From an optimization exercise on the open Yosys and OpenROAD flow, aimed at small area; shortcuts taken in it are not production practice. RTL that was checked went through simulation tests only; none was proved equivalent to the original. Not every run is shown, and edits may drop behaviour that the tests do not exercise. No functional check of the RTL was part of runs 7 and 8.

[flow/flow/run.sh]
#!/bin/bash
set -euo pipefail
export BUFFER_PORTS_ARGS="-buffer_cell sky130_fd_sc_hd__buf_1"
export CTS_ARGS="-sink_clustering_enable -repair_clock_nets -dont_use_dummy_load -sink_clustering_size 8 -sink_clustering_max_diameter 40 -buf_list sky130_fd_sc_hd__clkbuf_4"
bash standard.sh > standard.log 2>&1
[flow/standard.sh]
#!/bin/bash
# synth_recipe.tcl (not shown) runs the flow's synth.tcl, then flattens the netlist and writes it again
# the make line also repeats each setting of config.mk as NAME=value (left out here)
make -C /OpenROAD-flow-scripts/flow DESIGN_CONFIG=/design/flow/config.mk WORK_HOME=/design/flow/orfs CLKGATE_MAP_FILE= SYNTH_SCRIPT=/design/flow/synth_recipe.tcl "${@:-finish}"
[flow/config.mk]
export PLATFORM = sky130hd
export DESIGN_NAME = ibis_texture_mapper
export DESIGN_NICKNAME = ibis_texture_mapper
export VERILOG_FILES = /design/flow/design.v
export SDC_FILE = /design/flow/constraint.sdc
export NUM_CORES = 4
export LEC_CHECK = 0
export CAP_MARGIN = 20
export CORE_MARGIN = 2
export CORE_UTILIZATION = 40
export SLEW_MARGIN = 20
[flow/constraint.sdc]
create_clock -name core_clock -period 10.0 [get_ports {aclk}]
set_input_delay 2.0000 -clock core_clock [delete_from_list [all_inputs] [get_ports {aclk}]]
set_output_delay 2.0000 -clock core_clock [all_outputs]
set_load 0.01 [all_outputs]
[flow/design.v]
`timescale 1ns / 1ps
`default_nettype none
module ibis_texture_mapper
#(parameter TILE_SIZE_POW2_MAX = 9,
  parameter WIDTH = 11)
 (input wire logic aclk,
  input wire logic aresetn,
  input wire logic enable,
  input wire logic unsigned [6:0] write_registers,
  input wire logic unsigned [WIDTH - 1:0] x,
  input wire logic unsigned [WIDTH - 1:0] y,
  input wire logic unsigned [2:0] texture_power2,
  input wire logic signed [17:0] texture_matrixA,
  input wire logic signed [17:0] texture_matrixB,
  input wire logic signed [17:0] texture_matrixC,
  input wire logic signed [17:0] texture_matrixD,
  input wire logic signed [17:0] texture_translateX,
  input wire logic signed [17:0] texture_translateY,
  output logic unsigned [(TILE_SIZE_POW2_MAX * 2) - 1:0] map_address,
  output logic stencil_test,
  output logic stencil_step,
  output logic ready);
  logic [4:0] r_js;
  always_ff @(posedge aclk) begin
    if(!aresetn) r_js <= 5'b00000;
    else if(enable) r_js <= {r_js[3:0], ~r_js[4]};
  end
  wire ph0 = ~r_js[4] & ~r_js[0];
  wire ph1 =  r_js[0] & ~r_js[1];
  wire ph2 =  r_js[1] & ~r_js[2];
  wire ph3 =  r_js[2] & ~r_js[3];
  wire ph4 =  r_js[3] & ~r_js[4];
  wire ph5 =  r_js[4] &  r_js[0];
  wire ph6 = ~r_js[0] &  r_js[1];
  wire ph7 = ~r_js[1] &  r_js[2];
  wire ph8 = ~r_js[2] &  r_js[3];
  wire ph9 = ~r_js[3] &  r_js[4];
  logic [2:0] r_tp;  
  logic signed [17:0] r_A, r_B, r_C, r_D, r_Tx, r_Ty;
  logic [5:0] r_w;
  wire wr = enable & ph0;
  always_ff @(posedge aclk) begin
    if(!aresetn) begin
      r_tp <= 3'd4;
      r_w <= 6'b0;
    end else begin
      if(wr & write_registers[6]) r_tp <= texture_power2;
      if(wr) r_w <= r_w | write_registers[5:0];
    end
  end
  always_ff @(posedge aclk) begin
    if(wr & write_registers[4]) r_Tx <= texture_translateX;
    if(wr & write_registers[5]) r_Ty <= texture_translateY;
    if(wr & write_registers[0]) r_A <= texture_matrixA;
    if(wr & write_registers[1]) r_B <= texture_matrixB;
    if(wr & write_registers[2]) r_C <= texture_matrixC;
    if(wr & write_registers[3]) r_D <= texture_matrixD;
  end
  logic [9:0] r_xh, r_yh;
  wire [9:0] xh_n, yh_n;
  wire [17:0] tx = r_Tx & {18{r_w[4]}};
  wire [17:0] ty = r_Ty & {18{r_w[5]}};
  ibis_tm_rca #(10) u_xh(.a({1'b0, x[8:0]}), .b(~tx[17:8]), .ci(~|tx[7:0]), .s(xh_n));
  ibis_tm_rca #(10) u_yh(.a({1'b0, y[8:0]}), .b(~ty[17:8]), .ci(~|ty[7:0]), .s(yh_n));
  always_ff @(posedge aclk) begin
    if(enable & ph1) r_xh <= xh_n;
    if(enable & ph3) r_yh <= yh_n;
  end
  wire useY = ph2 | ph4 | ph6 | ph8;
  wire hi   = ph3 | ph4 | ph7 | ph8;
  wire start = ph1 | ph5;
  wire [7:0] tlo = useY ? ty[7:0] : tx[7:0];
  wire [8:0] lo_c;
  wire [7:0] lo;  
  assign lo_c[0] = 1'b1;
  for(genvar i = 0; i < 8; i++) begin: g_neg
    assign lo[i] = ~tlo[i] ^ lo_c[i];
    assign lo_c[i + 1] = ~tlo[i] & lo_c[i];
  end
  wire [9:0] hv = useY ? r_yh : r_xh;
  wire [9:0] dig = hi ? hv : {2'b00, lo};
  wire selA = ph1 | ph3;
  wire selB = ph2 | ph4;
  wire selC = ph5 | ph7;
  wire selD = ph6 | ph8;
  wire [17:0] msel = ({18{selA & r_w[0]}} & r_A) | ({18{selB & r_w[1]}} & r_B)
                   | ({18{selC & r_w[2]}} & r_C) | ({18{selD & r_w[3]}} & r_D)
                   | {9'b0, (selA & ~r_w[0]) | (selD & ~r_w[3]), 8'b0};
  logic signed [27:0] r_S;
  logic signed [27:0] acc_in;
  always_comb begin
    if(start) acc_in = 28'sd1 << (17 + r_tp);
    else if(ph3 | ph7) acc_in = r_S >>> 8;
    else acc_in = r_S;
  end
  wire [27:0] sum;
  ibis_tm_mac u_mac(.m(msel), .d(dig), .acc(acc_in), .sum(sum));
  always_ff @(posedge aclk) begin
    if(enable & ~ph9 & ~ph0) r_S <= sum;
  end
  function automatic logic zero_hi(input logic [27:0] h, input logic [2:0] tp);
    logic [7:0] m;
    m = 8'hff << tp;  
    zero_hi = ~|h[27:18] & ~|(h[17:10] & m);
  endfunction
  logic [8:0] r_uk;  
  logic r_zu;        
  always_ff @(posedge aclk) begin
    if(enable & ph4) begin
      r_uk <= sum[16:8];
      r_zu <= zero_hi(sum, r_tp);
    end
  end
  logic r_sx, r_sy, r_tx, r_ty;
  always_ff @(posedge aclk) begin
    if(!aresetn) begin
      r_sx <= 1'b0;
      r_sy <= 1'b0;
    end else begin
      if(enable & ph6) r_sx <= r_zu;
      if(enable & ph8) r_sy <= zero_hi(sum, r_tp);
    end
  end
  always_ff @(posedge aclk) begin
    if(enable & ph8) begin
      r_tx <= ~r_uk[r_tp];
      r_ty <= ~sum[8 + r_tp];
    end
  end
  logic [17:0] r_addr;
  wire [17:0] addr_n;
  wire [8:0] amask = ~(9'h1fc << r_tp);
  wire [17:0] av = {9'b0, r_S[16:8] & amask} << 2;
  wire [17:0] av1 = r_tp[0] ? {av[16:0], 1'b0} : av;
  wire [17:0] av2 = r_tp[1] ? {av1[15:0], 2'b0} : av1;
  wire [17:0] av3 = r_tp[2] ? {av2[13:0], 4'b0} : av2;
  assign addr_n = av3 | {9'b0, r_uk & amask};
  always_ff @(posedge aclk) begin
    if(enable & ph9) r_addr <= addr_n;
  end
  assign map_address = r_addr;
  assign ready = ph9;
  assign stencil_test = r_sx & r_sy;
  assign stencil_step = r_tx & r_ty;
endmodule
module ibis_tm_mac(input wire [17:0] m, input wire [9:0] d, input wire [27:0] acc, output wire [27:0] sum);
  wire t1 = (m[0] & d[8]) ^ (m[1] & d[7]);
  wire t2 = (m[0] & d[8]) & (m[1] & d[7]);
  wire t3 = 1'b1 ^ ~(m[0] & d[9]) ^ (m[1] & d[8]);
  wire t4 = (1'b1 & ~(m[0] & d[9])) | (1'b1 & (m[1] & d[8])) | (~(m[0] & d[9]) & (m[1] & d[8]));
  wire t5 = (m[2] & d[7]) ^ (m[3] & d[6]) ^ (m[4] & d[5]);
  wire t6 = ((m[2] & d[7]) & (m[3] & d[6])) | ((m[2] & d[7]) & (m[4] & d[5])) | ((m[3] & d[6]) & (m[4] & d[5]));
  wire t7 = ~(m[1] & d[9]) ^ (m[2] & d[8]) ^ (m[3] & d[7]);
  wire t8 = (~(m[1] & d[9]) & (m[2] & d[8])) | (~(m[1] & d[9]) & (m[3] & d[7])) | ((m[2] & d[8]) & (m[3] & d[7]));
  wire t9 = (m[4] & d[6]) ^ (m[5] & d[5]) ^ (m[6] & d[4]);
  wire t10 = ((m[4] & d[6]) & (m[5] & d[5])) | ((m[4] & d[6]) & (m[6] & d[4])) | ((m[5] & d[5]) & (m[6] & d[4]));
  wire t11 = ~(m[2] & d[9]) ^ (m[3] & d[8]) ^ (m[4] & d[7]);
  wire t12 = (~(m[2] & d[9]) & (m[3] & d[8])) | (~(m[2] & d[9]) & (m[4] & d[7])) | ((m[3] & d[8]) & (m[4] & d[7]));
  wire t13 = (m[5] & d[6]) ^ (m[6] & d[5]) ^ (m[7] & d[4]);
  wire t14 = ((m[5] & d[6]) & (m[6] & d[5])) | ((m[5] & d[6]) & (m[7] & d[4])) | ((m[6] & d[5]) & (m[7] & d[4]));
  wire t15 = ~(m[3] & d[9]) ^ (m[4] & d[8]) ^ (m[5] & d[7]);
  wire t16 = (~(m[3] & d[9]) & (m[4] & d[8])) | (~(m[3] & d[9]) & (m[5] & d[7])) | ((m[4] & d[8]) & (m[5] & d[7]));
  wire t17 = (m[6] & d[6]) ^ (m[7] & d[5]) ^ (m[8] & d[4]);
  wire t18 = ((m[6] & d[6]) & (m[7] & d[5])) | ((m[6] & d[6]) & (m[8] & d[4])) | ((m[7] & d[5]) & (m[8] & d[4]));
  wire t19 = ~(m[4] & d[9]) ^ (m[5] & d[8]) ^ (m[6] & d[7]);
  wire t20 = (~(m[4] & d[9]) & (m[5] & d[8])) | (~(m[4] & d[9]) & (m[6] & d[7])) | ((m[5] & d[8]) & (m[6] & d[7]));
  wire t21 = (m[7] & d[6]) ^ (m[8] & d[5]) ^ (m[9] & d[4]);
  wire t22 = ((m[7] & d[6]) & (m[8] & d[5])) | ((m[7] & d[6]) & (m[9] & d[4])) | ((m[8] & d[5]) & (m[9] & d[4]));
  wire t23 = ~(m[5] & d[9]) ^ (m[6] & d[8]) ^ (m[7] & d[7]);
  wire t24 = (~(m[5] & d[9]) & (m[6] & d[8])) | (~(m[5] & d[9]) & (m[7] & d[7])) | ((m[6] & d[8]) & (m[7] & d[7]));
  wire t25 = (m[8] & d[6]) ^ (m[9] & d[5]) ^ (m[10] & d[4]);
  wire t26 = ((m[8] & d[6]) & (m[9] & d[5])) | ((m[8] & d[6]) & (m[10] & d[4])) | ((m[9] & d[5]) & (m[10] & d[4]));
  wire t27 = ~(m[6] & d[9]) ^ (m[7] & d[8]) ^ (m[8] & d[7]);
  wire t28 = (~(m[6] & d[9]) & (m[7] & d[8])) | (~(m[6] & d[9]) & (m[8] & d[7])) | ((m[7] & d[8]) & (m[8] & d[7]));
  wire t29 = (m[9] & d[6]) ^ (m[10] & d[5]) ^ (m[11] & d[4]);
  wire t30 = ((m[9] & d[6]) & (m[10] & d[5])) | ((m[9] & d[6]) & (m[11] & d[4])) | ((m[10] & d[5]) & (m[11] & d[4]));
  wire t31 = ~(m[7] & d[9]) ^ (m[8] & d[8]) ^ (m[9] & d[7]);
  wire t32 = (~(m[7] & d[9]) & (m[8] & d[8])) | (~(m[7] & d[9]) & (m[9] & d[7])) | ((m[8] & d[8]) & (m[9] & d[7]));
  wire t33 = (m[10] & d[6]) ^ (m[11] & d[5]) ^ (m[12] & d[4]);
  wire t34 = ((m[10] & d[6]) & (m[11] & d[5])) | ((m[10] & d[6]) & (m[12] & d[4])) | ((m[11] & d[5]) & (m[12] & d[4]));
  wire t35 = 1'b1 ^ ~(m[8] & d[9]) ^ (m[9] & d[8]);
  wire t36 = (1'b1 & ~(m[8] & d[9])) | (1'b1 & (m[9] & d[8])) | (~(m[8] & d[9]) & (m[9] & d[8]));
  wire t37 = (m[10] & d[7]) ^ (m[11] & d[6]) ^ (m[12] & d[5]);
  wire t38 = ((m[10] & d[7]) & (m[11] & d[6])) | ((m[10] & d[7]) & (m[12] & d[5])) | ((m[11] & d[6]) & (m[12] & d[5]));
  wire t39 = (m[13] & d[4]) ^ (m[14] & d[3]);
  wire t40 = (m[13] & d[4]) & (m[14] & d[3]);
  wire t41 = ~(m[9] & d[9]) ^ (m[10] & d[8]) ^ (m[11] & d[7]);
  wire t42 = (~(m[9] & d[9]) & (m[10] & d[8])) | (~(m[9] & d[9]) & (m[11] & d[7])) | ((m[10] & d[8]) & (m[11] & d[7]));
  wire t43 = (m[12] & d[6]) ^ (m[13] & d[5]) ^ (m[14] & d[4]);
  wire t44 = ((m[12] & d[6]) & (m[13] & d[5])) | ((m[12] & d[6]) & (m[14] & d[4])) | ((m[13] & d[5]) & (m[14] & d[4]));
  wire t45 = ~(m[10] & d[9]) ^ (m[11] & d[8]) ^ (m[12] & d[7]);
  wire t46 = (~(m[10] & d[9]) & (m[11] & d[8])) | (~(m[10] & d[9]) & (m[12] & d[7])) | ((m[11] & d[8]) & (m[12] & d[7]));
  wire t47 = (m[0] & d[5]) ^ (m[1] & d[4]);
  wire t48 = (m[0] & d[5]) & (m[1] & d[4]);
  wire t49 = (m[0] & d[6]) ^ (m[1] & d[5]) ^ (m[2] & d[4]);
  wire t50 = ((m[0] & d[6]) & (m[1] & d[5])) | ((m[0] & d[6]) & (m[2] & d[4])) | ((m[1] & d[5]) & (m[2] & d[4]));
  wire t51 = (m[3] & d[3]) ^ (m[4] & d[2]);
  wire t52 = (m[3] & d[3]) & (m[4] & d[2]);
  wire t53 = (m[0] & d[7]) ^ (m[1] & d[6]) ^ (m[2] & d[5]);
  wire t54 = ((m[0] & d[7]) & (m[1] & d[6])) | ((m[0] & d[7]) & (m[2] & d[5])) | ((m[1] & d[6]) & (m[2] & d[5]));
  wire t55 = (m[3] & d[4]) ^ (m[4] & d[3]) ^ (m[5] & d[2]);
  wire t56 = ((m[3] & d[4]) & (m[4] & d[3])) | ((m[3] & d[4]) & (m[5] & d[2])) | ((m[4] & d[3]) & (m[5] & d[2]));
  wire t57 = (m[6] & d[1]) ^ (m[7] & d[0]);
  wire t58 = (m[6] & d[1]) & (m[7] & d[0]);
  wire t59 = t1 ^ (m[2] & d[6]) ^ (m[3] & d[5]);
  wire t60 = (t1 & (m[2] & d[6])) | (t1 & (m[3] & d[5])) | ((m[2] & d[6]) & (m[3] & d[5]));
  wire t61 = (m[4] & d[4]) ^ (m[5] & d[3]) ^ (m[6] & d[2]);
  wire t62 = ((m[4] & d[4]) & (m[5] & d[3])) | ((m[4] & d[4]) & (m[6] & d[2])) | ((m[5] & d[3]) & (m[6] & d[2]));
  wire t63 = (m[7] & d[1]) ^ (m[8] & d[0]) ^ acc[8];
  wire t64 = ((m[7] & d[1]) & (m[8] & d[0])) | ((m[7] & d[1]) & acc[8]) | ((m[8] & d[0]) & acc[8]);
  wire t65 = t3 ^ t5 ^ (m[5] & d[4]);
  wire t66 = (t3 & t5) | (t3 & (m[5] & d[4])) | (t5 & (m[5] & d[4]));
  wire t67 = (m[6] & d[3]) ^ (m[7] & d[2]) ^ (m[8] & d[1]);
  wire t68 = ((m[6] & d[3]) & (m[7] & d[2])) | ((m[6] & d[3]) & (m[8] & d[1])) | ((m[7] & d[2]) & (m[8] & d[1]));
  wire t69 = (m[9] & d[0]) ^ acc[9] ^ t2;
  wire t70 = ((m[9] & d[0]) & acc[9]) | ((m[9] & d[0]) & t2) | (acc[9] & t2);
  wire t71 = t7 ^ t9 ^ (m[7] & d[3]);
  wire t72 = (t7 & t9) | (t7 & (m[7] & d[3])) | (t9 & (m[7] & d[3]));
  wire t73 = (m[8] & d[2]) ^ (m[9] & d[1]) ^ (m[10] & d[0]);
  wire t74 = ((m[8] & d[2]) & (m[9] & d[1])) | ((m[8] & d[2]) & (m[10] & d[0])) | ((m[9] & d[1]) & (m[10] & d[0]));
  wire t75 = acc[10] ^ t4 ^ t6;
  wire t76 = (acc[10] & t4) | (acc[10] & t6) | (t4 & t6);
  wire t77 = t11 ^ t13 ^ (m[8] & d[3]);
  wire t78 = (t11 & t13) | (t11 & (m[8] & d[3])) | (t13 & (m[8] & d[3]));
  wire t79 = (m[9] & d[2]) ^ (m[10] & d[1]) ^ (m[11] & d[0]);
  wire t80 = ((m[9] & d[2]) & (m[10] & d[1])) | ((m[9] & d[2]) & (m[11] & d[0])) | ((m[10] & d[1]) & (m[11] & d[0]));
  wire t81 = acc[11] ^ t8 ^ t10;
  wire t82 = (acc[11] & t8) | (acc[11] & t10) | (t8 & t10);
  wire t83 = t15 ^ t17 ^ (m[9] & d[3]);
  wire t84 = (t15 & t17) | (t15 & (m[9] & d[3])) | (t17 & (m[9] & d[3]));
  wire t85 = (m[10] & d[2]) ^ (m[11] & d[1]) ^ (m[12] & d[0]);
  wire t86 = ((m[10] & d[2]) & (m[11] & d[1])) | ((m[10] & d[2]) & (m[12] & d[0])) | ((m[11] & d[1]) & (m[12] & d[0]));
  wire t87 = acc[12] ^ t12 ^ t14;
  wire t88 = (acc[12] & t12) | (acc[12] & t14) | (t12 & t14);
  wire t89 = t19 ^ t21 ^ (m[10] & d[3]);
  wire t90 = (t19 & t21) | (t19 & (m[10] & d[3])) | (t21 & (m[10] & d[3]));
  wire t91 = (m[11] & d[2]) ^ (m[12] & d[1]) ^ (m[13] & d[0]);
  wire t92 = ((m[11] & d[2]) & (m[12] & d[1])) | ((m[11] & d[2]) & (m[13] & d[0])) | ((m[12] & d[1]) & (m[13] & d[0]));
  wire t93 = acc[13] ^ t16 ^ t18;
  wire t94 = (acc[13] & t16) | (acc[13] & t18) | (t16 & t18);
  wire t95 = t23 ^ t25 ^ (m[11] & d[3]);
  wire t96 = (t23 & t25) | (t23 & (m[11] & d[3])) | (t25 & (m[11] & d[3]));
  wire t97 = (m[12] & d[2]) ^ (m[13] & d[1]) ^ (m[14] & d[0]);
  wire t98 = ((m[12] & d[2]) & (m[13] & d[1])) | ((m[12] & d[2]) & (m[14] & d[0])) | ((m[13] & d[1]) & (m[14] & d[0]));
  wire t99 = acc[14] ^ t20 ^ t22;
  wire t100 = (acc[14] & t20) | (acc[14] & t22) | (t20 & t22);
  wire t101 = t27 ^ t29 ^ (m[12] & d[3]);
  wire t102 = (t27 & t29) | (t27 & (m[12] & d[3])) | (t29 & (m[12] & d[3]));
  wire t103 = (m[13] & d[2]) ^ (m[14] & d[1]) ^ (m[15] & d[0]);
  wire t104 = ((m[13] & d[2]) & (m[14] & d[1])) | ((m[13] & d[2]) & (m[15] & d[0])) | ((m[14] & d[1]) & (m[15] & d[0]));
  wire t105 = acc[15] ^ t24 ^ t26;
  wire t106 = (acc[15] & t24) | (acc[15] & t26) | (t24 & t26);
  wire t107 = t31 ^ t33 ^ (m[13] & d[3]);
  wire t108 = (t31 & t33) | (t31 & (m[13] & d[3])) | (t33 & (m[13] & d[3]));
  wire t109 = (m[14] & d[2]) ^ (m[15] & d[1]) ^ (m[16] & d[0]);
  wire t110 = ((m[14] & d[2]) & (m[15] & d[1])) | ((m[14] & d[2]) & (m[16] & d[0])) | ((m[15] & d[1]) & (m[16] & d[0]));
  wire t111 = acc[16] ^ t28 ^ t30;
  wire t112 = (acc[16] & t28) | (acc[16] & t30) | (t28 & t30);
  wire t113 = t35 ^ t37 ^ t39;
  wire t114 = (t35 & t37) | (t35 & t39) | (t37 & t39);
  wire t115 = (m[15] & d[2]) ^ (m[16] & d[1]) ^ ~(m[17] & d[0]);
  wire t116 = ((m[15] & d[2]) & (m[16] & d[1])) | ((m[15] & d[2]) & ~(m[17] & d[0])) | ((m[16] & d[1]) & ~(m[17] & d[0]));
  wire t117 = acc[17] ^ t32 ^ t34;
  wire t118 = (acc[17] & t32) | (acc[17] & t34) | (t32 & t34);
  wire t119 = t41 ^ t43 ^ (m[15] & d[3]);
  wire t120 = (t41 & t43) | (t41 & (m[15] & d[3])) | (t43 & (m[15] & d[3]));
  wire t121 = (m[16] & d[2]) ^ ~(m[17] & d[1]) ^ acc[18];
  wire t122 = ((m[16] & d[2]) & ~(m[17] & d[1])) | ((m[16] & d[2]) & acc[18]) | (~(m[17] & d[1]) & acc[18]);
  wire t123 = t36 ^ t38 ^ t40;
  wire t124 = (t36 & t38) | (t36 & t40) | (t38 & t40);
  wire t125 = t45 ^ (m[13] & d[6]) ^ (m[14] & d[5]);
  wire t126 = (t45 & (m[13] & d[6])) | (t45 & (m[14] & d[5])) | ((m[13] & d[6]) & (m[14] & d[5]));
  wire t127 = (m[15] & d[4]) ^ (m[16] & d[3]) ^ ~(m[17] & d[2]);
  wire t128 = ((m[15] & d[4]) & (m[16] & d[3])) | ((m[15] & d[4]) & ~(m[17] & d[2])) | ((m[16] & d[3]) & ~(m[17] & d[2]));
  wire t129 = acc[19] ^ t42 ^ t44;
  wire t130 = (acc[19] & t42) | (acc[19] & t44) | (t42 & t44);
  wire t131 = ~(m[11] & d[9]) ^ (m[12] & d[8]) ^ (m[13] & d[7]);
  wire t132 = (~(m[11] & d[9]) & (m[12] & d[8])) | (~(m[11] & d[9]) & (m[13] & d[7])) | ((m[12] & d[8]) & (m[13] & d[7]));
  wire t133 = (m[14] & d[6]) ^ (m[15] & d[5]) ^ (m[16] & d[4]);
  wire t134 = ((m[14] & d[6]) & (m[15] & d[5])) | ((m[14] & d[6]) & (m[16] & d[4])) | ((m[15] & d[5]) & (m[16] & d[4]));
  wire t135 = ~(m[17] & d[3]) ^ acc[20] ^ t46;
  wire t136 = (~(m[17] & d[3]) & acc[20]) | (~(m[17] & d[3]) & t46) | (acc[20] & t46);
  wire t137 = ~(m[12] & d[9]) ^ (m[13] & d[8]) ^ (m[14] & d[7]);
  wire t138 = (~(m[12] & d[9]) & (m[13] & d[8])) | (~(m[12] & d[9]) & (m[14] & d[7])) | ((m[13] & d[8]) & (m[14] & d[7]));
  wire t139 = (m[15] & d[6]) ^ (m[16] & d[5]) ^ ~(m[17] & d[4]);
  wire t140 = ((m[15] & d[6]) & (m[16] & d[5])) | ((m[15] & d[6]) & ~(m[17] & d[4])) | ((m[16] & d[5]) & ~(m[17] & d[4]));
  wire t141 = ~(m[13] & d[9]) ^ (m[14] & d[8]) ^ (m[15] & d[7]);
  wire t142 = (~(m[13] & d[9]) & (m[14] & d[8])) | (~(m[13] & d[9]) & (m[15] & d[7])) | ((m[14] & d[8]) & (m[15] & d[7]));
  wire t143 = (m[0] & d[3]) ^ (m[1] & d[2]);
  wire t144 = (m[0] & d[3]) & (m[1] & d[2]);
  wire t145 = (m[0] & d[4]) ^ (m[1] & d[3]) ^ (m[2] & d[2]);
  wire t146 = ((m[0] & d[4]) & (m[1] & d[3])) | ((m[0] & d[4]) & (m[2] & d[2])) | ((m[1] & d[3]) & (m[2] & d[2]));
  wire t147 = (m[3] & d[1]) ^ (m[4] & d[0]);
  wire t148 = (m[3] & d[1]) & (m[4] & d[0]);
  wire t149 = t47 ^ (m[2] & d[3]) ^ (m[3] & d[2]);
  wire t150 = (t47 & (m[2] & d[3])) | (t47 & (m[3] & d[2])) | ((m[2] & d[3]) & (m[3] & d[2]));
  wire t151 = (m[4] & d[1]) ^ (m[5] & d[0]) ^ acc[5];
  wire t152 = ((m[4] & d[1]) & (m[5] & d[0])) | ((m[4] & d[1]) & acc[5]) | ((m[5] & d[0]) & acc[5]);
  wire t153 = t49 ^ t51 ^ (m[5] & d[1]);
  wire t154 = (t49 & t51) | (t49 & (m[5] & d[1])) | (t51 & (m[5] & d[1]));
  wire t155 = (m[6] & d[0]) ^ acc[6] ^ t48;
  wire t156 = ((m[6] & d[0]) & acc[6]) | ((m[6] & d[0]) & t48) | (acc[6] & t48);
  wire t157 = t53 ^ t55 ^ t57;
  wire t158 = (t53 & t55) | (t53 & t57) | (t55 & t57);
  wire t159 = acc[7] ^ t50 ^ t52;
  wire t160 = (acc[7] & t50) | (acc[7] & t52) | (t50 & t52);
  wire t161 = t59 ^ t61 ^ t63;
  wire t162 = (t59 & t61) | (t59 & t63) | (t61 & t63);
  wire t163 = t54 ^ t56 ^ t58;
  wire t164 = (t54 & t56) | (t54 & t58) | (t56 & t58);
  wire t165 = t65 ^ t67 ^ t69;
  wire t166 = (t65 & t67) | (t65 & t69) | (t67 & t69);
  wire t167 = t60 ^ t62 ^ t64;
  wire t168 = (t60 & t62) | (t60 & t64) | (t62 & t64);
  wire t169 = t71 ^ t73 ^ t75;
  wire t170 = (t71 & t73) | (t71 & t75) | (t73 & t75);
  wire t171 = t66 ^ t68 ^ t70;
  wire t172 = (t66 & t68) | (t66 & t70) | (t68 & t70);
  wire t173 = t77 ^ t79 ^ t81;
  wire t174 = (t77 & t79) | (t77 & t81) | (t79 & t81);
  wire t175 = t72 ^ t74 ^ t76;
  wire t176 = (t72 & t74) | (t72 & t76) | (t74 & t76);
  wire t177 = t83 ^ t85 ^ t87;
  wire t178 = (t83 & t85) | (t83 & t87) | (t85 & t87);
  wire t179 = t78 ^ t80 ^ t82;
  wire t180 = (t78 & t80) | (t78 & t82) | (t80 & t82);
  wire t181 = t89 ^ t91 ^ t93;
  wire t182 = (t89 & t91) | (t89 & t93) | (t91 & t93);
  wire t183 = t84 ^ t86 ^ t88;
  wire t184 = (t84 & t86) | (t84 & t88) | (t86 & t88);
  wire t185 = t95 ^ t97 ^ t99;
  wire t186 = (t95 & t97) | (t95 & t99) | (t97 & t99);
  wire t187 = t90 ^ t92 ^ t94;
  wire t188 = (t90 & t92) | (t90 & t94) | (t92 & t94);
  wire t189 = t101 ^ t103 ^ t105;
  wire t190 = (t101 & t103) | (t101 & t105) | (t103 & t105);
  wire t191 = t96 ^ t98 ^ t100;
  wire t192 = (t96 & t98) | (t96 & t100) | (t98 & t100);
  wire t193 = t107 ^ t109 ^ t111;
  wire t194 = (t107 & t109) | (t107 & t111) | (t109 & t111);
  wire t195 = t102 ^ t104 ^ t106;
  wire t196 = (t102 & t104) | (t102 & t106) | (t104 & t106);
  wire t197 = t113 ^ t115 ^ t117;
  wire t198 = (t113 & t115) | (t113 & t117) | (t115 & t117);
  wire t199 = t108 ^ t110 ^ t112;
  wire t200 = (t108 & t110) | (t108 & t112) | (t110 & t112);
  wire t201 = t119 ^ t121 ^ t123;
  wire t202 = (t119 & t121) | (t119 & t123) | (t121 & t123);
  wire t203 = t114 ^ t116 ^ t118;
  wire t204 = (t114 & t116) | (t114 & t118) | (t116 & t118);
  wire t205 = t125 ^ t127 ^ t129;
  wire t206 = (t125 & t127) | (t125 & t129) | (t127 & t129);
  wire t207 = t120 ^ t122 ^ t124;
  wire t208 = (t120 & t122) | (t120 & t124) | (t122 & t124);
  wire t209 = t131 ^ t133 ^ t135;
  wire t210 = (t131 & t133) | (t131 & t135) | (t133 & t135);
  wire t211 = t126 ^ t128 ^ t130;
  wire t212 = (t126 & t128) | (t126 & t130) | (t128 & t130);
  wire t213 = t137 ^ t139 ^ acc[21];
  wire t214 = (t137 & t139) | (t137 & acc[21]) | (t139 & acc[21]);
  wire t215 = t132 ^ t134 ^ t136;
  wire t216 = (t132 & t134) | (t132 & t136) | (t134 & t136);
  wire t217 = t141 ^ (m[16] & d[6]) ^ ~(m[17] & d[5]);
  wire t218 = (t141 & (m[16] & d[6])) | (t141 & ~(m[17] & d[5])) | ((m[16] & d[6]) & ~(m[17] & d[5]));
  wire t219 = acc[22] ^ t138 ^ t140;
  wire t220 = (acc[22] & t138) | (acc[22] & t140) | (t138 & t140);
  wire t221 = ~(m[14] & d[9]) ^ (m[15] & d[8]) ^ (m[16] & d[7]);
  wire t222 = (~(m[14] & d[9]) & (m[15] & d[8])) | (~(m[14] & d[9]) & (m[16] & d[7])) | ((m[15] & d[8]) & (m[16] & d[7]));
  wire t223 = ~(m[17] & d[6]) ^ acc[23] ^ t142;
  wire t224 = (~(m[17] & d[6]) & acc[23]) | (~(m[17] & d[6]) & t142) | (acc[23] & t142);
  wire t225 = ~(m[15] & d[9]) ^ (m[16] & d[8]) ^ ~(m[17] & d[7]);
  wire t226 = (~(m[15] & d[9]) & (m[16] & d[8])) | (~(m[15] & d[9]) & ~(m[17] & d[7])) | ((m[16] & d[8]) & ~(m[17] & d[7]));
  wire t227 = (m[0] & d[2]) ^ (m[1] & d[1]);
  wire t228 = (m[0] & d[2]) & (m[1] & d[1]);
  wire t229 = t143 ^ (m[2] & d[1]) ^ (m[3] & d[0]);
  wire t230 = (t143 & (m[2] & d[1])) | (t143 & (m[3] & d[0])) | ((m[2] & d[1]) & (m[3] & d[0]));
  wire t231 = t145 ^ t147 ^ acc[4];
  wire t232 = (t145 & t147) | (t145 & acc[4]) | (t147 & acc[4]);
  wire t233 = t149 ^ t151 ^ t146;
  wire t234 = (t149 & t151) | (t149 & t146) | (t151 & t146);
  wire t235 = t153 ^ t155 ^ t150;
  wire t236 = (t153 & t155) | (t153 & t150) | (t155 & t150);
  wire t237 = t157 ^ t159 ^ t154;
  wire t238 = (t157 & t159) | (t157 & t154) | (t159 & t154);
  wire t239 = t161 ^ t163 ^ t158;
  wire t240 = (t161 & t163) | (t161 & t158) | (t163 & t158);
  wire t241 = t165 ^ t167 ^ t162;
  wire t242 = (t165 & t167) | (t165 & t162) | (t167 & t162);
  wire t243 = t169 ^ t171 ^ t166;
  wire t244 = (t169 & t171) | (t169 & t166) | (t171 & t166);
  wire t245 = t173 ^ t175 ^ t170;
  wire t246 = (t173 & t175) | (t173 & t170) | (t175 & t170);
  wire t247 = t177 ^ t179 ^ t174;
  wire t248 = (t177 & t179) | (t177 & t174) | (t179 & t174);
  wire t249 = t181 ^ t183 ^ t178;
  wire t250 = (t181 & t183) | (t181 & t178) | (t183 & t178);
  wire t251 = t185 ^ t187 ^ t182;
  wire t252 = (t185 & t187) | (t185 & t182) | (t187 & t182);
  wire t253 = t189 ^ t191 ^ t186;
  wire t254 = (t189 & t191) | (t189 & t186) | (t191 & t186);
  wire t255 = t193 ^ t195 ^ t190;
  wire t256 = (t193 & t195) | (t193 & t190) | (t195 & t190);
  wire t257 = t197 ^ t199 ^ t194;
  wire t258 = (t197 & t199) | (t197 & t194) | (t199 & t194);
  wire t259 = t201 ^ t203 ^ t198;
  wire t260 = (t201 & t203) | (t201 & t198) | (t203 & t198);
  wire t261 = t205 ^ t207 ^ t202;
  wire t262 = (t205 & t207) | (t205 & t202) | (t207 & t202);
  wire t263 = t209 ^ t211 ^ t206;
  wire t264 = (t209 & t211) | (t209 & t206) | (t211 & t206);
  wire t265 = t213 ^ t215 ^ t210;
  wire t266 = (t213 & t215) | (t213 & t210) | (t215 & t210);
  wire t267 = t217 ^ t219 ^ t214;
  wire t268 = (t217 & t219) | (t217 & t214) | (t219 & t214);
  wire t269 = t221 ^ t223 ^ t218;
  wire t270 = (t221 & t223) | (t221 & t218) | (t223 & t218);
  wire t271 = t225 ^ acc[24] ^ t222;
  wire t272 = (t225 & acc[24]) | (t225 & t222) | (acc[24] & t222);
  wire t273 = ~(m[16] & d[9]) ^ ~(m[17] & d[8]) ^ acc[25];
  wire t274 = (~(m[16] & d[9]) & ~(m[17] & d[8])) | (~(m[16] & d[9]) & acc[25]) | (~(m[17] & d[8]) & acc[25]);
  wire t275 = (m[0] & d[1]) ^ (m[1] & d[0]);
  wire t276 = (m[0] & d[1]) & (m[1] & d[0]);
  wire t277 = t227 ^ (m[2] & d[0]) ^ acc[2];
  wire t278 = (t227 & (m[2] & d[0])) | (t227 & acc[2]) | ((m[2] & d[0]) & acc[2]);
  wire t279 = t229 ^ acc[3] ^ t228;
  wire t280 = (t229 & acc[3]) | (t229 & t228) | (acc[3] & t228);
  wire t281 = t231 ^ t144 ^ t230;
  wire t282 = (t231 & t144) | (t231 & t230) | (t144 & t230);
  wire t283 = t233 ^ t148 ^ t232;
  wire t284 = (t233 & t148) | (t233 & t232) | (t148 & t232);
  wire t285 = t235 ^ t152 ^ t234;
  wire t286 = (t235 & t152) | (t235 & t234) | (t152 & t234);
  wire t287 = t237 ^ t156 ^ t236;
  wire t288 = (t237 & t156) | (t237 & t236) | (t156 & t236);
  wire t289 = t239 ^ t160 ^ t238;
  wire t290 = (t239 & t160) | (t239 & t238) | (t160 & t238);
  wire t291 = t241 ^ t164 ^ t240;
  wire t292 = (t241 & t164) | (t241 & t240) | (t164 & t240);
  wire t293 = t243 ^ t168 ^ t242;
  wire t294 = (t243 & t168) | (t243 & t242) | (t168 & t242);
  wire t295 = t245 ^ t172 ^ t244;
  wire t296 = (t245 & t172) | (t245 & t244) | (t172 & t244);
  wire t297 = t247 ^ t176 ^ t246;
  wire t298 = (t247 & t176) | (t247 & t246) | (t176 & t246);
  wire t299 = t249 ^ t180 ^ t248;
  wire t300 = (t249 & t180) | (t249 & t248) | (t180 & t248);
  wire t301 = t251 ^ t184 ^ t250;
  wire t302 = (t251 & t184) | (t251 & t250) | (t184 & t250);
  wire t303 = t253 ^ t188 ^ t252;
  wire t304 = (t253 & t188) | (t253 & t252) | (t188 & t252);
  wire t305 = t255 ^ t192 ^ t254;
  wire t306 = (t255 & t192) | (t255 & t254) | (t192 & t254);
  wire t307 = t257 ^ t196 ^ t256;
  wire t308 = (t257 & t196) | (t257 & t256) | (t196 & t256);
  wire t309 = t259 ^ t200 ^ t258;
  wire t310 = (t259 & t200) | (t259 & t258) | (t200 & t258);
  wire t311 = t261 ^ t204 ^ t260;
  wire t312 = (t261 & t204) | (t261 & t260) | (t204 & t260);
  wire t313 = t263 ^ t208 ^ t262;
  wire t314 = (t263 & t208) | (t263 & t262) | (t208 & t262);
  wire t315 = t265 ^ t212 ^ t264;
  wire t316 = (t265 & t212) | (t265 & t264) | (t212 & t264);
  wire t317 = t267 ^ t216 ^ t266;
  wire t318 = (t267 & t216) | (t267 & t266) | (t216 & t266);
  wire t319 = t269 ^ t220 ^ t268;
  wire t320 = (t269 & t220) | (t269 & t268) | (t220 & t268);
  wire t321 = t271 ^ t224 ^ t270;
  wire t322 = (t271 & t224) | (t271 & t270) | (t224 & t270);
  wire t323 = t273 ^ t226 ^ t272;
  wire t324 = (t273 & t226) | (t273 & t272) | (t226 & t272);
  wire t325 = (m[17] & d[9]) ^ acc[26] ^ t274;
  wire t326 = ((m[17] & d[9]) & acc[26]) | ((m[17] & d[9]) & t274) | (acc[26] & t274);
  wire t327 = 1'b1 ^ acc[27];
  wire t328 = 1'b1 & acc[27];
  wire [27:0] t329 = {t327, t325, t323, t321, t319, t317, t315, t313, t311, t309, t307, t305, t303, t301, t299, t297, t295, t293, t291, t289, t287, t285, t283, t281, t279, t277, t275, (m[0] & d[0])};
  wire [27:0] t330 = {t326, t324, t322, t320, t318, t316, t314, t312, t310, t308, t306, t304, t302, t300, t298, t296, t294, t292, t290, t288, t286, t284, t282, t280, t278, t276, acc[1], acc[0]};
  wire fp0_0 = t329[0] ^ t330[0];
  wire fg0_0 = t329[0] & t330[0];
  wire fp0_1 = t329[1] ^ t330[1];
  wire fg0_1 = t329[1] & t330[1];
  wire fp0_2 = t329[2] ^ t330[2];
  wire fg0_2 = t329[2] & t330[2];
  wire fp0_3 = t329[3] ^ t330[3];
  wire fg0_3 = t329[3] & t330[3];
  wire fp0_4 = t329[4] ^ t330[4];
  wire fg0_4 = t329[4] & t330[4];
  wire fp0_5 = t329[5] ^ t330[5];
  wire fg0_5 = t329[5] & t330[5];
  wire fp0_6 = t329[6] ^ t330[6];
  wire fg0_6 = t329[6] & t330[6];
  wire fp0_7 = t329[7] ^ t330[7];
  wire fg0_7 = t329[7] & t330[7];
  wire fp0_8 = t329[8] ^ t330[8];
  wire fg0_8 = t329[8] & t330[8];
  wire fp0_9 = t329[9] ^ t330[9];
  wire fg0_9 = t329[9] & t330[9];
  wire fp0_10 = t329[10] ^ t330[10];
  wire fg0_10 = t329[10] & t330[10];
  wire fp0_11 = t329[11] ^ t330[11];
  wire fg0_11 = t329[11] & t330[11];
  wire fp0_12 = t329[12] ^ t330[12];
  wire fg0_12 = t329[12] & t330[12];
  wire fp0_13 = t329[13] ^ t330[13];
  wire fg0_13 = t329[13] & t330[13];
  wire fp0_14 = t329[14] ^ t330[14];
  wire fg0_14 = t329[14] & t330[14];
  wire fp0_15 = t329[15] ^ t330[15];
  wire fg0_15 = t329[15] & t330[15];
  wire fp0_16 = t329[16] ^ t330[16];
  wire fg0_16 = t329[16] & t330[16];
  wire fp0_17 = t329[17] ^ t330[17];
  wire fg0_17 = t329[17] & t330[17];
  wire fp0_18 = t329[18] ^ t330[18];
  wire fg0_18 = t329[18] & t330[18];
  wire fp0_19 = t329[19] ^ t330[19];
  wire fg0_19 = t329[19] & t330[19];
  wire fp0_20 = t329[20] ^ t330[20];
  wire fg0_20 = t329[20] & t330[20];
  wire fp0_21 = t329[21] ^ t330[21];
  wire fg0_21 = t329[21] & t330[21];
  wire fp0_22 = t329[22] ^ t330[22];
  wire fg0_22 = t329[22] & t330[22];
  wire fp0_23 = t329[23] ^ t330[23];
  wire fg0_23 = t329[23] & t330[23];
  wire fp0_24 = t329[24] ^ t330[24];
  wire fg0_24 = t329[24] & t330[24];
  wire fp0_25 = t329[25] ^ t330[25];
  wire fg0_25 = t329[25] & t330[25];
  wire fp0_26 = t329[26] ^ t330[26];
  wire fg0_26 = t329[26] & t330[26];
  wire fp0_27 = t329[27] ^ t330[27];
  wire fg0_27 = t329[27] & t330[27];
  wire fg_1 = fg0_1 | (fp0_1 & fg0_0);
  wire fpp_1 = fp0_1 & fp0_0;
  wire fg_2 = fg0_3 | (fp0_3 & fg0_2);
  wire fpp_2 = fp0_3 & fp0_2;
  wire fg_3 = fg0_5 | (fp0_5 & fg0_4);
  wire fpp_3 = fp0_5 & fp0_4;
  wire fg_4 = fg0_7 | (fp0_7 & fg0_6);
  wire fpp_4 = fp0_7 & fp0_6;
  wire fg_5 = fg0_9 | (fp0_9 & fg0_8);
  wire fpp_5 = fp0_9 & fp0_8;
  wire fg_6 = fg0_11 | (fp0_11 & fg0_10);
  wire fpp_6 = fp0_11 & fp0_10;
  wire fg_7 = fg0_13 | (fp0_13 & fg0_12);
  wire fpp_7 = fp0_13 & fp0_12;
  wire fg_8 = fg0_15 | (fp0_15 & fg0_14);
  wire fpp_8 = fp0_15 & fp0_14;
  wire fg_9 = fg0_17 | (fp0_17 & fg0_16);
  wire fpp_9 = fp0_17 & fp0_16;
  wire fg_10 = fg0_19 | (fp0_19 & fg0_18);
  wire fpp_10 = fp0_19 & fp0_18;
  wire fg_11 = fg0_21 | (fp0_21 & fg0_20);
  wire fpp_11 = fp0_21 & fp0_20;
  wire fg_12 = fg0_23 | (fp0_23 & fg0_22);
  wire fpp_12 = fp0_23 & fp0_22;
  wire fg_13 = fg0_25 | (fp0_25 & fg0_24);
  wire fpp_13 = fp0_25 & fp0_24;
  wire fg_14 = fg0_27 | (fp0_27 & fg0_26);
  wire fpp_14 = fp0_27 & fp0_26;
  wire fg_15 = fg_2 | (fpp_2 & fg_1);
  wire fpp_15 = fpp_2 & fpp_1;
  wire fg_16 = fg_4 | (fpp_4 & fg_3);
  wire fpp_16 = fpp_4 & fpp_3;
  wire fg_17 = fg_6 | (fpp_6 & fg_5);
  wire fpp_17 = fpp_6 & fpp_5;
  wire fg_18 = fg_8 | (fpp_8 & fg_7);
  wire fpp_18 = fpp_8 & fpp_7;
  wire fg_19 = fg_10 | (fpp_10 & fg_9);
  wire fpp_19 = fpp_10 & fpp_9;
  wire fg_20 = fg_12 | (fpp_12 & fg_11);
  wire fpp_20 = fpp_12 & fpp_11;
  wire fg_21 = fg_14 | (fpp_14 & fg_13);
  wire fpp_21 = fpp_14 & fpp_13;
  wire fg_22 = fg_16 | (fpp_16 & fg_15);
  wire fpp_22 = fpp_16 & fpp_15;
  wire fg_23 = fg_18 | (fpp_18 & fg_17);
  wire fpp_23 = fpp_18 & fpp_17;
  wire fg_24 = fg_20 | (fpp_20 & fg_19);
  wire fpp_24 = fpp_20 & fpp_19;
  wire fg_25 = fg_23 | (fpp_23 & fg_22);
  wire fpp_25 = fpp_23 & fpp_22;
  wire fg_26 = fg_24 | (fpp_24 & fg_25);
  wire fpp_26 = fpp_24 & fpp_25;
  wire fg_27 = fg_17 | (fpp_17 & fg_22);
  wire fpp_27 = fpp_17 & fpp_22;
  wire fg_28 = fg_19 | (fpp_19 & fg_25);
  wire fpp_28 = fpp_19 & fpp_25;
  wire fg_29 = fg_21 | (fpp_21 & fg_26);
  wire fpp_29 = fpp_21 & fpp_26;
  wire fg_30 = fg_3 | (fpp_3 & fg_15);
  wire fpp_30 = fpp_3 & fpp_15;
  wire fg_31 = fg_5 | (fpp_5 & fg_22);
  wire fpp_31 = fpp_5 & fpp_22;
  wire fg_32 = fg_7 | (fpp_7 & fg_27);
  wire fpp_32 = fpp_7 & fpp_27;
  wire fg_33 = fg_9 | (fpp_9 & fg_25);
  wire fpp_33 = fpp_9 & fpp_25;
  wire fg_34 = fg_11 | (fpp_11 & fg_28);
  wire fpp_34 = fpp_11 & fpp_28;
  wire fg_35 = fg_13 | (fpp_13 & fg_26);
  wire fpp_35 = fpp_13 & fpp_26;
  wire fg_36 = fg0_2 | (fp0_2 & fg_1);
  wire fpp_36 = fp0_2 & fpp_1;
  wire fg_37 = fg0_4 | (fp0_4 & fg_15);
  wire fpp_37 = fp0_4 & fpp_15;
  wire fg_38 = fg0_6 | (fp0_6 & fg_30);
  wire fpp_38 = fp0_6 & fpp_30;
  wire fg_39 = fg0_8 | (fp0_8 & fg_22);
  wire fpp_39 = fp0_8 & fpp_22;
  wire fg_40 = fg0_10 | (fp0_10 & fg_31);
  wire fpp_40 = fp0_10 & fpp_31;
  wire fg_41 = fg0_12 | (fp0_12 & fg_27);
  wire fpp_41 = fp0_12 & fpp_27;
  wire fg_42 = fg0_14 | (fp0_14 & fg_32);
  wire fpp_42 = fp0_14 & fpp_32;
  wire fg_43 = fg0_16 | (fp0_16 & fg_25);
  wire fpp_43 = fp0_16 & fpp_25;
  wire fg_44 = fg0_18 | (fp0_18 & fg_33);
  wire fpp_44 = fp0_18 & fpp_33;
  wire fg_45 = fg0_20 | (fp0_20 & fg_28);
  wire fpp_45 = fp0_20 & fpp_28;
  wire fg_46 = fg0_22 | (fp0_22 & fg_34);
  wire fpp_46 = fp0_22 & fpp_34;
  wire fg_47 = fg0_24 | (fp0_24 & fg_26);
  wire fpp_47 = fp0_24 & fpp_26;
  wire fg_48 = fg0_26 | (fp0_26 & fg_35);
  wire fpp_48 = fp0_26 & fpp_35;
  assign sum[0] = fp0_0 ^ 1'b0;
  assign sum[1] = fp0_1 ^ fg0_0;
  assign sum[2] = fp0_2 ^ fg_1;
  assign sum[3] = fp0_3 ^ fg_36;
  assign sum[4] = fp0_4 ^ fg_15;
  assign sum[5] = fp0_5 ^ fg_37;
  assign sum[6] = fp0_6 ^ fg_30;
  assign sum[7] = fp0_7 ^ fg_38;
  assign sum[8] = fp0_8 ^ fg_22;
  assign sum[9] = fp0_9 ^ fg_39;
  assign sum[10] = fp0_10 ^ fg_31;
  assign sum[11] = fp0_11 ^ fg_40;
  assign sum[12] = fp0_12 ^ fg_27;
  assign sum[13] = fp0_13 ^ fg_41;
  assign sum[14] = fp0_14 ^ fg_32;
  assign sum[15] = fp0_15 ^ fg_42;
  assign sum[16] = fp0_16 ^ fg_25;
  assign sum[17] = fp0_17 ^ fg_43;
  assign sum[18] = fp0_18 ^ fg_33;
  assign sum[19] = fp0_19 ^ fg_44;
  assign sum[20] = fp0_20 ^ fg_28;
  assign sum[21] = fp0_21 ^ fg_45;
  assign sum[22] = fp0_22 ^ fg_34;
  assign sum[23] = fp0_23 ^ fg_46;
  assign sum[24] = fp0_24 ^ fg_26;
  assign sum[25] = fp0_25 ^ fg_47;
  assign sum[26] = fp0_26 ^ fg_35;
  assign sum[27] = fp0_27 ^ fg_48;
endmodule
module ibis_tm_rca #(parameter N = 10)
 (input wire logic [N - 1:0] a,
  input wire logic [N - 1:0] b,
  input wire logic ci,
  output logic [N - 1:0] s);
  wire [N:0] c;
  assign c[0] = ci;
  for(genvar i = 0; i < N; i++) begin: g_bit
    assign s[i] = a[i] ^ b[i] ^ c[i];
    assign c[i + 1] = (a[i] & b[i]) | (a[i] & c[i]) | (b[i] & c[i]);
  end
endmodule
Fig. 1: run 1, power grid
Bar = 50 µm. Pins as bars on the die edge. Tap cells in grey.
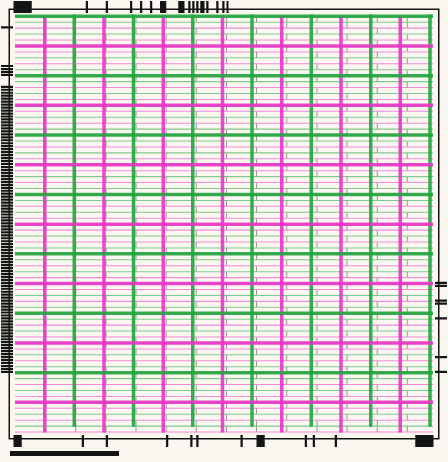
Green is VDD. Magenta is VSS.
164 signal pins sit on the boundary. The core has 70 rows. 468 tap cells. 14 straps on met4.
Core Box Area: 36,400 µm²
die outline height: 196 µm
horizontal die dimension: 196 µm

Fig. 2: run 1, placed cells, one colour a class
Bar = 50 µm. Fill, decap, tap and diode cells in grey.
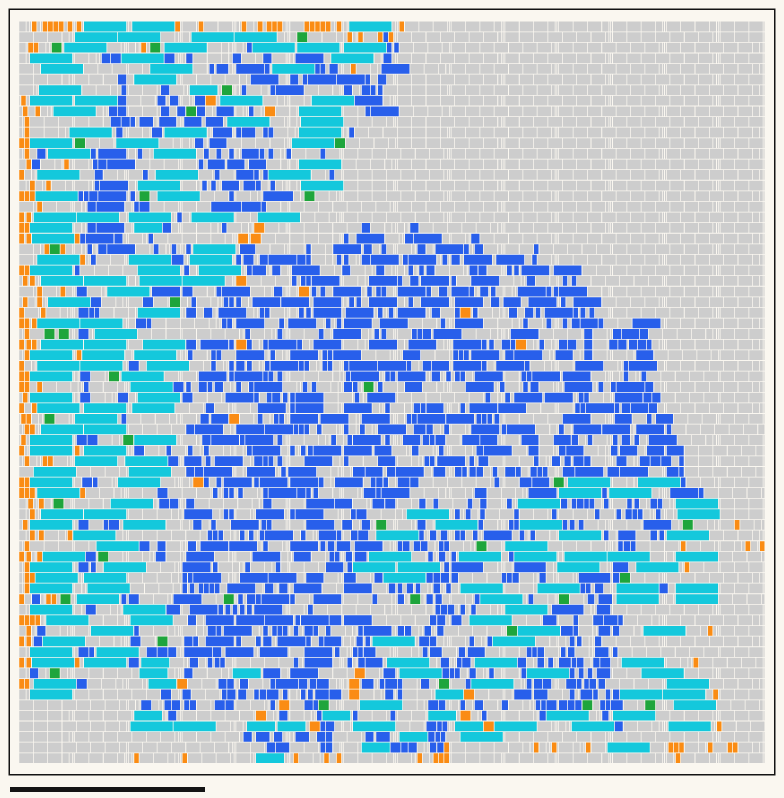
Blue is all other logic, cells 1,066, share of their area 55%. Orange is other buffers and delay cells, cells 181, share of their area 4.9%. Cyan is flip-flops, cells 202, share of their area 38%. Green is cells driving clock nets, cells 35, share of their area 1.7%.

Fig. 3: run 1, clock wires, drivers and flops
Bar = 50 µm.
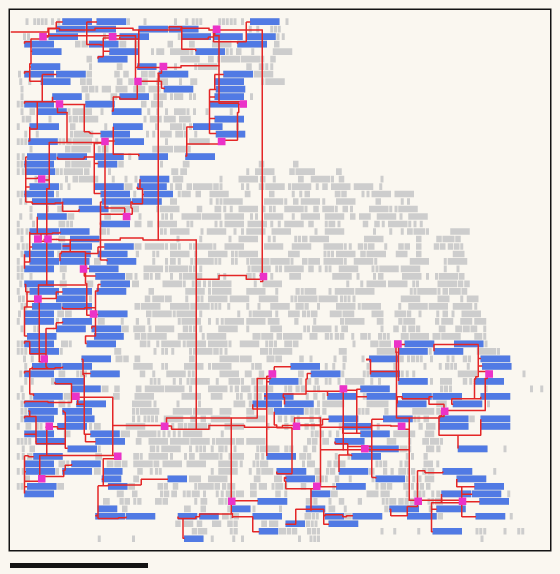
Blue is flip-flops, count 202. Magenta is cells driving clock nets, count 35. Red is clock wires, length 2,820 µm.
Position of the flops: all over the die. There are 36 routed clock nets.

==> results by group, run 1 <==
Routing
  – Post-route DRC violation count: 0
  – Vias after detailed routing: 9,919
  – Vias per inst: 5.08
  – Post-detailed-route wirelength per cell: 17.9 µm
  – DR iter-0 viols: 535
  – Number of nets still failing antenna checks after routing: 0

Finish
  – Final nets: 1,857
  – Area Growth Syn to Fin: 9.33%
  – Fraction of layout instances using a drive strength above 1: 5.59%

Synth
  – Total standard cell area after synthesis: 14,700 µm²
  – Post-Synthesis Net Count: 1,689
  – Instance count of the mapped netlist: 1,318
  – Number of enable flip-flop cells after synthesis: 186
  – Number of distinct library cell variants in the gate-level netlist after synthesis: 58
  – Share of async-settable or async-resettable flops after synthesis: 0%

Floorplanning
  – Starting Density: 40.5%
  – Total die area: 38,400 µm²
  – # IOs: 164

GRT
  – Remaining global-route overflow: 0
  – First-pass GRT wire length: 56,000 µm
  – Initial antenna violation count: 2
  – Global-route usage over all layers: 18.9%
  – Number of global-route vias before repair: 10,400

Placement
  – Half-perimeter wire length of the detailed placement result: 27,100 µm

Worst setup path
  – Crit-path max FO: 12
  – Crit. End Element: register
  – Class of the most critical setup path: register to register
  – Largest stage delay, worst path: 0.56 ns
  – CP Launch Type: register
  – Worst endpoint required time: 10.46 ns
  – Critical path arrival: 9.87 ns
  – Worst-path cell with the longest stage delay: fa_1
  – Most repeated library cell on the critical path: ha_1

STA
  – Tcrit/Tclk final: 94.1%
  – Worst Max-Slew Pin Slew: 1.04 ns
  – Maximum operating frequency: 106 MHz
  – Rel. slew slack: 30.7%
  – Worst hold slack after final layout: 0.463 ns

Clock network
  – Setup Fix Bufs, Post-CTS: 0
  – Clock tree from TritonCTS: yes
  – Clock buffer count from CTS: 35
  – Clock transition at the registers of the reported paths: 0.08 ns
  – Post_cts resized: 0
  – Root Buffer Master: clkbuf_4
  – Post-CTS Hold Fix Bufs: 0

Job
  – Max cap viols: 0

Run status
  – Status: timing/DRC/antenna clean

Min path
  – Worst hold path type: register to register
run 1: critical path, delay by kind of cell (launching register included):
kind	cells	cell delay (ns)
simple gates	7	1.11
fa+ha+maj	13	4.69
buf+inv	4	0.46
compound gates	9	2.48
flops	1	0.47
run 1: synth_stat cells (all sizes together) (4+ instances only):
library cell	number	share of area, %
ha	44	3.7
fa	184	25
inv	212	5.4
mux4	4	0.61
nor2b	10	0.42
nor3	4	0.14
mux2i	16	1.1
dfxtp	16	2.2
o21a	7	0.36
a21boi	8	0.43
clkbuf	21	0.53
a22oi	38	2.0
or4	4	0.20
buf	29	1.2
nand3	12	0.41
nand2	225	5.8
edfxtp	186	38
a21o	4	0.20
nor2	31	0.79
and3	13	0.55
and2	110	4.7
a31oi	19	1.2
xor2	9	0.53
xnor2	8	0.48
o21ai	29	0.98
a21oi	44	1.6
run 1: cell usage in the layout, fill, tap and decap left out, types with 3 or more instances in the layout:
master and count:
a211oi_1 3, a21boi_0 6, a21o_1 4, a21oi_1 42, a221o_1 3, a22o_1 3
a22oi_1 37, a31oi_1 12, a31oi_2 5, and2_1 110, and3_1 13, buf_1 159
buf_4 22, clkbuf_4 35, dfxtp_1 16, edfxtp_1 186, fa_1 184, ha_1 44
inv_1 210, mux2i_1 14, mux4_2 4, nand2_1 222, nand2_2 3, nand3_1 12
nor2_1 30, nor2b_1 9, nor3_1 4, o211ai_1 3, o21a_1 7, o21ai_0 28
o22ai_1 3, or4_1 4, xnor2_1 8, xor2_1 9
run 1: state kept, by name (all words and copies together), names as in the netlist, 18 cells and up:
register  count
r_S          28
r_B          18
r_Ty         18
r_Tx         18
r_C          18
r_D          18
r_addr       18
r_A          18
run 1: logic make-up (layout without fill, tap and decap cells):
family	after synthesis	count (layout)	share of synthesized area (%)
and+or+nand+nor	417	417	13.4
buffers and inverters	262	428	7.09
adders and majority gates	228	228	28.7
DFF	202	202	40.1
AOI/OAI and AO/OA	171	171	7.95
muxes	21	21	1.82
xor gates and xnor gates	17	17	1.01
other	0	2	0
run 1: area by class of cell:
| type | count | area, µm² |
|---|---|---|
| Antenna cell | 2 | 5.00 |
| Fill cell | 3541 | 20300 |
| Clock buffer | 35 | 263 |
| Sequential cell | 202 | 5910 |
| Timing Repair Buffer | 181 | 762 |
| Multi-Input combinational cell | 854 | 7800 |
| Tap cell | 468 | 586 |
| Inverter | 212 | 796 |
run 1: final timing paths:
| check | cells past startpoint | slack [ns] | endpoint | from |
|---|---|---|---|---|
| max reg2reg | 33 | 0.59 | r_zu | r_js[2] |
| min reg2reg | 1 | 0.46 | r_w[2] | r_w[2] |
| max | 33 | 0.59 | r_zu | r_js[2] |
| min | 1 | 0.46 | r_w[2] | r_w[2] |
run 1: per-layer routing:
metal / global-route usage [%] / wire [µm] / vias up
met3: 3.85 / 2050 / 61
met1: 26.2 / 15900 / 4916
met5: 0 / 0 / -
met4: 7.10 / 1100 / 0
li1: - / - / 4630
met2: 29.6 / 15900 / 312
run 1: per-stage QoR:
stage                     area, µm²  utilization [%]  instances  worst slack [ns]
after floorplan               14700                -       1318              1.80
after global placement        15800             43.5       1917             0.655
after detailed placement      15800             43.5       1917             0.461
after CTS                     16100             44.2       1952             0.462
after global routing          16100             44.2       1954           0.00353
final                         16100             44.2       1954             0.590
Fig. 4: run 1, metal layers overlaid
Bar = 50 µm. Two of the layers only.
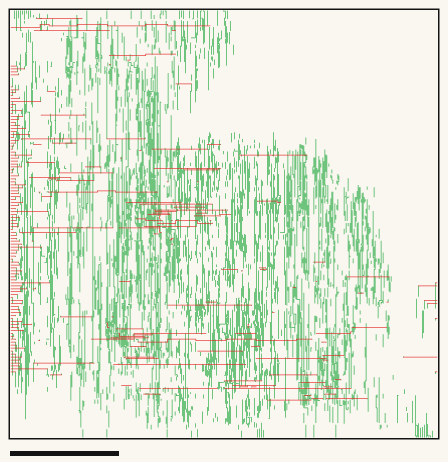

==> run 1 -> run 2 <==
--- a/flow/design.v
+++ b/flow/design.v
@@ -79,24 +79,24 @@
   end
   wire [9:0] hv = useY ? r_yh : r_xh;
   wire [9:0] dig = hi ? hv : {2'b00, lo};
-  wire selA = ph1 | ph3;
-  wire selB = ph2 | ph4;
-  wire selC = ph5 | ph7;
-  wire selD = ph6 | ph8;
+  wire selA = enable & (ph1 | ph3);
+  wire selB = enable & (ph2 | ph4);
+  wire selC = enable & (ph5 | ph7);
+  wire selD = enable & (ph6 | ph8);
   wire [17:0] msel = ({18{selA & r_w[0]}} & r_A) | ({18{selB & r_w[1]}} & r_B)
                    | ({18{selC & r_w[2]}} & r_C) | ({18{selD & r_w[3]}} & r_D)
                    | {9'b0, (selA & ~r_w[0]) | (selD & ~r_w[3]), 8'b0};
   logic signed [27:0] r_S;
   logic signed [27:0] acc_in;
   always_comb begin
-    if(start) acc_in = 28'sd1 << (17 + r_tp);
-    else if(ph3 | ph7) acc_in = r_S >>> 8;
+    if(enable & start) acc_in = 28'sd1 << (17 + r_tp);
+    else if(enable & (ph3 | ph7)) acc_in = r_S >>> 8;
     else acc_in = r_S;
   end
   wire [27:0] sum;
   ibis_tm_mac u_mac(.m(msel), .d(dig), .acc(acc_in), .sum(sum));
   always_ff @(posedge aclk) begin
-    if(enable & ~ph9 & ~ph0) r_S <= sum;
+    r_S <= sum;
   end
   function automatic logic zero_hi(input logic [27:0] h, input logic [2:0] tp);
     logic [7:0] m;
==> flow/flow/run.sh (replaced) <==
#!/bin/bash
set -euo pipefail
export SYNTH_ARGS="-noabc"
export BUFFER_PORTS_ARGS="-buffer_cell sky130_fd_sc_hd__buf_1"
export CTS_ARGS="-sink_clustering_enable -repair_clock_nets -dont_use_dummy_load -sink_clustering_size 8 -sink_clustering_max_diameter 40 -buf_list sky130_fd_sc_hd__clkbuf_4"
bash standard.sh > standard.log 2>&1
--- a/flow/config.mk
+++ b/flow/config.mk
@@ -5,6 +5,7 @@
 export SDC_FILE = /design/flow/constraint.sdc
 export NUM_CORES = 4
 export LEC_CHECK = 0
+export ABC_AREA = 1
 export CAP_MARGIN = 20
 export CORE_MARGIN = 2
 export CORE_UTILIZATION = 40
Fig. 5: run 2, metal layers overlaid
Bar = 50 µm. Two of the layers only.
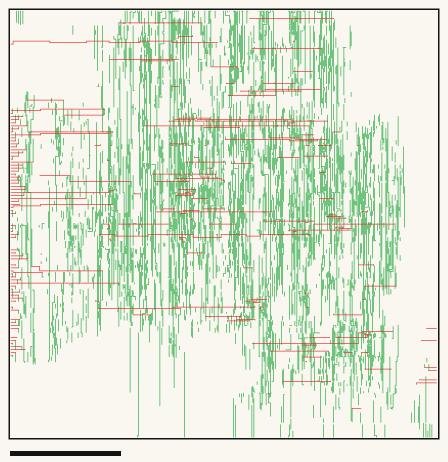
Green is met2, wire length 17,900 µm. Red is met3, wire length 2,230 µm.

Fig. 6: run 2, power grid
Bar = 50 µm. Pins as bars on the die edge. Tap cells in grey.
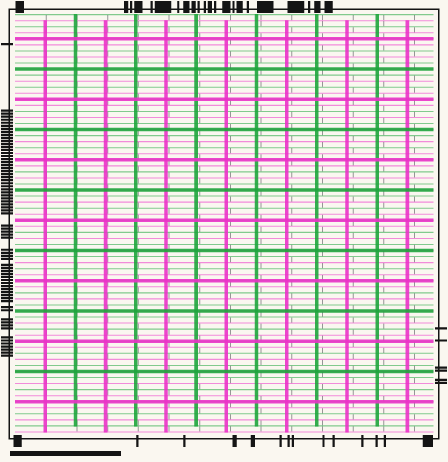
Green is VDD. Magenta is VSS.
70 met1 rails follow the rows. 164 signal pins sit on the boundary. 13 straps on met5. The core has 69 rows.

Fig. 7: run 2, clock wires, drivers and flops
Bar = 50 µm.
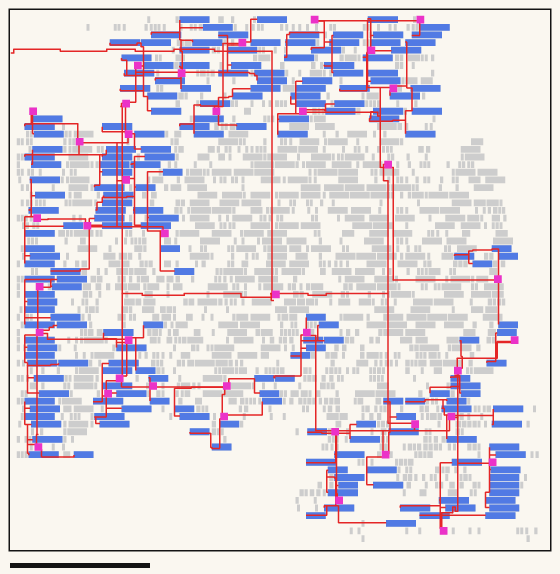
Magenta is cells driving clock nets, count 39. Blue is flip-flops, count 202. Red is clock wires, length 2,870 µm.
Position of the flops: all over the die.

==> run 2 against run 1 <==
  * Design area decreased by 3.5%
  * Die area fell by 3.5%
  * Sequential share of layout area is 0.48 points lower
  * Critical endpoint is now r_sy
  * Largest cell class unchanged
==> results by group, run 2 <==
Synth
  – Simple-gate share of the synthesized area: 16.6% (+3.2 points)
  – Mux contribution to synthesized area: 0.0704% (-1.8 points)
  – Total standard cell area after synthesis: 14,200 µm² (-3.6%)
  – Ranking of synthesized cells by area: edfxtp_1 (33%), fa_1 (26%), nand2_1 (7.7%), dfxtp_1 (6.2%), inv_1 (5.0%)
  – Share of async-settable or async-resettable flops after synthesis: 0% (unchanged)
  – Part of the Yosys area used for sequential elements: 39.6%
  – Instance count of the mapped netlist: 1,402 (+6.4%)
  – Synth top cells by count: nand2_1 (291), inv_1 (190), fa_1 (184)
  – Fraction of synthesized cell area taken by the top area cell type: 33.4% (-4.5 points)
  – Mean Syn Cell Area: 10.1 µm²
  – Commonest register cell after synthesis: edfxtp_1
  – Complex-gate fraction of the synthesized area: 6.02% (-1.9 points)
  – Yosys reg bits: 202
  – Number of enable flip-flop cells after synthesis: 158 (-15%)
  – Adder-cell share of the synthesized area: 29.7% (+0.99 points)
  – Largest area contributor in the netlist: edfxtp_1
  – Synth warn: 1
  – Largest family of logic cells by synthesized area: adder cells
  – Number of distinct library cell variants in the gate-level netlist after synthesis: 48 (-17%)
  – Post-synthesis share of cell area spent on xor and xnor gates: 0.863% (-0.15 points)
  – Most used standard cell by instance count after synthesis: nand2_1
  – Post-Synthesis Net Count: 1,772 (+4.9%)

Worst setup path
  – Worst endpoint required time: 10.57 ns (+0.11 ns)
  – Worst-path cell with the longest stage delay: o21ai_2
  – Class of the most critical setup path: register to register
  – Crit-path max FO: 31 (+19)
  – Number of buffers and inverters on the critical path: 0 (-4)
  – Largest stage delay, worst path: 0.69 ns (+0.13 ns)
  – CP Launch Type: register
  – CP top delay family: adder cells
  – Most repeated library cell on the critical path: nand2_1
  – Crit. End Element: register
  – Critical path arrival: 9.18 ns (-0.69 ns)

Placement
  – Half-perimeter wire length of the detailed placement result: 28,200 µm (+3.8%)
  – Port buffer count: 159
  – Cell Count Post-Placement: 1,994 (+4.0%)
  – Pre-CTS setup slack: 0.863 ns (+0.402 ns)
  – Weighted congestion reported at the end of routability-driven placement: 0.933

Finish
  – Fraction of layout instances using a drive strength above 1: 7.38% (+1.8 points)
  – Post-route non-filler standard cell count: 2,035 (+4.1%)
  – Register bank with the most flops: r_S
  – Sequential standard cell area: 5630 µm² (-4.7%)
  – Post-route core utilization: 44.1% (-0.18 points)
  – Max reg flops: 28 (unchanged)
  – Final nets: 1,944 (+4.7%)
  – Commonest non-fill, non-tap cells in the layout: nand2_1 (291), inv_1 (190), fa_1 (184), nor2_1 (175), buf_1 (159)
  – Multi-input logic area: 7570 µm² (-3.0%)
  – Most frequent standard cell in the layout excluding fill and tap cells: nand2_1
  – Filler Cells Inserted: 3,414 (-3.6%)
  – Area Growth Syn to Fin: 9.47%

Run status
  – Status: timing/DRC/antenna clean

Clock network
  – Clock tree from TritonCTS: yes
  – Htree depth: 2
  – Setup Fix Bufs, Post-CTS: 0 (unchanged)
  – Post_cts resized: 0 (unchanged)
  – Clock sinks: 202
  – Post-CTS Hold Fix Bufs: 0 (unchanged)
  – Maximum number of buffers from clock root to sink: 3
  – Root Buffer Master: clkbuf_4
  – Clock buffer count from CTS: 39 (+11%)
  – Insertion delay of the later-clocked pin in the worst-skew pair: 0.71 ns
  – Clock transition at the registers of the reported paths: 0.07 ns (about the same)

GRT
  – Global-route usage over all layers: 20.1% (+1.2 points)
  – Initial antenna violation count: 1 (-1)
  – Remaining global-route overflow: 0 (unchanged)
  – Global Route met3 Usage: 4.16% (+0.31 points)
  – First-pass GRT wire length: 55,500 µm (-0.81%)
  – Met2 track demand over resource: 34.1% (+4.5 points)
  – Met1 track demand over resource in global routing: 25.0% (-1.2 points)
  – GRT Max-Usage Layer: met2
  – Number of global-route vias before repair: 10,400 (+0.30%)
  – Largest net degree at the start of global routing: 32

Min path
  – Worst hold path type: register to register

Floorplanning
  – Core Box Area: 35,300 µm² (-3.1%)
  – # IOs: 164 (unchanged)
  – Row cnt: 69
  – Horizontal die dimension: 192 µm (-1.8%)
  – Die outline height: 192 µm (-1.8%)
  – Starting Density: 40.2% (-0.22 points)
  – Total die area: 37,100 µm² (-3.5%)

Routing
  – Number of nets still failing antenna checks after routing: 0 (unchanged)
  – DR iter-0 viols: 605 (+13%)
  – Vias per inst: 4.93 (-2.8%)
  – Post-route DRC violation count: 0 (unchanged)
  – Total iterations of the first detailed-routing run: 5
  – Vias after detailed routing: 10,000 (+1.2%)
  – Total Wirelength: 35,700 µm
  – Post-detailed-route wirelength per cell: 17.6 µm (-1.8%)

STA
  – Summed negative setup slack over all endpoints: 0 ns
  – Setup repair after global routing missed its margin: false
  – Number of max-slew violations in the final report: 0
  – Fin Clk Skew: 0.0938 ns
  – Final-report setup violation count: 0
  – Rel. slew slack: 28.4% (-2.4 points)
  – Slack of the critical path: 1.39 ns (+0.799 ns)
  – Crit path time final: 8.61 ns
  – Worst Max-Slew Pin Slew: 1.07 ns (+0.0356 ns)
  – Maximum operating frequency: 116 MHz (+9.3%)
  – Tcrit/Tclk final: 86.1% (-8.0 points)
  – Endpoints failing hold: 0

Job
  – Max cap viols: 0 (unchanged)
==> run 2: cell types whose count changed in the layout (fill, tap and decap cells not counted), sizes merged, moves of 34 or more <==
cell / delta
nor2: +153
and2: -109
nand2: +71
nand3: +39
a22oi: -38
o21ai: +34
==> run 2: worst paths after layout <==
kind | slack [ns] | cells past startpoint | start | to
min reg2reg | 0.46 | 0 | r_uk[1] | r_addr[1]
max | 1.39 | 37 | r_js[2] | r_sy
max reg2reg | 1.39 | 37 | r_js[2] | r_sy
min | 0.46 | 0 | r_uk[1] | r_addr[1]
==> run 2: kinds of logic after synthesis <==
group / count (synthesis)
and+or+nand+nor: 561
DFF: 202
xor gates and xnor gates: 14
buffers and inverters: 251
muxes: 1
adders and majority gates: 227
AOI/OAI and AO/OA: 146
==> run 2: metrics by stage <==
step	hold WS, ns	cell area [µm²]
after floorplan	0.421	14200
final	0.460	15600
after CTS	0.464	15500
after global placement	0.434	15300
after detailed placement	0.445	15300
after global routing	0.483	15600
==> run 2: metal layers <==
metal	routed length [µm]	part of all wire [%]
met1	14400	40
met2	17900	50
met3	2230	6.2
met4	1210	3.4
met5	0	0
==> run 2: cell type report <==
class | count | share of cell area, %
repair buffers | 173 | 4.51
well taps | 461 | 3.71
flip-flops and latches | 202 | 36.2
diodes | 2 | 0.0322
inverters | 209 | 5.04
multi-input cells | 949 | 48.7
clock buffers | 39 | 1.88
Fig. 8: run 2, placed cells, one colour a class
Bar = 50 µm. Fill, decap, tap and diode cells in grey.
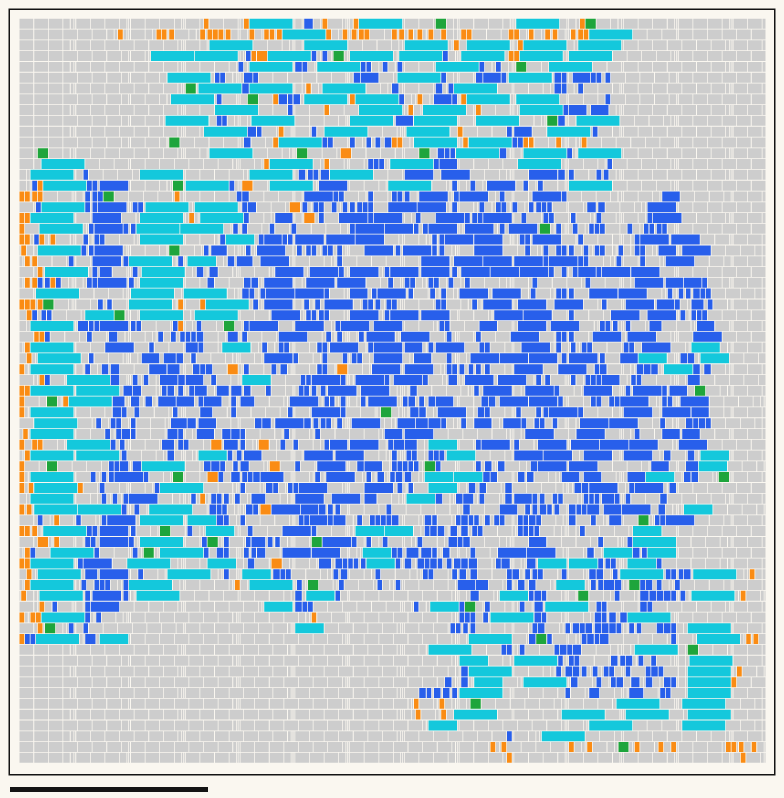

==> run 2 -> run 3 <==
==> flow/flow/run.sh (replaced) <==
#!/bin/bash
set -euo pipefail
export SYNTH_ARGS="-noabc"
export BUFFER_PORTS_ARGS="-buffer_cell sky130_fd_sc_hd__buf_1"
export CTS_ARGS="-sink_clustering_enable -repair_clock_nets -dont_use_dummy_load -sink_clustering_size 16 -sink_clustering_max_diameter 60 -buf_list sky130_fd_sc_hd__clkbuf_8"
bash standard.sh > standard.log 2>&1
Fig. 9: run 3, placed cells, one colour a class
Bar = 50 µm. Fill, decap, tap and diode cells in grey.
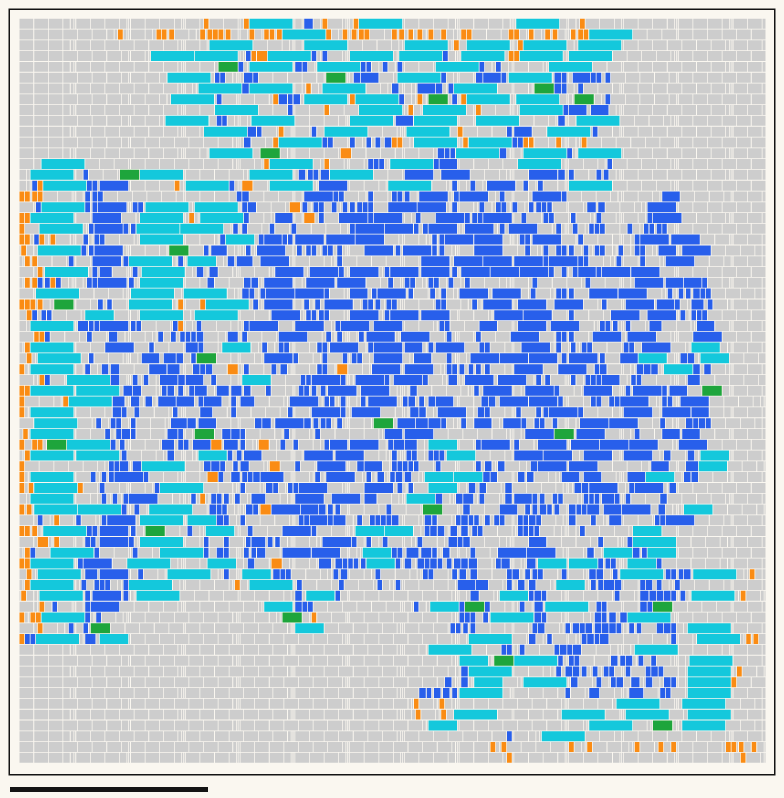
Cyan is flip-flops, cells 202, share of their area 38%. Green is cells driving clock nets, cells 23, share of their area 2.1%. Blue is all other logic, cells 1,158, share of their area 56%. Orange is other buffers and delay cells, cells 173, share of their area 4.7%.

Fig. 10: run 3, metal layers overlaid
Bar = 50 µm. Two of the layers only.
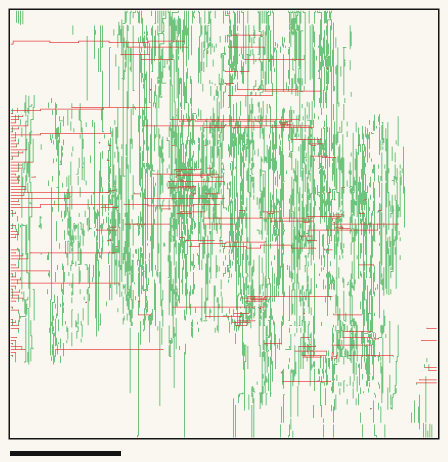
Red is met3, wire length 2,080 µm. Green is met2, wire length 17,900 µm.

==> run 3 against run 2 <==
  * Clock skew decreased by 0.042 ns
  * Final cell count down 0.88%
  * First-iteration DRC count up 9.3%
  * Maximum frequency fell by 0.45%
  * Synthesized cell count did not move
  * Critical endpoint unchanged
==> results by group, run 3 <==
Run status
  – Status: timing/DRC/antenna clean

Finish
  – Final nets: 1,928 (-0.82%)
  – Max reg flops: 28 (unchanged)
  – Commonest non-fill, non-tap cells in the layout: nand2_1 (291), inv_1 (190), fa_1 (184), nor2_1 (175), buf_1 (159)
  – Most frequent standard cell in the layout excluding fill and tap cells: nand2_1
  – Final non-filler cell area: 15,600 µm² (+0.12%)

STA
  – Summed negative setup slack over all endpoints: 0 ns (unchanged)
  – Final-report setup violation count: 0 (unchanged)
  – Fin Clk Skew: 0.0518 ns (-0.0420 ns)
  – Tcrit/Tclk final: 86.5% (+0.39 points)
  – Endpoints failing hold: 0 (unchanged)
  – Setup repair after global routing missed its margin: false
  – Worst Max-Slew Pin Slew: 1.04 ns (-0.0297 ns)
  – Rel. slew slack: 30.3% (+2.0 points)

Synth
  – Commonest register cell after synthesis: edfxtp_1
  – Largest area contributor in the netlist: edfxtp_1
  – Total standard cell area after synthesis: 14,200 µm² (unchanged)
  – Share of async-settable or async-resettable flops after synthesis: 0% (unchanged)
  – Instance count of the mapped netlist: 1,402 (unchanged)
  – Part of the Yosys area used for sequential elements: 39.6% (unchanged)
  – Synth top cells by count: nand2_1 (291), inv_1 (190), fa_1 (184)
  – Ranking of synthesized cells by area: edfxtp_1 (33%), fa_1 (26%), nand2_1 (7.7%), dfxtp_1 (6.2%), inv_1 (5.0%)
  – Mean Syn Cell Area: 10.1 µm² (unchanged)
  – Yosys reg bits: 202 (unchanged)
  – Synth warn: 1 (unchanged)
  – Number of enable flip-flop cells after synthesis: 158 (unchanged)

Routing
  – Total iterations of the first detailed-routing run: 5 (unchanged)
  – DR iter-0 viols: 661 (+9.3%)
  – Total Wirelength: 35,600 µm (-0.50%)
  – Vias after detailed routing: 9,972 (-0.68%)
  – Vias per inst: 4.94 (+0.21%)
  – Number of nets still failing antenna checks after routing: 0 (unchanged)

Placement
  – Port buffer count: 159 (unchanged)

GRT
  – Met2 track demand over resource: 34.3% (+0.24 points)
  – First-pass GRT wire length: 55,300 µm (-0.42%)
  – Global Route met3 Usage: 3.87% (-0.29 points)
  – Largest net degree at the start of global routing: 32 (unchanged)
  – Global-route usage over all layers: 19.8% (-0.29 points)
  – Initial antenna violation count: 0 (-1)

Clock network
  – Insertion delay of the later-clocked pin in the worst-skew pair: 0.57 ns (-0.14 ns)
  – Post_cts resized: 0 (unchanged)
  – Clock buffer count from CTS: 23 (-41%)
  – Clock tree from TritonCTS: yes
  – Setup Fix Bufs, Post-CTS: 0 (unchanged)
  – Maximum number of buffers from clock root to sink: 3 (unchanged)
  – Clock transition at the registers of the reported paths: 0.08 ns (about the same)

Worst setup path
  – Worst-path cell with the longest stage delay: o21ai_2
  – Most repeated library cell on the critical path: nand2_1
  – Crit-path max FO: 31 (unchanged)
  – Largest stage delay, worst path: 0.70 ns (about the same)
  – CP Launch Type: register
  – Class of the most critical setup path: register to register
  – Crit. End Element: register

Floorplanning
  – Row cnt: 69 (unchanged)
  – Core Box Area: 35,300 µm² (unchanged)
  – # IOs: 164 (unchanged)
  – Horizontal die dimension: 192 µm (unchanged)
  – Die outline height: 192 µm (unchanged)
Fig. 11: run 3, clock wires, drivers and flops
Bar = 50 µm.
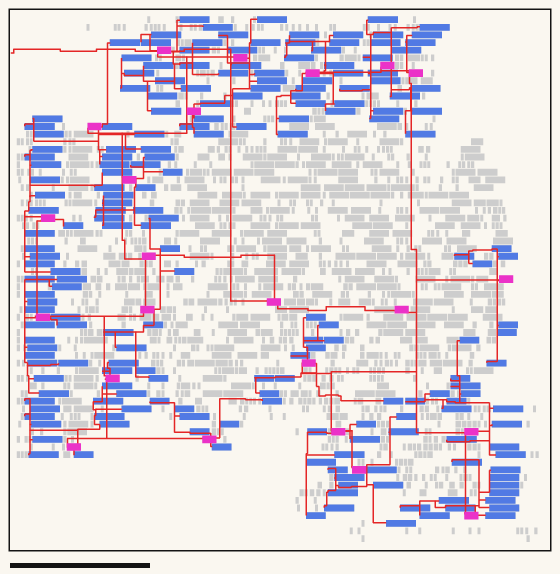
Red is clock wires, length 2,690 µm. Blue is flip-flops, count 202. Magenta is cells driving clock nets, count 23.
Position of the flops: all over the die.

==> run 3: per-layer routing <==
layer	part of all wire [%]	wire length, µm
met5	0	0
met4	3.1	1090
met3	5.8	2080
met2	50	17900
met1	41	14500
==> run 3: critical path: cells and delay by family (launching register included) <==
family,cells,cell delay (ns)
simple gates,20,2.46
fa+ha+maj,13,4.62
flops,1,0.42
compound gates,4,1.03
==> run 3: worst paths after layout <==
path	startpoint	to	slack, ns	cells after the start
setup / recovery	r_js[2]	r_sy	1.35	37
hold / removal	r_uk[0]	r_addr[0]	0.46	0
setup reg to reg	r_js[2]	r_sy	1.35	37
hold reg to reg	r_uk[0]	r_addr[0]	0.46	0
==> run 3: layout make-up <==
| class | count | area (µm²) |
|---|---|---|
| Fill cell | 3394 | 19700 |
| Tap cell | 461 | 577 |
| Clock buffer | 23 | 317 |
| Inverter | 209 | 785 |
| Timing Repair Buffer | 173 | 702 |
| Multi-Input combinational cell | 949 | 7570 |
| Sequential cell | 202 | 5630 |
==> run 3: kinds of logic after synthesis <==
group | count (synthesis) | share of synthesized area (%)
flip-flops | 202 | 39.6
buffers and inverters | 251 | 7.19
adder cells (fa/ha/maj) | 227 | 29.7
AND/OR/NAND/NOR | 561 | 16.6
multiplexers | 1 | 0.0704
XOR/XNOR | 14 | 0.863
AO/OA/AOI/OAI | 146 | 6.02
==> run 3: stage by stage <==
step | hold WS [ns] | instances | utilization, % | worst slack (ns)
detailed placement | 0.445 | 1994 | 43.2 | 0.863
finish | 0.461 | 2017 | 44.1 | 1.35
global placement | 0.434 | 1994 | 43.2 | 0.870
floorplan | 0.421 | 1402 | - | 2.04
CTS | 0.465 | 2017 | 44.1 | 1.35
global route | 0.481 | 2017 | 44.1 | 0.663
==> run 3 -> run 4 <==
==> flow/flow/run.sh (replaced) <==
#!/bin/bash
set -euo pipefail
export SYNTH_ARGS="-noabc"
export BUFFER_PORTS_ARGS="-buffer_cell sky130_fd_sc_hd__buf_1"
export CTS_ARGS="-sink_clustering_enable -repair_clock_nets -dont_use_dummy_load -sink_clustering_size 5 -sink_clustering_max_diameter 30 -buf_list sky130_fd_sc_hd__clkbuf_2"
bash standard.sh > standard.log 2>&1
Fig. 12: run 4, metal layers overlaid
Bar = 50 µm. Two of the layers only.
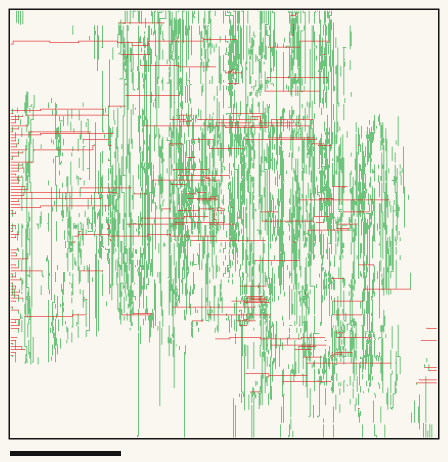
Green is met2, wire length 18,100 µm. Red is met3, wire length 2,230 µm.

Fig. 13: run 4, placed cells, one colour a class
Bar = 50 µm. Fill, decap, tap and diode cells in grey.
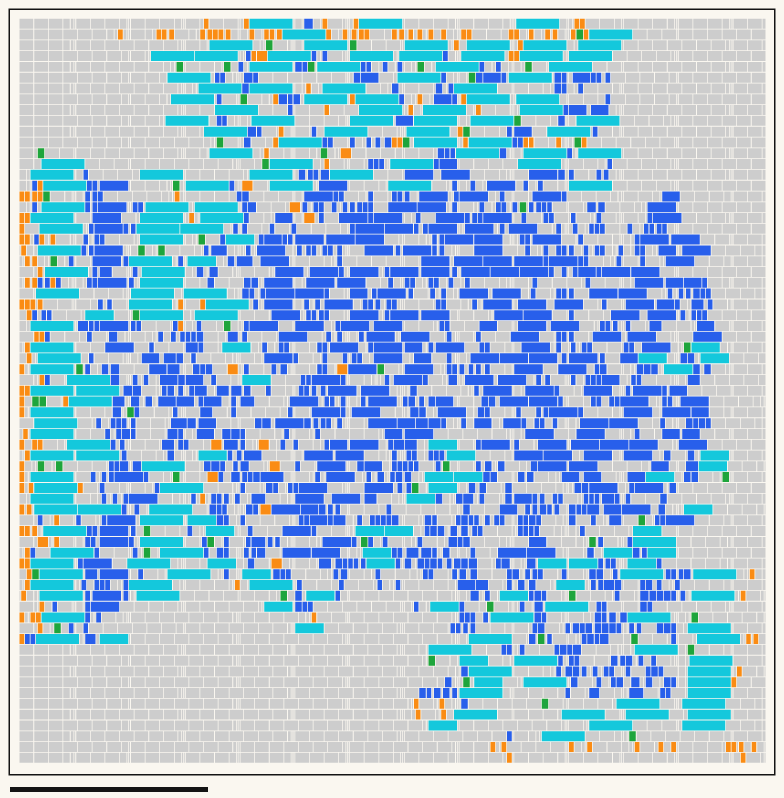
Green is cells driving clock nets, cells 58, share of their area 1.9%. Cyan is flip-flops, cells 202, share of their area 38%. Orange is other buffers and delay cells, cells 173, share of their area 4.7%. Blue is all other logic, cells 1,158, share of their area 56%.
final non-filler cell area: 15,600 µm²
sequential portion of the cell area: 36.2%
post-route core utilization: 44.1%
Core Box Area: 35,300 µm²

Fig. 14: run 4, clock wires, drivers and flops
Bar = 50 µm.
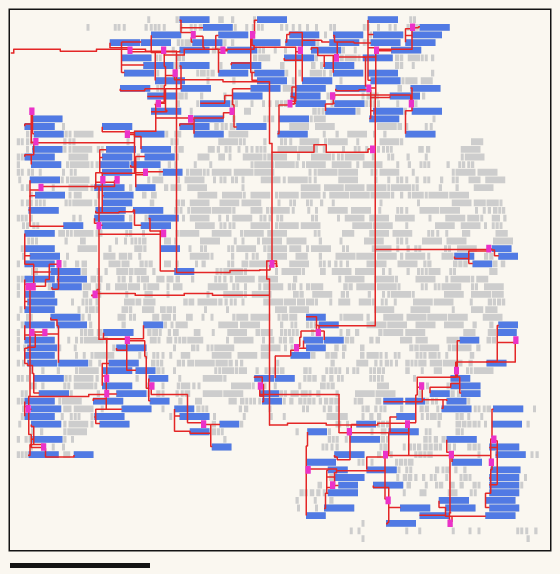
Blue is flip-flops, count 202. Magenta is cells driving clock nets, count 58. Red is clock wires, length 2,940 µm.
Position of the flops: all over the die.

==> run 4 against run 3 <==
  * Highest routed layer unchanged
  * Design area fell by 0.14%
  * Critical path depth unchanged
  * Final cell count is 1.8% higher
  * Largest cell class unchanged
  * Worst setup slack improved by 0.059 ns
  * Sequential cell count stayed put
  * Register-to-register slack better by 0.06 ns
==> results by group, run 4 <==
Run status
  – Status: timing/DRC/antenna clean

Worst setup path
  – Largest stage delay, worst path: 0.69 ns (about the same)
  – Worst-path cell with the longest stage delay: o21ai_2
  – CP Launch Type: register
  – CP Launch Point: r_js[4]
  – Timing endpoint of the critical path: r_sy
  – Reg-to-reg critical path endpoint: r_sy
  – Crit-path max FO: 31 (unchanged)
  – Crit. End Element: register
  – Worst-case register-to-register setup slack: 1.41 ns (+0.06 ns)
  – Class of the most critical setup path: register to register
  – Cells on worst reg2reg path: 37 (unchanged)
  – Most repeated library cell on the critical path: nand2_1
  – Startpoint of the worst-slack reg-to-reg timing path: r_js[4]

GRT
  – Initial antenna violation count: 2 (+2)
  – Global Route met3 Usage: 5.07% (+1.2 points)
  – Largest net degree at the start of global routing: 32 (unchanged)
  – First-pass GRT wire length: 55,700 µm (+0.71%)

Clock network
  – Clock buffer count from CTS: 58 (+150%)
  – Clock tree from TritonCTS: yes
  – Post_cts resized: 0 (unchanged)
  – Insertion delay of the later-clocked pin in the worst-skew pair: 0.99 ns (+0.42 ns)
  – Clock transition at the registers of the reported paths: 0.09 ns (about the same)
  – Maximum number of buffers from clock root to sink: 3 (unchanged)

Placement
  – Pre-CTS setup slack: 0.863 ns (unchanged)
  – Cell Count Post-Placement: 1,994 (unchanged)
  – Port buffer count: 159 (unchanged)

STA
  – Setup repair after global routing missed its margin: false
  – Worst hold slack after final layout: 0.410 ns (-0.0512 ns)
  – Rel. slew slack: 29.2% (-1.1 points)
  – Summed negative setup slack over all endpoints: 0 ns (unchanged)
  – Worst Max-Slew Pin Slew: 1.06 ns (+0.0167 ns)
  – Final-report setup violation count: 0 (unchanged)
  – Fin Clk Skew: 0.136 ns (+0.0838 ns)
  – Slack of the critical path: 1.41 ns (+0.0593 ns)

Synth
  – Commonest register cell after synthesis: edfxtp_1
  – Most used standard cell by instance count after synthesis: nand2_1
  – Synth warn: 1 (unchanged)
  – Total standard cell area after synthesis: 14,200 µm² (unchanged)
  – Part of the Yosys area used for sequential elements: 39.6% (unchanged)
  – Yosys reg bits: 202 (unchanged)
  – Ranking of synthesized cells by area: edfxtp_1 (33%), fa_1 (26%), nand2_1 (7.7%), dfxtp_1 (6.2%), inv_1 (5.0%)
  – Number of enable flip-flop cells after synthesis: 158 (unchanged)
  – Mean Syn Cell Area: 10.1 µm² (unchanged)
  – Synth top cells by count: nand2_1 (291), inv_1 (190), fa_1 (184)
  – Instance count of the mapped netlist: 1,402 (unchanged)
  – Share of async-settable or async-resettable flops after synthesis: 0% (unchanged)
  – Largest area contributor in the netlist: edfxtp_1

Finish
  – Max reg flops: 28 (unchanged)
  – Filler Cells Inserted: 3,425 (+0.91%)
  – Post-route non-filler standard cell count: 2,054 (+1.8%)
  – Commonest non-fill, non-tap cells in the layout: nand2_1 (291), inv_1 (190), fa_1 (184), nor2_1 (175), buf_1 (159)
  – Most frequent standard cell in the layout excluding fill and tap cells: nand2_1
  – Multi-input logic area: 7570 µm² (unchanged)
  – Final nets: 1,963 (+1.8%)
  – Area Growth Syn to Fin: 9.46%

Routing
  – Total Wirelength: 35,900 µm (+1.0%)
  – Post-detailed-route wirelength per cell: 17.5 µm
  – Vias after detailed routing: 10,200 (+1.8%)
  – Number of nets still failing antenna checks after routing: 0 (unchanged)
  – Vias per inst: 4.94 (about the same)
  – DR iter-0 viols: 585 (-11%)

Floorplanning
  – Row cnt: 69 (unchanged)
  – Horizontal die dimension: 192 µm (unchanged)
  – Die outline height: 192 µm (unchanged)
  – # IOs: 164 (unchanged)

Min path
  – Worst hold path type: register to register

Job
  – Max cap viols: 0
## run 4: cell counts after synthesis
No cell type changed its count.
## run 4: metal layers
layer | up-vias | routed length (µm) | share of wire [%]
met4 | 0 | 948 | 2.6
met5 | - | 0 | 0
met2 | 321 | 18100 | 50
met1 | 4936 | 14700 | 41
li1 | 4843 | - | -
met3 | 54 | 2230 | 6.2
## run 4: final cells by class
cell class,instances,area share (%)
clock buffers,58,1.87
well taps,461,3.71
inverters,209,5.04
flip-flops and latches,202,36.2
diodes,2,0.0322
repair buffers,173,4.51
multi-input cells,949,48.7
## run 4: logic make-up (layout without fill, tap and decap cells)
logic type	count (synthesis)	in the layout	synth area share (%)
simple gates	561	561	16.6
buf+inv	251	440	7.19
fa+ha+maj	227	227	29.7
flops	202	202	39.6
compound gates	146	146	6.02
xor+xnor	14	14	0.863
mux	1	1	0.0704
other cells	0	2	0
## run 4: worst min path at each step
stage / startpoint / endpoint / slack, ns / depth (start not counted)
2_1_floorplan: r_uk[1] / r_addr[1] / 0.42 / 0
3_3_place_gp: r_uk[1] / r_addr[1] / 0.43 / 0
3_5_place_dp: r_uk[1] / r_addr[1] / 0.44 / 0
4_1_cts: r_uk[1] / r_addr[1] / 0.41 / 0
5_1_grt: r_uk[1] / r_addr[1] / 0.43 / 0
6_report: r_uk[1] / r_addr[1] / 0.41 / 0
## run 4: critical path: cells and delay by family, from the launching register on
family / cells / cell delay [ns]
AO/OA/AOI/OAI: 4 / 1.01
AND/OR/NAND/NOR: 20 / 2.41
flip-flops: 1 / 0.40
adder cells (fa/ha/maj): 13 / 4.67
==> run 4 -> run 5 <==
==> flow/flow/run.sh (replaced) <==
#!/bin/bash
set -euo pipefail
here=$(pwd)
rm -rf "$here/orfs_scripts"
cp -r "$FLOW_HOME/scripts" "$here/orfs_scripts"
cp "$here/flow/abc_area.script" "$here/orfs_scripts/abc_area.script"
export SCRIPTS_DIR="$here/orfs_scripts"
export SYNTH_ARGS="-noabc"
export BUFFER_PORTS_ARGS="-buffer_cell sky130_fd_sc_hd__buf_1"
export CTS_ARGS="-sink_clustering_enable -repair_clock_nets -dont_use_dummy_load -sink_clustering_size 8 -sink_clustering_max_diameter 40 -buf_list sky130_fd_sc_hd__clkbuf_4"
bash standard.sh > standard.log 2>&1
==> flow/flow/abc_area.script (new file) <==
strash
dc2
&get -n
&dch -f
&nf -a -R 1000
&put
topo
stime -c
buffer -c
upsize -c
dnsize -c
Fig. 15: run 5, power grid
Bar = 50 µm. Pins as bars on the die edge. Tap cells in grey.
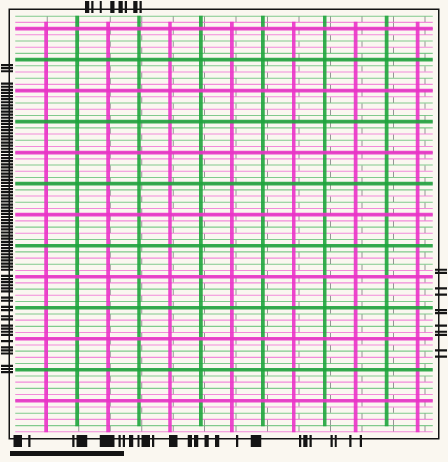
Green is VDD. Magenta is VSS.
13 straps on met5. The core has 67 rows. 164 signal pins sit on the boundary. 448 tap cells. 68 met1 rails follow the rows.
Core Box Area: 33,400 µm²

Fig. 16: run 5, clock wires, drivers and flops
Bar = 50 µm.
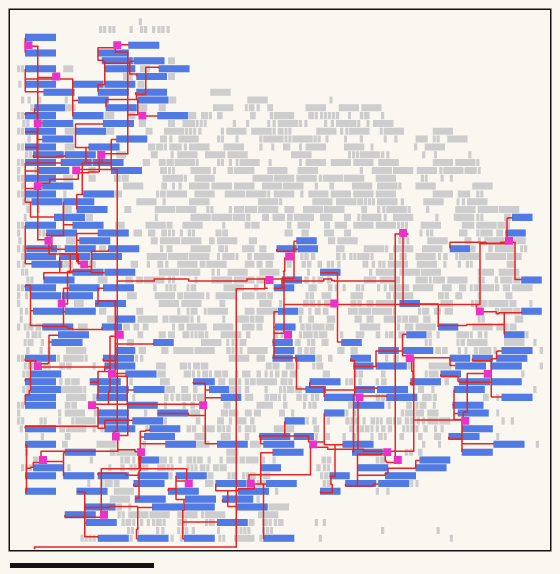
Magenta is cells driving clock nets, count 36. Red is clock wires, length 2,840 µm. Blue is flip-flops, count 202.
There are 37 routed clock nets. Position of the flops: all over the die.
insertion delay of the later-clocked pin in the worst-skew pair: 0.70 ns
Fin Clk Skew: 0.0922 ns

Fig. 17: run 5, placed cells, one colour a class
Bar = 50 µm. Fill, decap, tap and diode cells in grey.
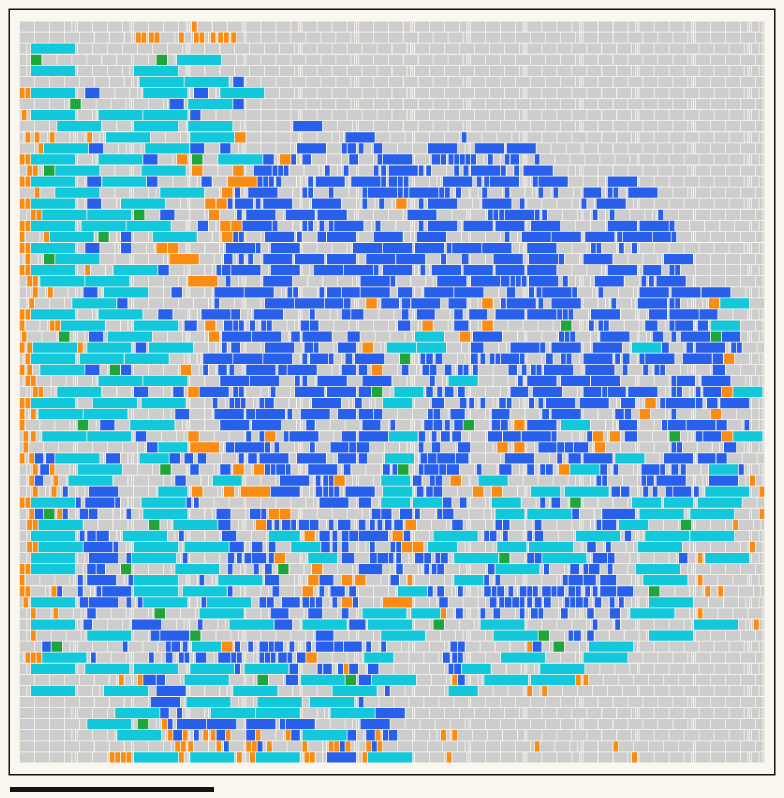
Blue is all other logic, cells 900, share of their area 52%. Green is cells driving clock nets, cells 36, share of their area 1.8%. Cyan is flip-flops, cells 202, share of their area 38%. Orange is other buffers and delay cells, cells 232, share of their area 8.2%.
final non-filler cell area: 15,400 µm²
row cnt: 67

==> run 5 against run 4 <==
  * Still clean
  * Sequential share of layout area increased by 0.35 points
  * Worst setup slack got worse by 0.70 ns
  * Register-to-register slack got worse by 0.65 ns
  * Die area decreased by 4.9%
  * Maximum frequency decreased by 7.6%
  * Via count decreased by 8.4%
  * Final cell count decreased by 11%
  * Utilization increased by 2.1 points
  * Area after synthesis decreased by 5.0%
  * Sequential cell count unchanged
  * Critical endpoint unchanged
  * Largest cell class unchanged
==> results by group, run 5 <==
Finish
  – Post-route core utilization: 46.2% (+2.1 points)
  – Commonest non-fill, non-tap cells in the layout: nor2_1 (192), fa_1 (184), buf_1 (159), edfxtp_1 (158), inv_1 (82)
  – Filler Cells Inserted: 3,162 (-7.7%)
  – Area Growth Syn to Fin: 14.2%
  – Fraction of layout instances using a drive strength above 1: 10.7%
  – Multi-input logic area: 7410 µm² (-2.1%)
  – Final nets: 1,742 (-11%)
  – Sequential standard cell area: 5630 µm²
  – Register bank with the most flops: r_S
  – Max reg flops: 28 (unchanged)
  – Most frequent standard cell in the layout excluding fill and tap cells: nor2_1

GRT
  – Number of global-route vias before repair: 10,100
  – Largest net degree at the start of global routing: 27 (-16%)
  – Initial antenna violation count: 1 (-1)
  – Global-route usage over all layers: 19.6%
  – Remaining global-route overflow: 0
  – First-pass GRT wire length: 53,300 µm (-4.3%)

Worst setup path
  – Reg-to-reg critical path endpoint: r_sy
  – Worst-path cell with the longest stage delay: fa_1
  – Startpoint of the worst-slack reg-to-reg timing path: r_js[1]
  – Most repeated library cell on the critical path: nand2_2
  – Cells on worst reg2reg path: 46 (+24%)
  – CP Launch Point: enable
  – Worst-case register-to-register setup slack: 0.76 ns (-0.65 ns)
  – CP Launch Type: input pin
  – Crit-path max FO: 10 (-68%)
  – Critical path arrival: 9.89 ns
  – Class of the most critical setup path: input pin to register
  – Timing endpoint of the critical path: r_sy
  – Crit. End Element: register
  – Largest stage delay, worst path: 0.53 ns (-0.16 ns)
  – Worst endpoint required time: 10.60 ns

STA
  – Crit path time final: 9.29 ns
  – Worst Max-Slew Pin Slew: 0.990 ns (-0.0712 ns)
  – Tcrit/Tclk final: 92.9%
  – Number of max-slew violations in the final report: 0
  – Final-report setup violation count: 0 (unchanged)
  – Summed negative setup slack over all endpoints: 0 ns (unchanged)
  – Rel. slew slack: 34.0% (+4.7 points)
  – Endpoints failing hold: 0
  – Setup repair after global routing missed its margin: false
  – Maximum operating frequency: 108 MHz

Routing
  – Post-route DRC violation count: 0
  – DR iter-0 viols: 627 (+7.2%)
  – Post-detailed-route wirelength per cell: 18.4 µm (+4.9%)
  – Total iterations of the first detailed-routing run: 6
  – Number of nets still failing antenna checks after routing: 0 (unchanged)
  – Vias per inst: 5.11 (+3.5%)
  – Vias after detailed routing: 9,303 (-8.4%)
  – Total Wirelength: 33,400 µm (-7.1%)

Floorplanning
  – Die outline height: 188 µm (-2.5%)
  – Horizontal die dimension: 188 µm (-2.5%)
  – # IOs: 164 (unchanged)
  – Starting Density: 40.4%
  – Total die area: 35,200 µm²

Clock network
  – Post-CTS Hold Fix Bufs: 0
  – Maximum number of buffers from clock root to sink: 3 (unchanged)
  – Clock sinks: 202
  – Clock buffer count from CTS: 36 (-38%)
  – Htree depth: 2
  – Root Buffer Master: clkbuf_4
  – Clock transition at the registers of the reported paths: 0.09 ns (about the same)
  – Clock tree from TritonCTS: yes

Placement
  – Weighted congestion reported at the end of routability-driven placement: 0.850
  – Port buffer count: 159 (unchanged)
  – Half-perimeter wire length of the detailed placement result: 25,400 µm

Synth
  – Yosys reg bits: 202 (unchanged)
  – Share of async-settable or async-resettable flops after synthesis: 0% (unchanged)
  – Mean Syn Cell Area: 11.8 µm² (+16%)
  – Synth warn: 1 (unchanged)
  – Number of enable flip-flop cells after synthesis: 158 (unchanged)
  – Largest area contributor in the netlist: edfxtp_1
  – Instance count of the mapped netlist: 1,144 (-18%)
  – Post-Synthesis Net Count: 1,514
  – Most used standard cell by instance count after synthesis: nor2_1
  – Number of distinct library cell variants in the gate-level netlist after synthesis: 48
  – Ranking of synthesized cells by area: edfxtp_1 (35%), fa_1 (27%), dfxtp_1 (6.5%), nor2_1 (5.3%), ha_1 (4.0%)
  – Synth top cells by count: nor2_1 (192), fa_1 (184), edfxtp_1 (158)
  – Fraction of synthesized cell area taken by the top area cell type: 35.2%
  – Total standard cell area after synthesis: 13,500 µm² (-5.0%)
  – Part of the Yosys area used for sequential elements: 41.7% (+2.1 points)
  – Commonest register cell after synthesis: edfxtp_1

Min path
  – Worst hold path type: register to register

Job
  – Max cap viols: 0 (unchanged)

Run status
  – Status: timing/DRC/antenna clean
## run 5: changes by cell type in the layout (fill, tap and decap cells not counted), moves of 21 or more
cell	before	now
inv_1	190	82
buf_4	14	67
o21ai_0	50	29
nand2_1	291	81
clkbuf_2	58	0
nand3_1	48	7
clkbuf_4	0	36
and2_1	1	32
nand2b_1	0	25
## run 5: repair_timing
action / 4_1_cts / 5_1_grt
endpoints found under the setup margin: 0 / 2
setup buffers: 0 / 2
resized for setup: 0 / 3
## run 5: cells by family after synthesis
family	count (synthesis)	share of synthesized area [%]
compound gates	175	8.38
xor+xnor	18	1.17
fa+ha+maj	227	31.3
buf+inv	126	3.50
flops	202	41.7
mux	14	1.17
simple gates	382	12.8
## run 5: metal layers
| metal | wire length (µm) | GRT usage, % | share of wire [%] | vias up |
|---|---|---|---|---|
| li1 | - | - | - | 4314 |
| met4 | 849 | 7.27 | 2.5 | 0 |
| met3 | 2290 | 3.84 | 6.9 | 57 |
| met2 | 16000 | 31.8 | 48 | 344 |
| met5 | 0 | 0 | 0 | - |
| met1 | 14300 | 26.1 | 43 | 4588 |
## run 5: worst min path at each step
stage               startpoint        end  cells after the start  slack, ns
floorplan              r_uk[1]  r_addr[1]                      0       0.43
global placement        r_w[2]     r_w[2]                      1       0.45
detailed placement      r_w[1]     r_w[1]                      1       0.46
CTS                     r_w[1]     r_w[1]                      1       0.48
global route            r_w[2]     r_w[2]                      1       0.50
finish                  r_w[1]     r_w[1]                      1       0.47
## run 5: area by class of cell
cell class	instances	share of cell area (%)
Multi-Input combinational cell	816	48.1
Tap cell	448	3.64
Inverter	84	2.05
Timing Repair Buffer	232	7.92
Sequential cell	202	36.5
Antenna cell	1	0.0162
Clock buffer	36	1.75
## run 5: through the flow
step / instances / area, µm² / hold WS, ns / setup slack (ns)
2_1_floorplan: 1144 / 13500 / 0.425 / 0.154
3_3_place_gp: 1780 / 15100 / 0.450 / 0.158
3_5_place_dp: 1780 / 15100 / 0.459 / 0.0427
4_1_cts: 1816 / 15400 / 0.478 / 0.501
5_1_grt: 1819 / 15400 / 0.496 / 0.00544
6_report: 1819 / 15400 / 0.473 / 0.707
## run 5: critical path: cells and delay by family
family                     cells  cell delay (ns)
AOI/OAI and AO/OA              7             1.93
and+or+nand+nor               25             2.06
adders and majority gates      7             3.28
buffers and inverters          3             0.63
Fig. 18: run 5, metal layers overlaid
Bar = 50 µm. Two of the layers only.
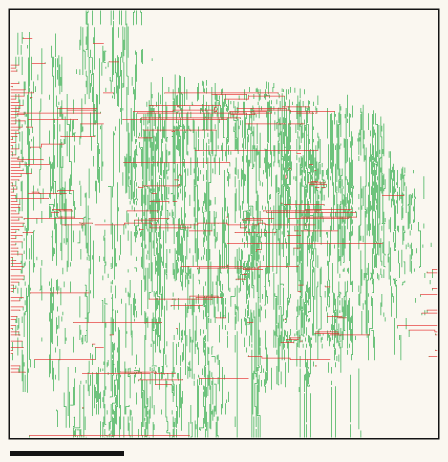

==> run 5 -> run 6 <==
==> flow/flow/abc_area.script (replaced) <==
strash
dc2
dch -f
map -a
topo
Fig. 19: run 6, metal layers overlaid
Bar = 50 µm. Two of the layers only.
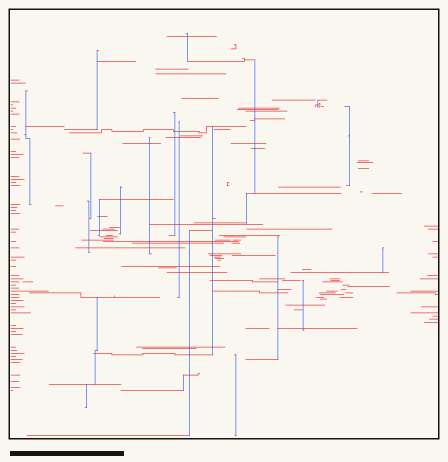
Blue is met4, wire length 843 µm. Red is met3, wire length 1,970 µm.
global-route usage over all layers: 19.3%
vias after detailed routing: 9,686

Fig. 20: run 6, placed cells, one colour a class
Bar = 50 µm. Fill, decap, tap and diode cells in grey.
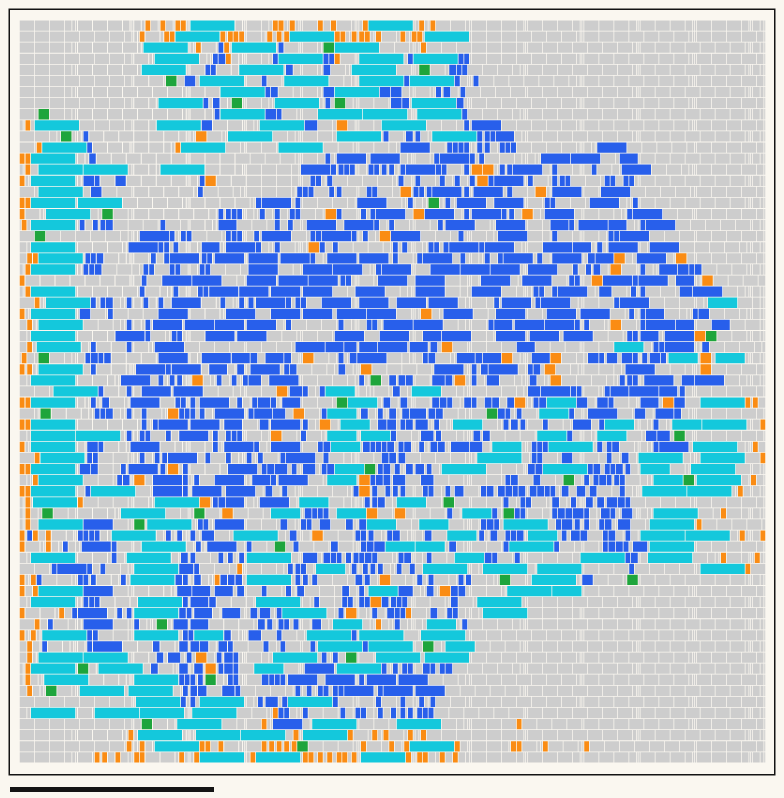
Blue is all other logic, cells 1,049, share of their area 53%. Orange is other buffers and delay cells, cells 213, share of their area 6.8%. Cyan is flip-flops, cells 202, share of their area 38%. Green is cells driving clock nets, cells 36, share of their area 1.8%.

==> run 6 against run 5 <==
  * Clock skew fell by 0.0061 ns
  * Largest cell class unchanged
  * Final cell count rose by 7.3%
  * Critical path depth increased by 4
  * Critical path type is now register to register
  * Worst hold slack worse by 0.029 ns
  * Non-clock buffer count fell by 19
  * Synthesized cell count rose by 9.4%
==> results by group, run 6 <==
Run status
  – Status: timing/DRC/antenna clean

Synth
  – Instance count of the mapped netlist: 1,251 (+9.4%)
  – Post-Synthesis Net Count: 1,621 (+7.1%)
  – Ranking of synthesized cells by area: edfxtp_1 (35%), fa_1 (27%), nor2_1 (7.0%), dfxtp_1 (6.5%), clkinv_1 (5.6%)
  – Mean Syn Cell Area: 10.8 µm² (-8.8%)
  – Number of distinct library cell variants in the gate-level netlist after synthesis: 30 (-38%)
  – Synth warn: 1 (unchanged)
  – Share of async-settable or async-resettable flops after synthesis: 0% (unchanged)
  – Yosys reg bits: 202 (unchanged)
  – Total standard cell area after synthesis: 13,500 µm² (-0.28%)
  – Largest area contributor in the netlist: edfxtp_1
  – Fraction of synthesized cell area taken by the top area cell type: 35.3% (+0.098 points)
  – Part of the Yosys area used for sequential elements: 41.8% (+0.12 points)
  – Number of enable flip-flop cells after synthesis: 158 (unchanged)
  – Most used standard cell by instance count after synthesis: nor2_1
  – Synth top cells by count: nor2_1 (250), clkinv_1 (200), fa_1 (184)
  – Commonest register cell after synthesis: edfxtp_1

STA
  – Maximum operating frequency: 109 MHz (+1.2%)
  – Worst Max-Slew Pin Slew: 0.986 ns (-0.00422 ns)
  – Rel. slew slack: 34.0% (+0.038 points)
  – Number of max-slew violations in the final report: 0 (unchanged)
  – Fin Clk Skew: 0.0861 ns (-0.00608 ns)
  – Final-report setup violation count: 0 (unchanged)
  – Crit path time final: 9.18 ns (-0.113 ns)
  – Setup repair after global routing missed its margin: false
  – Tcrit/Tclk final: 91.8% (-1.1 points)
  – Summed negative setup slack over all endpoints: 0 ns (unchanged)
  – Endpoints failing hold: 0 (unchanged)

Worst setup path
  – CP Launch Type: register
  – Critical path arrival: 9.82 ns (-0.07 ns)
  – Worst endpoint required time: 10.64 ns (+0.04 ns)
  – Crit. End Element: register
  – Most repeated library cell on the critical path: nand2_1
  – Largest stage delay, worst path: 0.55 ns (+0.02 ns)
  – Worst-case register-to-register setup slack: 0.82 ns (+0.06 ns)
  – Crit-path max FO: 13 (+3)
  – Class of the most critical setup path: register to register
  – Worst-path cell with the longest stage delay: fa_1
  – Cells on worst reg2reg path: 46 (unchanged)

Floorplanning
  – Starting Density: 40.3% (-0.11 points)
  – Core Box Area: 33,400 µm² (unchanged)
  – Row cnt: 67 (unchanged)
  – # IOs: 164 (unchanged)
  – Total die area: 35,100 µm² (-0.27%)

Clock network
  – Root Buffer Master: clkbuf_4
  – Clock buffer count from CTS: 36 (unchanged)
  – Clock sinks: 202 (unchanged)
  – Insertion delay of the later-clocked pin in the worst-skew pair: 0.70 ns (about the same)
  – Setup Fix Bufs, Post-CTS: 0 (unchanged)
  – Clock tree from TritonCTS: yes
  – Htree depth: 2 (unchanged)
  – Maximum number of buffers from clock root to sink: 3 (unchanged)
  – Clock transition at the registers of the reported paths: 0.09 ns (about the same)
  – Post_cts resized: 0 (unchanged)
  – Post-CTS Hold Fix Bufs: 0 (unchanged)

Job
  – Max cap viols: 0 (unchanged)

GRT
  – Initial antenna violation count: 3 (+2)
  – First-pass GRT wire length: 52,300 µm (-1.8%)
  – Remaining global-route overflow: 0 (unchanged)
  – Number of global-route vias before repair: 9,990 (-0.74%)
  – Largest net degree at the start of global routing: 26 (-3.7%)

Finish
  – Fraction of layout instances using a drive strength above 1: 6.47% (-4.3 points)
  – Area Growth Syn to Fin: 13.8%
  – Commonest non-fill, non-tap cells in the layout: nor2_1 (250), clkinv_1 (200), fa_1 (184), buf_1 (159), edfxtp_1 (158)
  – Filler Cells Inserted: 3,248 (+2.7%)
  – Final nets: 1,872 (+7.5%)
  – Register bank with the most flops: r_S
  – Max reg flops: 28 (unchanged)
  – Most frequent standard cell in the layout excluding fill and tap cells: nor2_1
  – Post-route core utilization: 45.9% (-0.29 points)
  – Post-route non-filler standard cell count: 1,951 (+7.3%)

Min path
  – Hold Path Depth: 2 (+1)
  – Worst hold path type: register to register

Routing
  – DR iter-0 viols: 700 (+12%)
  – Vias per inst: 4.96 (-2.9%)
  – Post-detailed-route wirelength per cell: 16.6 µm (-9.6%)
  – Met3 routed wirelength: 1970 µm (-14%)
  – Routed met1 length: 13,700 µm (-3.6%)
  – Number of nets still failing antenna checks after routing: 0 (unchanged)
  – Total Wirelength: 32,400 µm (-3.0%)
  – Uppermost signal routing layer after detailed routing: met5
  – Total iterations of the first detailed-routing run: 5 (-1)
  – Met2 wire len: 15,800 µm (-1.1%)
  – Post-route DRC violation count: 0 (unchanged)

Placement
  – Half-perimeter wire length of the detailed placement result: 25,800 µm (+1.7%)
  – Port buffer count: 159 (unchanged)
  – Weighted congestion reported at the end of routability-driven placement: 0.888 (+4.5%)
  – Cell Count Post-Placement: 1,912 (+7.4%)
Fig. 21: run 6, power grid
Bar = 50 µm. Pins as bars on the die edge. Tap cells in grey.
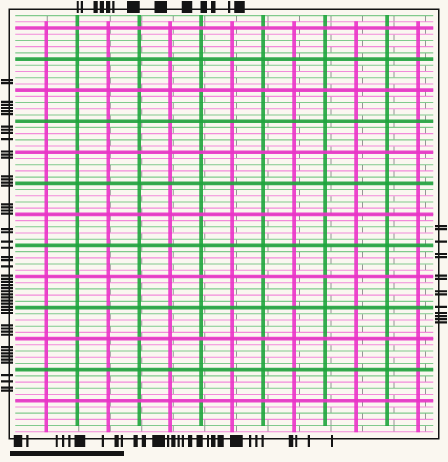
Magenta is VSS. Green is VDD.
The core has 67 rows. 164 signal pins sit on the boundary. 68 met1 rails follow the rows.
die outline height: 187 µm
horizontal die dimension: 187 µm

[run 6: changes by cell type after synthesis, sizes merged, moves of 14 or more]
cell    change
clkinv    +199
inv        -83
nor2       +58
nand2      +43
clkbuf     -39
and2       -31
nand2b     -25
a21boi     -22
o21ai      +21
a222oi     -19
a22oi      +18
a21oi      +14
[run 6: logic make-up (layout without fill, tap and decap cells)]
logic type	after synthesis	in the layout	synth area share, %
flip-flops	202	202	41.8
buffers and inverters	200	449	5.58
multiplexers	4	4	0.298
AND/OR/NAND/NOR	420	420	12.1
other	0	3	0
AO/OA/AOI/OAI	181	181	7.74
XOR/XNOR	17	17	1.11
adder cells (fa/ha/maj)	227	227	31.4
[run 6: critical path: cells and delay by family (launching register included)]
| kind | cells | cell delay [ns] |
|---|---|---|
| fa+ha+maj | 13 | 4.39 |
| simple gates | 21 | 2.52 |
| compound gates | 9 | 1.30 |
| flops | 1 | 0.48 |
| buf+inv | 3 | 0.40 |
[run 6: layer usage]
metal | GRT usage [%] | vias up
li1 | - | 4592
met1 | 25.4 | 4737
met2 | 32.2 | 295
met3 | 3.81 | 60
met4 | 6.00 | 2
met5 | 0 | -
[run 6: through the flow]
stage | setup slack, ns | area [µm²] | hold slack [ns]
2_1_floorplan | 0.474 | 13500 | 0.418
3_3_place_gp | 0.214 | 15000 | 0.429
3_5_place_dp | 0.141 | 15000 | 0.433
4_1_cts | 0.760 | 15300 | 0.446
5_1_grt | 0.0291 | 15300 | 0.472
6_report | 0.819 | 15300 | 0.443
[run 6: worst paths after layout]
| kind | end | start |
|---|---|---|
| hold reg to reg | r_sy | r_sy |
| hold / removal | r_sy | r_sy |
| setup reg to reg | r_sy | r_js[3] |
| setup / recovery | r_sy | r_js[3] |
[run 6: cell type report]
type                       count  area (µm²)  area share (%)
clock buffer                  36         270            1.77
tap                          448         561            3.66
sequential                   202        5630            36.7
antenna                        3        7.51          0.0490
inverter                     200         751            4.90
multi-input combinational    849        7090            46.3
timing repair buffer         213        1000            6.55
Fig. 22: run 6, clock wires, drivers and flops
Bar = 50 µm.
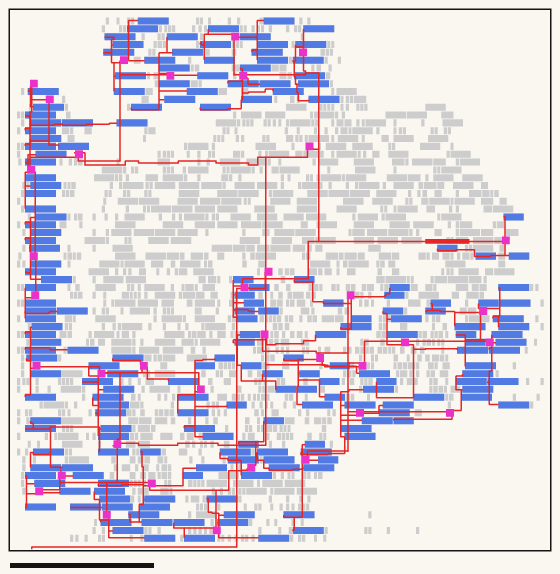

--- run 7 (changed files replaced; the others as in run 6) ---
==> flow/design.v <==
`timescale 1ns / 1ps
`default_nettype none
module ibis_texture_mapper
#(parameter TILE_SIZE_POW2_MAX = 9,
  parameter WIDTH = 11)
 (input wire logic aclk,
  input wire logic aresetn,
  input wire logic enable,
  input wire logic unsigned [6:0] write_registers,
  input wire logic unsigned [WIDTH - 1:0] x,
  input wire logic unsigned [WIDTH - 1:0] y,
  input wire logic unsigned [2:0] texture_power2,
  input wire logic signed [17:0] texture_matrixA,
  input wire logic signed [17:0] texture_matrixB,
  input wire logic signed [17:0] texture_matrixC,
  input wire logic signed [17:0] texture_matrixD,
  input wire logic signed [17:0] texture_translateX,
  input wire logic signed [17:0] texture_translateY,
  output logic unsigned [(TILE_SIZE_POW2_MAX * 2) - 1:0] map_address,
  output logic stencil_test,
  output logic stencil_step,
  output logic ready);
  logic [4:0] r_js;
  always_ff @(posedge aclk) begin
    if(!aresetn) r_js <= 5'b00000;
    else if(enable) r_js <= {r_js[3:0], ~r_js[4]};
  end
  wire ph0 = ~r_js[4] & ~r_js[0];
  wire ph1 =  r_js[0] & ~r_js[1];
  wire ph2 =  r_js[1] & ~r_js[2];
  wire ph3 =  r_js[2] & ~r_js[3];
  wire ph4 =  r_js[3] & ~r_js[4];
  wire ph5 =  r_js[4] &  r_js[0];
  wire ph6 = ~r_js[0] &  r_js[1];
  wire ph7 = ~r_js[1] &  r_js[2];
  wire ph8 = ~r_js[2] &  r_js[3];
  wire ph9 = ~r_js[3] &  r_js[4];
  logic [2:0] r_tp;  
  logic signed [17:0] r_A, r_B, r_C, r_D, r_Tx, r_Ty;
  logic [5:0] r_w;
  wire wr = enable & ph0;
  always_ff @(posedge aclk) begin
    if(!aresetn) begin
      r_tp <= 3'd4;
      r_w <= 6'b0;
    end else begin
      if(wr & write_registers[6]) r_tp <= texture_power2;
      if(wr) r_w <= r_w | write_registers[5:0];
    end
  end
  always_ff @(posedge aclk) begin
    if(wr & write_registers[4]) r_Tx <= texture_translateX;
    if(wr & write_registers[5]) r_Ty <= texture_translateY;
    if(wr & write_registers[0]) r_A <= texture_matrixA;
    if(wr & write_registers[1]) r_B <= texture_matrixB;
    if(wr & write_registers[2]) r_C <= texture_matrixC;
    if(wr & write_registers[3]) r_D <= texture_matrixD;
  end
  logic [9:0] r_xh, r_yh;
  wire [9:0] xh_n, yh_n;
  wire [17:0] tx = r_Tx & {18{r_w[4]}};
  wire [17:0] ty = r_Ty & {18{r_w[5]}};
  ibis_tm_rca #(10) u_xh(.a({1'b0, x[8:0]}), .b(~tx[17:8]), .ci(~|tx[7:0]), .s(xh_n));
  ibis_tm_rca #(10) u_yh(.a({1'b0, y[8:0]}), .b(~ty[17:8]), .ci(~|ty[7:0]), .s(yh_n));
  always_ff @(posedge aclk) begin
    if(enable & ph1) r_xh <= xh_n;
    if(enable & ph3) r_yh <= yh_n;
  end
  wire useY = ph2 | ph4 | ph6 | ph8;
  wire hi   = ph3 | ph4 | ph7 | ph8;
  wire start = ph1 | ph5;
  wire [7:0] tlo = useY ? ty[7:0] : tx[7:0];
  wire [8:0] lo_c;
  wire [7:0] lo;  
  assign lo_c[0] = 1'b1;
  for(genvar i = 0; i < 8; i++) begin: g_neg
    assign lo[i] = ~tlo[i] ^ lo_c[i];
    assign lo_c[i + 1] = ~tlo[i] & lo_c[i];
  end
  wire [9:0] hv = useY ? r_yh : r_xh;
  wire [10:0] win = hi ? {hv, 1'b0} : {2'b00, lo, 1'b0};
  wire selA = enable & (ph1 | ph3);
  wire selB = enable & (ph2 | ph4);
  wire selC = enable & (ph5 | ph7);
  wire selD = enable & (ph6 | ph8);
  wire [17:0] msel = ({18{selA & r_w[0]}} & r_A) | ({18{selB & r_w[1]}} & r_B)
                   | ({18{selC & r_w[2]}} & r_C) | ({18{selD & r_w[3]}} & r_D)
                   | {9'b0, (selA & ~r_w[0]) | (selD & ~r_w[3]), 8'b0};
  logic signed [27:0] r_S;
  logic signed [27:0] acc_in;
  always_comb begin
    if(enable & start) acc_in = 28'sd1 << (17 + r_tp);
    else if(enable & (ph3 | ph7)) acc_in = r_S >>> 8;
    else acc_in = r_S;
  end
  wire [27:0] sum;
  ibis_tm_mac u_mac(.m(msel), .win(win), .acc(acc_in), .sum(sum));
  always_ff @(posedge aclk) begin
    r_S <= sum;
  end
  function automatic logic zero_hi(input logic [27:0] h, input logic [2:0] tp);
    logic [7:0] m;
    m = 8'hff << tp;  
    zero_hi = ~|h[27:18] & ~|(h[17:10] & m);
  endfunction
  logic [8:0] r_uk;  
  logic r_zu;        
  always_ff @(posedge aclk) begin
    if(enable & ph4) begin
      r_uk <= sum[16:8];
      r_zu <= zero_hi(sum, r_tp);
    end
  end
  logic r_sx, r_sy, r_tx, r_ty;
  always_ff @(posedge aclk) begin
    if(!aresetn) begin
      r_sx <= 1'b0;
      r_sy <= 1'b0;
    end else begin
      if(enable & ph6) r_sx <= r_zu;
      if(enable & ph8) r_sy <= zero_hi(sum, r_tp);
    end
  end
  always_ff @(posedge aclk) begin
    if(enable & ph8) begin
      r_tx <= ~r_uk[r_tp];
      r_ty <= ~sum[8 + r_tp];
    end
  end
  logic [17:0] r_addr;
  wire [17:0] addr_n;
  wire [8:0] amask = ~(9'h1fc << r_tp);
  wire [17:0] av = {9'b0, r_S[16:8] & amask} << 2;
  wire [17:0] av1 = r_tp[0] ? {av[16:0], 1'b0} : av;
  wire [17:0] av2 = r_tp[1] ? {av1[15:0], 2'b0} : av1;
  wire [17:0] av3 = r_tp[2] ? {av2[13:0], 4'b0} : av2;
  assign addr_n = av3 | {9'b0, r_uk & amask};
  always_ff @(posedge aclk) begin
    if(enable & ph9) r_addr <= addr_n;
  end
  assign map_address = r_addr;
  assign ready = ph9;
  assign stencil_test = r_sx & r_sy;
  assign stencil_step = r_tx & r_ty;
endmodule
module ibis_tm_mac(input wire [17:0] m, input wire [10:0] win, input wire [27:0] acc, output wire [27:0] sum);
  wire [18:0] m1 = {m[17], m};
  wire [18:0] m2 = {m, 1'b0};
  wire neg0 = win[2];
  wire one0 = win[1] ^ win[0];
  wire two0 = (win[2] & ~win[1] & ~win[0]) | (~win[2] & win[1] & win[0]);
  wire [18:0] r0 = ((m1 ^ {19{neg0}}) & {19{one0}}) | ((m2 ^ {19{neg0}}) & {19{two0}});
  wire nz0 = neg0 & (one0 | two0);
  wire neg1 = win[4];
  wire one1 = win[3] ^ win[2];
  wire two1 = (win[4] & ~win[3] & ~win[2]) | (~win[4] & win[3] & win[2]);
  wire [18:0] r1 = ((m1 ^ {19{neg1}}) & {19{one1}}) | ((m2 ^ {19{neg1}}) & {19{two1}});
  wire nz1 = neg1 & (one1 | two1);
  wire neg2 = win[6];
  wire one2 = win[5] ^ win[4];
  wire two2 = (win[6] & ~win[5] & ~win[4]) | (~win[6] & win[5] & win[4]);
  wire [18:0] r2 = ((m1 ^ {19{neg2}}) & {19{one2}}) | ((m2 ^ {19{neg2}}) & {19{two2}});
  wire nz2 = neg2 & (one2 | two2);
  wire neg3 = win[8];
  wire one3 = win[7] ^ win[6];
  wire two3 = (win[8] & ~win[7] & ~win[6]) | (~win[8] & win[7] & win[6]);
  wire [18:0] r3 = ((m1 ^ {19{neg3}}) & {19{one3}}) | ((m2 ^ {19{neg3}}) & {19{two3}});
  wire nz3 = neg3 & (one3 | two3);
  wire neg4 = win[10];
  wire one4 = win[9] ^ win[8];
  wire two4 = (win[10] & ~win[9] & ~win[8]) | (~win[10] & win[9] & win[8]);
  wire [18:0] r4 = ((m1 ^ {19{neg4}}) & {19{one4}}) | ((m2 ^ {19{neg4}}) & {19{two4}});
  wire nz4 = neg4 & (one4 | two4);
  wire t1 = r0[8] ^ r1[6];
  wire t2 = r0[8] & r1[6];
  wire t3 = r0[9] ^ r1[7];
  wire t4 = r0[9] & r1[7];
  wire t5 = r0[10] ^ r1[8];
  wire t6 = r0[10] & r1[8];
  wire t7 = r0[11] ^ r1[9];
  wire t8 = r0[11] & r1[9];
  wire t9 = r0[12] ^ r1[10];
  wire t10 = r0[12] & r1[10];
  wire t11 = r0[13] ^ r1[11];
  wire t12 = r0[13] & r1[11];
  wire t13 = r0[14] ^ r1[12];
  wire t14 = r0[14] & r1[12];
  wire t15 = r0[15] ^ r1[13];
  wire t16 = r0[15] & r1[13];
  wire t17 = r0[16] ^ r1[14];
  wire t18 = r0[16] & r1[14];
  wire t19 = r0[17] ^ r1[15];
  wire t20 = r0[17] & r1[15];
  wire t21 = 1'b1 ^ ~r0[18] ^ r1[16];
  wire t22 = (1'b1 & ~r0[18]) | (1'b1 & r1[16]) | (~r0[18] & r1[16]);
  wire t23 = 1'b1 ^ r1[17];
  wire t24 = 1'b1 & r1[17];
  wire t25 = r0[4] ^ r1[2];
  wire t26 = r0[4] & r1[2];
  wire t27 = r0[5] ^ r1[3];
  wire t28 = r0[5] & r1[3];
  wire t29 = r0[6] ^ r1[4] ^ r2[2];
  wire t30 = (r0[6] & r1[4]) | (r0[6] & r2[2]) | (r1[4] & r2[2]);
  wire t31 = r3[0] ^ nz3;
  wire t32 = r3[0] & nz3;
  wire t33 = r0[7] ^ r1[5] ^ r2[3];
  wire t34 = (r0[7] & r1[5]) | (r0[7] & r2[3]) | (r1[5] & r2[3]);
  wire t35 = r3[1] ^ acc[7];
  wire t36 = r3[1] & acc[7];
  wire t37 = t1 ^ r2[4] ^ r3[2];
  wire t38 = (t1 & r2[4]) | (t1 & r3[2]) | (r2[4] & r3[2]);
  wire t39 = r4[0] ^ nz4 ^ acc[8];
  wire t40 = (r4[0] & nz4) | (r4[0] & acc[8]) | (nz4 & acc[8]);
  wire t41 = t3 ^ r2[5] ^ r3[3];
  wire t42 = (t3 & r2[5]) | (t3 & r3[3]) | (r2[5] & r3[3]);
  wire t43 = r4[1] ^ acc[9] ^ t2;
  wire t44 = (r4[1] & acc[9]) | (r4[1] & t2) | (acc[9] & t2);
  wire t45 = t5 ^ r2[6] ^ r3[4];
  wire t46 = (t5 & r2[6]) | (t5 & r3[4]) | (r2[6] & r3[4]);
  wire t47 = r4[2] ^ acc[10] ^ t4;
  wire t48 = (r4[2] & acc[10]) | (r4[2] & t4) | (acc[10] & t4);
  wire t49 = t7 ^ r2[7] ^ r3[5];
  wire t50 = (t7 & r2[7]) | (t7 & r3[5]) | (r2[7] & r3[5]);
  wire t51 = r4[3] ^ acc[11] ^ t6;
  wire t52 = (r4[3] & acc[11]) | (r4[3] & t6) | (acc[11] & t6);
  wire t53 = t9 ^ r2[8] ^ r3[6];
  wire t54 = (t9 & r2[8]) | (t9 & r3[6]) | (r2[8] & r3[6]);
  wire t55 = r4[4] ^ acc[12] ^ t8;
  wire t56 = (r4[4] & acc[12]) | (r4[4] & t8) | (acc[12] & t8);
  wire t57 = t11 ^ r2[9] ^ r3[7];
  wire t58 = (t11 & r2[9]) | (t11 & r3[7]) | (r2[9] & r3[7]);
  wire t59 = r4[5] ^ acc[13] ^ t10;
  wire t60 = (r4[5] & acc[13]) | (r4[5] & t10) | (acc[13] & t10);
  wire t61 = t13 ^ r2[10] ^ r3[8];
  wire t62 = (t13 & r2[10]) | (t13 & r3[8]) | (r2[10] & r3[8]);
  wire t63 = r4[6] ^ acc[14] ^ t12;
  wire t64 = (r4[6] & acc[14]) | (r4[6] & t12) | (acc[14] & t12);
  wire t65 = t15 ^ r2[11] ^ r3[9];
  wire t66 = (t15 & r2[11]) | (t15 & r3[9]) | (r2[11] & r3[9]);
  wire t67 = r4[7] ^ acc[15] ^ t14;
  wire t68 = (r4[7] & acc[15]) | (r4[7] & t14) | (acc[15] & t14);
  wire t69 = t17 ^ r2[12] ^ r3[10];
  wire t70 = (t17 & r2[12]) | (t17 & r3[10]) | (r2[12] & r3[10]);
  wire t71 = r4[8] ^ acc[16] ^ t16;
  wire t72 = (r4[8] & acc[16]) | (r4[8] & t16) | (acc[16] & t16);
  wire t73 = t19 ^ r2[13] ^ r3[11];
  wire t74 = (t19 & r2[13]) | (t19 & r3[11]) | (r2[13] & r3[11]);
  wire t75 = r4[9] ^ acc[17] ^ t18;
  wire t76 = (r4[9] & acc[17]) | (r4[9] & t18) | (acc[17] & t18);
  wire t77 = t21 ^ r2[14] ^ r3[12];
  wire t78 = (t21 & r2[14]) | (t21 & r3[12]) | (r2[14] & r3[12]);
  wire t79 = r4[10] ^ acc[18] ^ t20;
  wire t80 = (r4[10] & acc[18]) | (r4[10] & t20) | (acc[18] & t20);
  wire t81 = t23 ^ r2[15] ^ r3[13];
  wire t82 = (t23 & r2[15]) | (t23 & r3[13]) | (r2[15] & r3[13]);
  wire t83 = r4[11] ^ acc[19] ^ t22;
  wire t84 = (r4[11] & acc[19]) | (r4[11] & t22) | (acc[19] & t22);
  wire t85 = ~r1[18] ^ r2[16] ^ r3[14];
  wire t86 = (~r1[18] & r2[16]) | (~r1[18] & r3[14]) | (r2[16] & r3[14]);
  wire t87 = r4[12] ^ acc[20] ^ t24;
  wire t88 = (r4[12] & acc[20]) | (r4[12] & t24) | (acc[20] & t24);
  wire t89 = 1'b1 ^ r2[17] ^ r3[15];
  wire t90 = (1'b1 & r2[17]) | (1'b1 & r3[15]) | (r2[17] & r3[15]);
  wire t91 = r4[13] ^ acc[21];
  wire t92 = r4[13] & acc[21];
  wire t93 = ~r2[18] ^ r3[16] ^ r4[14];
  wire t94 = (~r2[18] & r3[16]) | (~r2[18] & r4[14]) | (r3[16] & r4[14]);
  wire t95 = 1'b1 ^ r3[17];
  wire t96 = 1'b1 & r3[17];
  wire t97 = r0[2] ^ r1[0];
  wire t98 = r0[2] & r1[0];
  wire t99 = r0[3] ^ r1[1];
  wire t100 = r0[3] & r1[1];
  wire t101 = t25 ^ r2[0] ^ nz2;
  wire t102 = (t25 & r2[0]) | (t25 & nz2) | (r2[0] & nz2);
  wire t103 = t27 ^ r2[1] ^ acc[5];
  wire t104 = (t27 & r2[1]) | (t27 & acc[5]) | (r2[1] & acc[5]);
  wire t105 = t29 ^ t31 ^ acc[6];
  wire t106 = (t29 & t31) | (t29 & acc[6]) | (t31 & acc[6]);
  wire t107 = t33 ^ t35 ^ t30;
  wire t108 = (t33 & t35) | (t33 & t30) | (t35 & t30);
  wire t109 = t37 ^ t39 ^ t34;
  wire t110 = (t37 & t39) | (t37 & t34) | (t39 & t34);
  wire t111 = t41 ^ t43 ^ t38;
  wire t112 = (t41 & t43) | (t41 & t38) | (t43 & t38);
  wire t113 = t45 ^ t47 ^ t42;
  wire t114 = (t45 & t47) | (t45 & t42) | (t47 & t42);
  wire t115 = t49 ^ t51 ^ t46;
  wire t116 = (t49 & t51) | (t49 & t46) | (t51 & t46);
  wire t117 = t53 ^ t55 ^ t50;
  wire t118 = (t53 & t55) | (t53 & t50) | (t55 & t50);
  wire t119 = t57 ^ t59 ^ t54;
  wire t120 = (t57 & t59) | (t57 & t54) | (t59 & t54);
  wire t121 = t61 ^ t63 ^ t58;
  wire t122 = (t61 & t63) | (t61 & t58) | (t63 & t58);
  wire t123 = t65 ^ t67 ^ t62;
  wire t124 = (t65 & t67) | (t65 & t62) | (t67 & t62);
  wire t125 = t69 ^ t71 ^ t66;
  wire t126 = (t69 & t71) | (t69 & t66) | (t71 & t66);
  wire t127 = t73 ^ t75 ^ t70;
  wire t128 = (t73 & t75) | (t73 & t70) | (t75 & t70);
  wire t129 = t77 ^ t79 ^ t74;
  wire t130 = (t77 & t79) | (t77 & t74) | (t79 & t74);
  wire t131 = t81 ^ t83 ^ t78;
  wire t132 = (t81 & t83) | (t81 & t78) | (t83 & t78);
  wire t133 = t85 ^ t87 ^ t82;
  wire t134 = (t85 & t87) | (t85 & t82) | (t87 & t82);
  wire t135 = t89 ^ t91 ^ t86;
  wire t136 = (t89 & t91) | (t89 & t86) | (t91 & t86);
  wire t137 = t93 ^ acc[22] ^ t90;
  wire t138 = (t93 & acc[22]) | (t93 & t90) | (acc[22] & t90);
  wire t139 = t95 ^ r4[15] ^ acc[23];
  wire t140 = (t95 & r4[15]) | (t95 & acc[23]) | (r4[15] & acc[23]);
  wire t141 = ~r3[18] ^ r4[16] ^ acc[24];
  wire t142 = (~r3[18] & r4[16]) | (~r3[18] & acc[24]) | (r4[16] & acc[24]);
  wire t143 = 1'b1 ^ r4[17];
  wire t144 = 1'b1 & r4[17];
  wire t145 = r0[0] ^ nz0;
  wire t146 = r0[0] & nz0;
  wire t147 = r0[1] ^ acc[1];
  wire t148 = r0[1] & acc[1];
  wire t149 = t97 ^ nz1 ^ acc[2];
  wire t150 = (t97 & nz1) | (t97 & acc[2]) | (nz1 & acc[2]);
  wire t151 = t99 ^ acc[3] ^ t98;
  wire t152 = (t99 & acc[3]) | (t99 & t98) | (acc[3] & t98);
  wire t153 = t101 ^ acc[4] ^ t100;
  wire t154 = (t101 & acc[4]) | (t101 & t100) | (acc[4] & t100);
  wire t155 = t103 ^ t26 ^ t102;
  wire t156 = (t103 & t26) | (t103 & t102) | (t26 & t102);
  wire t157 = t105 ^ t28 ^ t104;
  wire t158 = (t105 & t28) | (t105 & t104) | (t28 & t104);
  wire t159 = t107 ^ t32 ^ t106;
  wire t160 = (t107 & t32) | (t107 & t106) | (t32 & t106);
  wire t161 = t109 ^ t36 ^ t108;
  wire t162 = (t109 & t36) | (t109 & t108) | (t36 & t108);
  wire t163 = t111 ^ t40 ^ t110;
  wire t164 = (t111 & t40) | (t111 & t110) | (t40 & t110);
  wire t165 = t113 ^ t44 ^ t112;
  wire t166 = (t113 & t44) | (t113 & t112) | (t44 & t112);
  wire t167 = t115 ^ t48 ^ t114;
  wire t168 = (t115 & t48) | (t115 & t114) | (t48 & t114);
  wire t169 = t117 ^ t52 ^ t116;
  wire t170 = (t117 & t52) | (t117 & t116) | (t52 & t116);
  wire t171 = t119 ^ t56 ^ t118;
  wire t172 = (t119 & t56) | (t119 & t118) | (t56 & t118);
  wire t173 = t121 ^ t60 ^ t120;
  wire t174 = (t121 & t60) | (t121 & t120) | (t60 & t120);
  wire t175 = t123 ^ t64 ^ t122;
  wire t176 = (t123 & t64) | (t123 & t122) | (t64 & t122);
  wire t177 = t125 ^ t68 ^ t124;
  wire t178 = (t125 & t68) | (t125 & t124) | (t68 & t124);
  wire t179 = t127 ^ t72 ^ t126;
  wire t180 = (t127 & t72) | (t127 & t126) | (t72 & t126);
  wire t181 = t129 ^ t76 ^ t128;
  wire t182 = (t129 & t76) | (t129 & t128) | (t76 & t128);
  wire t183 = t131 ^ t80 ^ t130;
  wire t184 = (t131 & t80) | (t131 & t130) | (t80 & t130);
  wire t185 = t133 ^ t84 ^ t132;
  wire t186 = (t133 & t84) | (t133 & t132) | (t84 & t132);
  wire t187 = t135 ^ t88 ^ t134;
  wire t188 = (t135 & t88) | (t135 & t134) | (t88 & t134);
  wire t189 = t137 ^ t92 ^ t136;
  wire t190 = (t137 & t92) | (t137 & t136) | (t92 & t136);
  wire t191 = t139 ^ t94 ^ t138;
  wire t192 = (t139 & t94) | (t139 & t138) | (t94 & t138);
  wire t193 = t141 ^ t96 ^ t140;
  wire t194 = (t141 & t96) | (t141 & t140) | (t96 & t140);
  wire t195 = t143 ^ acc[25] ^ t142;
  wire t196 = (t143 & acc[25]) | (t143 & t142) | (acc[25] & t142);
  wire t197 = ~r4[18] ^ acc[26] ^ t144;
  wire t198 = (~r4[18] & acc[26]) | (~r4[18] & t144) | (acc[26] & t144);
  wire t199 = 1'b1 ^ acc[27];
  wire t200 = 1'b1 & acc[27];
  wire [27:0] t201 = {t199, t197, t195, t193, t191, t189, t187, t185, t183, t181, t179, t177, t175, t173, t171, t169, t167, t165, t163, t161, t159, t157, t155, t153, t151, t149, t147, t145};
  wire [27:0] t202 = {t198, t196, t194, t192, t190, t188, t186, t184, t182, t180, t178, t176, t174, t172, t170, t168, t166, t164, t162, t160, t158, t156, t154, t152, t150, t148, t146, acc[0]};
  wire fp0_0 = t201[0] ^ t202[0];
  wire fg0_0 = t201[0] & t202[0];
  wire fp0_1 = t201[1] ^ t202[1];
  wire fg0_1 = t201[1] & t202[1];
  wire fp0_2 = t201[2] ^ t202[2];
  wire fg0_2 = t201[2] & t202[2];
  wire fp0_3 = t201[3] ^ t202[3];
  wire fg0_3 = t201[3] & t202[3];
  wire fp0_4 = t201[4] ^ t202[4];
  wire fg0_4 = t201[4] & t202[4];
  wire fp0_5 = t201[5] ^ t202[5];
  wire fg0_5 = t201[5] & t202[5];
  wire fp0_6 = t201[6] ^ t202[6];
  wire fg0_6 = t201[6] & t202[6];
  wire fp0_7 = t201[7] ^ t202[7];
  wire fg0_7 = t201[7] & t202[7];
  wire fp0_8 = t201[8] ^ t202[8];
  wire fg0_8 = t201[8] & t202[8];
  wire fp0_9 = t201[9] ^ t202[9];
  wire fg0_9 = t201[9] & t202[9];
  wire fp0_10 = t201[10] ^ t202[10];
  wire fg0_10 = t201[10] & t202[10];
  wire fp0_11 = t201[11] ^ t202[11];
  wire fg0_11 = t201[11] & t202[11];
  wire fp0_12 = t201[12] ^ t202[12];
  wire fg0_12 = t201[12] & t202[12];
  wire fp0_13 = t201[13] ^ t202[13];
  wire fg0_13 = t201[13] & t202[13];
  wire fp0_14 = t201[14] ^ t202[14];
  wire fg0_14 = t201[14] & t202[14];
  wire fp0_15 = t201[15] ^ t202[15];
  wire fg0_15 = t201[15] & t202[15];
  wire fp0_16 = t201[16] ^ t202[16];
  wire fg0_16 = t201[16] & t202[16];
  wire fp0_17 = t201[17] ^ t202[17];
  wire fg0_17 = t201[17] & t202[17];
  wire fp0_18 = t201[18] ^ t202[18];
  wire fg0_18 = t201[18] & t202[18];
  wire fp0_19 = t201[19] ^ t202[19];
  wire fg0_19 = t201[19] & t202[19];
  wire fp0_20 = t201[20] ^ t202[20];
  wire fg0_20 = t201[20] & t202[20];
  wire fp0_21 = t201[21] ^ t202[21];
  wire fg0_21 = t201[21] & t202[21];
  wire fp0_22 = t201[22] ^ t202[22];
  wire fg0_22 = t201[22] & t202[22];
  wire fp0_23 = t201[23] ^ t202[23];
  wire fg0_23 = t201[23] & t202[23];
  wire fp0_24 = t201[24] ^ t202[24];
  wire fg0_24 = t201[24] & t202[24];
  wire fp0_25 = t201[25] ^ t202[25];
  wire fg0_25 = t201[25] & t202[25];
  wire fp0_26 = t201[26] ^ t202[26];
  wire fg0_26 = t201[26] & t202[26];
  wire fp0_27 = t201[27] ^ t202[27];
  wire fg0_27 = t201[27] & t202[27];
  wire fg_1 = fg0_1 | (fp0_1 & fg0_0);
  wire fpp_1 = fp0_1 & fp0_0;
  wire fg_2 = fg0_3 | (fp0_3 & fg0_2);
  wire fpp_2 = fp0_3 & fp0_2;
  wire fg_3 = fg0_5 | (fp0_5 & fg0_4);
  wire fpp_3 = fp0_5 & fp0_4;
  wire fg_4 = fg0_7 | (fp0_7 & fg0_6);
  wire fpp_4 = fp0_7 & fp0_6;
  wire fg_5 = fg0_9 | (fp0_9 & fg0_8);
  wire fpp_5 = fp0_9 & fp0_8;
  wire fg_6 = fg0_11 | (fp0_11 & fg0_10);
  wire fpp_6 = fp0_11 & fp0_10;
  wire fg_7 = fg0_13 | (fp0_13 & fg0_12);
  wire fpp_7 = fp0_13 & fp0_12;
  wire fg_8 = fg0_15 | (fp0_15 & fg0_14);
  wire fpp_8 = fp0_15 & fp0_14;
  wire fg_9 = fg0_17 | (fp0_17 & fg0_16);
  wire fpp_9 = fp0_17 & fp0_16;
  wire fg_10 = fg0_19 | (fp0_19 & fg0_18);
  wire fpp_10 = fp0_19 & fp0_18;
  wire fg_11 = fg0_21 | (fp0_21 & fg0_20);
  wire fpp_11 = fp0_21 & fp0_20;
  wire fg_12 = fg0_23 | (fp0_23 & fg0_22);
  wire fpp_12 = fp0_23 & fp0_22;
  wire fg_13 = fg0_25 | (fp0_25 & fg0_24);
  wire fpp_13 = fp0_25 & fp0_24;
  wire fg_14 = fg0_27 | (fp0_27 & fg0_26);
  wire fpp_14 = fp0_27 & fp0_26;
  wire fg_15 = fg_2 | (fpp_2 & fg_1);
  wire fpp_15 = fpp_2 & fpp_1;
  wire fg_16 = fg_4 | (fpp_4 & fg_3);
  wire fpp_16 = fpp_4 & fpp_3;
  wire fg_17 = fg_6 | (fpp_6 & fg_5);
  wire fpp_17 = fpp_6 & fpp_5;
  wire fg_18 = fg_8 | (fpp_8 & fg_7);
  wire fpp_18 = fpp_8 & fpp_7;
  wire fg_19 = fg_10 | (fpp_10 & fg_9);
  wire fpp_19 = fpp_10 & fpp_9;
  wire fg_20 = fg_12 | (fpp_12 & fg_11);
  wire fpp_20 = fpp_12 & fpp_11;
  wire fg_21 = fg_14 | (fpp_14 & fg_13);
  wire fpp_21 = fpp_14 & fpp_13;
  wire fg_22 = fg_16 | (fpp_16 & fg_15);
  wire fpp_22 = fpp_16 & fpp_15;
  wire fg_23 = fg_18 | (fpp_18 & fg_17);
  wire fpp_23 = fpp_18 & fpp_17;
  wire fg_24 = fg_20 | (fpp_20 & fg_19);
  wire fpp_24 = fpp_20 & fpp_19;
  wire fg_25 = fg_23 | (fpp_23 & fg_22);
  wire fpp_25 = fpp_23 & fpp_22;
  wire fg_26 = fg_24 | (fpp_24 & fg_25);
  wire fpp_26 = fpp_24 & fpp_25;
  wire fg_27 = fg_17 | (fpp_17 & fg_22);
  wire fpp_27 = fpp_17 & fpp_22;
  wire fg_28 = fg_19 | (fpp_19 & fg_25);
  wire fpp_28 = fpp_19 & fpp_25;
  wire fg_29 = fg_21 | (fpp_21 & fg_26);
  wire fpp_29 = fpp_21 & fpp_26;
  wire fg_30 = fg_3 | (fpp_3 & fg_15);
  wire fpp_30 = fpp_3 & fpp_15;
  wire fg_31 = fg_5 | (fpp_5 & fg_22);
  wire fpp_31 = fpp_5 & fpp_22;
  wire fg_32 = fg_7 | (fpp_7 & fg_27);
  wire fpp_32 = fpp_7 & fpp_27;
  wire fg_33 = fg_9 | (fpp_9 & fg_25);
  wire fpp_33 = fpp_9 & fpp_25;
  wire fg_34 = fg_11 | (fpp_11 & fg_28);
  wire fpp_34 = fpp_11 & fpp_28;
  wire fg_35 = fg_13 | (fpp_13 & fg_26);
  wire fpp_35 = fpp_13 & fpp_26;
  wire fg_36 = fg0_2 | (fp0_2 & fg_1);
  wire fpp_36 = fp0_2 & fpp_1;
  wire fg_37 = fg0_4 | (fp0_4 & fg_15);
  wire fpp_37 = fp0_4 & fpp_15;
  wire fg_38 = fg0_6 | (fp0_6 & fg_30);
  wire fpp_38 = fp0_6 & fpp_30;
  wire fg_39 = fg0_8 | (fp0_8 & fg_22);
  wire fpp_39 = fp0_8 & fpp_22;
  wire fg_40 = fg0_10 | (fp0_10 & fg_31);
  wire fpp_40 = fp0_10 & fpp_31;
  wire fg_41 = fg0_12 | (fp0_12 & fg_27);
  wire fpp_41 = fp0_12 & fpp_27;
  wire fg_42 = fg0_14 | (fp0_14 & fg_32);
  wire fpp_42 = fp0_14 & fpp_32;
  wire fg_43 = fg0_16 | (fp0_16 & fg_25);
  wire fpp_43 = fp0_16 & fpp_25;
  wire fg_44 = fg0_18 | (fp0_18 & fg_33);
  wire fpp_44 = fp0_18 & fpp_33;
  wire fg_45 = fg0_20 | (fp0_20 & fg_28);
  wire fpp_45 = fp0_20 & fpp_28;
  wire fg_46 = fg0_22 | (fp0_22 & fg_34);
  wire fpp_46 = fp0_22 & fpp_34;
  wire fg_47 = fg0_24 | (fp0_24 & fg_26);
  wire fpp_47 = fp0_24 & fpp_26;
  wire fg_48 = fg0_26 | (fp0_26 & fg_35);
  wire fpp_48 = fp0_26 & fpp_35;
  assign sum[0] = fp0_0 ^ 1'b0;
  assign sum[1] = fp0_1 ^ fg0_0;
  assign sum[2] = fp0_2 ^ fg_1;
  assign sum[3] = fp0_3 ^ fg_36;
  assign sum[4] = fp0_4 ^ fg_15;
  assign sum[5] = fp0_5 ^ fg_37;
  assign sum[6] = fp0_6 ^ fg_30;
  assign sum[7] = fp0_7 ^ fg_38;
  assign sum[8] = fp0_8 ^ fg_22;
  assign sum[9] = fp0_9 ^ fg_39;
  assign sum[10] = fp0_10 ^ fg_31;
  assign sum[11] = fp0_11 ^ fg_40;
  assign sum[12] = fp0_12 ^ fg_27;
  assign sum[13] = fp0_13 ^ fg_41;
  assign sum[14] = fp0_14 ^ fg_32;
  assign sum[15] = fp0_15 ^ fg_42;
  assign sum[16] = fp0_16 ^ fg_25;
  assign sum[17] = fp0_17 ^ fg_43;
  assign sum[18] = fp0_18 ^ fg_33;
  assign sum[19] = fp0_19 ^ fg_44;
  assign sum[20] = fp0_20 ^ fg_28;
  assign sum[21] = fp0_21 ^ fg_45;
  assign sum[22] = fp0_22 ^ fg_34;
  assign sum[23] = fp0_23 ^ fg_46;
  assign sum[24] = fp0_24 ^ fg_26;
  assign sum[25] = fp0_25 ^ fg_47;
  assign sum[26] = fp0_26 ^ fg_35;
  assign sum[27] = fp0_27 ^ fg_48;
endmodule
module ibis_tm_rca #(parameter N = 10)
 (input wire logic [N - 1:0] a,
  input wire logic [N - 1:0] b,
  input wire logic ci,
  output logic [N - 1:0] s);
  wire [N:0] c;
  assign c[0] = ci;
  for(genvar i = 0; i < N; i++) begin: g_bit
    assign s[i] = a[i] ^ b[i] ^ c[i];
    assign c[i + 1] = (a[i] & b[i]) | (a[i] & c[i]) | (b[i] & c[i]);
  end
endmodule
Fig. 23: run 7, clock wires, drivers and flops
Bar = 50 µm.
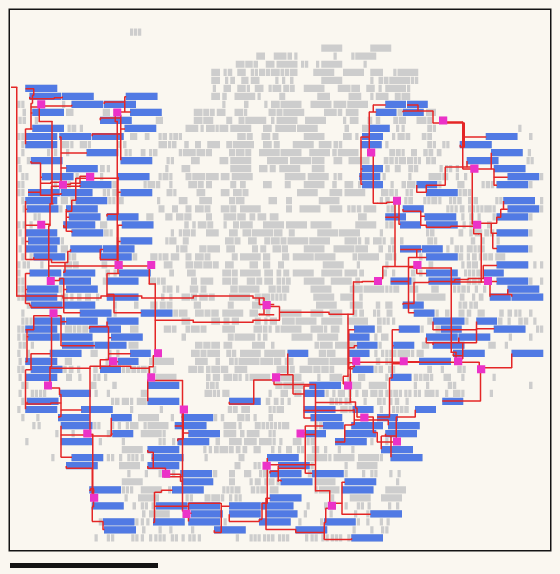
Blue is flip-flops, count 202. Magenta is cells driving clock nets, count 38. Red is clock wires, length 2,600 µm.
There are 39 routed clock nets.

Fig. 24: run 7, power grid
Bar = 50 µm. Pins as bars on the die edge. Tap cells in grey.
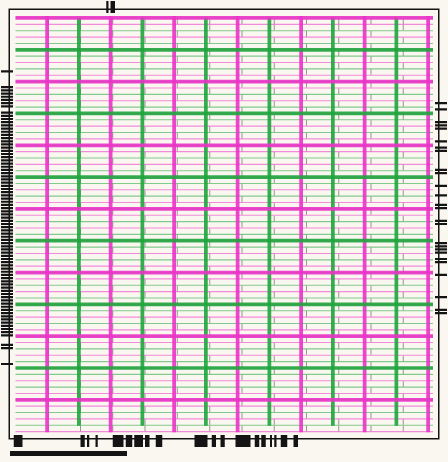
Green is VDD. Magenta is VSS.
402 tap cells. 164 signal pins sit on the boundary. 13 straps on met4.
horizontal die dimension: 183 µm
Core Box Area: 31,600 µm²

==> run 7 against run 6 <==
  * Still clean
  * Sequential cell count is the same
  * Area after synthesis shrank 4.8%
  * Sequential share of layout area grew 1.6 points
==> results by group, run 7 <==
GRT
  – Initial antenna violation count: 1 (-2)
  – Global-route usage over all layers: 19.0% (-0.27 points)
  – Remaining global-route overflow: 0 (unchanged)
  – Number of global-route vias before repair: 9,415 (-5.8%)
  – First-pass GRT wire length: 50,200 µm (-4.1%)
  – Largest net degree at the start of global routing: 28 (+7.7%)

Synth
  – Largest area contributor in the netlist: edfxtp_1
  – Complex-gate fraction of the synthesized area: 13.1% (+5.3 points)
  – Number of distinct library cell variants in the gate-level netlist after synthesis: 31 (+3.3%)
  – Commonest register cell after synthesis: edfxtp_1
  – Total standard cell area after synthesis: 12,800 µm² (-4.8%)
  – Fraction of synthesized cell area taken by the top area cell type: 37.0% (+1.8 points)
  – Adder-cell share of the synthesized area: 21.9% (-9.5 points)
  – Instance count of the mapped netlist: 1,207 (-3.5%)
  – Mean Syn Cell Area: 10.6 µm² (-1.4%)
  – Synth warn: 1 (unchanged)
  – Post-synthesis share of cell area spent on xor and xnor gates: 6.57% (+5.5 points)
  – Number of enable flip-flop cells after synthesis: 158 (unchanged)
  – Largest family of logic cells by synthesized area: adder cells
  – Yosys reg bits: 202 (unchanged)
  – Part of the Yosys area used for sequential elements: 43.9% (+2.1 points)
  – Post-Synthesis Net Count: 1,510 (-6.8%)
  – Share of async-settable or async-resettable flops after synthesis: 0% (unchanged)
  – Most used standard cell by instance count after synthesis: edfxtp_1
  – Mux contribution to synthesized area: 0.0782% (-0.22 points)
  – Synth top cells by count: edfxtp_1 (158), clkinv_1 (151), nand2_1 (136)
  – Simple-gate share of the synthesized area: 10.0% (-2.1 points)
  – Ranking of synthesized cells by area: edfxtp_1 (37%), fa_1 (17%), dfxtp_1 (6.9%), ha_1 (5.2%), xor2_1 (4.7%)

Finish
  – Final nets: 1,756 (-6.2%)
  – Post-route non-filler standard cell count: 1,858 (-4.8%)
  – Max reg flops: 28 (unchanged)
  – Fraction of layout instances using a drive strength above 1: 7.44% (+0.98 points)
  – Final non-filler cell area: 14,700 µm² (-4.3%)
  – Area Growth Syn to Fin: 14.4%
  – Register bank with the most flops: r_S
  – Most frequent standard cell in the layout excluding fill and tap cells: buf_1
  – Commonest non-fill, non-tap cells in the layout: buf_1 (159), edfxtp_1 (158), clkinv_1 (150), nand2_1 (136), nor2_1 (115)

STA
  – Number of max-slew violations in the final report: 0 (unchanged)
  – Crit path time final: 9.21 ns (+0.0251 ns)
  – Final-report setup violation count: 0 (unchanged)
  – Setup repair after global routing missed its margin: false
  – Tcrit/Tclk final: 92.1% (+0.25 points)
  – Endpoints failing hold: 0 (unchanged)
  – Maximum operating frequency: 109 MHz (-0.27%)
  – Worst Max-Slew Pin Slew: 0.940 ns (-0.0459 ns)
  – Fin Clk Skew: 0.0497 ns (-0.0364 ns)
  – Rel. slew slack: 37.1% (+3.1 points)
  – Slack of the critical path: 0.794 ns (-0.0251 ns)

Clock network
  – Maximum number of buffers from clock root to sink: 3 (unchanged)
  – Post-CTS Hold Fix Bufs: 0 (unchanged)
  – Insertion delay of the later-clocked pin in the worst-skew pair: 0.61 ns (-0.09 ns)
  – Clock sinks: 202 (unchanged)
  – Clock tree from TritonCTS: yes
  – Htree depth: 2 (unchanged)
  – Post_cts resized: 0 (unchanged)
  – Root Buffer Master: clkbuf_4
  – Clock buffer count from CTS: 38 (+5.6%)
  – Setup Fix Bufs, Post-CTS: 0 (unchanged)
  – Clock transition at the registers of the reported paths: 0.09 ns (about the same)

Floorplanning
  – Starting Density: 40.6% (+0.25 points)
  – Row cnt: 65 (-3.0%)
  – # IOs: 164 (unchanged)
  – Total die area: 33,500 µm² (-4.7%)

Routing
  – Number of nets still failing antenna checks after routing: 0 (unchanged)
  – Vias after detailed routing: 9,596 (-0.93%)
  – Total iterations of the first detailed-routing run: 5 (unchanged)
  – Post-detailed-route wirelength per cell: 16.6 µm (-0.22%)
  – DR iter-0 viols: 547 (-22%)
  – Total Wirelength: 30,800 µm (-5.0%)
  – Post-route DRC violation count: 0 (unchanged)
  – Vias per inst: 5.16 (+4.0%)

Placement
  – Pre-CTS setup slack: -0.105 ns (-0.246 ns)
  – Half-perimeter wire length of the detailed placement result: 24,800 µm (-3.9%)
  – Port buffer count: 159 (unchanged)
  – Weighted congestion reported at the end of routability-driven placement: 0.879 (-0.97%)
  – Placed Area: 14,300 µm² (-4.8%)
  – Cell Count Post-Placement: 1,815 (-5.1%)

Worst setup path
  – Crit-path max FO: 18 (+5)
  – Most repeated library cell on the critical path: nand2_1
  – Class of the most critical setup path: input pin to register
  – Largest stage delay, worst path: 0.59 ns (+0.04 ns)
  – Critical path arrival: 9.76 ns (-0.06 ns)
  – Worst endpoint required time: 10.55 ns (-0.09 ns)
  – Crit. End Element: register
  – Worst-path cell with the longest stage delay: fa_1
  – CP Launch Type: input pin

Job
  – Max cap viols: 0 (unchanged)

Min path
  – Worst hold path type: register to register

Run status
  – Status: timing/DRC/antenna clean
Fig. 25: run 7, placed cells, one colour a class
Bar = 50 µm. Fill, decap, tap and diode cells in grey.
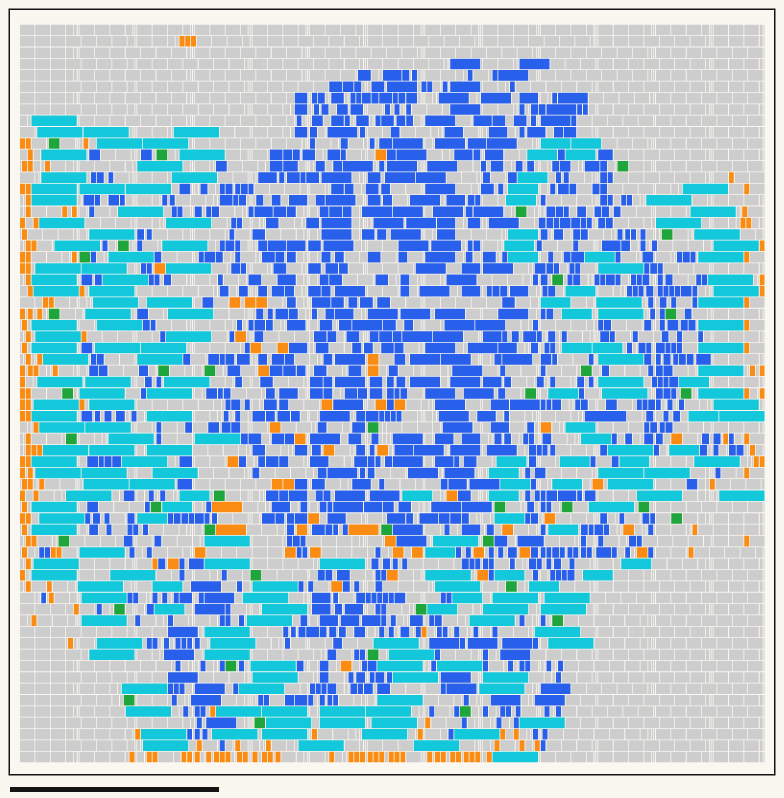
Blue is all other logic, cells 1,005, share of their area 51%. Green is cells driving clock nets, cells 38, share of their area 2.0%. Orange is other buffers and delay cells, cells 206, share of their area 7.0%. Cyan is flip-flops, cells 202, share of their area 40%.

run 7: worst max-delay path: cells and delay by family:
kind / cells / cell delay, ns
AND/OR/NAND/NOR: 25 / 2.95
adder cells (fa/ha/maj): 6 / 2.65
buffers and inverters: 8 / 1.18
AO/OA/AOI/OAI: 5 / 0.80
XOR/XNOR: 1 / 0.16
run 7: path summary, 6_finish.rpt:
| path | from | to | slack, ns | cells after the start |
|---|---|---|---|---|
| setup reg to reg | r_js[2] | r_sy | 0.96 | 48 |
| setup / recovery | enable | r_sy | 0.79 | 45 |
| hold reg to reg | r_w[1] | r_w[1] | 0.46 | 2 |
| hold / removal | r_w[1] | r_w[1] | 0.46 | 2 |
run 7: stage by stage:
step / hold WS, ns / TNS (ns) / utilization (%)
after global placement: 0.444 / -0.0240 / 45.3
after global routing: 0.493 / 0 / 46.4
after detailed placement: 0.450 / -0.128 / 45.3
after floorplan: 0.421 / 0 / -
after CTS: 0.465 / 0 / 46.2
final: 0.457 / 0 / 46.4
run 7: area by class of cell:
type,count,area (µm²)
fillers,2996,16900
flip-flops and latches,202,5630
clock buffers,38,285
diodes,5,12.5
repair buffers,206,987
well taps,402,503
multi-input cells,854,6680
inverters,151,567
run 7: layer usage:
layer  global-route usage [%]  wire (µm)
met1                     28.8      15300
met3                     2.64       1670
met4                     4.83        624
met5                        0          0
met2                     28.7      13200
run 7: cells by family (layout without fill, tap and decap cells):
kind of cell / after synthesis / count (layout)
adder cells (fa/ha/maj): 160 / 160
other: 0 / 5
buffers and inverters: 151 / 395
AO/OA/AOI/OAI: 283 / 283
AND/OR/NAND/NOR: 314 / 314
multiplexers: 1 / 1
XOR/XNOR: 96 / 96
flip-flops: 202 / 202
Fig. 26: run 7, metal layers overlaid
Bar = 50 µm. Two of the layers only.
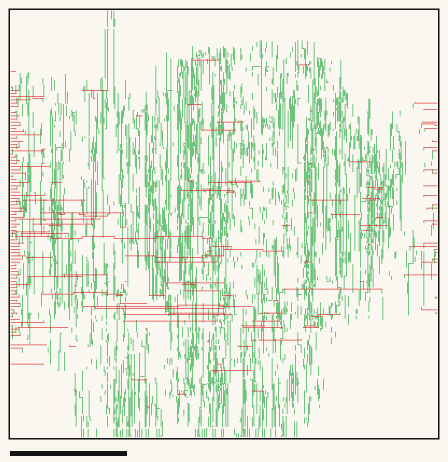

==> run 7 -> run 8 <==
--- a/flow/config.mk
+++ b/flow/config.mk
@@ -9,4 +9,5 @@
 export CAP_MARGIN = 20
 export CORE_MARGIN = 2
 export CORE_UTILIZATION = 40
+export GPL_TIMING_DRIVEN = 0
 export SLEW_MARGIN = 20
Fig. 27: run 8, metal layers overlaid
Bar = 50 µm. Two of the layers only.
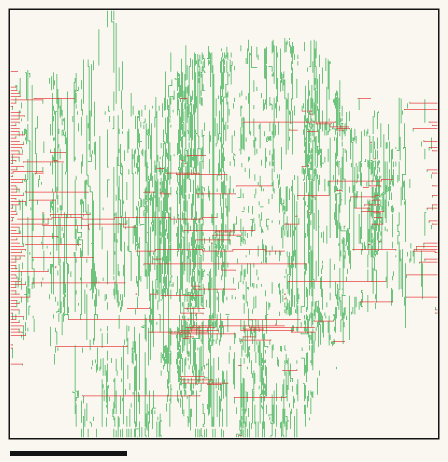
Red is met3, wire length 1,930 µm. Green is met2, wire length 13,800 µm.
post-detailed-route wirelength per cell: 17.2 µm
global-route usage over all layers: 19.4%
vias after detailed routing: 9,553
Total Wirelength: 31,600 µm

Fig. 28: run 8, clock wires, drivers and flops
Bar = 50 µm.
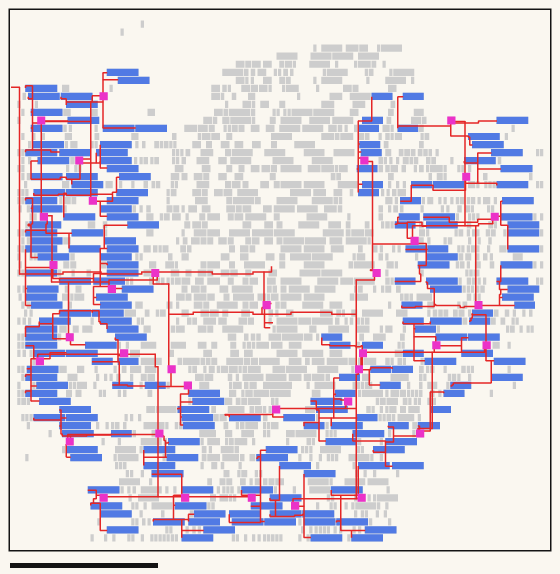
Magenta is cells driving clock nets, count 35. Red is clock wires, length 2,570 µm. Blue is flip-flops, count 202.
Position of the flops: all over the die.
Fin Clk Skew: 0.0409 ns

Fig. 29: run 8, placed cells, one colour a class
Bar = 50 µm. Fill, decap, tap and diode cells in grey.
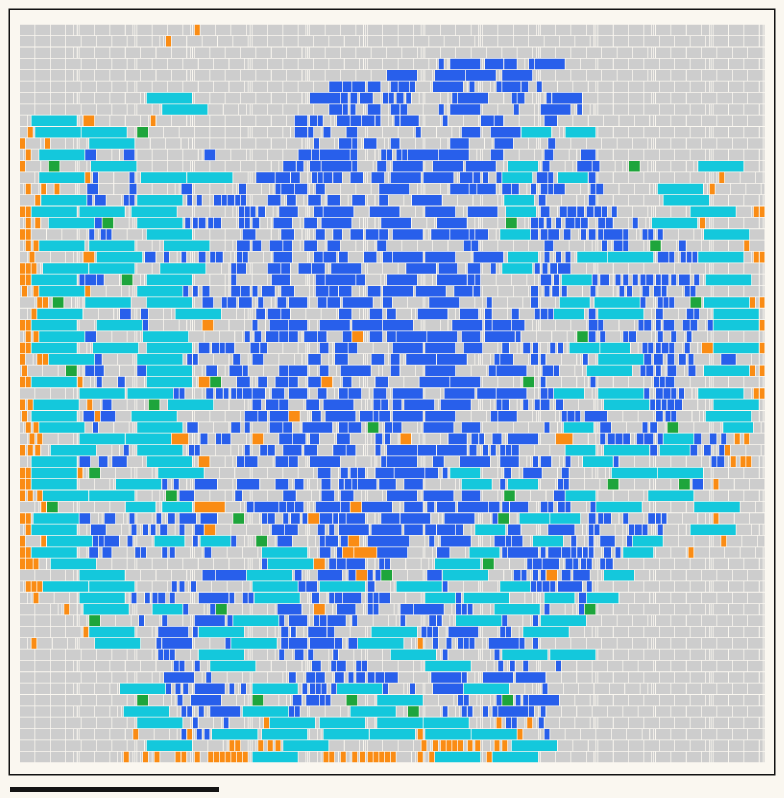
Orange is other buffers and delay cells, cells 183, share of their area 5.7%. Green is cells driving clock nets, cells 35, share of their area 1.9%. Cyan is flip-flops, cells 202, share of their area 40%. Blue is all other logic, cells 1,009, share of their area 53%.
sequential portion of the cell area: 38.4%
final non-filler cell area: 14,700 µm²

==> run 8 against run 7 <==
  * Critical path depth fell by 5
  * Worst hold slack improved by 0.0066 ns
  * Area after synthesis is the same
  * Critical path type unchanged
  * Die area is the same
  * Register-to-register slack worse by 0.14 ns
  * Still clean on timing, DRC and antenna
==> results by group, run 8 <==
Run status
  – Status: timing/DRC/antenna clean

Synth
  – Mean Syn Cell Area: 10.6 µm² (unchanged)
  – Total standard cell area after synthesis: 12,800 µm² (unchanged)
  – Share of async-settable or async-resettable flops after synthesis: 0% (unchanged)
  – Most used standard cell by instance count after synthesis: edfxtp_1
  – Part of the Yosys area used for sequential elements: 43.9% (unchanged)
  – Fraction of synthesized cell area taken by the top area cell type: 37.0% (unchanged)
  – Yosys reg bits: 202 (unchanged)
  – Synth warn: 1 (unchanged)
  – Number of distinct library cell variants in the gate-level netlist after synthesis: 31 (unchanged)
  – Number of enable flip-flop cells after synthesis: 158 (unchanged)
  – Instance count of the mapped netlist: 1,207 (unchanged)
  – Ranking of synthesized cells by area: edfxtp_1 (37%), fa_1 (17%), dfxtp_1 (6.9%), ha_1 (5.2%), xor2_1 (4.7%)
  – Post-Synthesis Net Count: 1,510 (unchanged)
  – Synth top cells by count: edfxtp_1 (158), clkinv_1 (151), nand2_1 (136)
  – Commonest register cell after synthesis: edfxtp_1
  – Largest area contributor in the netlist: edfxtp_1

Clock network
  – Clock buffer count from CTS: 35 (-7.9%)
  – Maximum number of buffers from clock root to sink: 3 (unchanged)
  – Htree depth: 2 (unchanged)
  – Post-CTS Hold Fix Bufs: 0 (unchanged)
  – Insertion delay of the later-clocked pin in the worst-skew pair: 0.61 ns (about the same)
  – Clock transition at the registers of the reported paths: 0.09 ns (about the same)
  – Clock sinks: 202 (unchanged)
  – Root Buffer Master: clkbuf_4
  – Clock tree from TritonCTS: yes

Floorplanning
  – Total die area: 33,500 µm² (unchanged)
  – # IOs: 164 (unchanged)
  – Die outline height: 183 µm
  – Horizontal die dimension: 183 µm (unchanged)
  – Core Box Area: 31,600 µm² (unchanged)
  – Starting Density: 40.6% (unchanged)
  – Row cnt: 65 (unchanged)

Placement
  – Port buffer count: 159 (unchanged)
  – Placed Area: 14,000 µm² (-1.8%)
  – Weighted congestion reported at the end of routability-driven placement: 0.878 (-0.11%)
  – Cell Count Post-Placement: 1,776 (-2.1%)
  – Half-perimeter wire length of the detailed placement result: 24,500 µm (-1.3%)

Finish
  – Fraction of layout instances using a drive strength above 1: 7.70% (+0.25 points)
  – Commonest non-fill, non-tap cells in the layout: buf_1 (158), edfxtp_1 (158), clkinv_1 (147), nand2_1 (135), nor2_1 (110)
  – Final nets: 1,734 (-1.3%)
  – Post-route non-filler standard cell count: 1,836 (-1.2%)
  – Register bank with the most flops: r_S
  – Max reg flops: 28 (unchanged)
  – Area Growth Syn to Fin: 14.4% (about the same)

Routing
  – DR iter-0 viols: 482 (-12%)
  – Post-route DRC violation count: 0 (unchanged)
  – Number of nets still failing antenna checks after routing: 0 (unchanged)
  – Total iterations of the first detailed-routing run: 7 (+2)
  – Vias per inst: 5.20 (+0.74%)

Worst setup path
  – Class of the most critical setup path: input pin to register
  – Crit-path max FO: 12 (-6)
  – Number of buffers and inverters on the critical path: 3 (-5)
  – Worst endpoint required time: 10.55 ns (about the same)
  – Worst-path cell with the longest stage delay: a221oi_2
  – CP top delay family: simple AND/OR/NAND/NOR gates
  – CP Launch Type: input pin
  – Most repeated library cell on the critical path: nand2_1
  – Crit. End Element: register
  – Critical path arrival: 10.05 ns (+0.29 ns)
  – Largest stage delay, worst path: 0.64 ns (+0.05 ns)

STA
  – Crit path time final: 9.50 ns (+0.294 ns)
  – Worst Max-Slew Pin Slew: 1.03 ns (+0.0943 ns)
  – Tcrit/Tclk final: 95.0% (+2.9 points)
  – Number of max-slew violations in the final report: 0 (unchanged)
  – Maximum operating frequency: 105 MHz (-3.1%)
  – Endpoints failing hold: 0 (unchanged)
  – Final-report setup violation count: 0 (unchanged)
  – Rel. slew slack: 31.0% (-6.1 points)
  – Setup repair after global routing missed its margin: false

GRT
  – First-pass GRT wire length: 50,600 µm (+0.76%)
  – Largest net degree at the start of global routing: 27 (-3.6%)
  – Number of global-route vias before repair: 9,511 (+1.0%)
  – Initial antenna violation count: 1 (unchanged)
  – Remaining global-route overflow: 0 (unchanged)

Job
  – Max cap viols: 0 (unchanged)

Min path
  – Worst hold path type: register to register
## run 8: cell counts after synthesis
Identical to the previous run, type by type.
## run 8: stage by stage
stage	hold slack [ns]	worst slack, ns	util (%)	setup TNS (ns)
floorplan	0.421	0.136	-	0
global placement	0.432	-2.83	44.1	-20.71
global route	0.510	0.00228	46.4	0
finish	0.463	0.501	46.4	0
CTS	0.469	0.0320	45.7	0
detailed placement	0.460	-2.45	44.5	-12.08
## run 8: area by class of cell
type | count | area (µm²)
Fill cell | 3012 | 16900
Multi-Input combinational cell | 857 | 6860
Sequential cell | 202 | 5630
Timing Repair Buffer | 183 | 806
Inverter | 151 | 578
Tap cell | 402 | 503
Clock buffer | 35 | 263
Antenna cell | 5 | 12.5
Timing Repair inverter | 1 | 5.00
## run 8: metal layers
| metal | part of all wire [%] | GRT usage (%) |
|---|---|---|
| met5 | 0 | 0 |
| met4 | 2.4 | 5.22 |
| met3 | 6.1 | 3.08 |
| met2 | 44 | 29.7 |
| met1 | 48 | 28.5 |
## run 8: cell families after synthesis
kind of cell	after synthesis	share of synthesized area (%)
AOI/OAI and AO/OA	283	13.1
xor gates and xnor gates	96	6.57
adders and majority gates	160	21.9
buffers and inverters	151	4.43
DFF	202	43.9
muxes	1	0.0782
and+or+nand+nor	314	10.0
## run 8: tightest hold or removal path, stage by stage, from the launching register on
cell and delay [ns]:
dfxtp_1 0.30, clkinv_1 0.06, a21oi_1 0.06
## run 8: timing repair
action	in CTS	in global routing
setup buffers	2	13
pin swaps	3	8
cloned	2	2
gates resized for setup	20	15
hold endpoints to repair	0	0
setup endpoints to repair	6	2
## run 8: final timing paths
check / cells after the start / slack, ns / start / end
setup / recovery: 40 / 0.50 / enable / r_sy
hold / removal: 2 / 0.46 / r_w[1] / r_w[1]
setup reg to reg: 41 / 0.82 / r_js[3] / r_sy
hold reg to reg: 2 / 0.46 / r_w[1] / r_w[1]
==> run 8 -> run 9 <==
--- a/flow/design.v
+++ b/flow/design.v
@@ -56,20 +56,19 @@
     if(wr & write_registers[2]) r_C <= texture_matrixC;
     if(wr & write_registers[3]) r_D <= texture_matrixD;
   end
+  wire useT_y = ph2 | ph3 | ph4 | ph6 | ph8;
+  wire [17:0] tsel = useT_y ? (r_Ty & {18{r_w[5]}}) : (r_Tx & {18{r_w[4]}});
   logic [9:0] r_xh, r_yh;
-  wire [9:0] xh_n, yh_n;
-  wire [17:0] tx = r_Tx & {18{r_w[4]}};
-  wire [17:0] ty = r_Ty & {18{r_w[5]}};
-  ibis_tm_rca #(10) u_xh(.a({1'b0, x[8:0]}), .b(~tx[17:8]), .ci(~|tx[7:0]), .s(xh_n));
-  ibis_tm_rca #(10) u_yh(.a({1'b0, y[8:0]}), .b(~ty[17:8]), .ci(~|ty[7:0]), .s(yh_n));
+  wire [9:0] xyh_n;
+  ibis_tm_rca #(10) u_xyh(.a({1'b0, ph3 ? y[8:0] : x[8:0]}), .b(~tsel[17:8]), .ci(~|tsel[7:0]), .s(xyh_n));
   always_ff @(posedge aclk) begin
-    if(enable & ph1) r_xh <= xh_n;
-    if(enable & ph3) r_yh <= yh_n;
+    if(enable & ph1) r_xh <= xyh_n;
+    if(enable & ph3) r_yh <= xyh_n;
   end
   wire useY = ph2 | ph4 | ph6 | ph8;
   wire hi   = ph3 | ph4 | ph7 | ph8;
   wire start = ph1 | ph5;
-  wire [7:0] tlo = useY ? ty[7:0] : tx[7:0];
+  wire [7:0] tlo = tsel[7:0];
   wire [8:0] lo_c;
   wire [7:0] lo;  
   assign lo_c[0] = 1'b1;
--- a/flow/config.mk
+++ b/flow/config.mk
@@ -9,5 +9,4 @@
 export CAP_MARGIN = 20
 export CORE_MARGIN = 2
 export CORE_UTILIZATION = 40
-export GPL_TIMING_DRIVEN = 0
 export SLEW_MARGIN = 20
Fig. 30: run 9, placed cells, one colour a class
Bar = 50 µm. Fill, decap, tap and diode cells in grey.
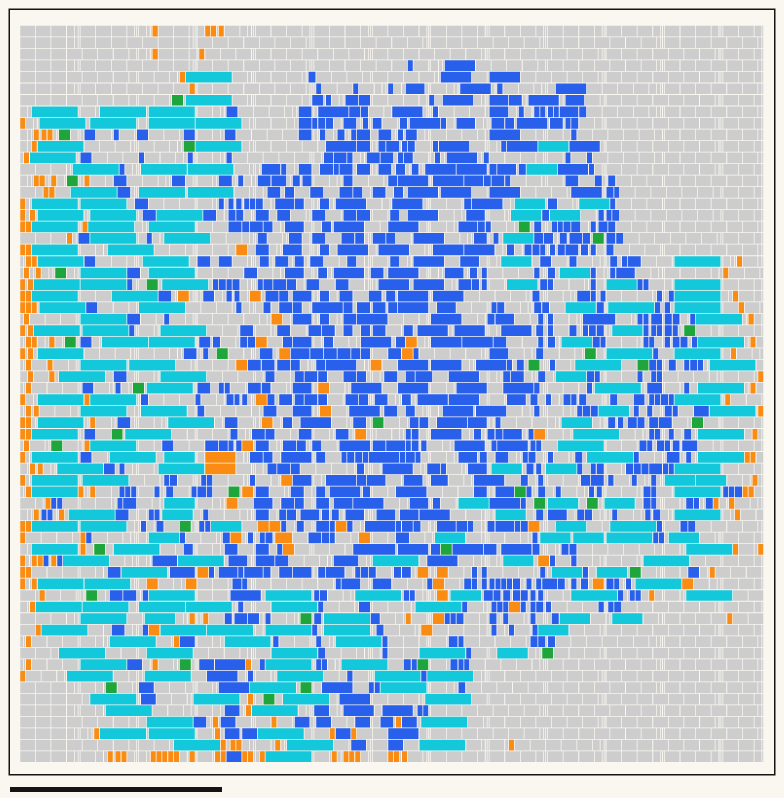
Cyan is flip-flops, cells 202, share of their area 41%. Blue is all other logic, cells 901, share of their area 50%. Orange is other buffers and delay cells, cells 203, share of their area 6.9%. Green is cells driving clock nets, cells 35, share of their area 1.9%.

Fig. 31: run 9, power grid
Bar = 50 µm. Pins as bars on the die edge. Tap cells in grey.
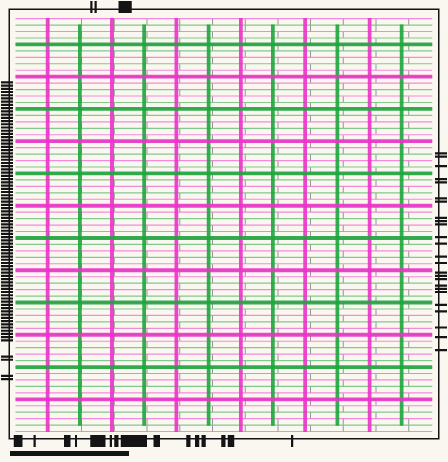
Green is VDD. Magenta is VSS.
12 straps on met5. 12 straps on met4.

==> run 9 against run 8 <==
  * Worst hold slack got worse by 0.019 ns
  * Register-to-register slack gained 0.02 ns
  * Area after synthesis decreased by 2.8%
  * Highest routed layer unchanged
==> results by group, run 9 <==
STA
  – Number of max-slew violations in the final report: 0 (unchanged)
  – Final-report setup violation count: 0 (unchanged)
  – Tcrit/Tclk final: 91.6% (-3.4 points)
  – Worst hold slack after final layout: 0.444 ns (-0.0192 ns)
  – Endpoints failing hold: 0 (unchanged)
  – Crit path time final: 9.16 ns (-0.344 ns)
  – Rel. slew slack: 39.0% (+8.0 points)
  – Fin Clk Skew: 0.132 ns (+0.0914 ns)
  – Setup repair after global routing missed its margin: false
  – Maximum operating frequency: 109 MHz (+3.8%)

Worst setup path
  – Startpoint of the worst-slack reg-to-reg timing path: r_js[2]
  – Worst endpoint required time: 10.53 ns (-0.02 ns)
  – Timing endpoint of the critical path: r_sy
  – Class of the most critical setup path: register to register
  – Most repeated library cell on the critical path: nand3_1
  – Crit. End Element: register
  – Crit-path max FO: 18 (+6)
  – Worst-case register-to-register setup slack: 0.84 ns (+0.02 ns)
  – CP Launch Point: r_js[2]
  – Cells on worst reg2reg path: 49 (+20%)
  – CP Launch Type: register
  – Critical path arrival: 9.69 ns (-0.36 ns)
  – Reg-to-reg critical path endpoint: r_sy

Job
  – Max cap viols: 0 (unchanged)

GRT
  – Largest net degree at the start of global routing: 26 (-3.7%)
  – Remaining global-route overflow: 0 (unchanged)
  – Global-route usage over all layers: 18.6% (-0.78 points)
  – Initial antenna violation count: 1 (unchanged)
  – First-pass GRT wire length: 48,600 µm (-3.9%)

Synth
  – Mean Syn Cell Area: 11.3 µm² (+6.4%)
  – Number of distinct library cell variants in the gate-level netlist after synthesis: 33 (+6.5%)
  – Part of the Yosys area used for sequential elements: 45.2% (+1.3 points)
  – Instance count of the mapped netlist: 1,103 (-8.6%)
  – Share of async-settable or async-resettable flops after synthesis: 0% (unchanged)
  – Ranking of synthesized cells by area: edfxtp_1 (38%), fa_1 (16%), dfxtp_1 (7.1%), ha_1 (5.4%), xor2_1 (4.9%)
  – Number of enable flip-flop cells after synthesis: 158 (unchanged)
  – Yosys reg bits: 202 (unchanged)
  – Synth warn: 1 (unchanged)
  – Total standard cell area after synthesis: 12,500 µm² (-2.8%)
  – Fraction of synthesized cell area taken by the top area cell type: 38.1% (+1.1 points)
  – Post-Synthesis Net Count: 1,398 (-7.4%)
  – Largest area contributor in the netlist: edfxtp_1
  – Commonest register cell after synthesis: edfxtp_1
  – Synth top cells by count: edfxtp_1 (158), nand2_1 (106), clkinv_1 (100)

Clock network
  – Insertion delay of the later-clocked pin in the worst-skew pair: 0.63 ns (+0.02 ns)
  – Root Buffer Master: clkbuf_4
  – Clock tree from TritonCTS: yes
  – Maximum number of buffers from clock root to sink: 3 (unchanged)
  – Clock buffer count from CTS: 35 (unchanged)
  – Clock transition at the registers of the reported paths: 0.09 ns (about the same)

Floorplanning
  – Die outline height: 180 µm (-1.4%)
  – Horizontal die dimension: 180 µm (-1.4%)
  – # IOs: 164 (unchanged)
  – Total die area: 32,600 µm² (-2.7%)
  – Row cnt: 64 (-1.5%)
  – Core Box Area: 30,600 µm² (-3.1%)

Routing
  – Vias per inst: 5.28 (+1.4%)
  – Total Wirelength: 30,100 µm (-4.5%)
  – Post-detailed-route wirelength per cell: 17.3 µm (+0.84%)
  – Post-route DRC violation count: 0 (unchanged)
  – DR iter-0 viols: 455 (-5.6%)
  – Number of nets still failing antenna checks after routing: 0 (unchanged)
  – Total iterations of the first detailed-routing run: 5 (-2)

Finish
  – Filler Cells Inserted: 2,893 (-4.0%)
  – Commonest non-fill, non-tap cells in the layout: buf_1 (159), edfxtp_1 (158), nand2_1 (105), clkinv_1 (100), fa_1 (98)
  – Fraction of layout instances using a drive strength above 1: 7.90% (+0.21 points)
  – Area Growth Syn to Fin: 14.7%
  – Final nets: 1,638 (-5.5%)

Placement
  – Port buffer count: 159 (unchanged)
  – Weighted congestion reported at the end of routability-driven placement: 0.883 (+0.49%)
  – Half-perimeter wire length of the detailed placement result: 24,000 µm (-1.8%)

Run status
  – Status: timing/DRC/antenna clean
Fig. 32: run 9, clock wires, drivers and flops
Bar = 50 µm.
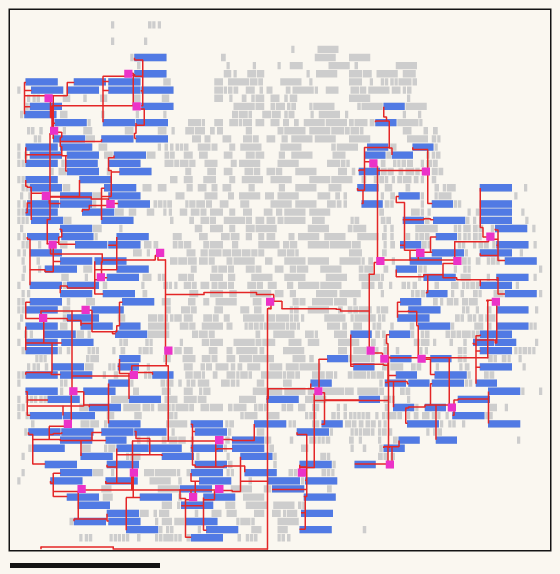
Red is clock wires, length 2,480 µm. Magenta is cells driving clock nets, count 35. Blue is flip-flops, count 202.
There are 36 routed clock nets.

[run 9: cell count changes after synthesis, moves of 8 or more]
cell	delta
a21oi_1	-10
a31oi_1	-17
a32o_1	+9
a32oi_1	+25
clkinv_1	-51
fa_1	-9
mux2i_1	+10
nand2_1	-30
nand3_1	-8
nand4_1	-11
nor2_1	-25
nor3_1	+11
xnor2_1	+9
[run 9: how the worst min path moves through the flow]
stage | startpoint | end | slack [ns] | cells past startpoint
floorplan | r_w[4] | r_w[4] | 0.43 | 2
global placement | r_w[4] | r_w[4] | 0.44 | 2
detailed placement | r_w[4] | r_w[4] | 0.45 | 2
CTS | r_uk[1] | r_addr[1] | 0.44 | 0
global route | r_uk[1] | r_addr[1] | 0.46 | 0
finish | r_uk[1] | r_addr[1] | 0.44 | 0
[run 9: final cells by class]
| type | instances | area, µm² | area share [%] |
|---|---|---|---|
| clock buffers | 35 | 263 | 1.84 |
| flip-flops and latches | 202 | 5630 | 39.4 |
| well taps | 396 | 495 | 3.47 |
| diodes | 1 | 2.50 | 0.0175 |
| repair buffers | 203 | 956 | 6.69 |
| multi-input cells | 801 | 6560 | 46.0 |
| inverters | 100 | 375 | 2.63 |
[run 9: per-stage QoR]
stage               setup slack [ns]  instance area [µm²]  util [%]  cells
floorplan                     0.0109                12500         -   1103
detailed placement            0.0239                13900      45.5   1701
global placement               0.138                13900      45.5   1701
CTS                           0.0941                14200      46.4   1736
global route                 0.00870                14300      46.7   1738
finish                         0.845                14300      46.7   1738
[run 9: worst max-delay path: cells and delay by family (launching register included)]
family | cells | cell delay, ns
xor gates and xnor gates | 1 | 0.16
adders and majority gates | 11 | 3.20
DFF | 1 | 0.40
and+or+nand+nor | 22 | 2.80
AOI/OAI and AO/OA | 8 | 1.58
buffers and inverters | 7 | 1.01
[run 9: cell families after synthesis]
logic type	synth area share (%)
adder cells (fa/ha/maj)	21.2
XOR/XNOR	7.46
AO/OA/AOI/OAI	14.2
flip-flops	45.2
AND/OR/NAND/NOR	8.12
buffers and inverters	3.01
multiplexers	0.884
[run 9: per-layer routing]
metal	vias up	GRT usage (%)	routed length [µm]
li1	4484	-	-
met1	4373	27.3	14600
met2	281	29.0	13400
met3	35	2.99	1810
met4	0	4.06	370
met5	-	0	0
[run 9: what timing repair did]
action,in CTS,in global routing
endpoints found under the hold margin,0,0
setup endpoints to repair,0,2
gates resized for setup,0,16
hold buffers,0,0
buffers inserted,0,1
Fig. 33: run 9, metal layers overlaid
Bar = 50 µm. Two of the layers only.
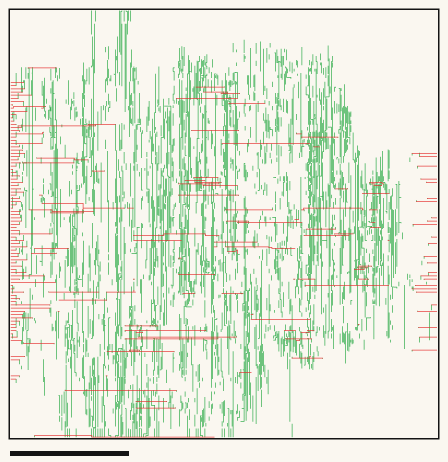

==> run 9 -> run 10 <==
--- a/flow/design.v
+++ b/flow/design.v
@@ -60,7 +60,8 @@
   wire [17:0] tsel = useT_y ? (r_Ty & {18{r_w[5]}}) : (r_Tx & {18{r_w[4]}});
   logic [9:0] r_xh, r_yh;
   wire [9:0] xyh_n;
-  ibis_tm_rca #(10) u_xyh(.a({1'b0, ph3 ? y[8:0] : x[8:0]}), .b(~tsel[17:8]), .ci(~|tsel[7:0]), .s(xyh_n));
+  wire tlo_nz = |tsel[7:0];
+  ibis_tm_rca #(10) u_xyh(.a({1'b0, ph3 ? y[8:0] : x[8:0]}), .b(~tsel[17:8]), .ci(~tlo_nz), .s(xyh_n));
   always_ff @(posedge aclk) begin
     if(enable & ph1) r_xh <= xyh_n;
     if(enable & ph3) r_yh <= xyh_n;
@@ -68,16 +69,8 @@
   wire useY = ph2 | ph4 | ph6 | ph8;
   wire hi   = ph3 | ph4 | ph7 | ph8;
   wire start = ph1 | ph5;
-  wire [7:0] tlo = tsel[7:0];
-  wire [8:0] lo_c;
-  wire [7:0] lo;  
-  assign lo_c[0] = 1'b1;
-  for(genvar i = 0; i < 8; i++) begin: g_neg
-    assign lo[i] = ~tlo[i] ^ lo_c[i];
-    assign lo_c[i + 1] = ~tlo[i] & lo_c[i];
-  end
   wire [9:0] hv = useY ? r_yh : r_xh;
-  wire [10:0] win = hi ? {hv, 1'b0} : {2'b00, lo, 1'b0};
+  wire [10:0] win = hi ? {hv, 1'b0} : {tlo_nz, tlo_nz, tsel[7:0], 1'b0};
   wire selA = enable & (ph1 | ph3);
   wire selB = enable & (ph2 | ph4);
   wire selC = enable & (ph5 | ph7);
@@ -93,7 +86,7 @@
     else acc_in = r_S;
   end
   wire [27:0] sum;
-  ibis_tm_mac u_mac(.m(msel), .win(win), .acc(acc_in), .sum(sum));
+  ibis_tm_mac u_mac(.m(msel), .win(win), .flip(~hi), .acc(acc_in), .sum(sum));
   always_ff @(posedge aclk) begin
     r_S <= sum;
   end
@@ -110,7 +103,7 @@
       r_zu <= zero_hi(sum, r_tp);
     end
   end
-  logic r_sx, r_sy, r_tx, r_ty;
+  logic r_sx, r_sy, r_step;
   always_ff @(posedge aclk) begin
     if(!aresetn) begin
       r_sx <= 1'b0;
@@ -122,8 +115,7 @@
   end
   always_ff @(posedge aclk) begin
     if(enable & ph8) begin
-      r_tx <= ~r_uk[r_tp];
-      r_ty <= ~sum[8 + r_tp];
+      r_step <= ~r_uk[r_tp] & ~sum[8 + r_tp];  
     end
   end
   logic [17:0] r_addr;
@@ -140,32 +132,32 @@
   assign map_address = r_addr;
   assign ready = ph9;
   assign stencil_test = r_sx & r_sy;
-  assign stencil_step = r_tx & r_ty;
+  assign stencil_step = r_step;
 endmodule
-module ibis_tm_mac(input wire [17:0] m, input wire [10:0] win, input wire [27:0] acc, output wire [27:0] sum);
+module ibis_tm_mac(input wire [17:0] m, input wire [10:0] win, input wire flip, input wire [27:0] acc, output wire [27:0] sum);
   wire [18:0] m1 = {m[17], m};
   wire [18:0] m2 = {m, 1'b0};
-  wire neg0 = win[2];
+  wire neg0 = win[2] ^ flip;
   wire one0 = win[1] ^ win[0];
   wire two0 = (win[2] & ~win[1] & ~win[0]) | (~win[2] & win[1] & win[0]);
   wire [18:0] r0 = ((m1 ^ {19{neg0}}) & {19{one0}}) | ((m2 ^ {19{neg0}}) & {19{two0}});
   wire nz0 = neg0 & (one0 | two0);
-  wire neg1 = win[4];
+  wire neg1 = win[4] ^ flip;
   wire one1 = win[3] ^ win[2];
   wire two1 = (win[4] & ~win[3] & ~win[2]) | (~win[4] & win[3] & win[2]);
   wire [18:0] r1 = ((m1 ^ {19{neg1}}) & {19{one1}}) | ((m2 ^ {19{neg1}}) & {19{two1}});
   wire nz1 = neg1 & (one1 | two1);
-  wire neg2 = win[6];
+  wire neg2 = win[6] ^ flip;
   wire one2 = win[5] ^ win[4];
   wire two2 = (win[6] & ~win[5] & ~win[4]) | (~win[6] & win[5] & win[4]);
   wire [18:0] r2 = ((m1 ^ {19{neg2}}) & {19{one2}}) | ((m2 ^ {19{neg2}}) & {19{two2}});
   wire nz2 = neg2 & (one2 | two2);
-  wire neg3 = win[8];
+  wire neg3 = win[8] ^ flip;
   wire one3 = win[7] ^ win[6];
   wire two3 = (win[8] & ~win[7] & ~win[6]) | (~win[8] & win[7] & win[6]);
   wire [18:0] r3 = ((m1 ^ {19{neg3}}) & {19{one3}}) | ((m2 ^ {19{neg3}}) & {19{two3}});
   wire nz3 = neg3 & (one3 | two3);
-  wire neg4 = win[10];
+  wire neg4 = win[10] ^ flip;
   wire one4 = win[9] ^ win[8];
   wire two4 = (win[10] & ~win[9] & ~win[8]) | (~win[10] & win[9] & win[8]);
   wire [18:0] r4 = ((m1 ^ {19{neg4}}) & {19{one4}}) | ((m2 ^ {19{neg4}}) & {19{two4}});
--- a/flow/config.mk
+++ b/flow/config.mk
@@ -6,7 +6,7 @@
 export NUM_CORES = 4
 export LEC_CHECK = 0
 export ABC_AREA = 1
-export CAP_MARGIN = 20
+export CAP_MARGIN = 0
 export CORE_MARGIN = 2
 export CORE_UTILIZATION = 40
-export SLEW_MARGIN = 20
+export SLEW_MARGIN = 0
Fig. 34: run 10, metal layers overlaid
Bar = 50 µm. Two of the layers only.
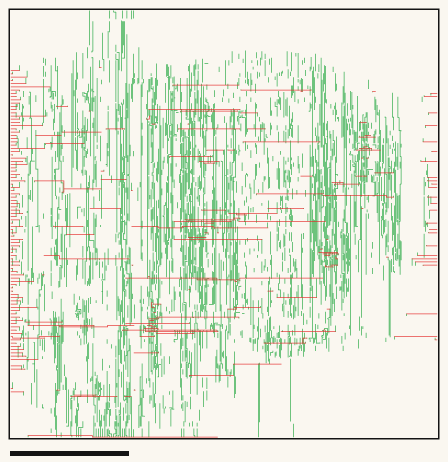
Green is met2, wire length 13,100 µm. Red is met3, wire length 1,890 µm.
vias after detailed routing: 9,057
Total Wirelength: 30,000 µm
global-route usage over all layers: 19.1%
post-detailed-route wirelength per cell: 17.5 µm

Fig. 35: run 10, clock wires, drivers and flops
Bar = 50 µm.
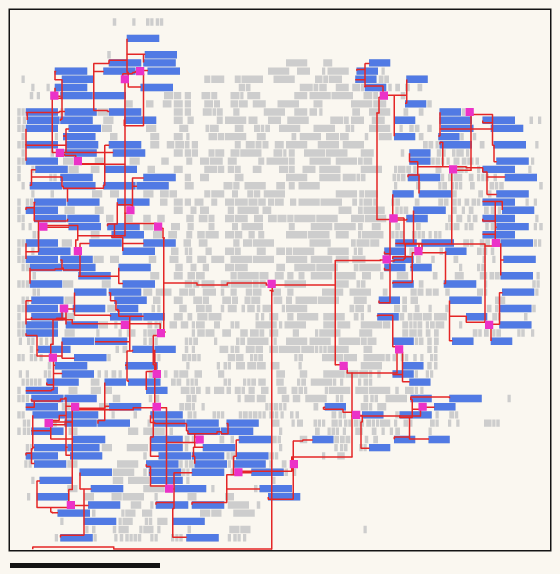
Magenta is cells driving clock nets, count 35. Blue is flip-flops, count 201. Red is clock wires, length 2,470 µm.
There are 36 routed clock nets. Position of the flops: all over the die.
insertion delay of the later-clocked pin in the worst-skew pair: 0.63 ns
Fin Clk Skew: 0.120 ns

Fig. 36: run 10, power grid
Bar = 50 µm. Pins as bars on the die edge. Tap cells in grey.
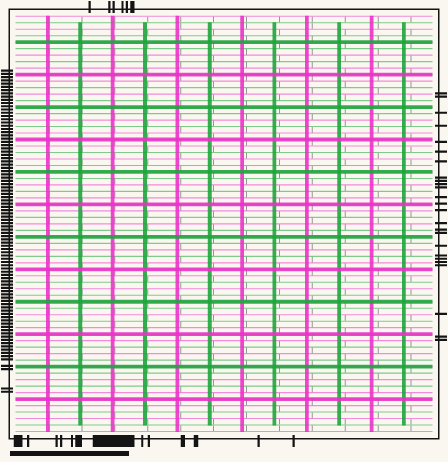
Magenta is VSS. Green is VDD.
12 straps on met4. 65 met1 rails follow the rows. The core has 64 rows. 12 straps on met5. 164 signal pins sit on the boundary.
die outline height: 179 µm

==> run 10 against run 9 <==
  * Still clean
  * Routed wire length decreased by 0.46%
  * Synthesized cell count down 2.8%
  * Critical path depth decreased by 14
  * Final cell count is 1.4% lower
  * Maximum frequency decreased by 1.3%
  * Sequential share of layout area up 0.38 points
  * Critical path type is now input pin to register
==> results by group, run 10 <==
Run status
  – Status: timing/DRC/antenna clean

STA
  – Tcrit/Tclk final: 92.8% (+1.2 points)
  – Setup repair after global routing missed its margin: false
  – Worst hold slack after final layout: 0.452 ns (+0.00756 ns)
  – Rel. slew slack: 21.4% (-18 points)
  – Number of max-slew violations in the final report: 0 (unchanged)

Synth
  – Synth warn: 1 (unchanged)
  – Yosys reg bits: 201 (-0.50%)
  – Simple-gate share of the synthesized area: 7.42% (-0.70 points)
  – Fraction of synthesized cell area taken by the top area cell type: 38.3% (+0.20 points)
  – Post-Synthesis Net Count: 1,360 (-2.7%)
  – Share of async-settable or async-resettable flops after synthesis: 0% (unchanged)
  – Instance count of the mapped netlist: 1,072 (-2.8%)
  – Total standard cell area after synthesis: 12,300 µm² (-1.2%)
  – Number of enable flip-flop cells after synthesis: 157 (-0.63%)
  – Largest family of logic cells by synthesized area: adder cells

Worst setup path
  – Class of the most critical setup path: input pin to register
  – Cells on worst reg2reg path: 41 (-16%)
  – Most repeated library cell on the critical path: nand2_1
  – Worst endpoint required time: 10.48 ns (-0.05 ns)
  – Crit-path max FO: 5 (-13)

Finish
  – Sequential standard cell area: 5600 µm² (-0.53%)
  – Area Growth Syn to Fin: 14.3%
  – Commonest non-fill, non-tap cells in the layout: buf_1 (159), edfxtp_1 (157), clkinv_1 (101), fa_1 (98), nor2_1 (91)
  – Final nets: 1,607 (-1.9%)
  – Filler Cells Inserted: 2,937 (+1.5%)

Clock network
  – Setup Fix Bufs, Post-CTS: 0 (unchanged)
  – Post-CTS Hold Fix Bufs: 0 (unchanged)
  – Root Buffer Master: clkbuf_4
  – Clock buffer count from CTS: 35 (unchanged)
  – Maximum number of buffers from clock root to sink: 3 (unchanged)
  – Clock tree from TritonCTS: yes

Job
  – Max cap viols: 0 (unchanged)

GRT
  – Global Route met3 Usage: 3.18% (+0.19 points)
  – GRT Max-Usage Layer: met2
  – Met2 track demand over resource: 29.3% (+0.31 points)
  – Largest net degree at the start of global routing: 27 (+3.8%)
  – Remaining global-route overflow: 0 (unchanged)
  – First-pass GRT wire length: 49,200 µm (+1.3%)
  – Initial antenna violation count: 1 (unchanged)
  – Met1 track demand over resource in global routing: 28.1% (+0.77 points)

Routing
  – Total iterations of the first detailed-routing run: 5 (unchanged)
  – Post-route DRC violation count: 0 (unchanged)

Placement
  – Half-perimeter wire length of the detailed placement result: 24,300 µm (+1.2%)
  – Port buffer count: 159 (unchanged)

Min path
  – Startpoint of the worst hold path: r_w[4]

Floorplanning
  – Core Box Area: 30,400 µm² (-0.52%)
run 10: cell count changes in the layout (fill, tap and decap cells not counted), moves of 10 or more:
cell	before	now
nor3_1	18	8
a32o_1	9	27
a221oi_1	2	18
o22ai_1	74	85
nand2_1	105	82
a32oi_1	23	6
a22oi_1	24	6
run 10: kinds of logic after synthesis:
group / Yosys count
fa+ha+maj: 145
compound gates: 285
mux: 12
buf+inv: 101
simple gates: 222
xor+xnor: 106
flops: 201
run 10: final cells by class:
type | instances | share of cell area [%]
clock buffers | 35 | 1.87
inverters | 101 | 2.69
multi-input cells | 770 | 45.1
flip-flops and latches | 201 | 39.8
diodes | 1 | 0.0178
well taps | 396 | 3.52
repair buffers | 210 | 7.05
run 10: critical path: cells and delay by family:
| kind | cells | cell delay (ns) |
|---|---|---|
| XOR/XNOR | 1 | 0.21 |
| AND/OR/NAND/NOR | 21 | 2.82 |
| AO/OA/AOI/OAI | 4 | 1.60 |
| buffers and inverters | 3 | 0.47 |
| adder cells (fa/ha/maj) | 6 | 2.67 |
run 10: how the worst max path moves through the flow:
stage	endpoint	startpoint	slack [ns]
2_1_floorplan	r_sy	r_js[2]	1.04
3_3_place_gp	r_sy	enable	0.24
3_5_place_dp	r_sy	enable	0.13
4_1_cts	r_sy	enable	0.70
5_1_grt	r_sy	enable	0.03
6_report	r_sy	enable	0.72
run 10: routing by layer:
| layer | up-vias | wire (µm) |
|---|---|---|
| met4 | 0 | 675 |
| met3 | 50 | 1890 |
| met5 | - | 0 |
| met2 | 326 | 13100 |
| met1 | 4251 | 14300 |
| li1 | 4430 | - |
run 10: per-stage QoR:
stage / worst slack [ns] / area, µm² / instances
2_1_floorplan: 1.04 / 12300 / 1072
3_3_place_gp: 0.236 / 13800 / 1678
3_5_place_dp: 0.131 / 13800 / 1678
4_1_cts: 0.704 / 14100 / 1713
5_1_grt: 0.0267 / 14100 / 1714
6_report: 0.722 / 14100 / 1714
Fig. 37: run 10, placed cells, one colour a class
Bar = 50 µm. Fill, decap, tap and diode cells in grey.
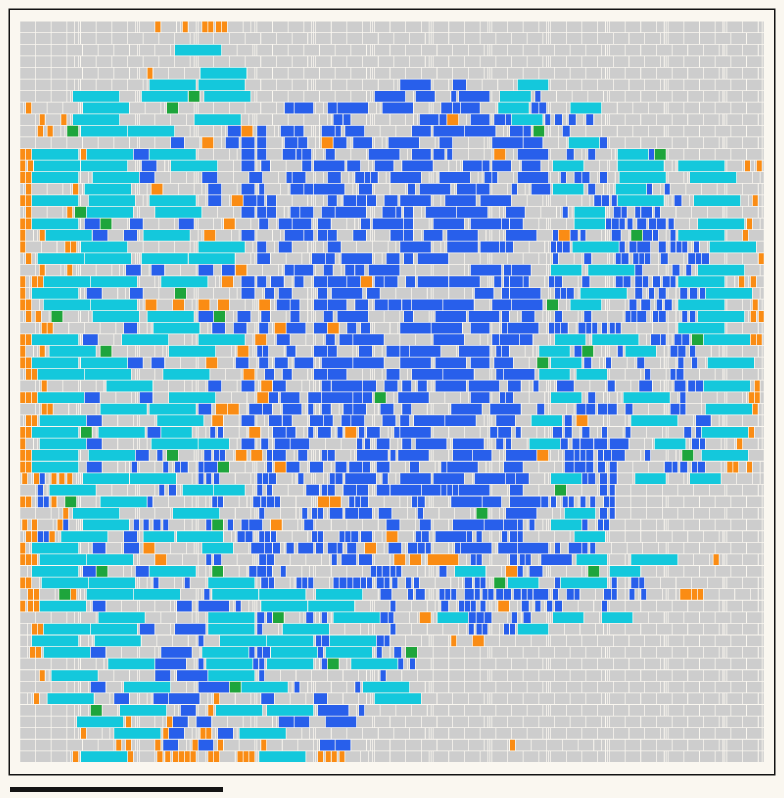

==> run 10 -> run 11 <==
--- a/flow/config.mk
+++ b/flow/config.mk
@@ -6,7 +6,7 @@
 export NUM_CORES = 4
 export LEC_CHECK = 0
 export ABC_AREA = 1
-export CAP_MARGIN = 0
+export CAP_MARGIN = 20
 export CORE_MARGIN = 2
 export CORE_UTILIZATION = 40
-export SLEW_MARGIN = 0
+export SLEW_MARGIN = 20
Fig. 38: run 11, placed cells, one colour a class
Bar = 50 µm. Fill, decap, tap and diode cells in grey.
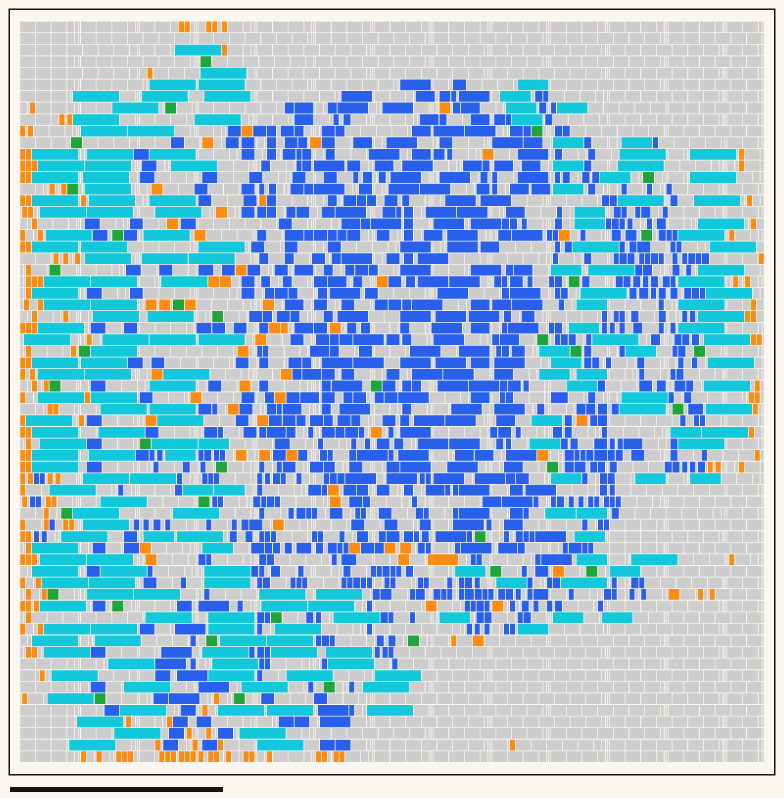
Cyan is flip-flops, cells 201, share of their area 41%. Blue is all other logic, cells 871, share of their area 49%. Orange is other buffers and delay cells, cells 212, share of their area 7.4%. Green is cells driving clock nets, cells 35, share of their area 1.9%.
row cnt: 64
sequential portion of the cell area: 39.7%
Core Box Area: 30,400 µm²

Fig. 39: run 11, metal layers overlaid
Bar = 50 µm. Two of the layers only.
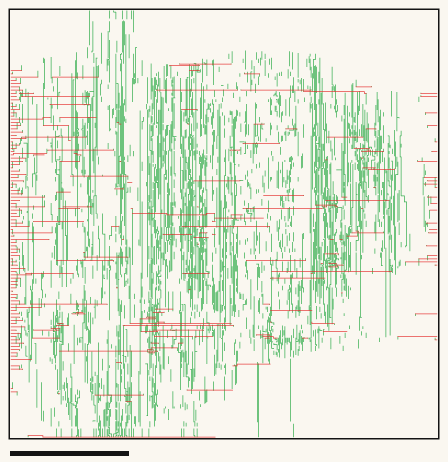
Green is met2, wire length 13,000 µm. Red is met3, wire length 1,930 µm.

==> run 11 against run 10 <==
  * Non-clock buffer count grew 2
  * Register-to-register slack lost 0.02 ns
  * Design area is essentially flat
  * Critical endpoint unchanged
  * Die area is the same
  * Critical path depth grew 5
  * Highest routed layer unchanged
  * Largest cell class unchanged
  * Still clean
==> results by group, run 11 <==
Clock network
  – Clock tree from TritonCTS: yes
  – Maximum number of buffers from clock root to sink: 3 (unchanged)
  – Setup Fix Bufs, Post-CTS: 0 (unchanged)
  – Clock buffer count from CTS: 35 (unchanged)
  – Insertion delay of the later-clocked pin in the worst-skew pair: 0.65 ns (+0.02 ns)
  – Htree depth: 2
  – Root Buffer Master: clkbuf_4
  – Post-CTS Hold Fix Bufs: 0 (unchanged)

GRT
  – Global-route usage over all layers: 19.1% (+0.031 points)
  – Initial antenna violation count: 1 (unchanged)
  – First-pass GRT wire length: 49,300 µm (+0.21%)
  – Largest net degree at the start of global routing: 27 (unchanged)
  – Remaining global-route overflow: 0 (unchanged)

Finish
  – Filler Cells Inserted: 2,920 (-0.58%)
  – Sequential standard cell area: 5600 µm² (unchanged)
  – Commonest non-fill, non-tap cells in the layout: buf_1 (159), edfxtp_1 (157), clkinv_1 (101), fa_1 (98), nor2_1 (91)
  – Fraction of layout instances using a drive strength above 1: 7.35%
  – Final nets: 1,609 (+0.12%)
  – Final non-filler cell area: 14,100 µm² (about the same)

Min path
  – Worst min-delay path endpoint: r_w[4]
  – Startpoint of the worst hold path: r_w[4]
  – Hold Path Depth: 2

STA
  – Rel. slew slack: 36.6% (+15 points)
  – Endpoints failing hold: 0
  – Setup repair after global routing missed its margin: false
  – Tcrit/Tclk final: 91.6% (-1.2 points)
  – Summed negative setup slack over all endpoints: 0 ns
  – Worst hold slack after final layout: 0.453 ns (+0.00146 ns)
  – Number of max-slew violations in the final report: 0 (unchanged)

Synth
  – Yosys reg bits: 201 (unchanged)
  – Share of async-settable or async-resettable flops after synthesis: 0% (unchanged)
  – Synth warn: 1 (unchanged)
  – Number of enable flip-flop cells after synthesis: 157 (unchanged)
  – Total standard cell area after synthesis: 12,300 µm² (unchanged)
  – Instance count of the mapped netlist: 1,072 (unchanged)
  – Fraction of synthesized cell area taken by the top area cell type: 38.3% (unchanged)
  – Synth top cells by count: edfxtp_1 (157), clkinv_1 (101), fa_1 (98)
  – Most used standard cell by instance count after synthesis: edfxtp_1

Worst setup path
  – Worst endpoint required time: 10.50 ns (+0.02 ns)
  – Startpoint of the worst-slack reg-to-reg timing path: r_js[2]
  – Crit-path max FO: 10 (+5)
  – Cells on worst reg2reg path: 41 (unchanged)
  – Worst-case register-to-register setup slack: 1.21 ns
  – Most repeated library cell on the critical path: nand2_1
  – Class of the most critical setup path: input pin to register

Placement
  – Half-perimeter wire length of the detailed placement result: 24,300 µm (-0.24%)
  – Port buffer count: 159 (unchanged)
  – Placed Area: 13,800 µm² (about the same)

Routing
  – Total Wirelength: 29,900 µm (-0.47%)
  – Post-route DRC violation count: 0 (unchanged)
  – Vias after detailed routing: 9,114 (+0.63%)
  – Number of nets still failing antenna checks after routing: 0
  – Post-detailed-route wirelength per cell: 17.4 µm (-0.58%)

Floorplanning
  – Die outline height: 179 µm (unchanged)
  – Total die area: 32,200 µm²

Job
  – Max cap viols: 0 (unchanged)

Run status
  – Status: timing/DRC/antenna clean
Fig. 40: run 11, clock wires, drivers and flops
Bar = 50 µm.
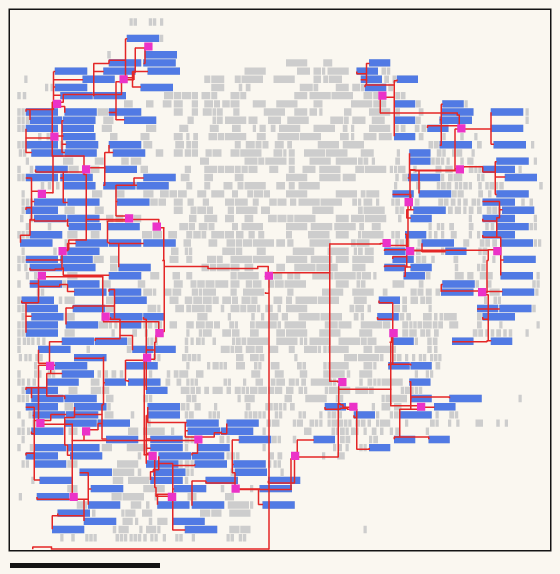
Magenta is cells driving clock nets, count 35. Red is clock wires, length 2,430 µm. Blue is flip-flops, count 201.
Position of the flops: all over the die. There are 36 routed clock nets.
Fin Clk Skew: 0.130 ns

[run 11: cell types whose count changed in the layout (fill, tap and decap cells not counted), sizes merged]
| cell | change |
|---|---|
| clkbuf | +1 |
| buf | +1 |
[run 11: worst max-delay path: cells and delay by family]
family	cells	cell delay, ns
adders and majority gates	6	2.72
and+or+nand+nor	21	2.54
buffers and inverters	7	1.26
AOI/OAI and AO/OA	5	0.93
xor gates and xnor gates	1	0.21
[run 11: cell type report]
type | instances | share of cell area [%]
inverter | 101 | 2.69
tap | 396 | 3.52
clock buffer | 35 | 1.87
antenna | 1 | 0.0178
multi-input combinational | 770 | 45.0
sequential | 201 | 39.7
timing repair buffer | 212 | 7.12
[run 11: logic make-up after synthesis]
family / count (synthesis) / synth area share, %
mux: 12 / 0.976
xor+xnor: 106 / 7.54
simple gates: 222 / 7.42
flops: 201 / 45.5
compound gates: 285 / 14.8
buf+inv: 101 / 3.08
fa+ha+maj: 145 / 20.7
[run 11: worst max-delay path by stage]
stage | startpoint | slack (ns) | end | depth (start not counted)
4_1_cts | enable | 0.73 | r_sy | 39
6_report | enable | 0.84 | r_sy | 40
3_5_place_dp | enable | 0.11 | r_sy | 39
2_1_floorplan | r_js[2] | 1.04 | r_sy | 40
5_1_grt | enable | 0.18 | r_sy | 43
3_3_place_gp | enable | 0.24 | r_sy | 39
[run 11: layer usage]
metal / global-route usage (%) / part of all wire [%] / vias to the layer above
met5: 0 / 0 / -
met4: 5.85 / 2.2 / 0
met3: 3.24 / 6.5 / 55
met2: 28.9 / 44 / 341
met1: 28.3 / 48 / 4289
li1: - / - / 4429
[run 11: stage by stage]
stage	instances	setup WS, ns
2_1_floorplan	1072	1.04
3_3_place_gp	1678	0.236
3_5_place_dp	1679	0.114
4_1_cts	1714	0.726
5_1_grt	1716	0.179
6_report	1716	0.843
==> run 11 -> run 12 <==
--- a/flow/flow/run.sh
+++ b/flow/flow/run.sh
@@ -8,4 +8,4 @@
 export SYNTH_ARGS="-noabc"
 export BUFFER_PORTS_ARGS="-buffer_cell sky130_fd_sc_hd__buf_1"
 export CTS_ARGS="-sink_clustering_enable -repair_clock_nets -dont_use_dummy_load -sink_clustering_size 8 -sink_clustering_max_diameter 40 -buf_list sky130_fd_sc_hd__clkbuf_4"
-bash standard.sh > standard.log 2>&1
+bash standard.sh MATCH_CELL_FOOTPRINT=0 finish > standard.log 2>&1
==> flow/flow/abc_area.script (replaced) <==
strash
dc2
dch -f
amap
topo
Fig. 41: run 12, metal layers overlaid
Bar = 50 µm. Two of the layers only.
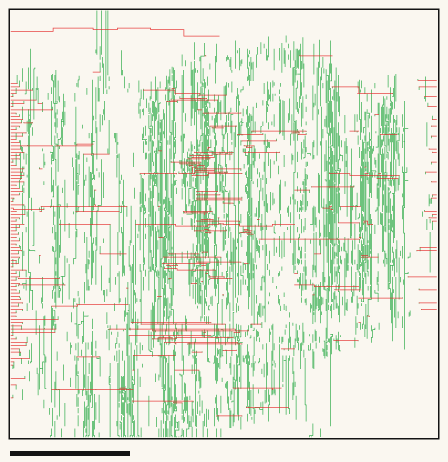
Red is met3, wire length 2,200 µm. Green is met2, wire length 14,100 µm.

Fig. 42: run 12, power grid
Bar = 50 µm. Pins as bars on the die edge. Tap cells in grey.
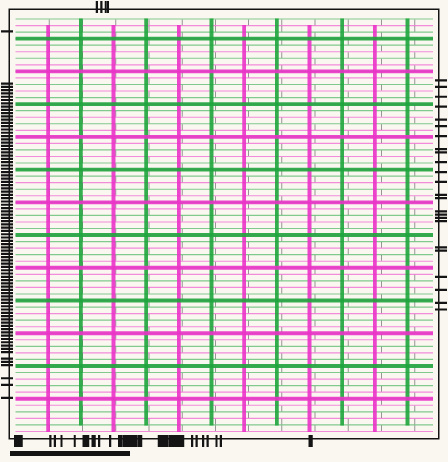
Magenta is VSS. Green is VDD.
12 straps on met5. 164 signal pins sit on the boundary. 12 straps on met4. 390 tap cells. The core has 63 rows.

==> run 12 against run 11 <==
  * Still clean on timing, DRC and antenna
  * Count of clock-buffer cells in the layout grew 2
  * Clock skew fell by 0.044 ns
  * Via count up 6.0%
  * First-iteration DRC count increased by 51%
  * Sequential cell count unchanged
  * Routed wire length increased by 9.5%
  * Worst setup slack got worse by 0.14 ns
  * Global-route usage is 2.0 points higher
  * Register-to-register slack lost 0.41 ns
  * Design area shrank 0.35%
  * Largest cell class unchanged
  * Highest routed layer unchanged
==> results by group, run 12 <==
Run status
  – Status: timing/DRC/antenna clean

Synth
  – Largest family of logic cells by synthesized area: compound AO/OA/AOI/OAI gates
  – Number of enable flip-flop cells after synthesis: 157 (unchanged)
  – Simple-gate share of the synthesized area: 6.73% (-0.69 points)
  – Synth top cells by count: o22ai_1 (189), edfxtp_1 (157), clkinv_1 (119)
  – Most used standard cell by instance count after synthesis: o22ai_1
  – Complex-gate fraction of the synthesized area: 22.2% (+7.4 points)
  – Share of async-settable or async-resettable flops after synthesis: 0% (unchanged)
  – Fraction of synthesized cell area taken by the top area cell type: 39.0% (+0.71 points)
  – Mux contribution to synthesized area: 0% (-0.98 points)
  – Synth warn: 1 (unchanged)

Finish
  – Fraction of layout instances using a drive strength above 1: 9.06% (+1.7 points)
  – Final non-filler cell area: 14,000 µm² (-0.35%)
  – Commonest non-fill, non-tap cells in the layout: o22ai_1 (189), buf_1 (159), edfxtp_1 (157), clkinv_1 (119), nor2_1 (100)
  – Final nets: 1,604 (-0.31%)

Routing
  – Post-route DRC violation count: 0 (unchanged)
  – Number of nets still failing antenna checks after routing: 0 (unchanged)
  – Vias after detailed routing: 9,662 (+6.0%)
  – Total Wirelength: 32,700 µm (+9.5%)
  – Post-detailed-route wirelength per cell: 19.2 µm (+10%)

GRT
  – Remaining global-route overflow: 0 (unchanged)
  – First-pass GRT wire length: 51,300 µm (+4.0%)
  – Largest net degree at the start of global routing: 28 (+3.7%)
  – Met2 track demand over resource: 31.8% (+2.9 points)

Clock network
  – Insertion delay of the later-clocked pin in the worst-skew pair: 0.63 ns (-0.02 ns)
  – Maximum number of buffers from clock root to sink: 3 (unchanged)
  – Htree depth: 2 (unchanged)

Floorplanning
  – Row cnt: 63 (-1.6%)
  – Core Box Area: 29,700 µm² (-2.3%)

Worst setup path
  – Class of the most critical setup path: input pin to register
  – Worst endpoint required time: 10.47 ns (-0.03 ns)
  – Worst-case register-to-register setup slack: 0.80 ns (-0.41 ns)

Placement
  – Placed Area: 13,700 µm² (-0.62%)
  – Half-perimeter wire length of the detailed placement result: 26,000 µm (+7.3%)
  – Cell Count Post-Placement: 1,667 (-0.71%)

STA
  – Number of max-slew violations in the final report: 0 (unchanged)
  – Setup repair after global routing missed its margin: false
  – Worst hold slack after final layout: 0.437 ns (-0.0164 ns)
  – Tcrit/Tclk final: 93.0% (+1.4 points)
  – Slack of the critical path: 0.703 ns (-0.140 ns)
  – Summed negative setup slack over all endpoints: 0 ns (unchanged)

Job
  – Max cap viols: 0 (unchanged)
Fig. 43: run 12, placed cells, one colour a class
Bar = 50 µm. Fill, decap, tap and diode cells in grey.
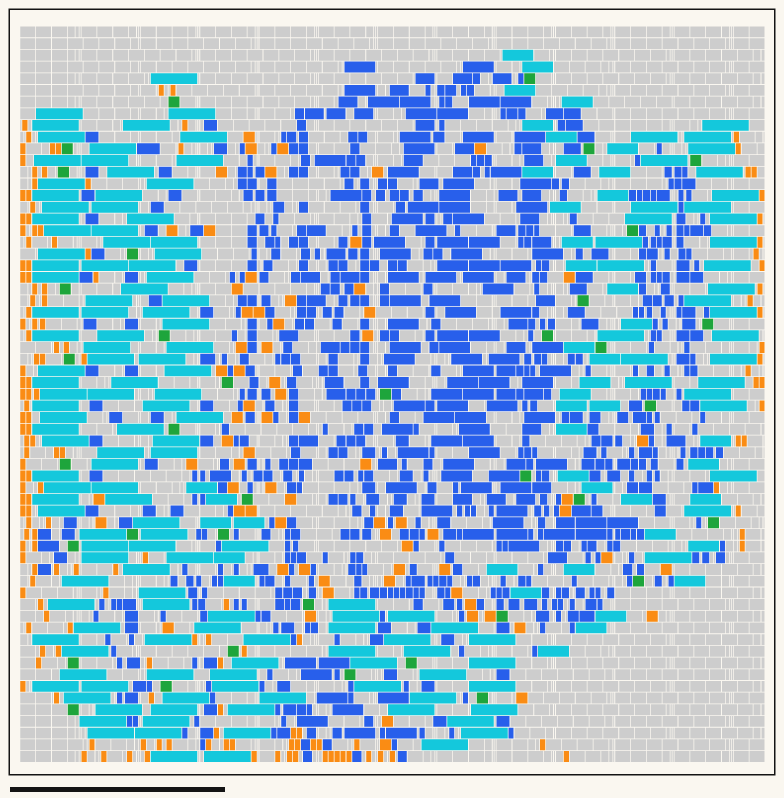
Orange is other buffers and delay cells, cells 230, share of their area 8.3%. Cyan is flip-flops, cells 201, share of their area 41%. Green is cells driving clock nets, cells 37, share of their area 2.1%. Blue is all other logic, cells 846, share of their area 48%.

## run 12: cell count changes after synthesis, sizes merged, moves of 12 or more
cell,before,now
o22a,1,26
o22ai,85,189
a21oi,65,43
xor2,73,0
o221a,0,12
nor2b,0,14
clkinv,101,119
a32o,27,0
xnor2,33,0
nand2,82,38
o21ai,62,29
mux2i,12,0
o32ai,3,19
a22o,0,18
## run 12: what timing repair did
action                     4_1_cts  5_1_grt
hold buffers                     0        0
gates resized for setup          0        5
setup buffers                    0        0
setup endpoints to repair        0        2
## run 12: final cells by class
class                           count  area [µm²]  area share [%]
Clock buffer                       37         278            1.98
Sequential cell                   201        5600            39.9
Tap cell                          390         488            3.48
Inverter                          119         447            3.18
Timing Repair Buffer              230        1130            8.05
Antenna cell                        1        2.50          0.0178
Multi-Input combinational cell    727        6090            43.4
## run 12: final timing paths
path,from,endpoint,cells after the start
max,enable,r_sy,42
min,r_sx,r_sx,2
max reg2reg,r_js[1],r_sy,43
min reg2reg,r_sx,r_sx,2
## run 12: kinds of logic after synthesis
group | after synthesis
AOI/OAI and AO/OA | 391
DFF | 201
and+or+nand+nor | 191
adders and majority gates | 145
buffers and inverters | 119
## run 12: per-layer routing
| metal | vias up | part of all wire, % |
|---|---|---|
| met4 | 0 | 2.6 |
| met1 | 4588 | 47 |
| met3 | 59 | 6.7 |
| li1 | 4629 | - |
| met5 | - | 0 |
| met2 | 386 | 43 |
## run 12: worst max-delay path, delay by kind of cell
family | cells | cell delay (ns)
adder cells (fa/ha/maj) | 6 | 2.73
AO/OA/AOI/OAI | 5 | 0.76
buffers and inverters | 6 | 1.06
AND/OR/NAND/NOR | 25 | 3.19
Fig. 44: run 12, clock wires, drivers and flops
Bar = 50 µm.
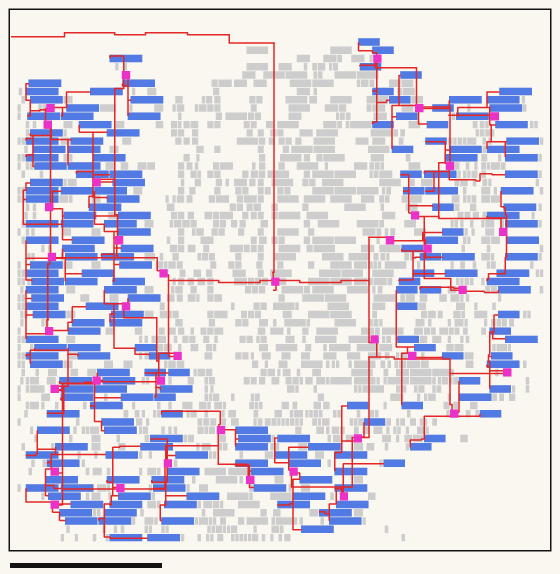

==> run 12 -> run 13 <==
--- a/flow/config.mk
+++ b/flow/config.mk
@@ -9,4 +9,5 @@
 export CAP_MARGIN = 20
 export CORE_MARGIN = 2
 export CORE_UTILIZATION = 40
+export GPL_TIMING_DRIVEN = 0
 export SLEW_MARGIN = 20
Fig. 45: run 13, clock wires, drivers and flops
Bar = 50 µm.
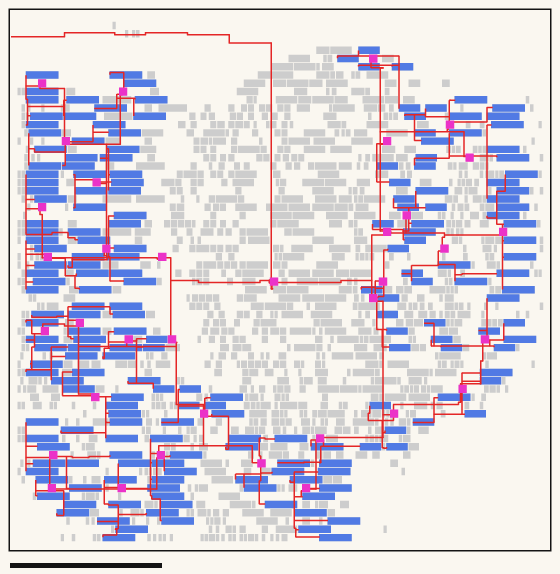
Red is clock wires, length 2,460 µm. Magenta is cells driving clock nets, count 35. Blue is flip-flops, count 201.
Position of the flops: all over the die.

Fig. 46: run 13, metal layers overlaid
Bar = 50 µm. Two of the layers only.
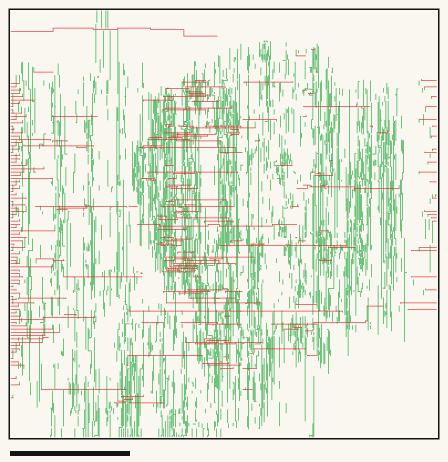
Red is met3, wire length 2,470 µm. Green is met2, wire length 13,900 µm.

Fig. 47: run 13, placed cells, one colour a class
Bar = 50 µm. Fill, decap, tap and diode cells in grey.
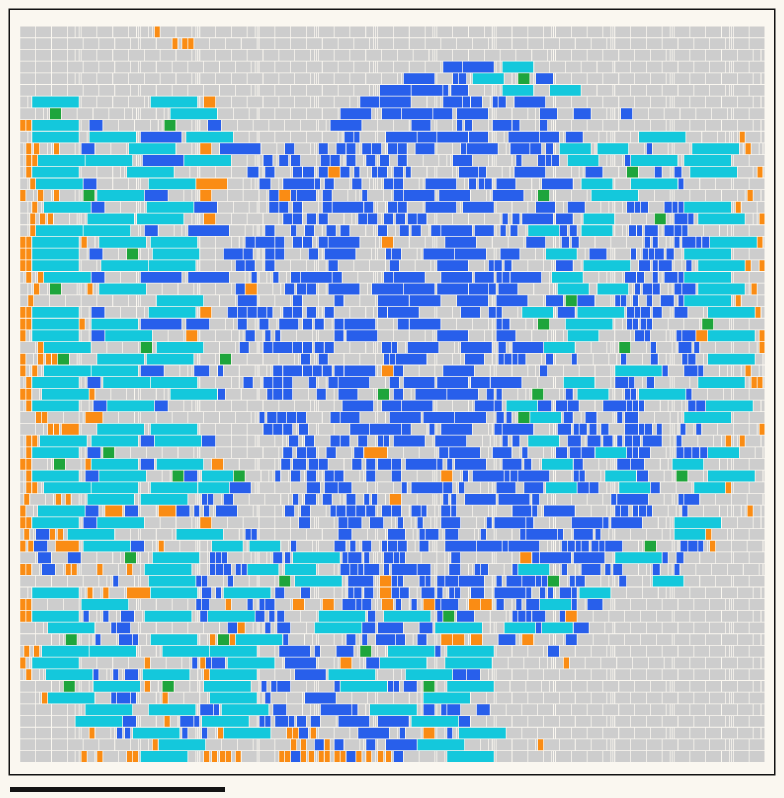
Green is cells driving clock nets, cells 35, share of their area 1.9%. Cyan is flip-flops, cells 201, share of their area 41%. Orange is other buffers and delay cells, cells 199, share of their area 6.9%. Blue is all other logic, cells 848, share of their area 50%.

==> run 13 against run 12 <==
  * Worst setup slack worse by 0.22 ns
  * Still clean
  * Maximum frequency down 2.3%
  * Sequential cell count did not move
  * Global-route usage is essentially flat
  * Critical path depth is 2 lower
  * Sequential share of layout area decreased by 0.43 points
  * First-iteration DRC count is 21% higher
  * Highest routed layer unchanged
  * Count of clock-buffer cells in the layout is 2 lower
==> results by group, run 13 <==
Worst setup path
  – Largest stage delay, worst path: 0.60 ns
  – Worst-case register-to-register setup slack: 0.74 ns (-0.06 ns)
  – Cells on worst reg2reg path: 41 (-4.7%)
  – Critical path arrival: 9.99 ns
  – Reg-to-reg critical path endpoint: r_sy
  – Worst endpoint required time: 10.47 ns (about the same)
  – CP Launch Type: input pin
  – Startpoint of the worst-slack reg-to-reg timing path: r_js[3]
  – Most repeated library cell on the critical path: nand2_1
  – Class of the most critical setup path: input pin to register

Min path
  – Worst min-delay path endpoint: r_sx
  – Hold Path Depth: 2 (unchanged)
  – Worst hold path type: register to register
  – Startpoint of the worst hold path: r_sx

GRT
  – First-pass GRT wire length: 52,000 µm (+1.3%)
  – Largest net degree at the start of global routing: 29 (+3.6%)
  – Global Route met3 Usage: 3.86%
  – Remaining global-route overflow: 0 (unchanged)
  – Met2 track demand over resource: 31.6% (-0.26 points)

Clock network
  – Htree depth: 2 (unchanged)
  – Insertion delay of the later-clocked pin in the worst-skew pair: 0.61 ns (-0.02 ns)
  – Maximum number of buffers from clock root to sink: 3 (unchanged)
  – Post-CTS Hold Fix Bufs: 0 (unchanged)
  – Clock sinks: 201

Routing
  – Number of nets still failing antenna checks after routing: 0 (unchanged)
  – Vias after detailed routing: 9,637 (-0.26%)
  – Total Wirelength: 32,400 µm (-0.79%)
  – DR iter-0 viols: 832
  – Total iterations of the first detailed-routing run: 5
  – Post-route DRC violation count: 0 (unchanged)
  – Post-detailed-route wirelength per cell: 19.4 µm (+1.0%)

Placement
  – Half-perimeter wire length of the detailed placement result: 25,000 µm (-4.0%)
  – Cell Count Post-Placement: 1,605 (-3.7%)
  – Placed Area: 13,300 µm² (-2.7%)

STA
  – Worst hold slack after final layout: 0.437 ns (+0.000267 ns)
  – Number of max-slew violations in the final report: 0 (unchanged)
  – Tcrit/Tclk final: 95.2% (+2.2 points)
  – Maximum operating frequency: 105 MHz
  – Crit path time final: 9.52 ns

Synth
  – Number of enable flip-flop cells after synthesis: 157 (unchanged)
  – Fraction of synthesized cell area taken by the top area cell type: 39.0% (unchanged)
  – Post-Synthesis Net Count: 1,335
  – Part of the Yosys area used for sequential elements: 46.3%
  – Number of distinct library cell variants in the gate-level netlist after synthesis: 34
  – Synth warn: 1 (unchanged)
  – Most used standard cell by instance count after synthesis: o22ai_1
  – Synth top cells by count: o22ai_1 (189), edfxtp_1 (157), clkinv_1 (119)
  – Commonest register cell after synthesis: edfxtp_1
  – Share of async-settable or async-resettable flops after synthesis: 0% (unchanged)

Job
  – Max cap viols: 0 (unchanged)

Finish
  – Final nets: 1,573 (-1.9%)
  – Commonest non-fill, non-tap cells in the layout: o22ai_1 (188), buf_1 (158), edfxtp_1 (157), clkinv_1 (103), fa_1 (98)
  – Post-route core utilization: 47.7%
  – Fraction of layout instances using a drive strength above 1: 10.9% (+1.9 points)
  – Final non-filler cell area: 14,200 µm² (+1.1%)

Floorplanning
  – Core Box Area: 29,700 µm² (unchanged)
  – Starting Density: 40.7%
  – Row cnt: 63 (unchanged)

Run status
  – Status: timing/DRC/antenna clean
==> run 13: timing repair <==
action	4_1_cts	5_1_grt
buffers inserted	17	14
pin swaps	3	4
resized for setup	35	33
cloned	1	1
endpoints found under the setup margin	8	3
==> run 13: worst max-delay path by stage <==
stage	to	from	cells after the start	slack [ns]
after global routing	r_sy	enable	40	-0.01
after CTS	r_sy	enable	43	0.11
after detailed placement	r_sy	enable	41	-1.66
final	r_sy	enable	40	0.48
after global placement	r_sy	r_js[3]	44	-3.33
after floorplan	r_sy	r_js[3]	42	0.06
==> run 13: cells by family (layout without fill, tap and decap cells) <==
group / after synthesis / count (layout) / share of synthesized area [%]
buf+inv: 119 / 354 / 3.70
compound gates: 391 / 391 / 22.2
fa+ha+maj: 145 / 145 / 21.1
other cells: 0 / 1 / 0
flops: 201 / 201 / 46.3
simple gates: 191 / 192 / 6.73
==> run 13: metrics by stage <==
step                setup slack (ns)  setup TNS, ns
detailed placement             -1.66          -5.62
floorplan                     0.0581              0
finish                         0.483              0
global route                 -0.0121        -0.0121
global placement               -3.33         -40.47
CTS                            0.109              0
==> run 13: worst max-delay path: cells and delay by family <==
| kind | cells | cell delay [ns] |
|---|---|---|
| buffers and inverters | 4 | 0.97 |
| and+or+nand+nor | 25 | 3.40 |
| adders and majority gates | 6 | 2.75 |
| AOI/OAI and AO/OA | 5 | 0.83 |
==> run 13: area by class of cell <==
cell class                 count  area (µm²)
inverter                     119         488
timing repair buffer         199         948
clock buffer                  35         263
sequential                   201        5600
fill                        2747       15500
antenna                        1        2.50
tap                          390         488
timing repair inverter         1        5.00
multi-input combinational    728        6390
==> run 13: layer usage <==
layer  routed length [µm]  share of wire, %  up-vias
met2                13900                43      434
met1                15400                47     4571
met3                 2470               7.6       50
met5                    0                 0        -
li1                     -                 -     4582
met4                  628               1.9        0
==> run 13 -> run 14 <==
--- a/flow/flow/run.sh
+++ b/flow/flow/run.sh
@@ -8,4 +8,4 @@
 export SYNTH_ARGS="-noabc"
 export BUFFER_PORTS_ARGS="-buffer_cell sky130_fd_sc_hd__buf_1"
 export CTS_ARGS="-sink_clustering_enable -repair_clock_nets -dont_use_dummy_load -sink_clustering_size 8 -sink_clustering_max_diameter 40 -buf_list sky130_fd_sc_hd__clkbuf_4"
-bash standard.sh MATCH_CELL_FOOTPRINT=0 finish > standard.log 2>&1
+bash standard.sh > standard.log 2>&1
==> flow/flow/abc_area.script (replaced) <==
strash
dc2
dch -f
amap
topo
stime -c
buffer -c
upsize -c
dnsize -c
--- a/flow/config.mk
+++ b/flow/config.mk
@@ -9,5 +9,4 @@
 export CAP_MARGIN = 20
 export CORE_MARGIN = 2
 export CORE_UTILIZATION = 40
-export GPL_TIMING_DRIVEN = 0
 export SLEW_MARGIN = 20
Fig. 48: run 14, power grid
Bar = 50 µm. Pins as bars on the die edge. Tap cells in grey.
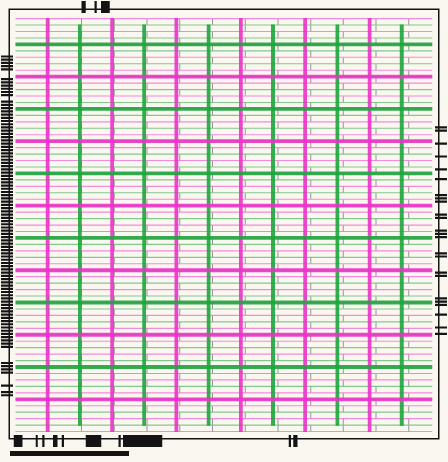
Magenta is VSS. Green is VDD.
12 straps on met4. The core has 64 rows. 12 straps on met5. 164 signal pins sit on the boundary. 396 tap cells.

Fig. 49: run 14, clock wires, drivers and flops
Bar = 50 µm.
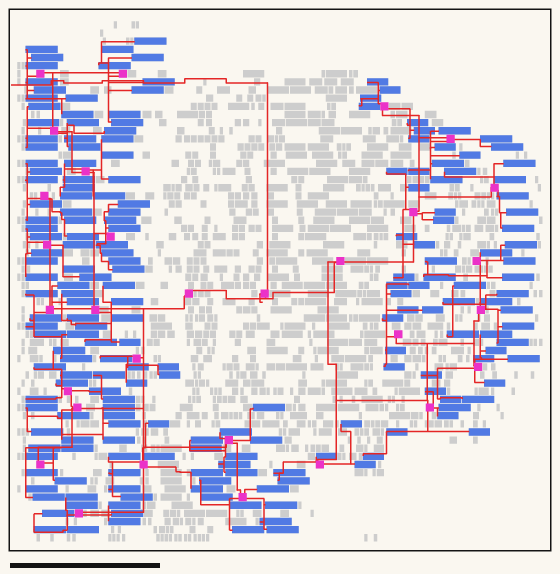
Blue is flip-flops, count 201. Magenta is cells driving clock nets, count 30. Red is clock wires, length 2,500 µm.
There are 31 routed clock nets.

==> run 14 against run 13 <==
  * Critical path depth is 3 higher
  * Largest cell class unchanged
  * Die area is 2.9% higher
  * Utilization decreased by 2.0 points
  * Synthesized cell count increased by 5.8%
  * Maximum frequency grew 3.9%
==> results by group, run 14 <==
Synth
  – Yosys reg bits: 201
  – Part of the Yosys area used for sequential elements: 44.9% (-1.4 points)
  – Synth warn: 1 (unchanged)
  – Commonest register cell after synthesis: edfxtp_1
  – Post-Synthesis Net Count: 1,396 (+4.6%)
  – Fraction of synthesized cell area taken by the top area cell type: 37.9% (-1.1 points)
  – Number of distinct library cell variants in the gate-level netlist after synthesis: 54 (+59%)
  – Share of async-settable or async-resettable flops after synthesis: 0% (unchanged)
  – Ranking of synthesized cells by area: edfxtp_1 (38%), fa_1 (16%), o22ai_1 (9.3%), dfxtp_1 (7.1%), ha_1 (4.7%)
  – Most used standard cell by instance count after synthesis: o22ai_1
  – Largest area contributor in the netlist: edfxtp_1
  – Number of enable flip-flop cells after synthesis: 157 (unchanged)
  – Synth top cells by count: o22ai_1 (186), edfxtp_1 (157), inv_1 (105)

Clock network
  – Setup Fix Bufs, Post-CTS: 0 (-17)
  – Insertion delay of the later-clocked pin in the worst-skew pair: 0.74 ns (+0.13 ns)
  – Post_cts resized: 0 (-100%)
  – Clock buffer count from CTS: 30
  – Htree depth: 1 (-1)
  – Post-CTS Hold Fix Bufs: 0 (unchanged)
  – Maximum number of buffers from clock root to sink: 3 (unchanged)
  – Clock sinks: 201 (unchanged)

Worst setup path
  – Worst-case register-to-register setup slack: 1.09 ns (+0.35 ns)
  – Class of the most critical setup path: input pin to register
  – Cells on worst reg2reg path: 46 (+12%)
  – Critical path arrival: 9.72 ns (-0.27 ns)
  – Worst endpoint required time: 10.56 ns (+0.09 ns)
  – Startpoint of the worst-slack reg-to-reg timing path: r_js[2]
  – Crit. End Element: register
  – Largest stage delay, worst path: 0.59 ns (about the same)
  – CP Launch Type: input pin
  – Worst-path cell with the longest stage delay: fa_1
  – Reg-to-reg critical path endpoint: r_sy

Routing
  – Vias after detailed routing: 9,573 (-0.66%)
  – Post-route DRC violation count: 0 (unchanged)
  – Number of nets still failing antenna checks after routing: 0 (unchanged)
  – Post-detailed-route wirelength per cell: 19.1 µm (-1.7%)
  – Total iterations of the first detailed-routing run: 5 (unchanged)
  – Total Wirelength: 32,200 µm (-0.66%)
  – DR iter-0 viols: 627 (-25%)

GRT
  – Initial antenna violation count: 1
  – Largest net degree at the start of global routing: 28 (-3.4%)
  – First-pass GRT wire length: 51,000 µm (-1.8%)
  – Remaining global-route overflow: 0 (unchanged)
  – Global-route usage over all layers: 19.6%

Finish
  – Filler Cells Inserted: 2,956 (+7.6%)
  – Commonest non-fill, non-tap cells in the layout: o22ai_1 (186), buf_1 (159), edfxtp_1 (157), inv_1 (105)
  – Multi-input logic area: 6170 µm² (-3.4%)
  – Most frequent standard cell in the layout excluding fill and tap cells: o22ai_1
  – Post-route core utilization: 45.7% (-2.0 points)
  – Fraction of layout instances using a drive strength above 1: 10.5% (-0.39 points)
  – Final nets: 1,583 (+0.64%)
  – Sequential standard cell area: 5600 µm² (unchanged)
  – Post-route non-filler standard cell count: 1,691

Min path
  – Hold Path Depth: 2 (unchanged)
  – Startpoint of the worst hold path: r_sx
  – Worst hold path type: register to register
  – Worst min-delay path endpoint: r_sx

Floorplanning
  – Total die area: 32,600 µm²
  – Starting Density: 40.7% (about the same)
  – Horizontal die dimension: 180 µm
  – Core Box Area: 30,600 µm² (+2.9%)
  – # IOs: 164
  – Row cnt: 64 (+1.6%)

Placement
  – Half-perimeter wire length of the detailed placement result: 25,700 µm (+2.8%)
  – Cell Count Post-Placement: 1,659 (+3.4%)
  – Port buffer count: 159

STA
  – Worst hold slack after final layout: 0.456 ns (+0.0187 ns)
  – Rel. slew slack: 29.9%
  – Number of max-slew violations in the final report: 0 (unchanged)
  – Setup repair after global routing missed its margin: false
  – Tcrit/Tclk final: 91.6% (-3.6 points)
  – Maximum operating frequency: 109 MHz (+3.9%)
  – Crit path time final: 9.16 ns (-0.356 ns)
  – Worst Max-Slew Pin Slew: 1.05 ns
  – Fin Clk Skew: 0.109 ns

Job
  – Max cap viols: 0 (unchanged)

Run status
  – Status: timing/DRC/antenna clean
Fig. 50: run 14, metal layers overlaid
Bar = 50 µm. Two of the layers only.
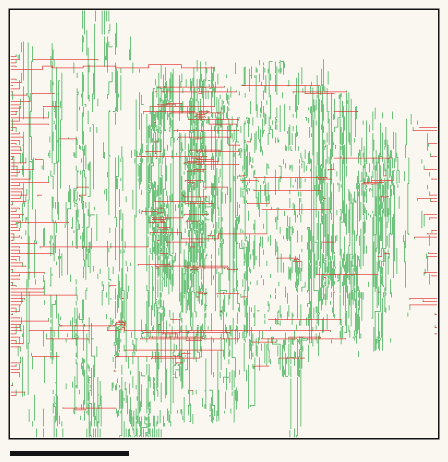
Green is met2, wire length 13,800 µm. Red is met3, wire length 2,270 µm.

-- run 14: critical path: cells and delay by family --
family / cells / cell delay, ns
buf+inv: 5 / 0.85
compound gates: 8 / 1.48
simple gates: 25 / 3.20
fa+ha+maj: 5 / 2.15
-- run 14: how the worst max path moves through the flow --
stage          slack [ns]  startpoint   end  cells after the start
2_1_floorplan        0.21      enable  r_sy                     41
3_3_place_gp         0.10      enable  r_sy                     43
3_5_place_dp       -0.007      enable  r_sy                     43
4_1_cts              0.67      enable  r_sy                     43
5_1_grt              0.05      enable  r_sy                     43
6_report             0.84      enable  r_sy                     43
-- run 14: cell type report --
cell class	instances	share of cell area, %
diodes	2	0.0358
well taps	396	3.54
repair buffers	216	7.42
clock buffers	30	1.61
flip-flops and latches	201	40.0
inverters	119	3.20
multi-input cells	727	44.2
-- run 14: through the flow --
stage	setup WS, ns	instance area [µm²]	setup TNS (ns)
after floorplan	0.213	12400	0
after global placement	0.104	13700	0
after detailed placement	-0.00743	13700	-0.00743
after CTS	0.669	14000	0
after global routing	0.0498	14000	0
final	0.840	14000	0
-- run 14: cell families after synthesis --
group,synth area share (%)
compound gates,22.0
fa+ha+maj,20.5
buf+inv,5.71
flops,44.9
simple gates,6.84
-- run 14: layer usage --
layer	vias to the layer above	track usage, %	share of wire [%]
met4	0	5.55	2.9
met3	61	3.09	7.0
li1	4568	-	-
met5	-	0	0
met2	369	29.6	43
met1	4575	29.2	47
==> run 14 -> run 15 <==
==> flow/flow/abc_area.script (replaced) <==
strash
dc2
dch -f
amap
topo
==> run 15 against run 14 <==
  * Routed wire length grew 1.5%
  * Critical endpoint unchanged
  * Worst hold slack got worse by 0.019 ns
  * Clock skew shrank 0.023 ns
  * Worst setup slack worse by 0.14 ns
  * Maximum frequency down 1.5%
==> results by group, run 15 <==
Worst setup path
  – Worst endpoint required time: 10.47 ns (-0.09 ns)
  – Worst-path cell with the longest stage delay: fa_1
  – Cells on worst reg2reg path: 43 (-6.5%)
  – Worst-case register-to-register setup slack: 0.80 ns (-0.29 ns)
  – Reg-to-reg critical path endpoint: r_sy
  – Critical path arrival: 9.77 ns (+0.05 ns)
  – Largest stage delay, worst path: 0.58 ns (about the same)
  – Crit-path max FO: 18
  – Most repeated library cell on the critical path: nand2_1
  – CP Launch Type: input pin
  – Startpoint of the worst-slack reg-to-reg timing path: r_js[1]
  – Class of the most critical setup path: input pin to register
  – Crit. End Element: register

Clock network
  – Setup Fix Bufs, Post-CTS: 0 (unchanged)
  – Clock sinks: 201 (unchanged)
  – Clock transition at the registers of the reported paths: 0.06 ns
  – Clock buffer count from CTS: 37 (+23%)
  – Maximum number of buffers from clock root to sink: 3 (unchanged)
  – Root Buffer Master: clkbuf_4
  – Clock tree from TritonCTS: yes
  – Insertion delay of the later-clocked pin in the worst-skew pair: 0.63 ns (-0.11 ns)
  – Htree depth: 2 (+1)

Finish
  – Final nets: 1,604 (+1.3%)
  – Fraction of layout instances using a drive strength above 1: 9.06% (-1.5 points)
  – Register bank with the most flops: r_S
  – Post-route non-filler standard cell count: 1,705 (+0.83%)
  – Most frequent standard cell in the layout excluding fill and tap cells: o22ai_1
  – Commonest non-fill, non-tap cells in the layout: o22ai_1 (189), buf_1 (159), edfxtp_1 (157), clkinv_1 (119), nor2_1 (100)
  – Area Growth Syn to Fin: 16.1%
  – Filler Cells Inserted: 2,807 (-5.0%)
  – Multi-input logic area: 6090 µm² (-1.3%)
  – Sequential standard cell area: 5600 µm² (unchanged)

Floorplanning
  – Horizontal die dimension: 178 µm (-1.4%)
  – Total die area: 31,600 µm² (-2.9%)
  – Starting Density: 40.7% (about the same)
  – Die outline height: 178 µm
  – Row cnt: 63 (-1.6%)
  – # IOs: 164 (unchanged)
  – Core Box Area: 29,700 µm² (-2.9%)

GRT
  – Initial antenna violation count: 1 (unchanged)
  – Largest net degree at the start of global routing: 28 (unchanged)
  – Remaining global-route overflow: 0 (unchanged)
  – First-pass GRT wire length: 51,300 µm (+0.49%)
  – Global-route usage over all layers: 21.1% (+1.5 points)

STA
  – Tcrit/Tclk final: 93.0% (+1.4 points)
  – Rel. slew slack: 27.6% (-2.3 points)
  – Worst Max-Slew Pin Slew: 1.08 ns (+0.0346 ns)
  – Maximum operating frequency: 108 MHz (-1.5%)
  – Setup repair after global routing missed its margin: false
  – Summed negative setup slack over all endpoints: 0 ns (unchanged)
  – Worst hold slack after final layout: 0.437 ns (-0.0189 ns)
  – Fin Clk Skew: 0.0863 ns (-0.0231 ns)
  – Crit path time final: 9.30 ns (+0.137 ns)
  – Number of max-slew violations in the final report: 0 (unchanged)
  – Endpoints failing hold: 0
  – Slack of the critical path: 0.703 ns (-0.137 ns)

Placement
  – Port buffer count: 159 (unchanged)
  – Half-perimeter wire length of the detailed placement result: 26,000 µm (+1.4%)
  – Pre-CTS setup slack: -0.380 ns (-0.373 ns)
  – Cell Count Post-Placement: 1,667 (+0.48%)

Synth
  – Number of enable flip-flop cells after synthesis: 157 (unchanged)
  – Instance count of the mapped netlist: 1,047
  – Post-Synthesis Net Count: 1,335 (-4.4%)
  – Number of distinct library cell variants in the gate-level netlist after synthesis: 34 (-37%)
  – Ranking of synthesized cells by area: edfxtp_1 (39%), fa_1 (16%), o22ai_1 (9.8%), dfxtp_1 (7.3%), ha_1 (4.9%)
  – Share of async-settable or async-resettable flops after synthesis: 0% (unchanged)
  – Synth warn: 1 (unchanged)
  – Yosys reg bits: 201 (unchanged)
  – Synth top cells by count: o22ai_1 (189), edfxtp_1 (157), clkinv_1 (119)
  – Fraction of synthesized cell area taken by the top area cell type: 39.0% (+1.1 points)
  – Largest area contributor in the netlist: edfxtp_1
  – Most used standard cell by instance count after synthesis: o22ai_1
  – Commonest register cell after synthesis: edfxtp_1
  – Part of the Yosys area used for sequential elements: 46.3% (+1.4 points)

Min path
  – Worst hold path type: register to register
  – Worst min-delay path endpoint: r_sx
  – Hold Path Depth: 2 (unchanged)
  – Startpoint of the worst hold path: r_sx

Job
  – Max cap viols: 0 (unchanged)

Run status
  – Status: timing/DRC/antenna clean

Routing
  – Number of nets still failing antenna checks after routing: 0 (unchanged)
  – Total iterations of the first detailed-routing run: 5 (unchanged)
  – Post-route DRC violation count: 0 (unchanged)
  – DR iter-0 viols: 686 (+9.4%)
  – Total Wirelength: 32,700 µm (+1.5%)
  – Vias after detailed routing: 9,662 (+0.93%)
  – Post-detailed-route wirelength per cell: 19.2 µm (+0.63%)
[run 15: cell type report]
class | instances | area share (%)
antenna | 1 | 0.0178
clock buffer | 37 | 1.98
inverter | 119 | 3.18
multi-input combinational | 727 | 43.4
sequential | 201 | 39.9
tap | 390 | 3.48
timing repair buffer | 230 | 8.05
[run 15: logic make-up after synthesis]
| family | count (synthesis) | synth area share [%] |
|---|---|---|
| buf+inv | 119 | 3.70 |
| simple gates | 191 | 6.73 |
| flops | 201 | 46.3 |
| compound gates | 391 | 22.2 |
| fa+ha+maj | 145 | 21.1 |
[run 15: metrics by stage]
step           utilization, %  instance area (µm²)
2_1_floorplan               -                12100
6_report                 47.2                14000
5_1_grt                  47.2                14000
4_1_cts                  47.1                14000
3_5_place_dp             46.2                13700
3_3_place_gp             46.2                13700
[run 15: how the worst max path moves through the flow]
| stage | from | slack (ns) | depth (start not counted) | to |
|---|---|---|---|---|
| 6_report | enable | 0.70 | 42 | r_sy |
| 5_1_grt | enable | 0.02 | 42 | r_sy |
| 4_1_cts | enable | 0.21 | 40 | r_sy |
| 3_5_place_dp | enable | -0.38 | 40 | r_sy |
| 3_3_place_gp | enable | -0.23 | 40 | r_sy |
| 2_1_floorplan | r_js[3] | 0.06 | 42 | r_sy |
[run 15: metal layers]
layer | global-route usage [%] | vias up | share of wire [%]
met5 | 0 | - | 0
met4 | 6.42 | 0 | 2.6
met3 | 3.08 | 59 | 6.7
met2 | 31.8 | 386 | 43
met1 | 31.5 | 4588 | 47
li1 | - | 4629 | -
[run 15: worst max-delay path: cells and delay by family]
kind | cells | cell delay, ns
adders and majority gates | 6 | 2.73
and+or+nand+nor | 25 | 3.19
buffers and inverters | 6 | 1.06
AOI/OAI and AO/OA | 5 | 0.76
[run 15: what timing repair did]
item | 4_1_cts | 5_1_grt
hold buffers | 0 | 0
hold endpoints to repair | 0 | 0
resized for setup | 0 | 5
endpoints found under the setup margin | 0 | 2
==> run 15 -> run 16 <==
==> flow/flow/abc_area.script (replaced) <==
strash
dc2
dch -f
amap
topo
stime -c
buffer -c
upsize -c
dnsize -c
--- a/flow/config.mk
+++ b/flow/config.mk
@@ -8,5 +8,6 @@
 export ABC_AREA = 1
 export CAP_MARGIN = 20
 export CORE_MARGIN = 2
-export CORE_UTILIZATION = 40
+export CORE_UTILIZATION = 55
+export PLACE_DENSITY = 0.75
 export SLEW_MARGIN = 20
Fig. 51: run 16, clock wires, drivers and flops
Bar = 50 µm.
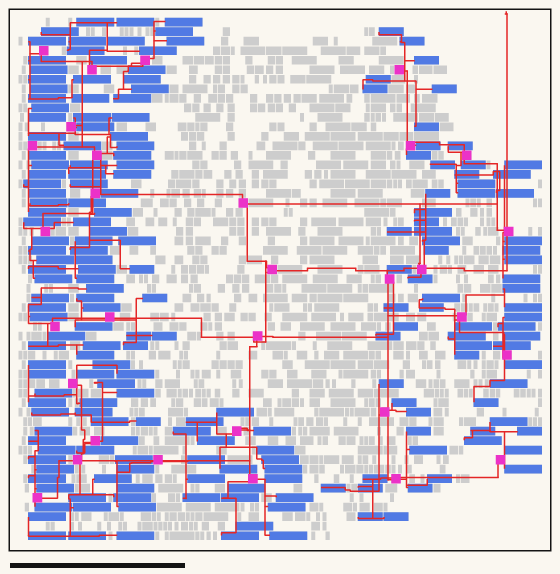
Magenta is cells driving clock nets, count 31. Red is clock wires, length 2,310 µm. Blue is flip-flops, count 201.
There are 32 routed clock nets.

Fig. 52: run 16, power grid
Bar = 50 µm. Pins as bars on the die edge. Tap cells in grey.
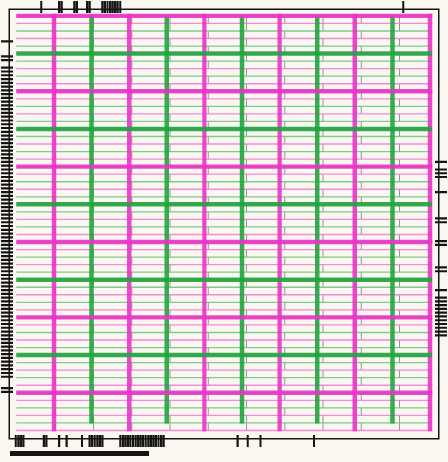
Magenta is VSS. Green is VDD.
11 straps on met5. 56 met1 rails follow the rows.
die outline height: 154 µm
Core Box Area: 22,400 µm²

==> run 16 against run 15 <==
  * Critical path depth unchanged
  * Count of clock-buffer cells in the layout down 6
  * Synthesized cell count up 5.8%
  * Routed wire length down 4.4%
  * Largest cell class unchanged
==> results by group, run 16 <==
Placement
  – Half-perimeter wire length of the detailed placement result: 24,800 µm (-4.9%)
  – Cell Count Post-Placement: 1,542 (-7.5%)

Finish
  – Post-route core utilization: 61.4% (+14 points)
  – Post-route non-filler standard cell count: 1,574 (-7.7%)
  – Multi-input logic area: 6170 µm² (+1.2%)
  – Fraction of layout instances using a drive strength above 1: 10.2% (+1.2 points)
  – Sequential standard cell area: 5600 µm² (unchanged)
  – Register bank with the most flops: r_S
  – Commonest non-fill, non-tap cells in the layout: o22ai_1 (186), buf_1 (159), edfxtp_1 (157), inv_1 (105)
  – Filler Cells Inserted: 1,847 (-34%)
  – Most frequent standard cell in the layout excluding fill and tap cells: o22ai_1
  – Area Growth Syn to Fin: 10.7%

Synth
  – Most used standard cell by instance count after synthesis: o22ai_1
  – Post-Synthesis Net Count: 1,396 (+4.6%)
  – Commonest register cell after synthesis: edfxtp_1
  – Largest area contributor in the netlist: edfxtp_1
  – Share of async-settable or async-resettable flops after synthesis: 0% (unchanged)
  – Fraction of synthesized cell area taken by the top area cell type: 37.9% (-1.1 points)
  – Synth top cells by count: o22ai_1 (186), edfxtp_1 (157), inv_1 (105)
  – Number of enable flip-flop cells after synthesis: 157 (unchanged)
  – Number of distinct library cell variants in the gate-level netlist after synthesis: 54 (+59%)
  – Synth warn: 1 (unchanged)
  – Part of the Yosys area used for sequential elements: 44.9% (-1.4 points)
  – Yosys reg bits: 201 (unchanged)
  – Ranking of synthesized cells by area: edfxtp_1 (38%), fa_1 (16%), o22ai_1 (9.3%), dfxtp_1 (7.1%), ha_1 (4.7%)
  – Instance count of the mapped netlist: 1,108 (+5.8%)

Clock network
  – Htree depth: 1 (-1)
  – Setup Fix Bufs, Post-CTS: 0 (unchanged)
  – Clock transition at the registers of the reported paths: 0.09 ns (+0.03 ns)
  – Clock sinks: 201 (unchanged)
  – Root Buffer Master: clkbuf_4
  – Insertion delay of the later-clocked pin in the worst-skew pair: 0.70 ns (+0.07 ns)
  – Clock tree from TritonCTS: yes
  – Post-CTS Hold Fix Bufs: 0 (unchanged)

STA
  – Setup repair after global routing missed its margin: false
  – Maximum operating frequency: 109 MHz (+0.95%)
  – Rel. slew slack: 27.4% (-0.19 points)
  – Endpoints failing hold: 0 (unchanged)
  – Crit path time final: 9.21 ns (-0.0879 ns)
  – Fin Clk Skew: 0.0739 ns (-0.0124 ns)
  – Tcrit/Tclk final: 92.1% (-0.88 points)
  – Worst Max-Slew Pin Slew: 1.08 ns (+0.000493 ns)

Floorplanning
  – Starting Density: 55.5% (+15 points)
  – Row cnt: 55 (-13%)
  – Total die area: 23,900 µm² (-25%)
  – Horizontal die dimension: 154 µm (-13%)
  – # IOs: 164 (unchanged)

Worst setup path
  – Largest stage delay, worst path: 0.58 ns (about the same)
  – CP Launch Type: input pin
  – Class of the most critical setup path: input pin to register
  – Crit. End Element: register
  – Worst-path cell with the longest stage delay: fa_1

GRT
  – First-pass GRT wire length: 50,500 µm (-1.5%)
  – Largest net degree at the start of global routing: 28 (unchanged)
  – Initial antenna violation count: 1 (unchanged)
  – Remaining global-route overflow: 0 (unchanged)

Min path
  – Worst hold path type: register to register

Run status
  – Status: timing/DRC/antenna clean

Routing
  – Total iterations of the first detailed-routing run: 6 (+1)
  – DR iter-0 viols: 677 (-1.3%)
  – Number of nets still failing antenna checks after routing: 0 (unchanged)

Job
  – Max cap viols: 0 (unchanged)
Fig. 53: run 16, metal layers overlaid
Bar = 50 µm. Two of the layers only.
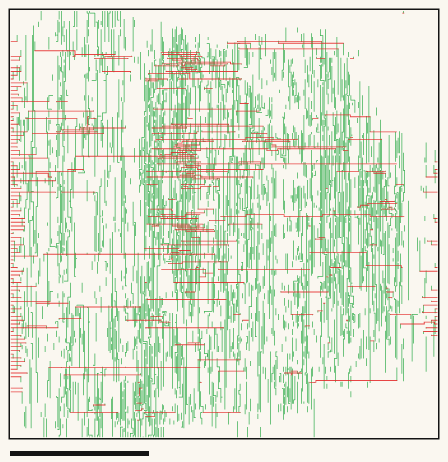
Red is met3, wire length 2,600 µm. Green is met2, wire length 14,200 µm.
vias after detailed routing: 9,811
global-route usage over all layers: 26.6%
Total Wirelength: 31,300 µm
post-detailed-route wirelength per cell: 19.9 µm

==> run 16: area by class of cell <==
type	count	share of cell area, %
clock buffers	31	1.69
diodes	1	0.0182
well taps	285	2.59
flip-flops and latches	201	40.6
inverters	119	3.24
multi-input cells	727	44.7
repair buffers	210	7.11
==> run 16: cell families (layout without fill, tap and decap cells) <==
logic type / count (synthesis) / in the layout / share of synthesized area (%)
adder cells (fa/ha/maj): 145 / 145 / 20.5
AO/OA/AOI/OAI: 391 / 391 / 22.0
other: 0 / 1 / 0
buffers and inverters: 180 / 360 / 5.71
AND/OR/NAND/NOR: 191 / 191 / 6.84
flip-flops: 201 / 201 / 44.9
==> run 16: worst paths after layout <==
path,start,endpoint,slack (ns),depth (start not counted)
setup / recovery,enable,r_sy,0.79,42
hold / removal,r_sx,r_sx,0.47,2
setup reg to reg,r_js[3],r_sy,0.83,46
hold reg to reg,r_sx,r_sx,0.47,2
==> run 16: metrics by stage <==
step / worst slack, ns / hold slack, ns / setup TNS, ns / cell area (µm²)
2_1_floorplan: 0.213 / 0.427 / 0 / 12400
3_3_place_gp: 0.0264 / 0.441 / 0 / 13500
3_5_place_dp: -0.0871 / 0.454 / -0.0871 / 13500
4_1_cts: 0.599 / 0.468 / 0 / 13800
5_1_grt: 0.0890 / 0.487 / 0 / 13800
6_report: 0.791 / 0.471 / 0 / 13800
==> run 16: repair_timing <==
item                                   CTS  global route
endpoints found under the hold margin    0             0
resized for setup                        0             3
setup endpoints to repair                0             1
==> run 16: critical path, delay by kind of cell <==
family | cells | cell delay, ns
AOI/OAI and AO/OA | 8 | 1.60
adders and majority gates | 5 | 2.13
buffers and inverters | 4 | 0.68
and+or+nand+nor | 25 | 3.39
==> run 16: layer usage <==
layer	track usage, %	part of all wire, %	up-vias	routed length, µm
li1	-	-	4560	-
met1	38.9	44	4716	13600
met2	41.5	45	475	14200
met3	4.43	8.3	60	2600
met4	7.89	2.9	0	895
met5	0	0	-	0
Fig. 54: run 16, placed cells, one colour a class
Bar = 50 µm. Fill, decap, tap and diode cells in grey.
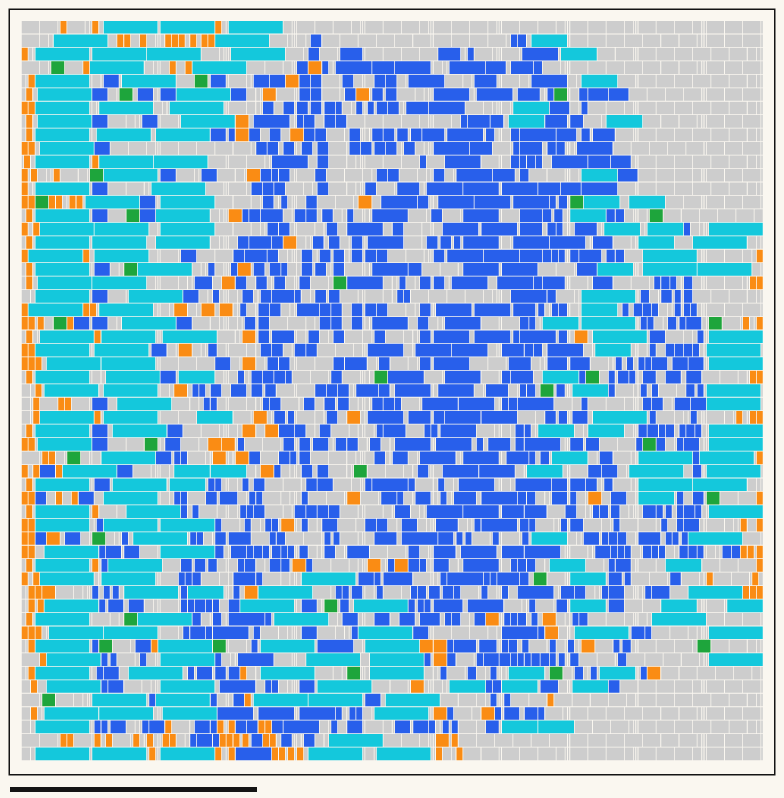

==> run 16 -> run 17 <==
==> flow/flow/run.sh (replaced) <==
#!/bin/bash
set -euo pipefail
here=$(pwd)
rm -rf "$here/orfs_scripts"
cp -r "$FLOW_HOME/scripts" "$here/orfs_scripts"
cp "$here/flow/abc_area.script" "$here/orfs_scripts/abc_area.script"
export SCRIPTS_DIR="$here/orfs_scripts"
export SYNTH_ARGS="-noabc"
export BUFFER_PORTS_ARGS="-buffer_cell sky130_fd_sc_hd__buf_1"
export CTS_ARGS="-sink_clustering_enable -repair_clock_nets -dont_use_dummy_load -sink_clustering_size 10 -sink_clustering_max_diameter 40 -buf_list sky130_fd_sc_hd__clkbuf_4"
bash standard.sh > standard.log 2>&1
Fig. 55: run 17, placed cells, one colour a class
Bar = 50 µm. Fill, decap, tap and diode cells in grey.
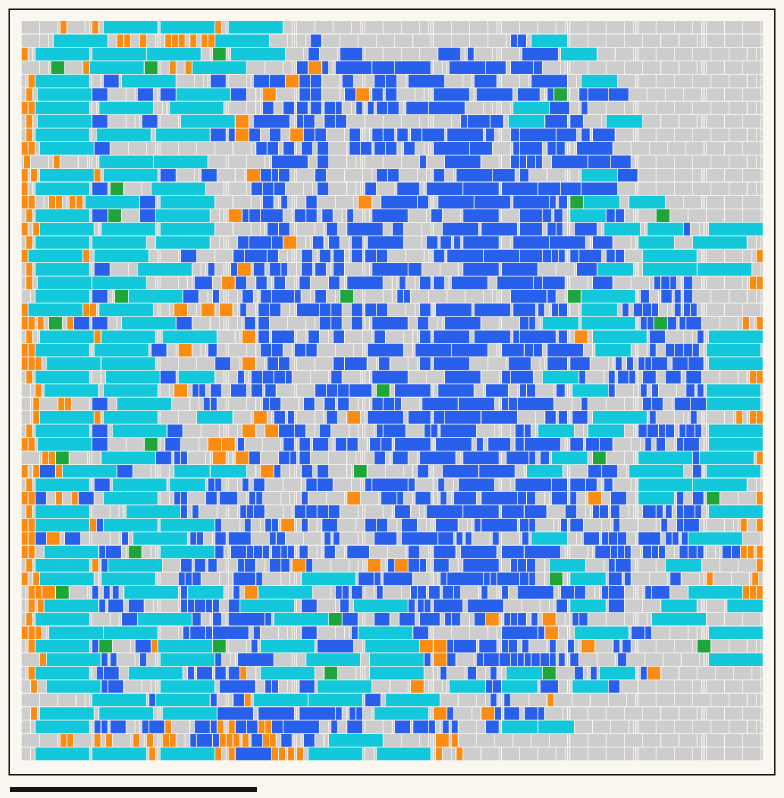
Blue is all other logic, cells 846, share of their area 49%. Green is cells driving clock nets, cells 28, share of their area 1.6%. Orange is other buffers and delay cells, cells 210, share of their area 7.3%. Cyan is flip-flops, cells 201, share of their area 42%.
sequential portion of the cell area: 40.7%
row cnt: 55
final non-filler cell area: 13,800 µm²
post-route core utilization: 61.3%

Fig. 56: run 17, clock wires, drivers and flops
Bar = 50 µm.
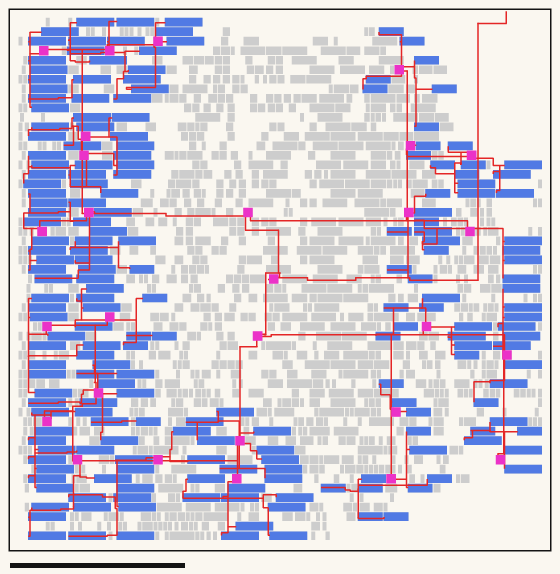
Magenta is cells driving clock nets, count 28. Red is clock wires, length 2,160 µm. Blue is flip-flops, count 201.
There are 29 routed clock nets.
Fin Clk Skew: 0.0738 ns

Fig. 57: run 17, metal layers overlaid
Bar = 50 µm. Two of the layers only.
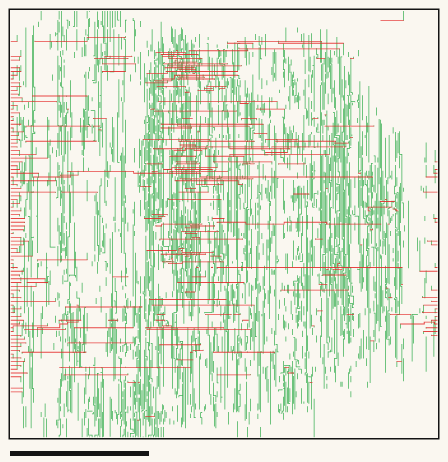
Green is met2, wire length 14,200 µm. Red is met3, wire length 2,650 µm.
global-route usage over all layers: 26.6%
Total Wirelength: 31,100 µm
vias after detailed routing: 9,768
post-detailed-route wirelength per cell: 19.8 µm

==> run 17 against run 16 <==
  * Highest routed layer unchanged
  * Critical path type unchanged
  * Largest cell class unchanged
  * Still clean on timing, DRC and antenna
  * Register-to-register slack is essentially flat
  * Die area did not move
  * Critical path depth stayed put
  * Sequential share of layout area is 0.067 points higher
  * Utilization is 0.10 points lower
  * Final cell count is 0.19% lower
==> results by group, run 17 <==
Finish
  – Commonest non-fill, non-tap cells in the layout: o22ai_1 (186), buf_1 (159), edfxtp_1 (157), inv_1 (105)
  – Register bank with the most flops: r_S
  – Area Growth Syn to Fin: 10.5%
  – Most frequent standard cell in the layout excluding fill and tap cells: o22ai_1

GRT
  – Initial antenna violation count: 1 (unchanged)
  – Remaining global-route overflow: 0 (unchanged)

Placement
  – Half-perimeter wire length of the detailed placement result: 24,800 µm (unchanged)
  – Cell Count Post-Placement: 1,542 (unchanged)

Clock network
  – Insertion delay of the later-clocked pin in the worst-skew pair: 0.66 ns (-0.04 ns)
  – Clock sinks: 201 (unchanged)
  – Htree depth: 1 (unchanged)

Run status
  – Status: timing/DRC/antenna clean

Synth
  – Number of distinct library cell variants in the gate-level netlist after synthesis: 54 (unchanged)
  – Commonest register cell after synthesis: edfxtp_1

Floorplanning
  – Core Box Area: 22,400 µm² (unchanged)
  – Horizontal die dimension: 154 µm (unchanged)
  – Die outline height: 154 µm (unchanged)

STA
  – Setup repair after global routing missed its margin: false

Job
  – Max cap viols: 0 (unchanged)

Min path
  – Worst hold path type: register to register

Worst setup path
  – Cells on worst reg2reg path: 46 (unchanged)
[run 17: cell types whose count changed in the layout (fill, tap and decap cells not counted)]
| cell | previous run | this run |
|---|---|---|
| clkbuf_4 | 31 | 28 |
[run 17: metrics by stage]
| stage | TNS, ns | hold slack, ns | util (%) | area, µm² |
|---|---|---|---|---|
| 3_3_place_gp | 0 | 0.441 | 60.3 | 13500 |
| 5_1_grt | 0 | 0.489 | 61.3 | 13800 |
| 2_1_floorplan | 0 | 0.427 | - | 12400 |
| 4_1_cts | 0 | 0.469 | 61.3 | 13700 |
| 6_report | 0 | 0.473 | 61.3 | 13800 |
| 3_5_place_dp | -0.0871 | 0.454 | 60.3 | 13500 |
[run 17: critical path, delay by kind of cell]
kind	cells	cell delay, ns
AND/OR/NAND/NOR	25	3.38
adder cells (fa/ha/maj)	5	2.13
AO/OA/AOI/OAI	8	1.63
buffers and inverters	4	0.69
[run 17: worst paths after layout]
check / endpoint / slack [ns]
max: r_sy / 0.77
max reg2reg: r_sy / 0.83
min: r_sx / 0.47
min reg2reg: r_sx / 0.47
[run 17: cell type report]
class,count,area share (%)
Inverter,119,3.25
Timing Repair Buffer,210,7.12
Sequential cell,201,40.7
Tap cell,285,2.59
Clock buffer,28,1.53
Multi-Input combinational cell,727,44.8
Antenna cell,1,0.0182
[run 17: per-layer routing]
layer | vias to the layer above | track usage [%] | wire length, µm
met3 | 50 | 4.31 | 2650
li1 | 4566 | - | -
met2 | 464 | 42.0 | 14200
met1 | 4688 | 38.7 | 13400
met4 | 0 | 6.88 | 794
met5 | - | 0 | 0
[run 17: cell families after synthesis]
kind of cell	Yosys count	share of synthesized area (%)
compound gates	391	22.0
flops	201	44.9
simple gates	191	6.84
buf+inv	180	5.71
fa+ha+maj	145	20.5

==> separate check: timing with driven ports <==
The flow's constraints put no driver on any port. The routed layouts listed below were extracted and timed again, unchanged, in two steps. Step 1 assumes that a clkbuf_16 drives the clock port and a buf_2 every other input. Step 2, shift: input delay + t, output delay - t, t = (earliest + latest rising clock arrival at the registers) / 2. This alone moves slack from input paths to output paths. Three values: ideal ports, drivers, drivers and shift; two values: the first two.
run	t (ns)	setup WS [ns]	worst setup path after step 2	latest minus earliest clock arrival (ns)	slew at the worst register clock pin (ns)
run 1	0.709	0.590 / 0.590 / 0.590	register to register	0.111 / 0.111	0.09 / 0.09
run 2	0.712	1.389 / 1.389 / 0.836	input to register	0.094 / 0.094	0.09 / 0.09
run 3	0.593	1.350 / 1.350 / 0.878	input to register	0.063 / 0.063	0.10 / 0.10
run 4	0.974	1.409 / 1.409 / 0.880	input to register	0.138 / 0.138	0.11 / 0.11
run 5	0.695	0.707 / 0.723 / 0.028	input to register	0.092 / 0.092	0.09 / 0.09
run 6	0.708	0.819 / 0.819 / 0.269	input to register	0.093 / 0.092	0.09 / 0.09
run 7	0.641	0.794 / 0.800 / 0.159	input to register	0.049 / 0.050	0.09 / 0.09
run 8	0.643	0.501 / 0.535 / -0.108	input to register	0.041 / 0.042	0.09 / 0.09
run 9	0.609	0.845 / 0.845 / 0.384	input to register	0.132 / 0.132	0.09 / 0.09
run 10	0.614	0.722 / 0.730 / 0.116	input to register	0.120 / 0.120	0.09 / 0.09
run 11	0.628	0.843 / 0.845 / 0.217	input to register	0.129 / 0.130	0.09 / 0.09
run 12	0.631	0.703 / 0.695 / 0.063	input to register	0.086 / 0.087	0.09 / 0.09
run 13	0.617	0.483 / 0.484 / -0.134	input to register	0.093 / 0.093	0.09 / 0.09
run 14	0.733	0.840 / 0.860 / 0.127	input to register	0.110 / 0.109	0.09 / 0.09
run 15	0.631	0.703 / 0.695 / 0.063	input to register	0.086 / 0.087	0.09 / 0.09
run 16	0.700	0.791 / 0.813 / 0.113	input to register	0.074 / 0.074	0.09 / 0.09
run 17	0.670	0.766 / 0.790 / 0.120	input to register	0.073 / 0.074	0.10 / 0.10
Met with ideal ports but missed after step 2: setup timing in run 8 and run 13. For run 14, which loses most, drivers alone change the setup slack by +0.020 ns; drivers and shift together by -0.713 ns.
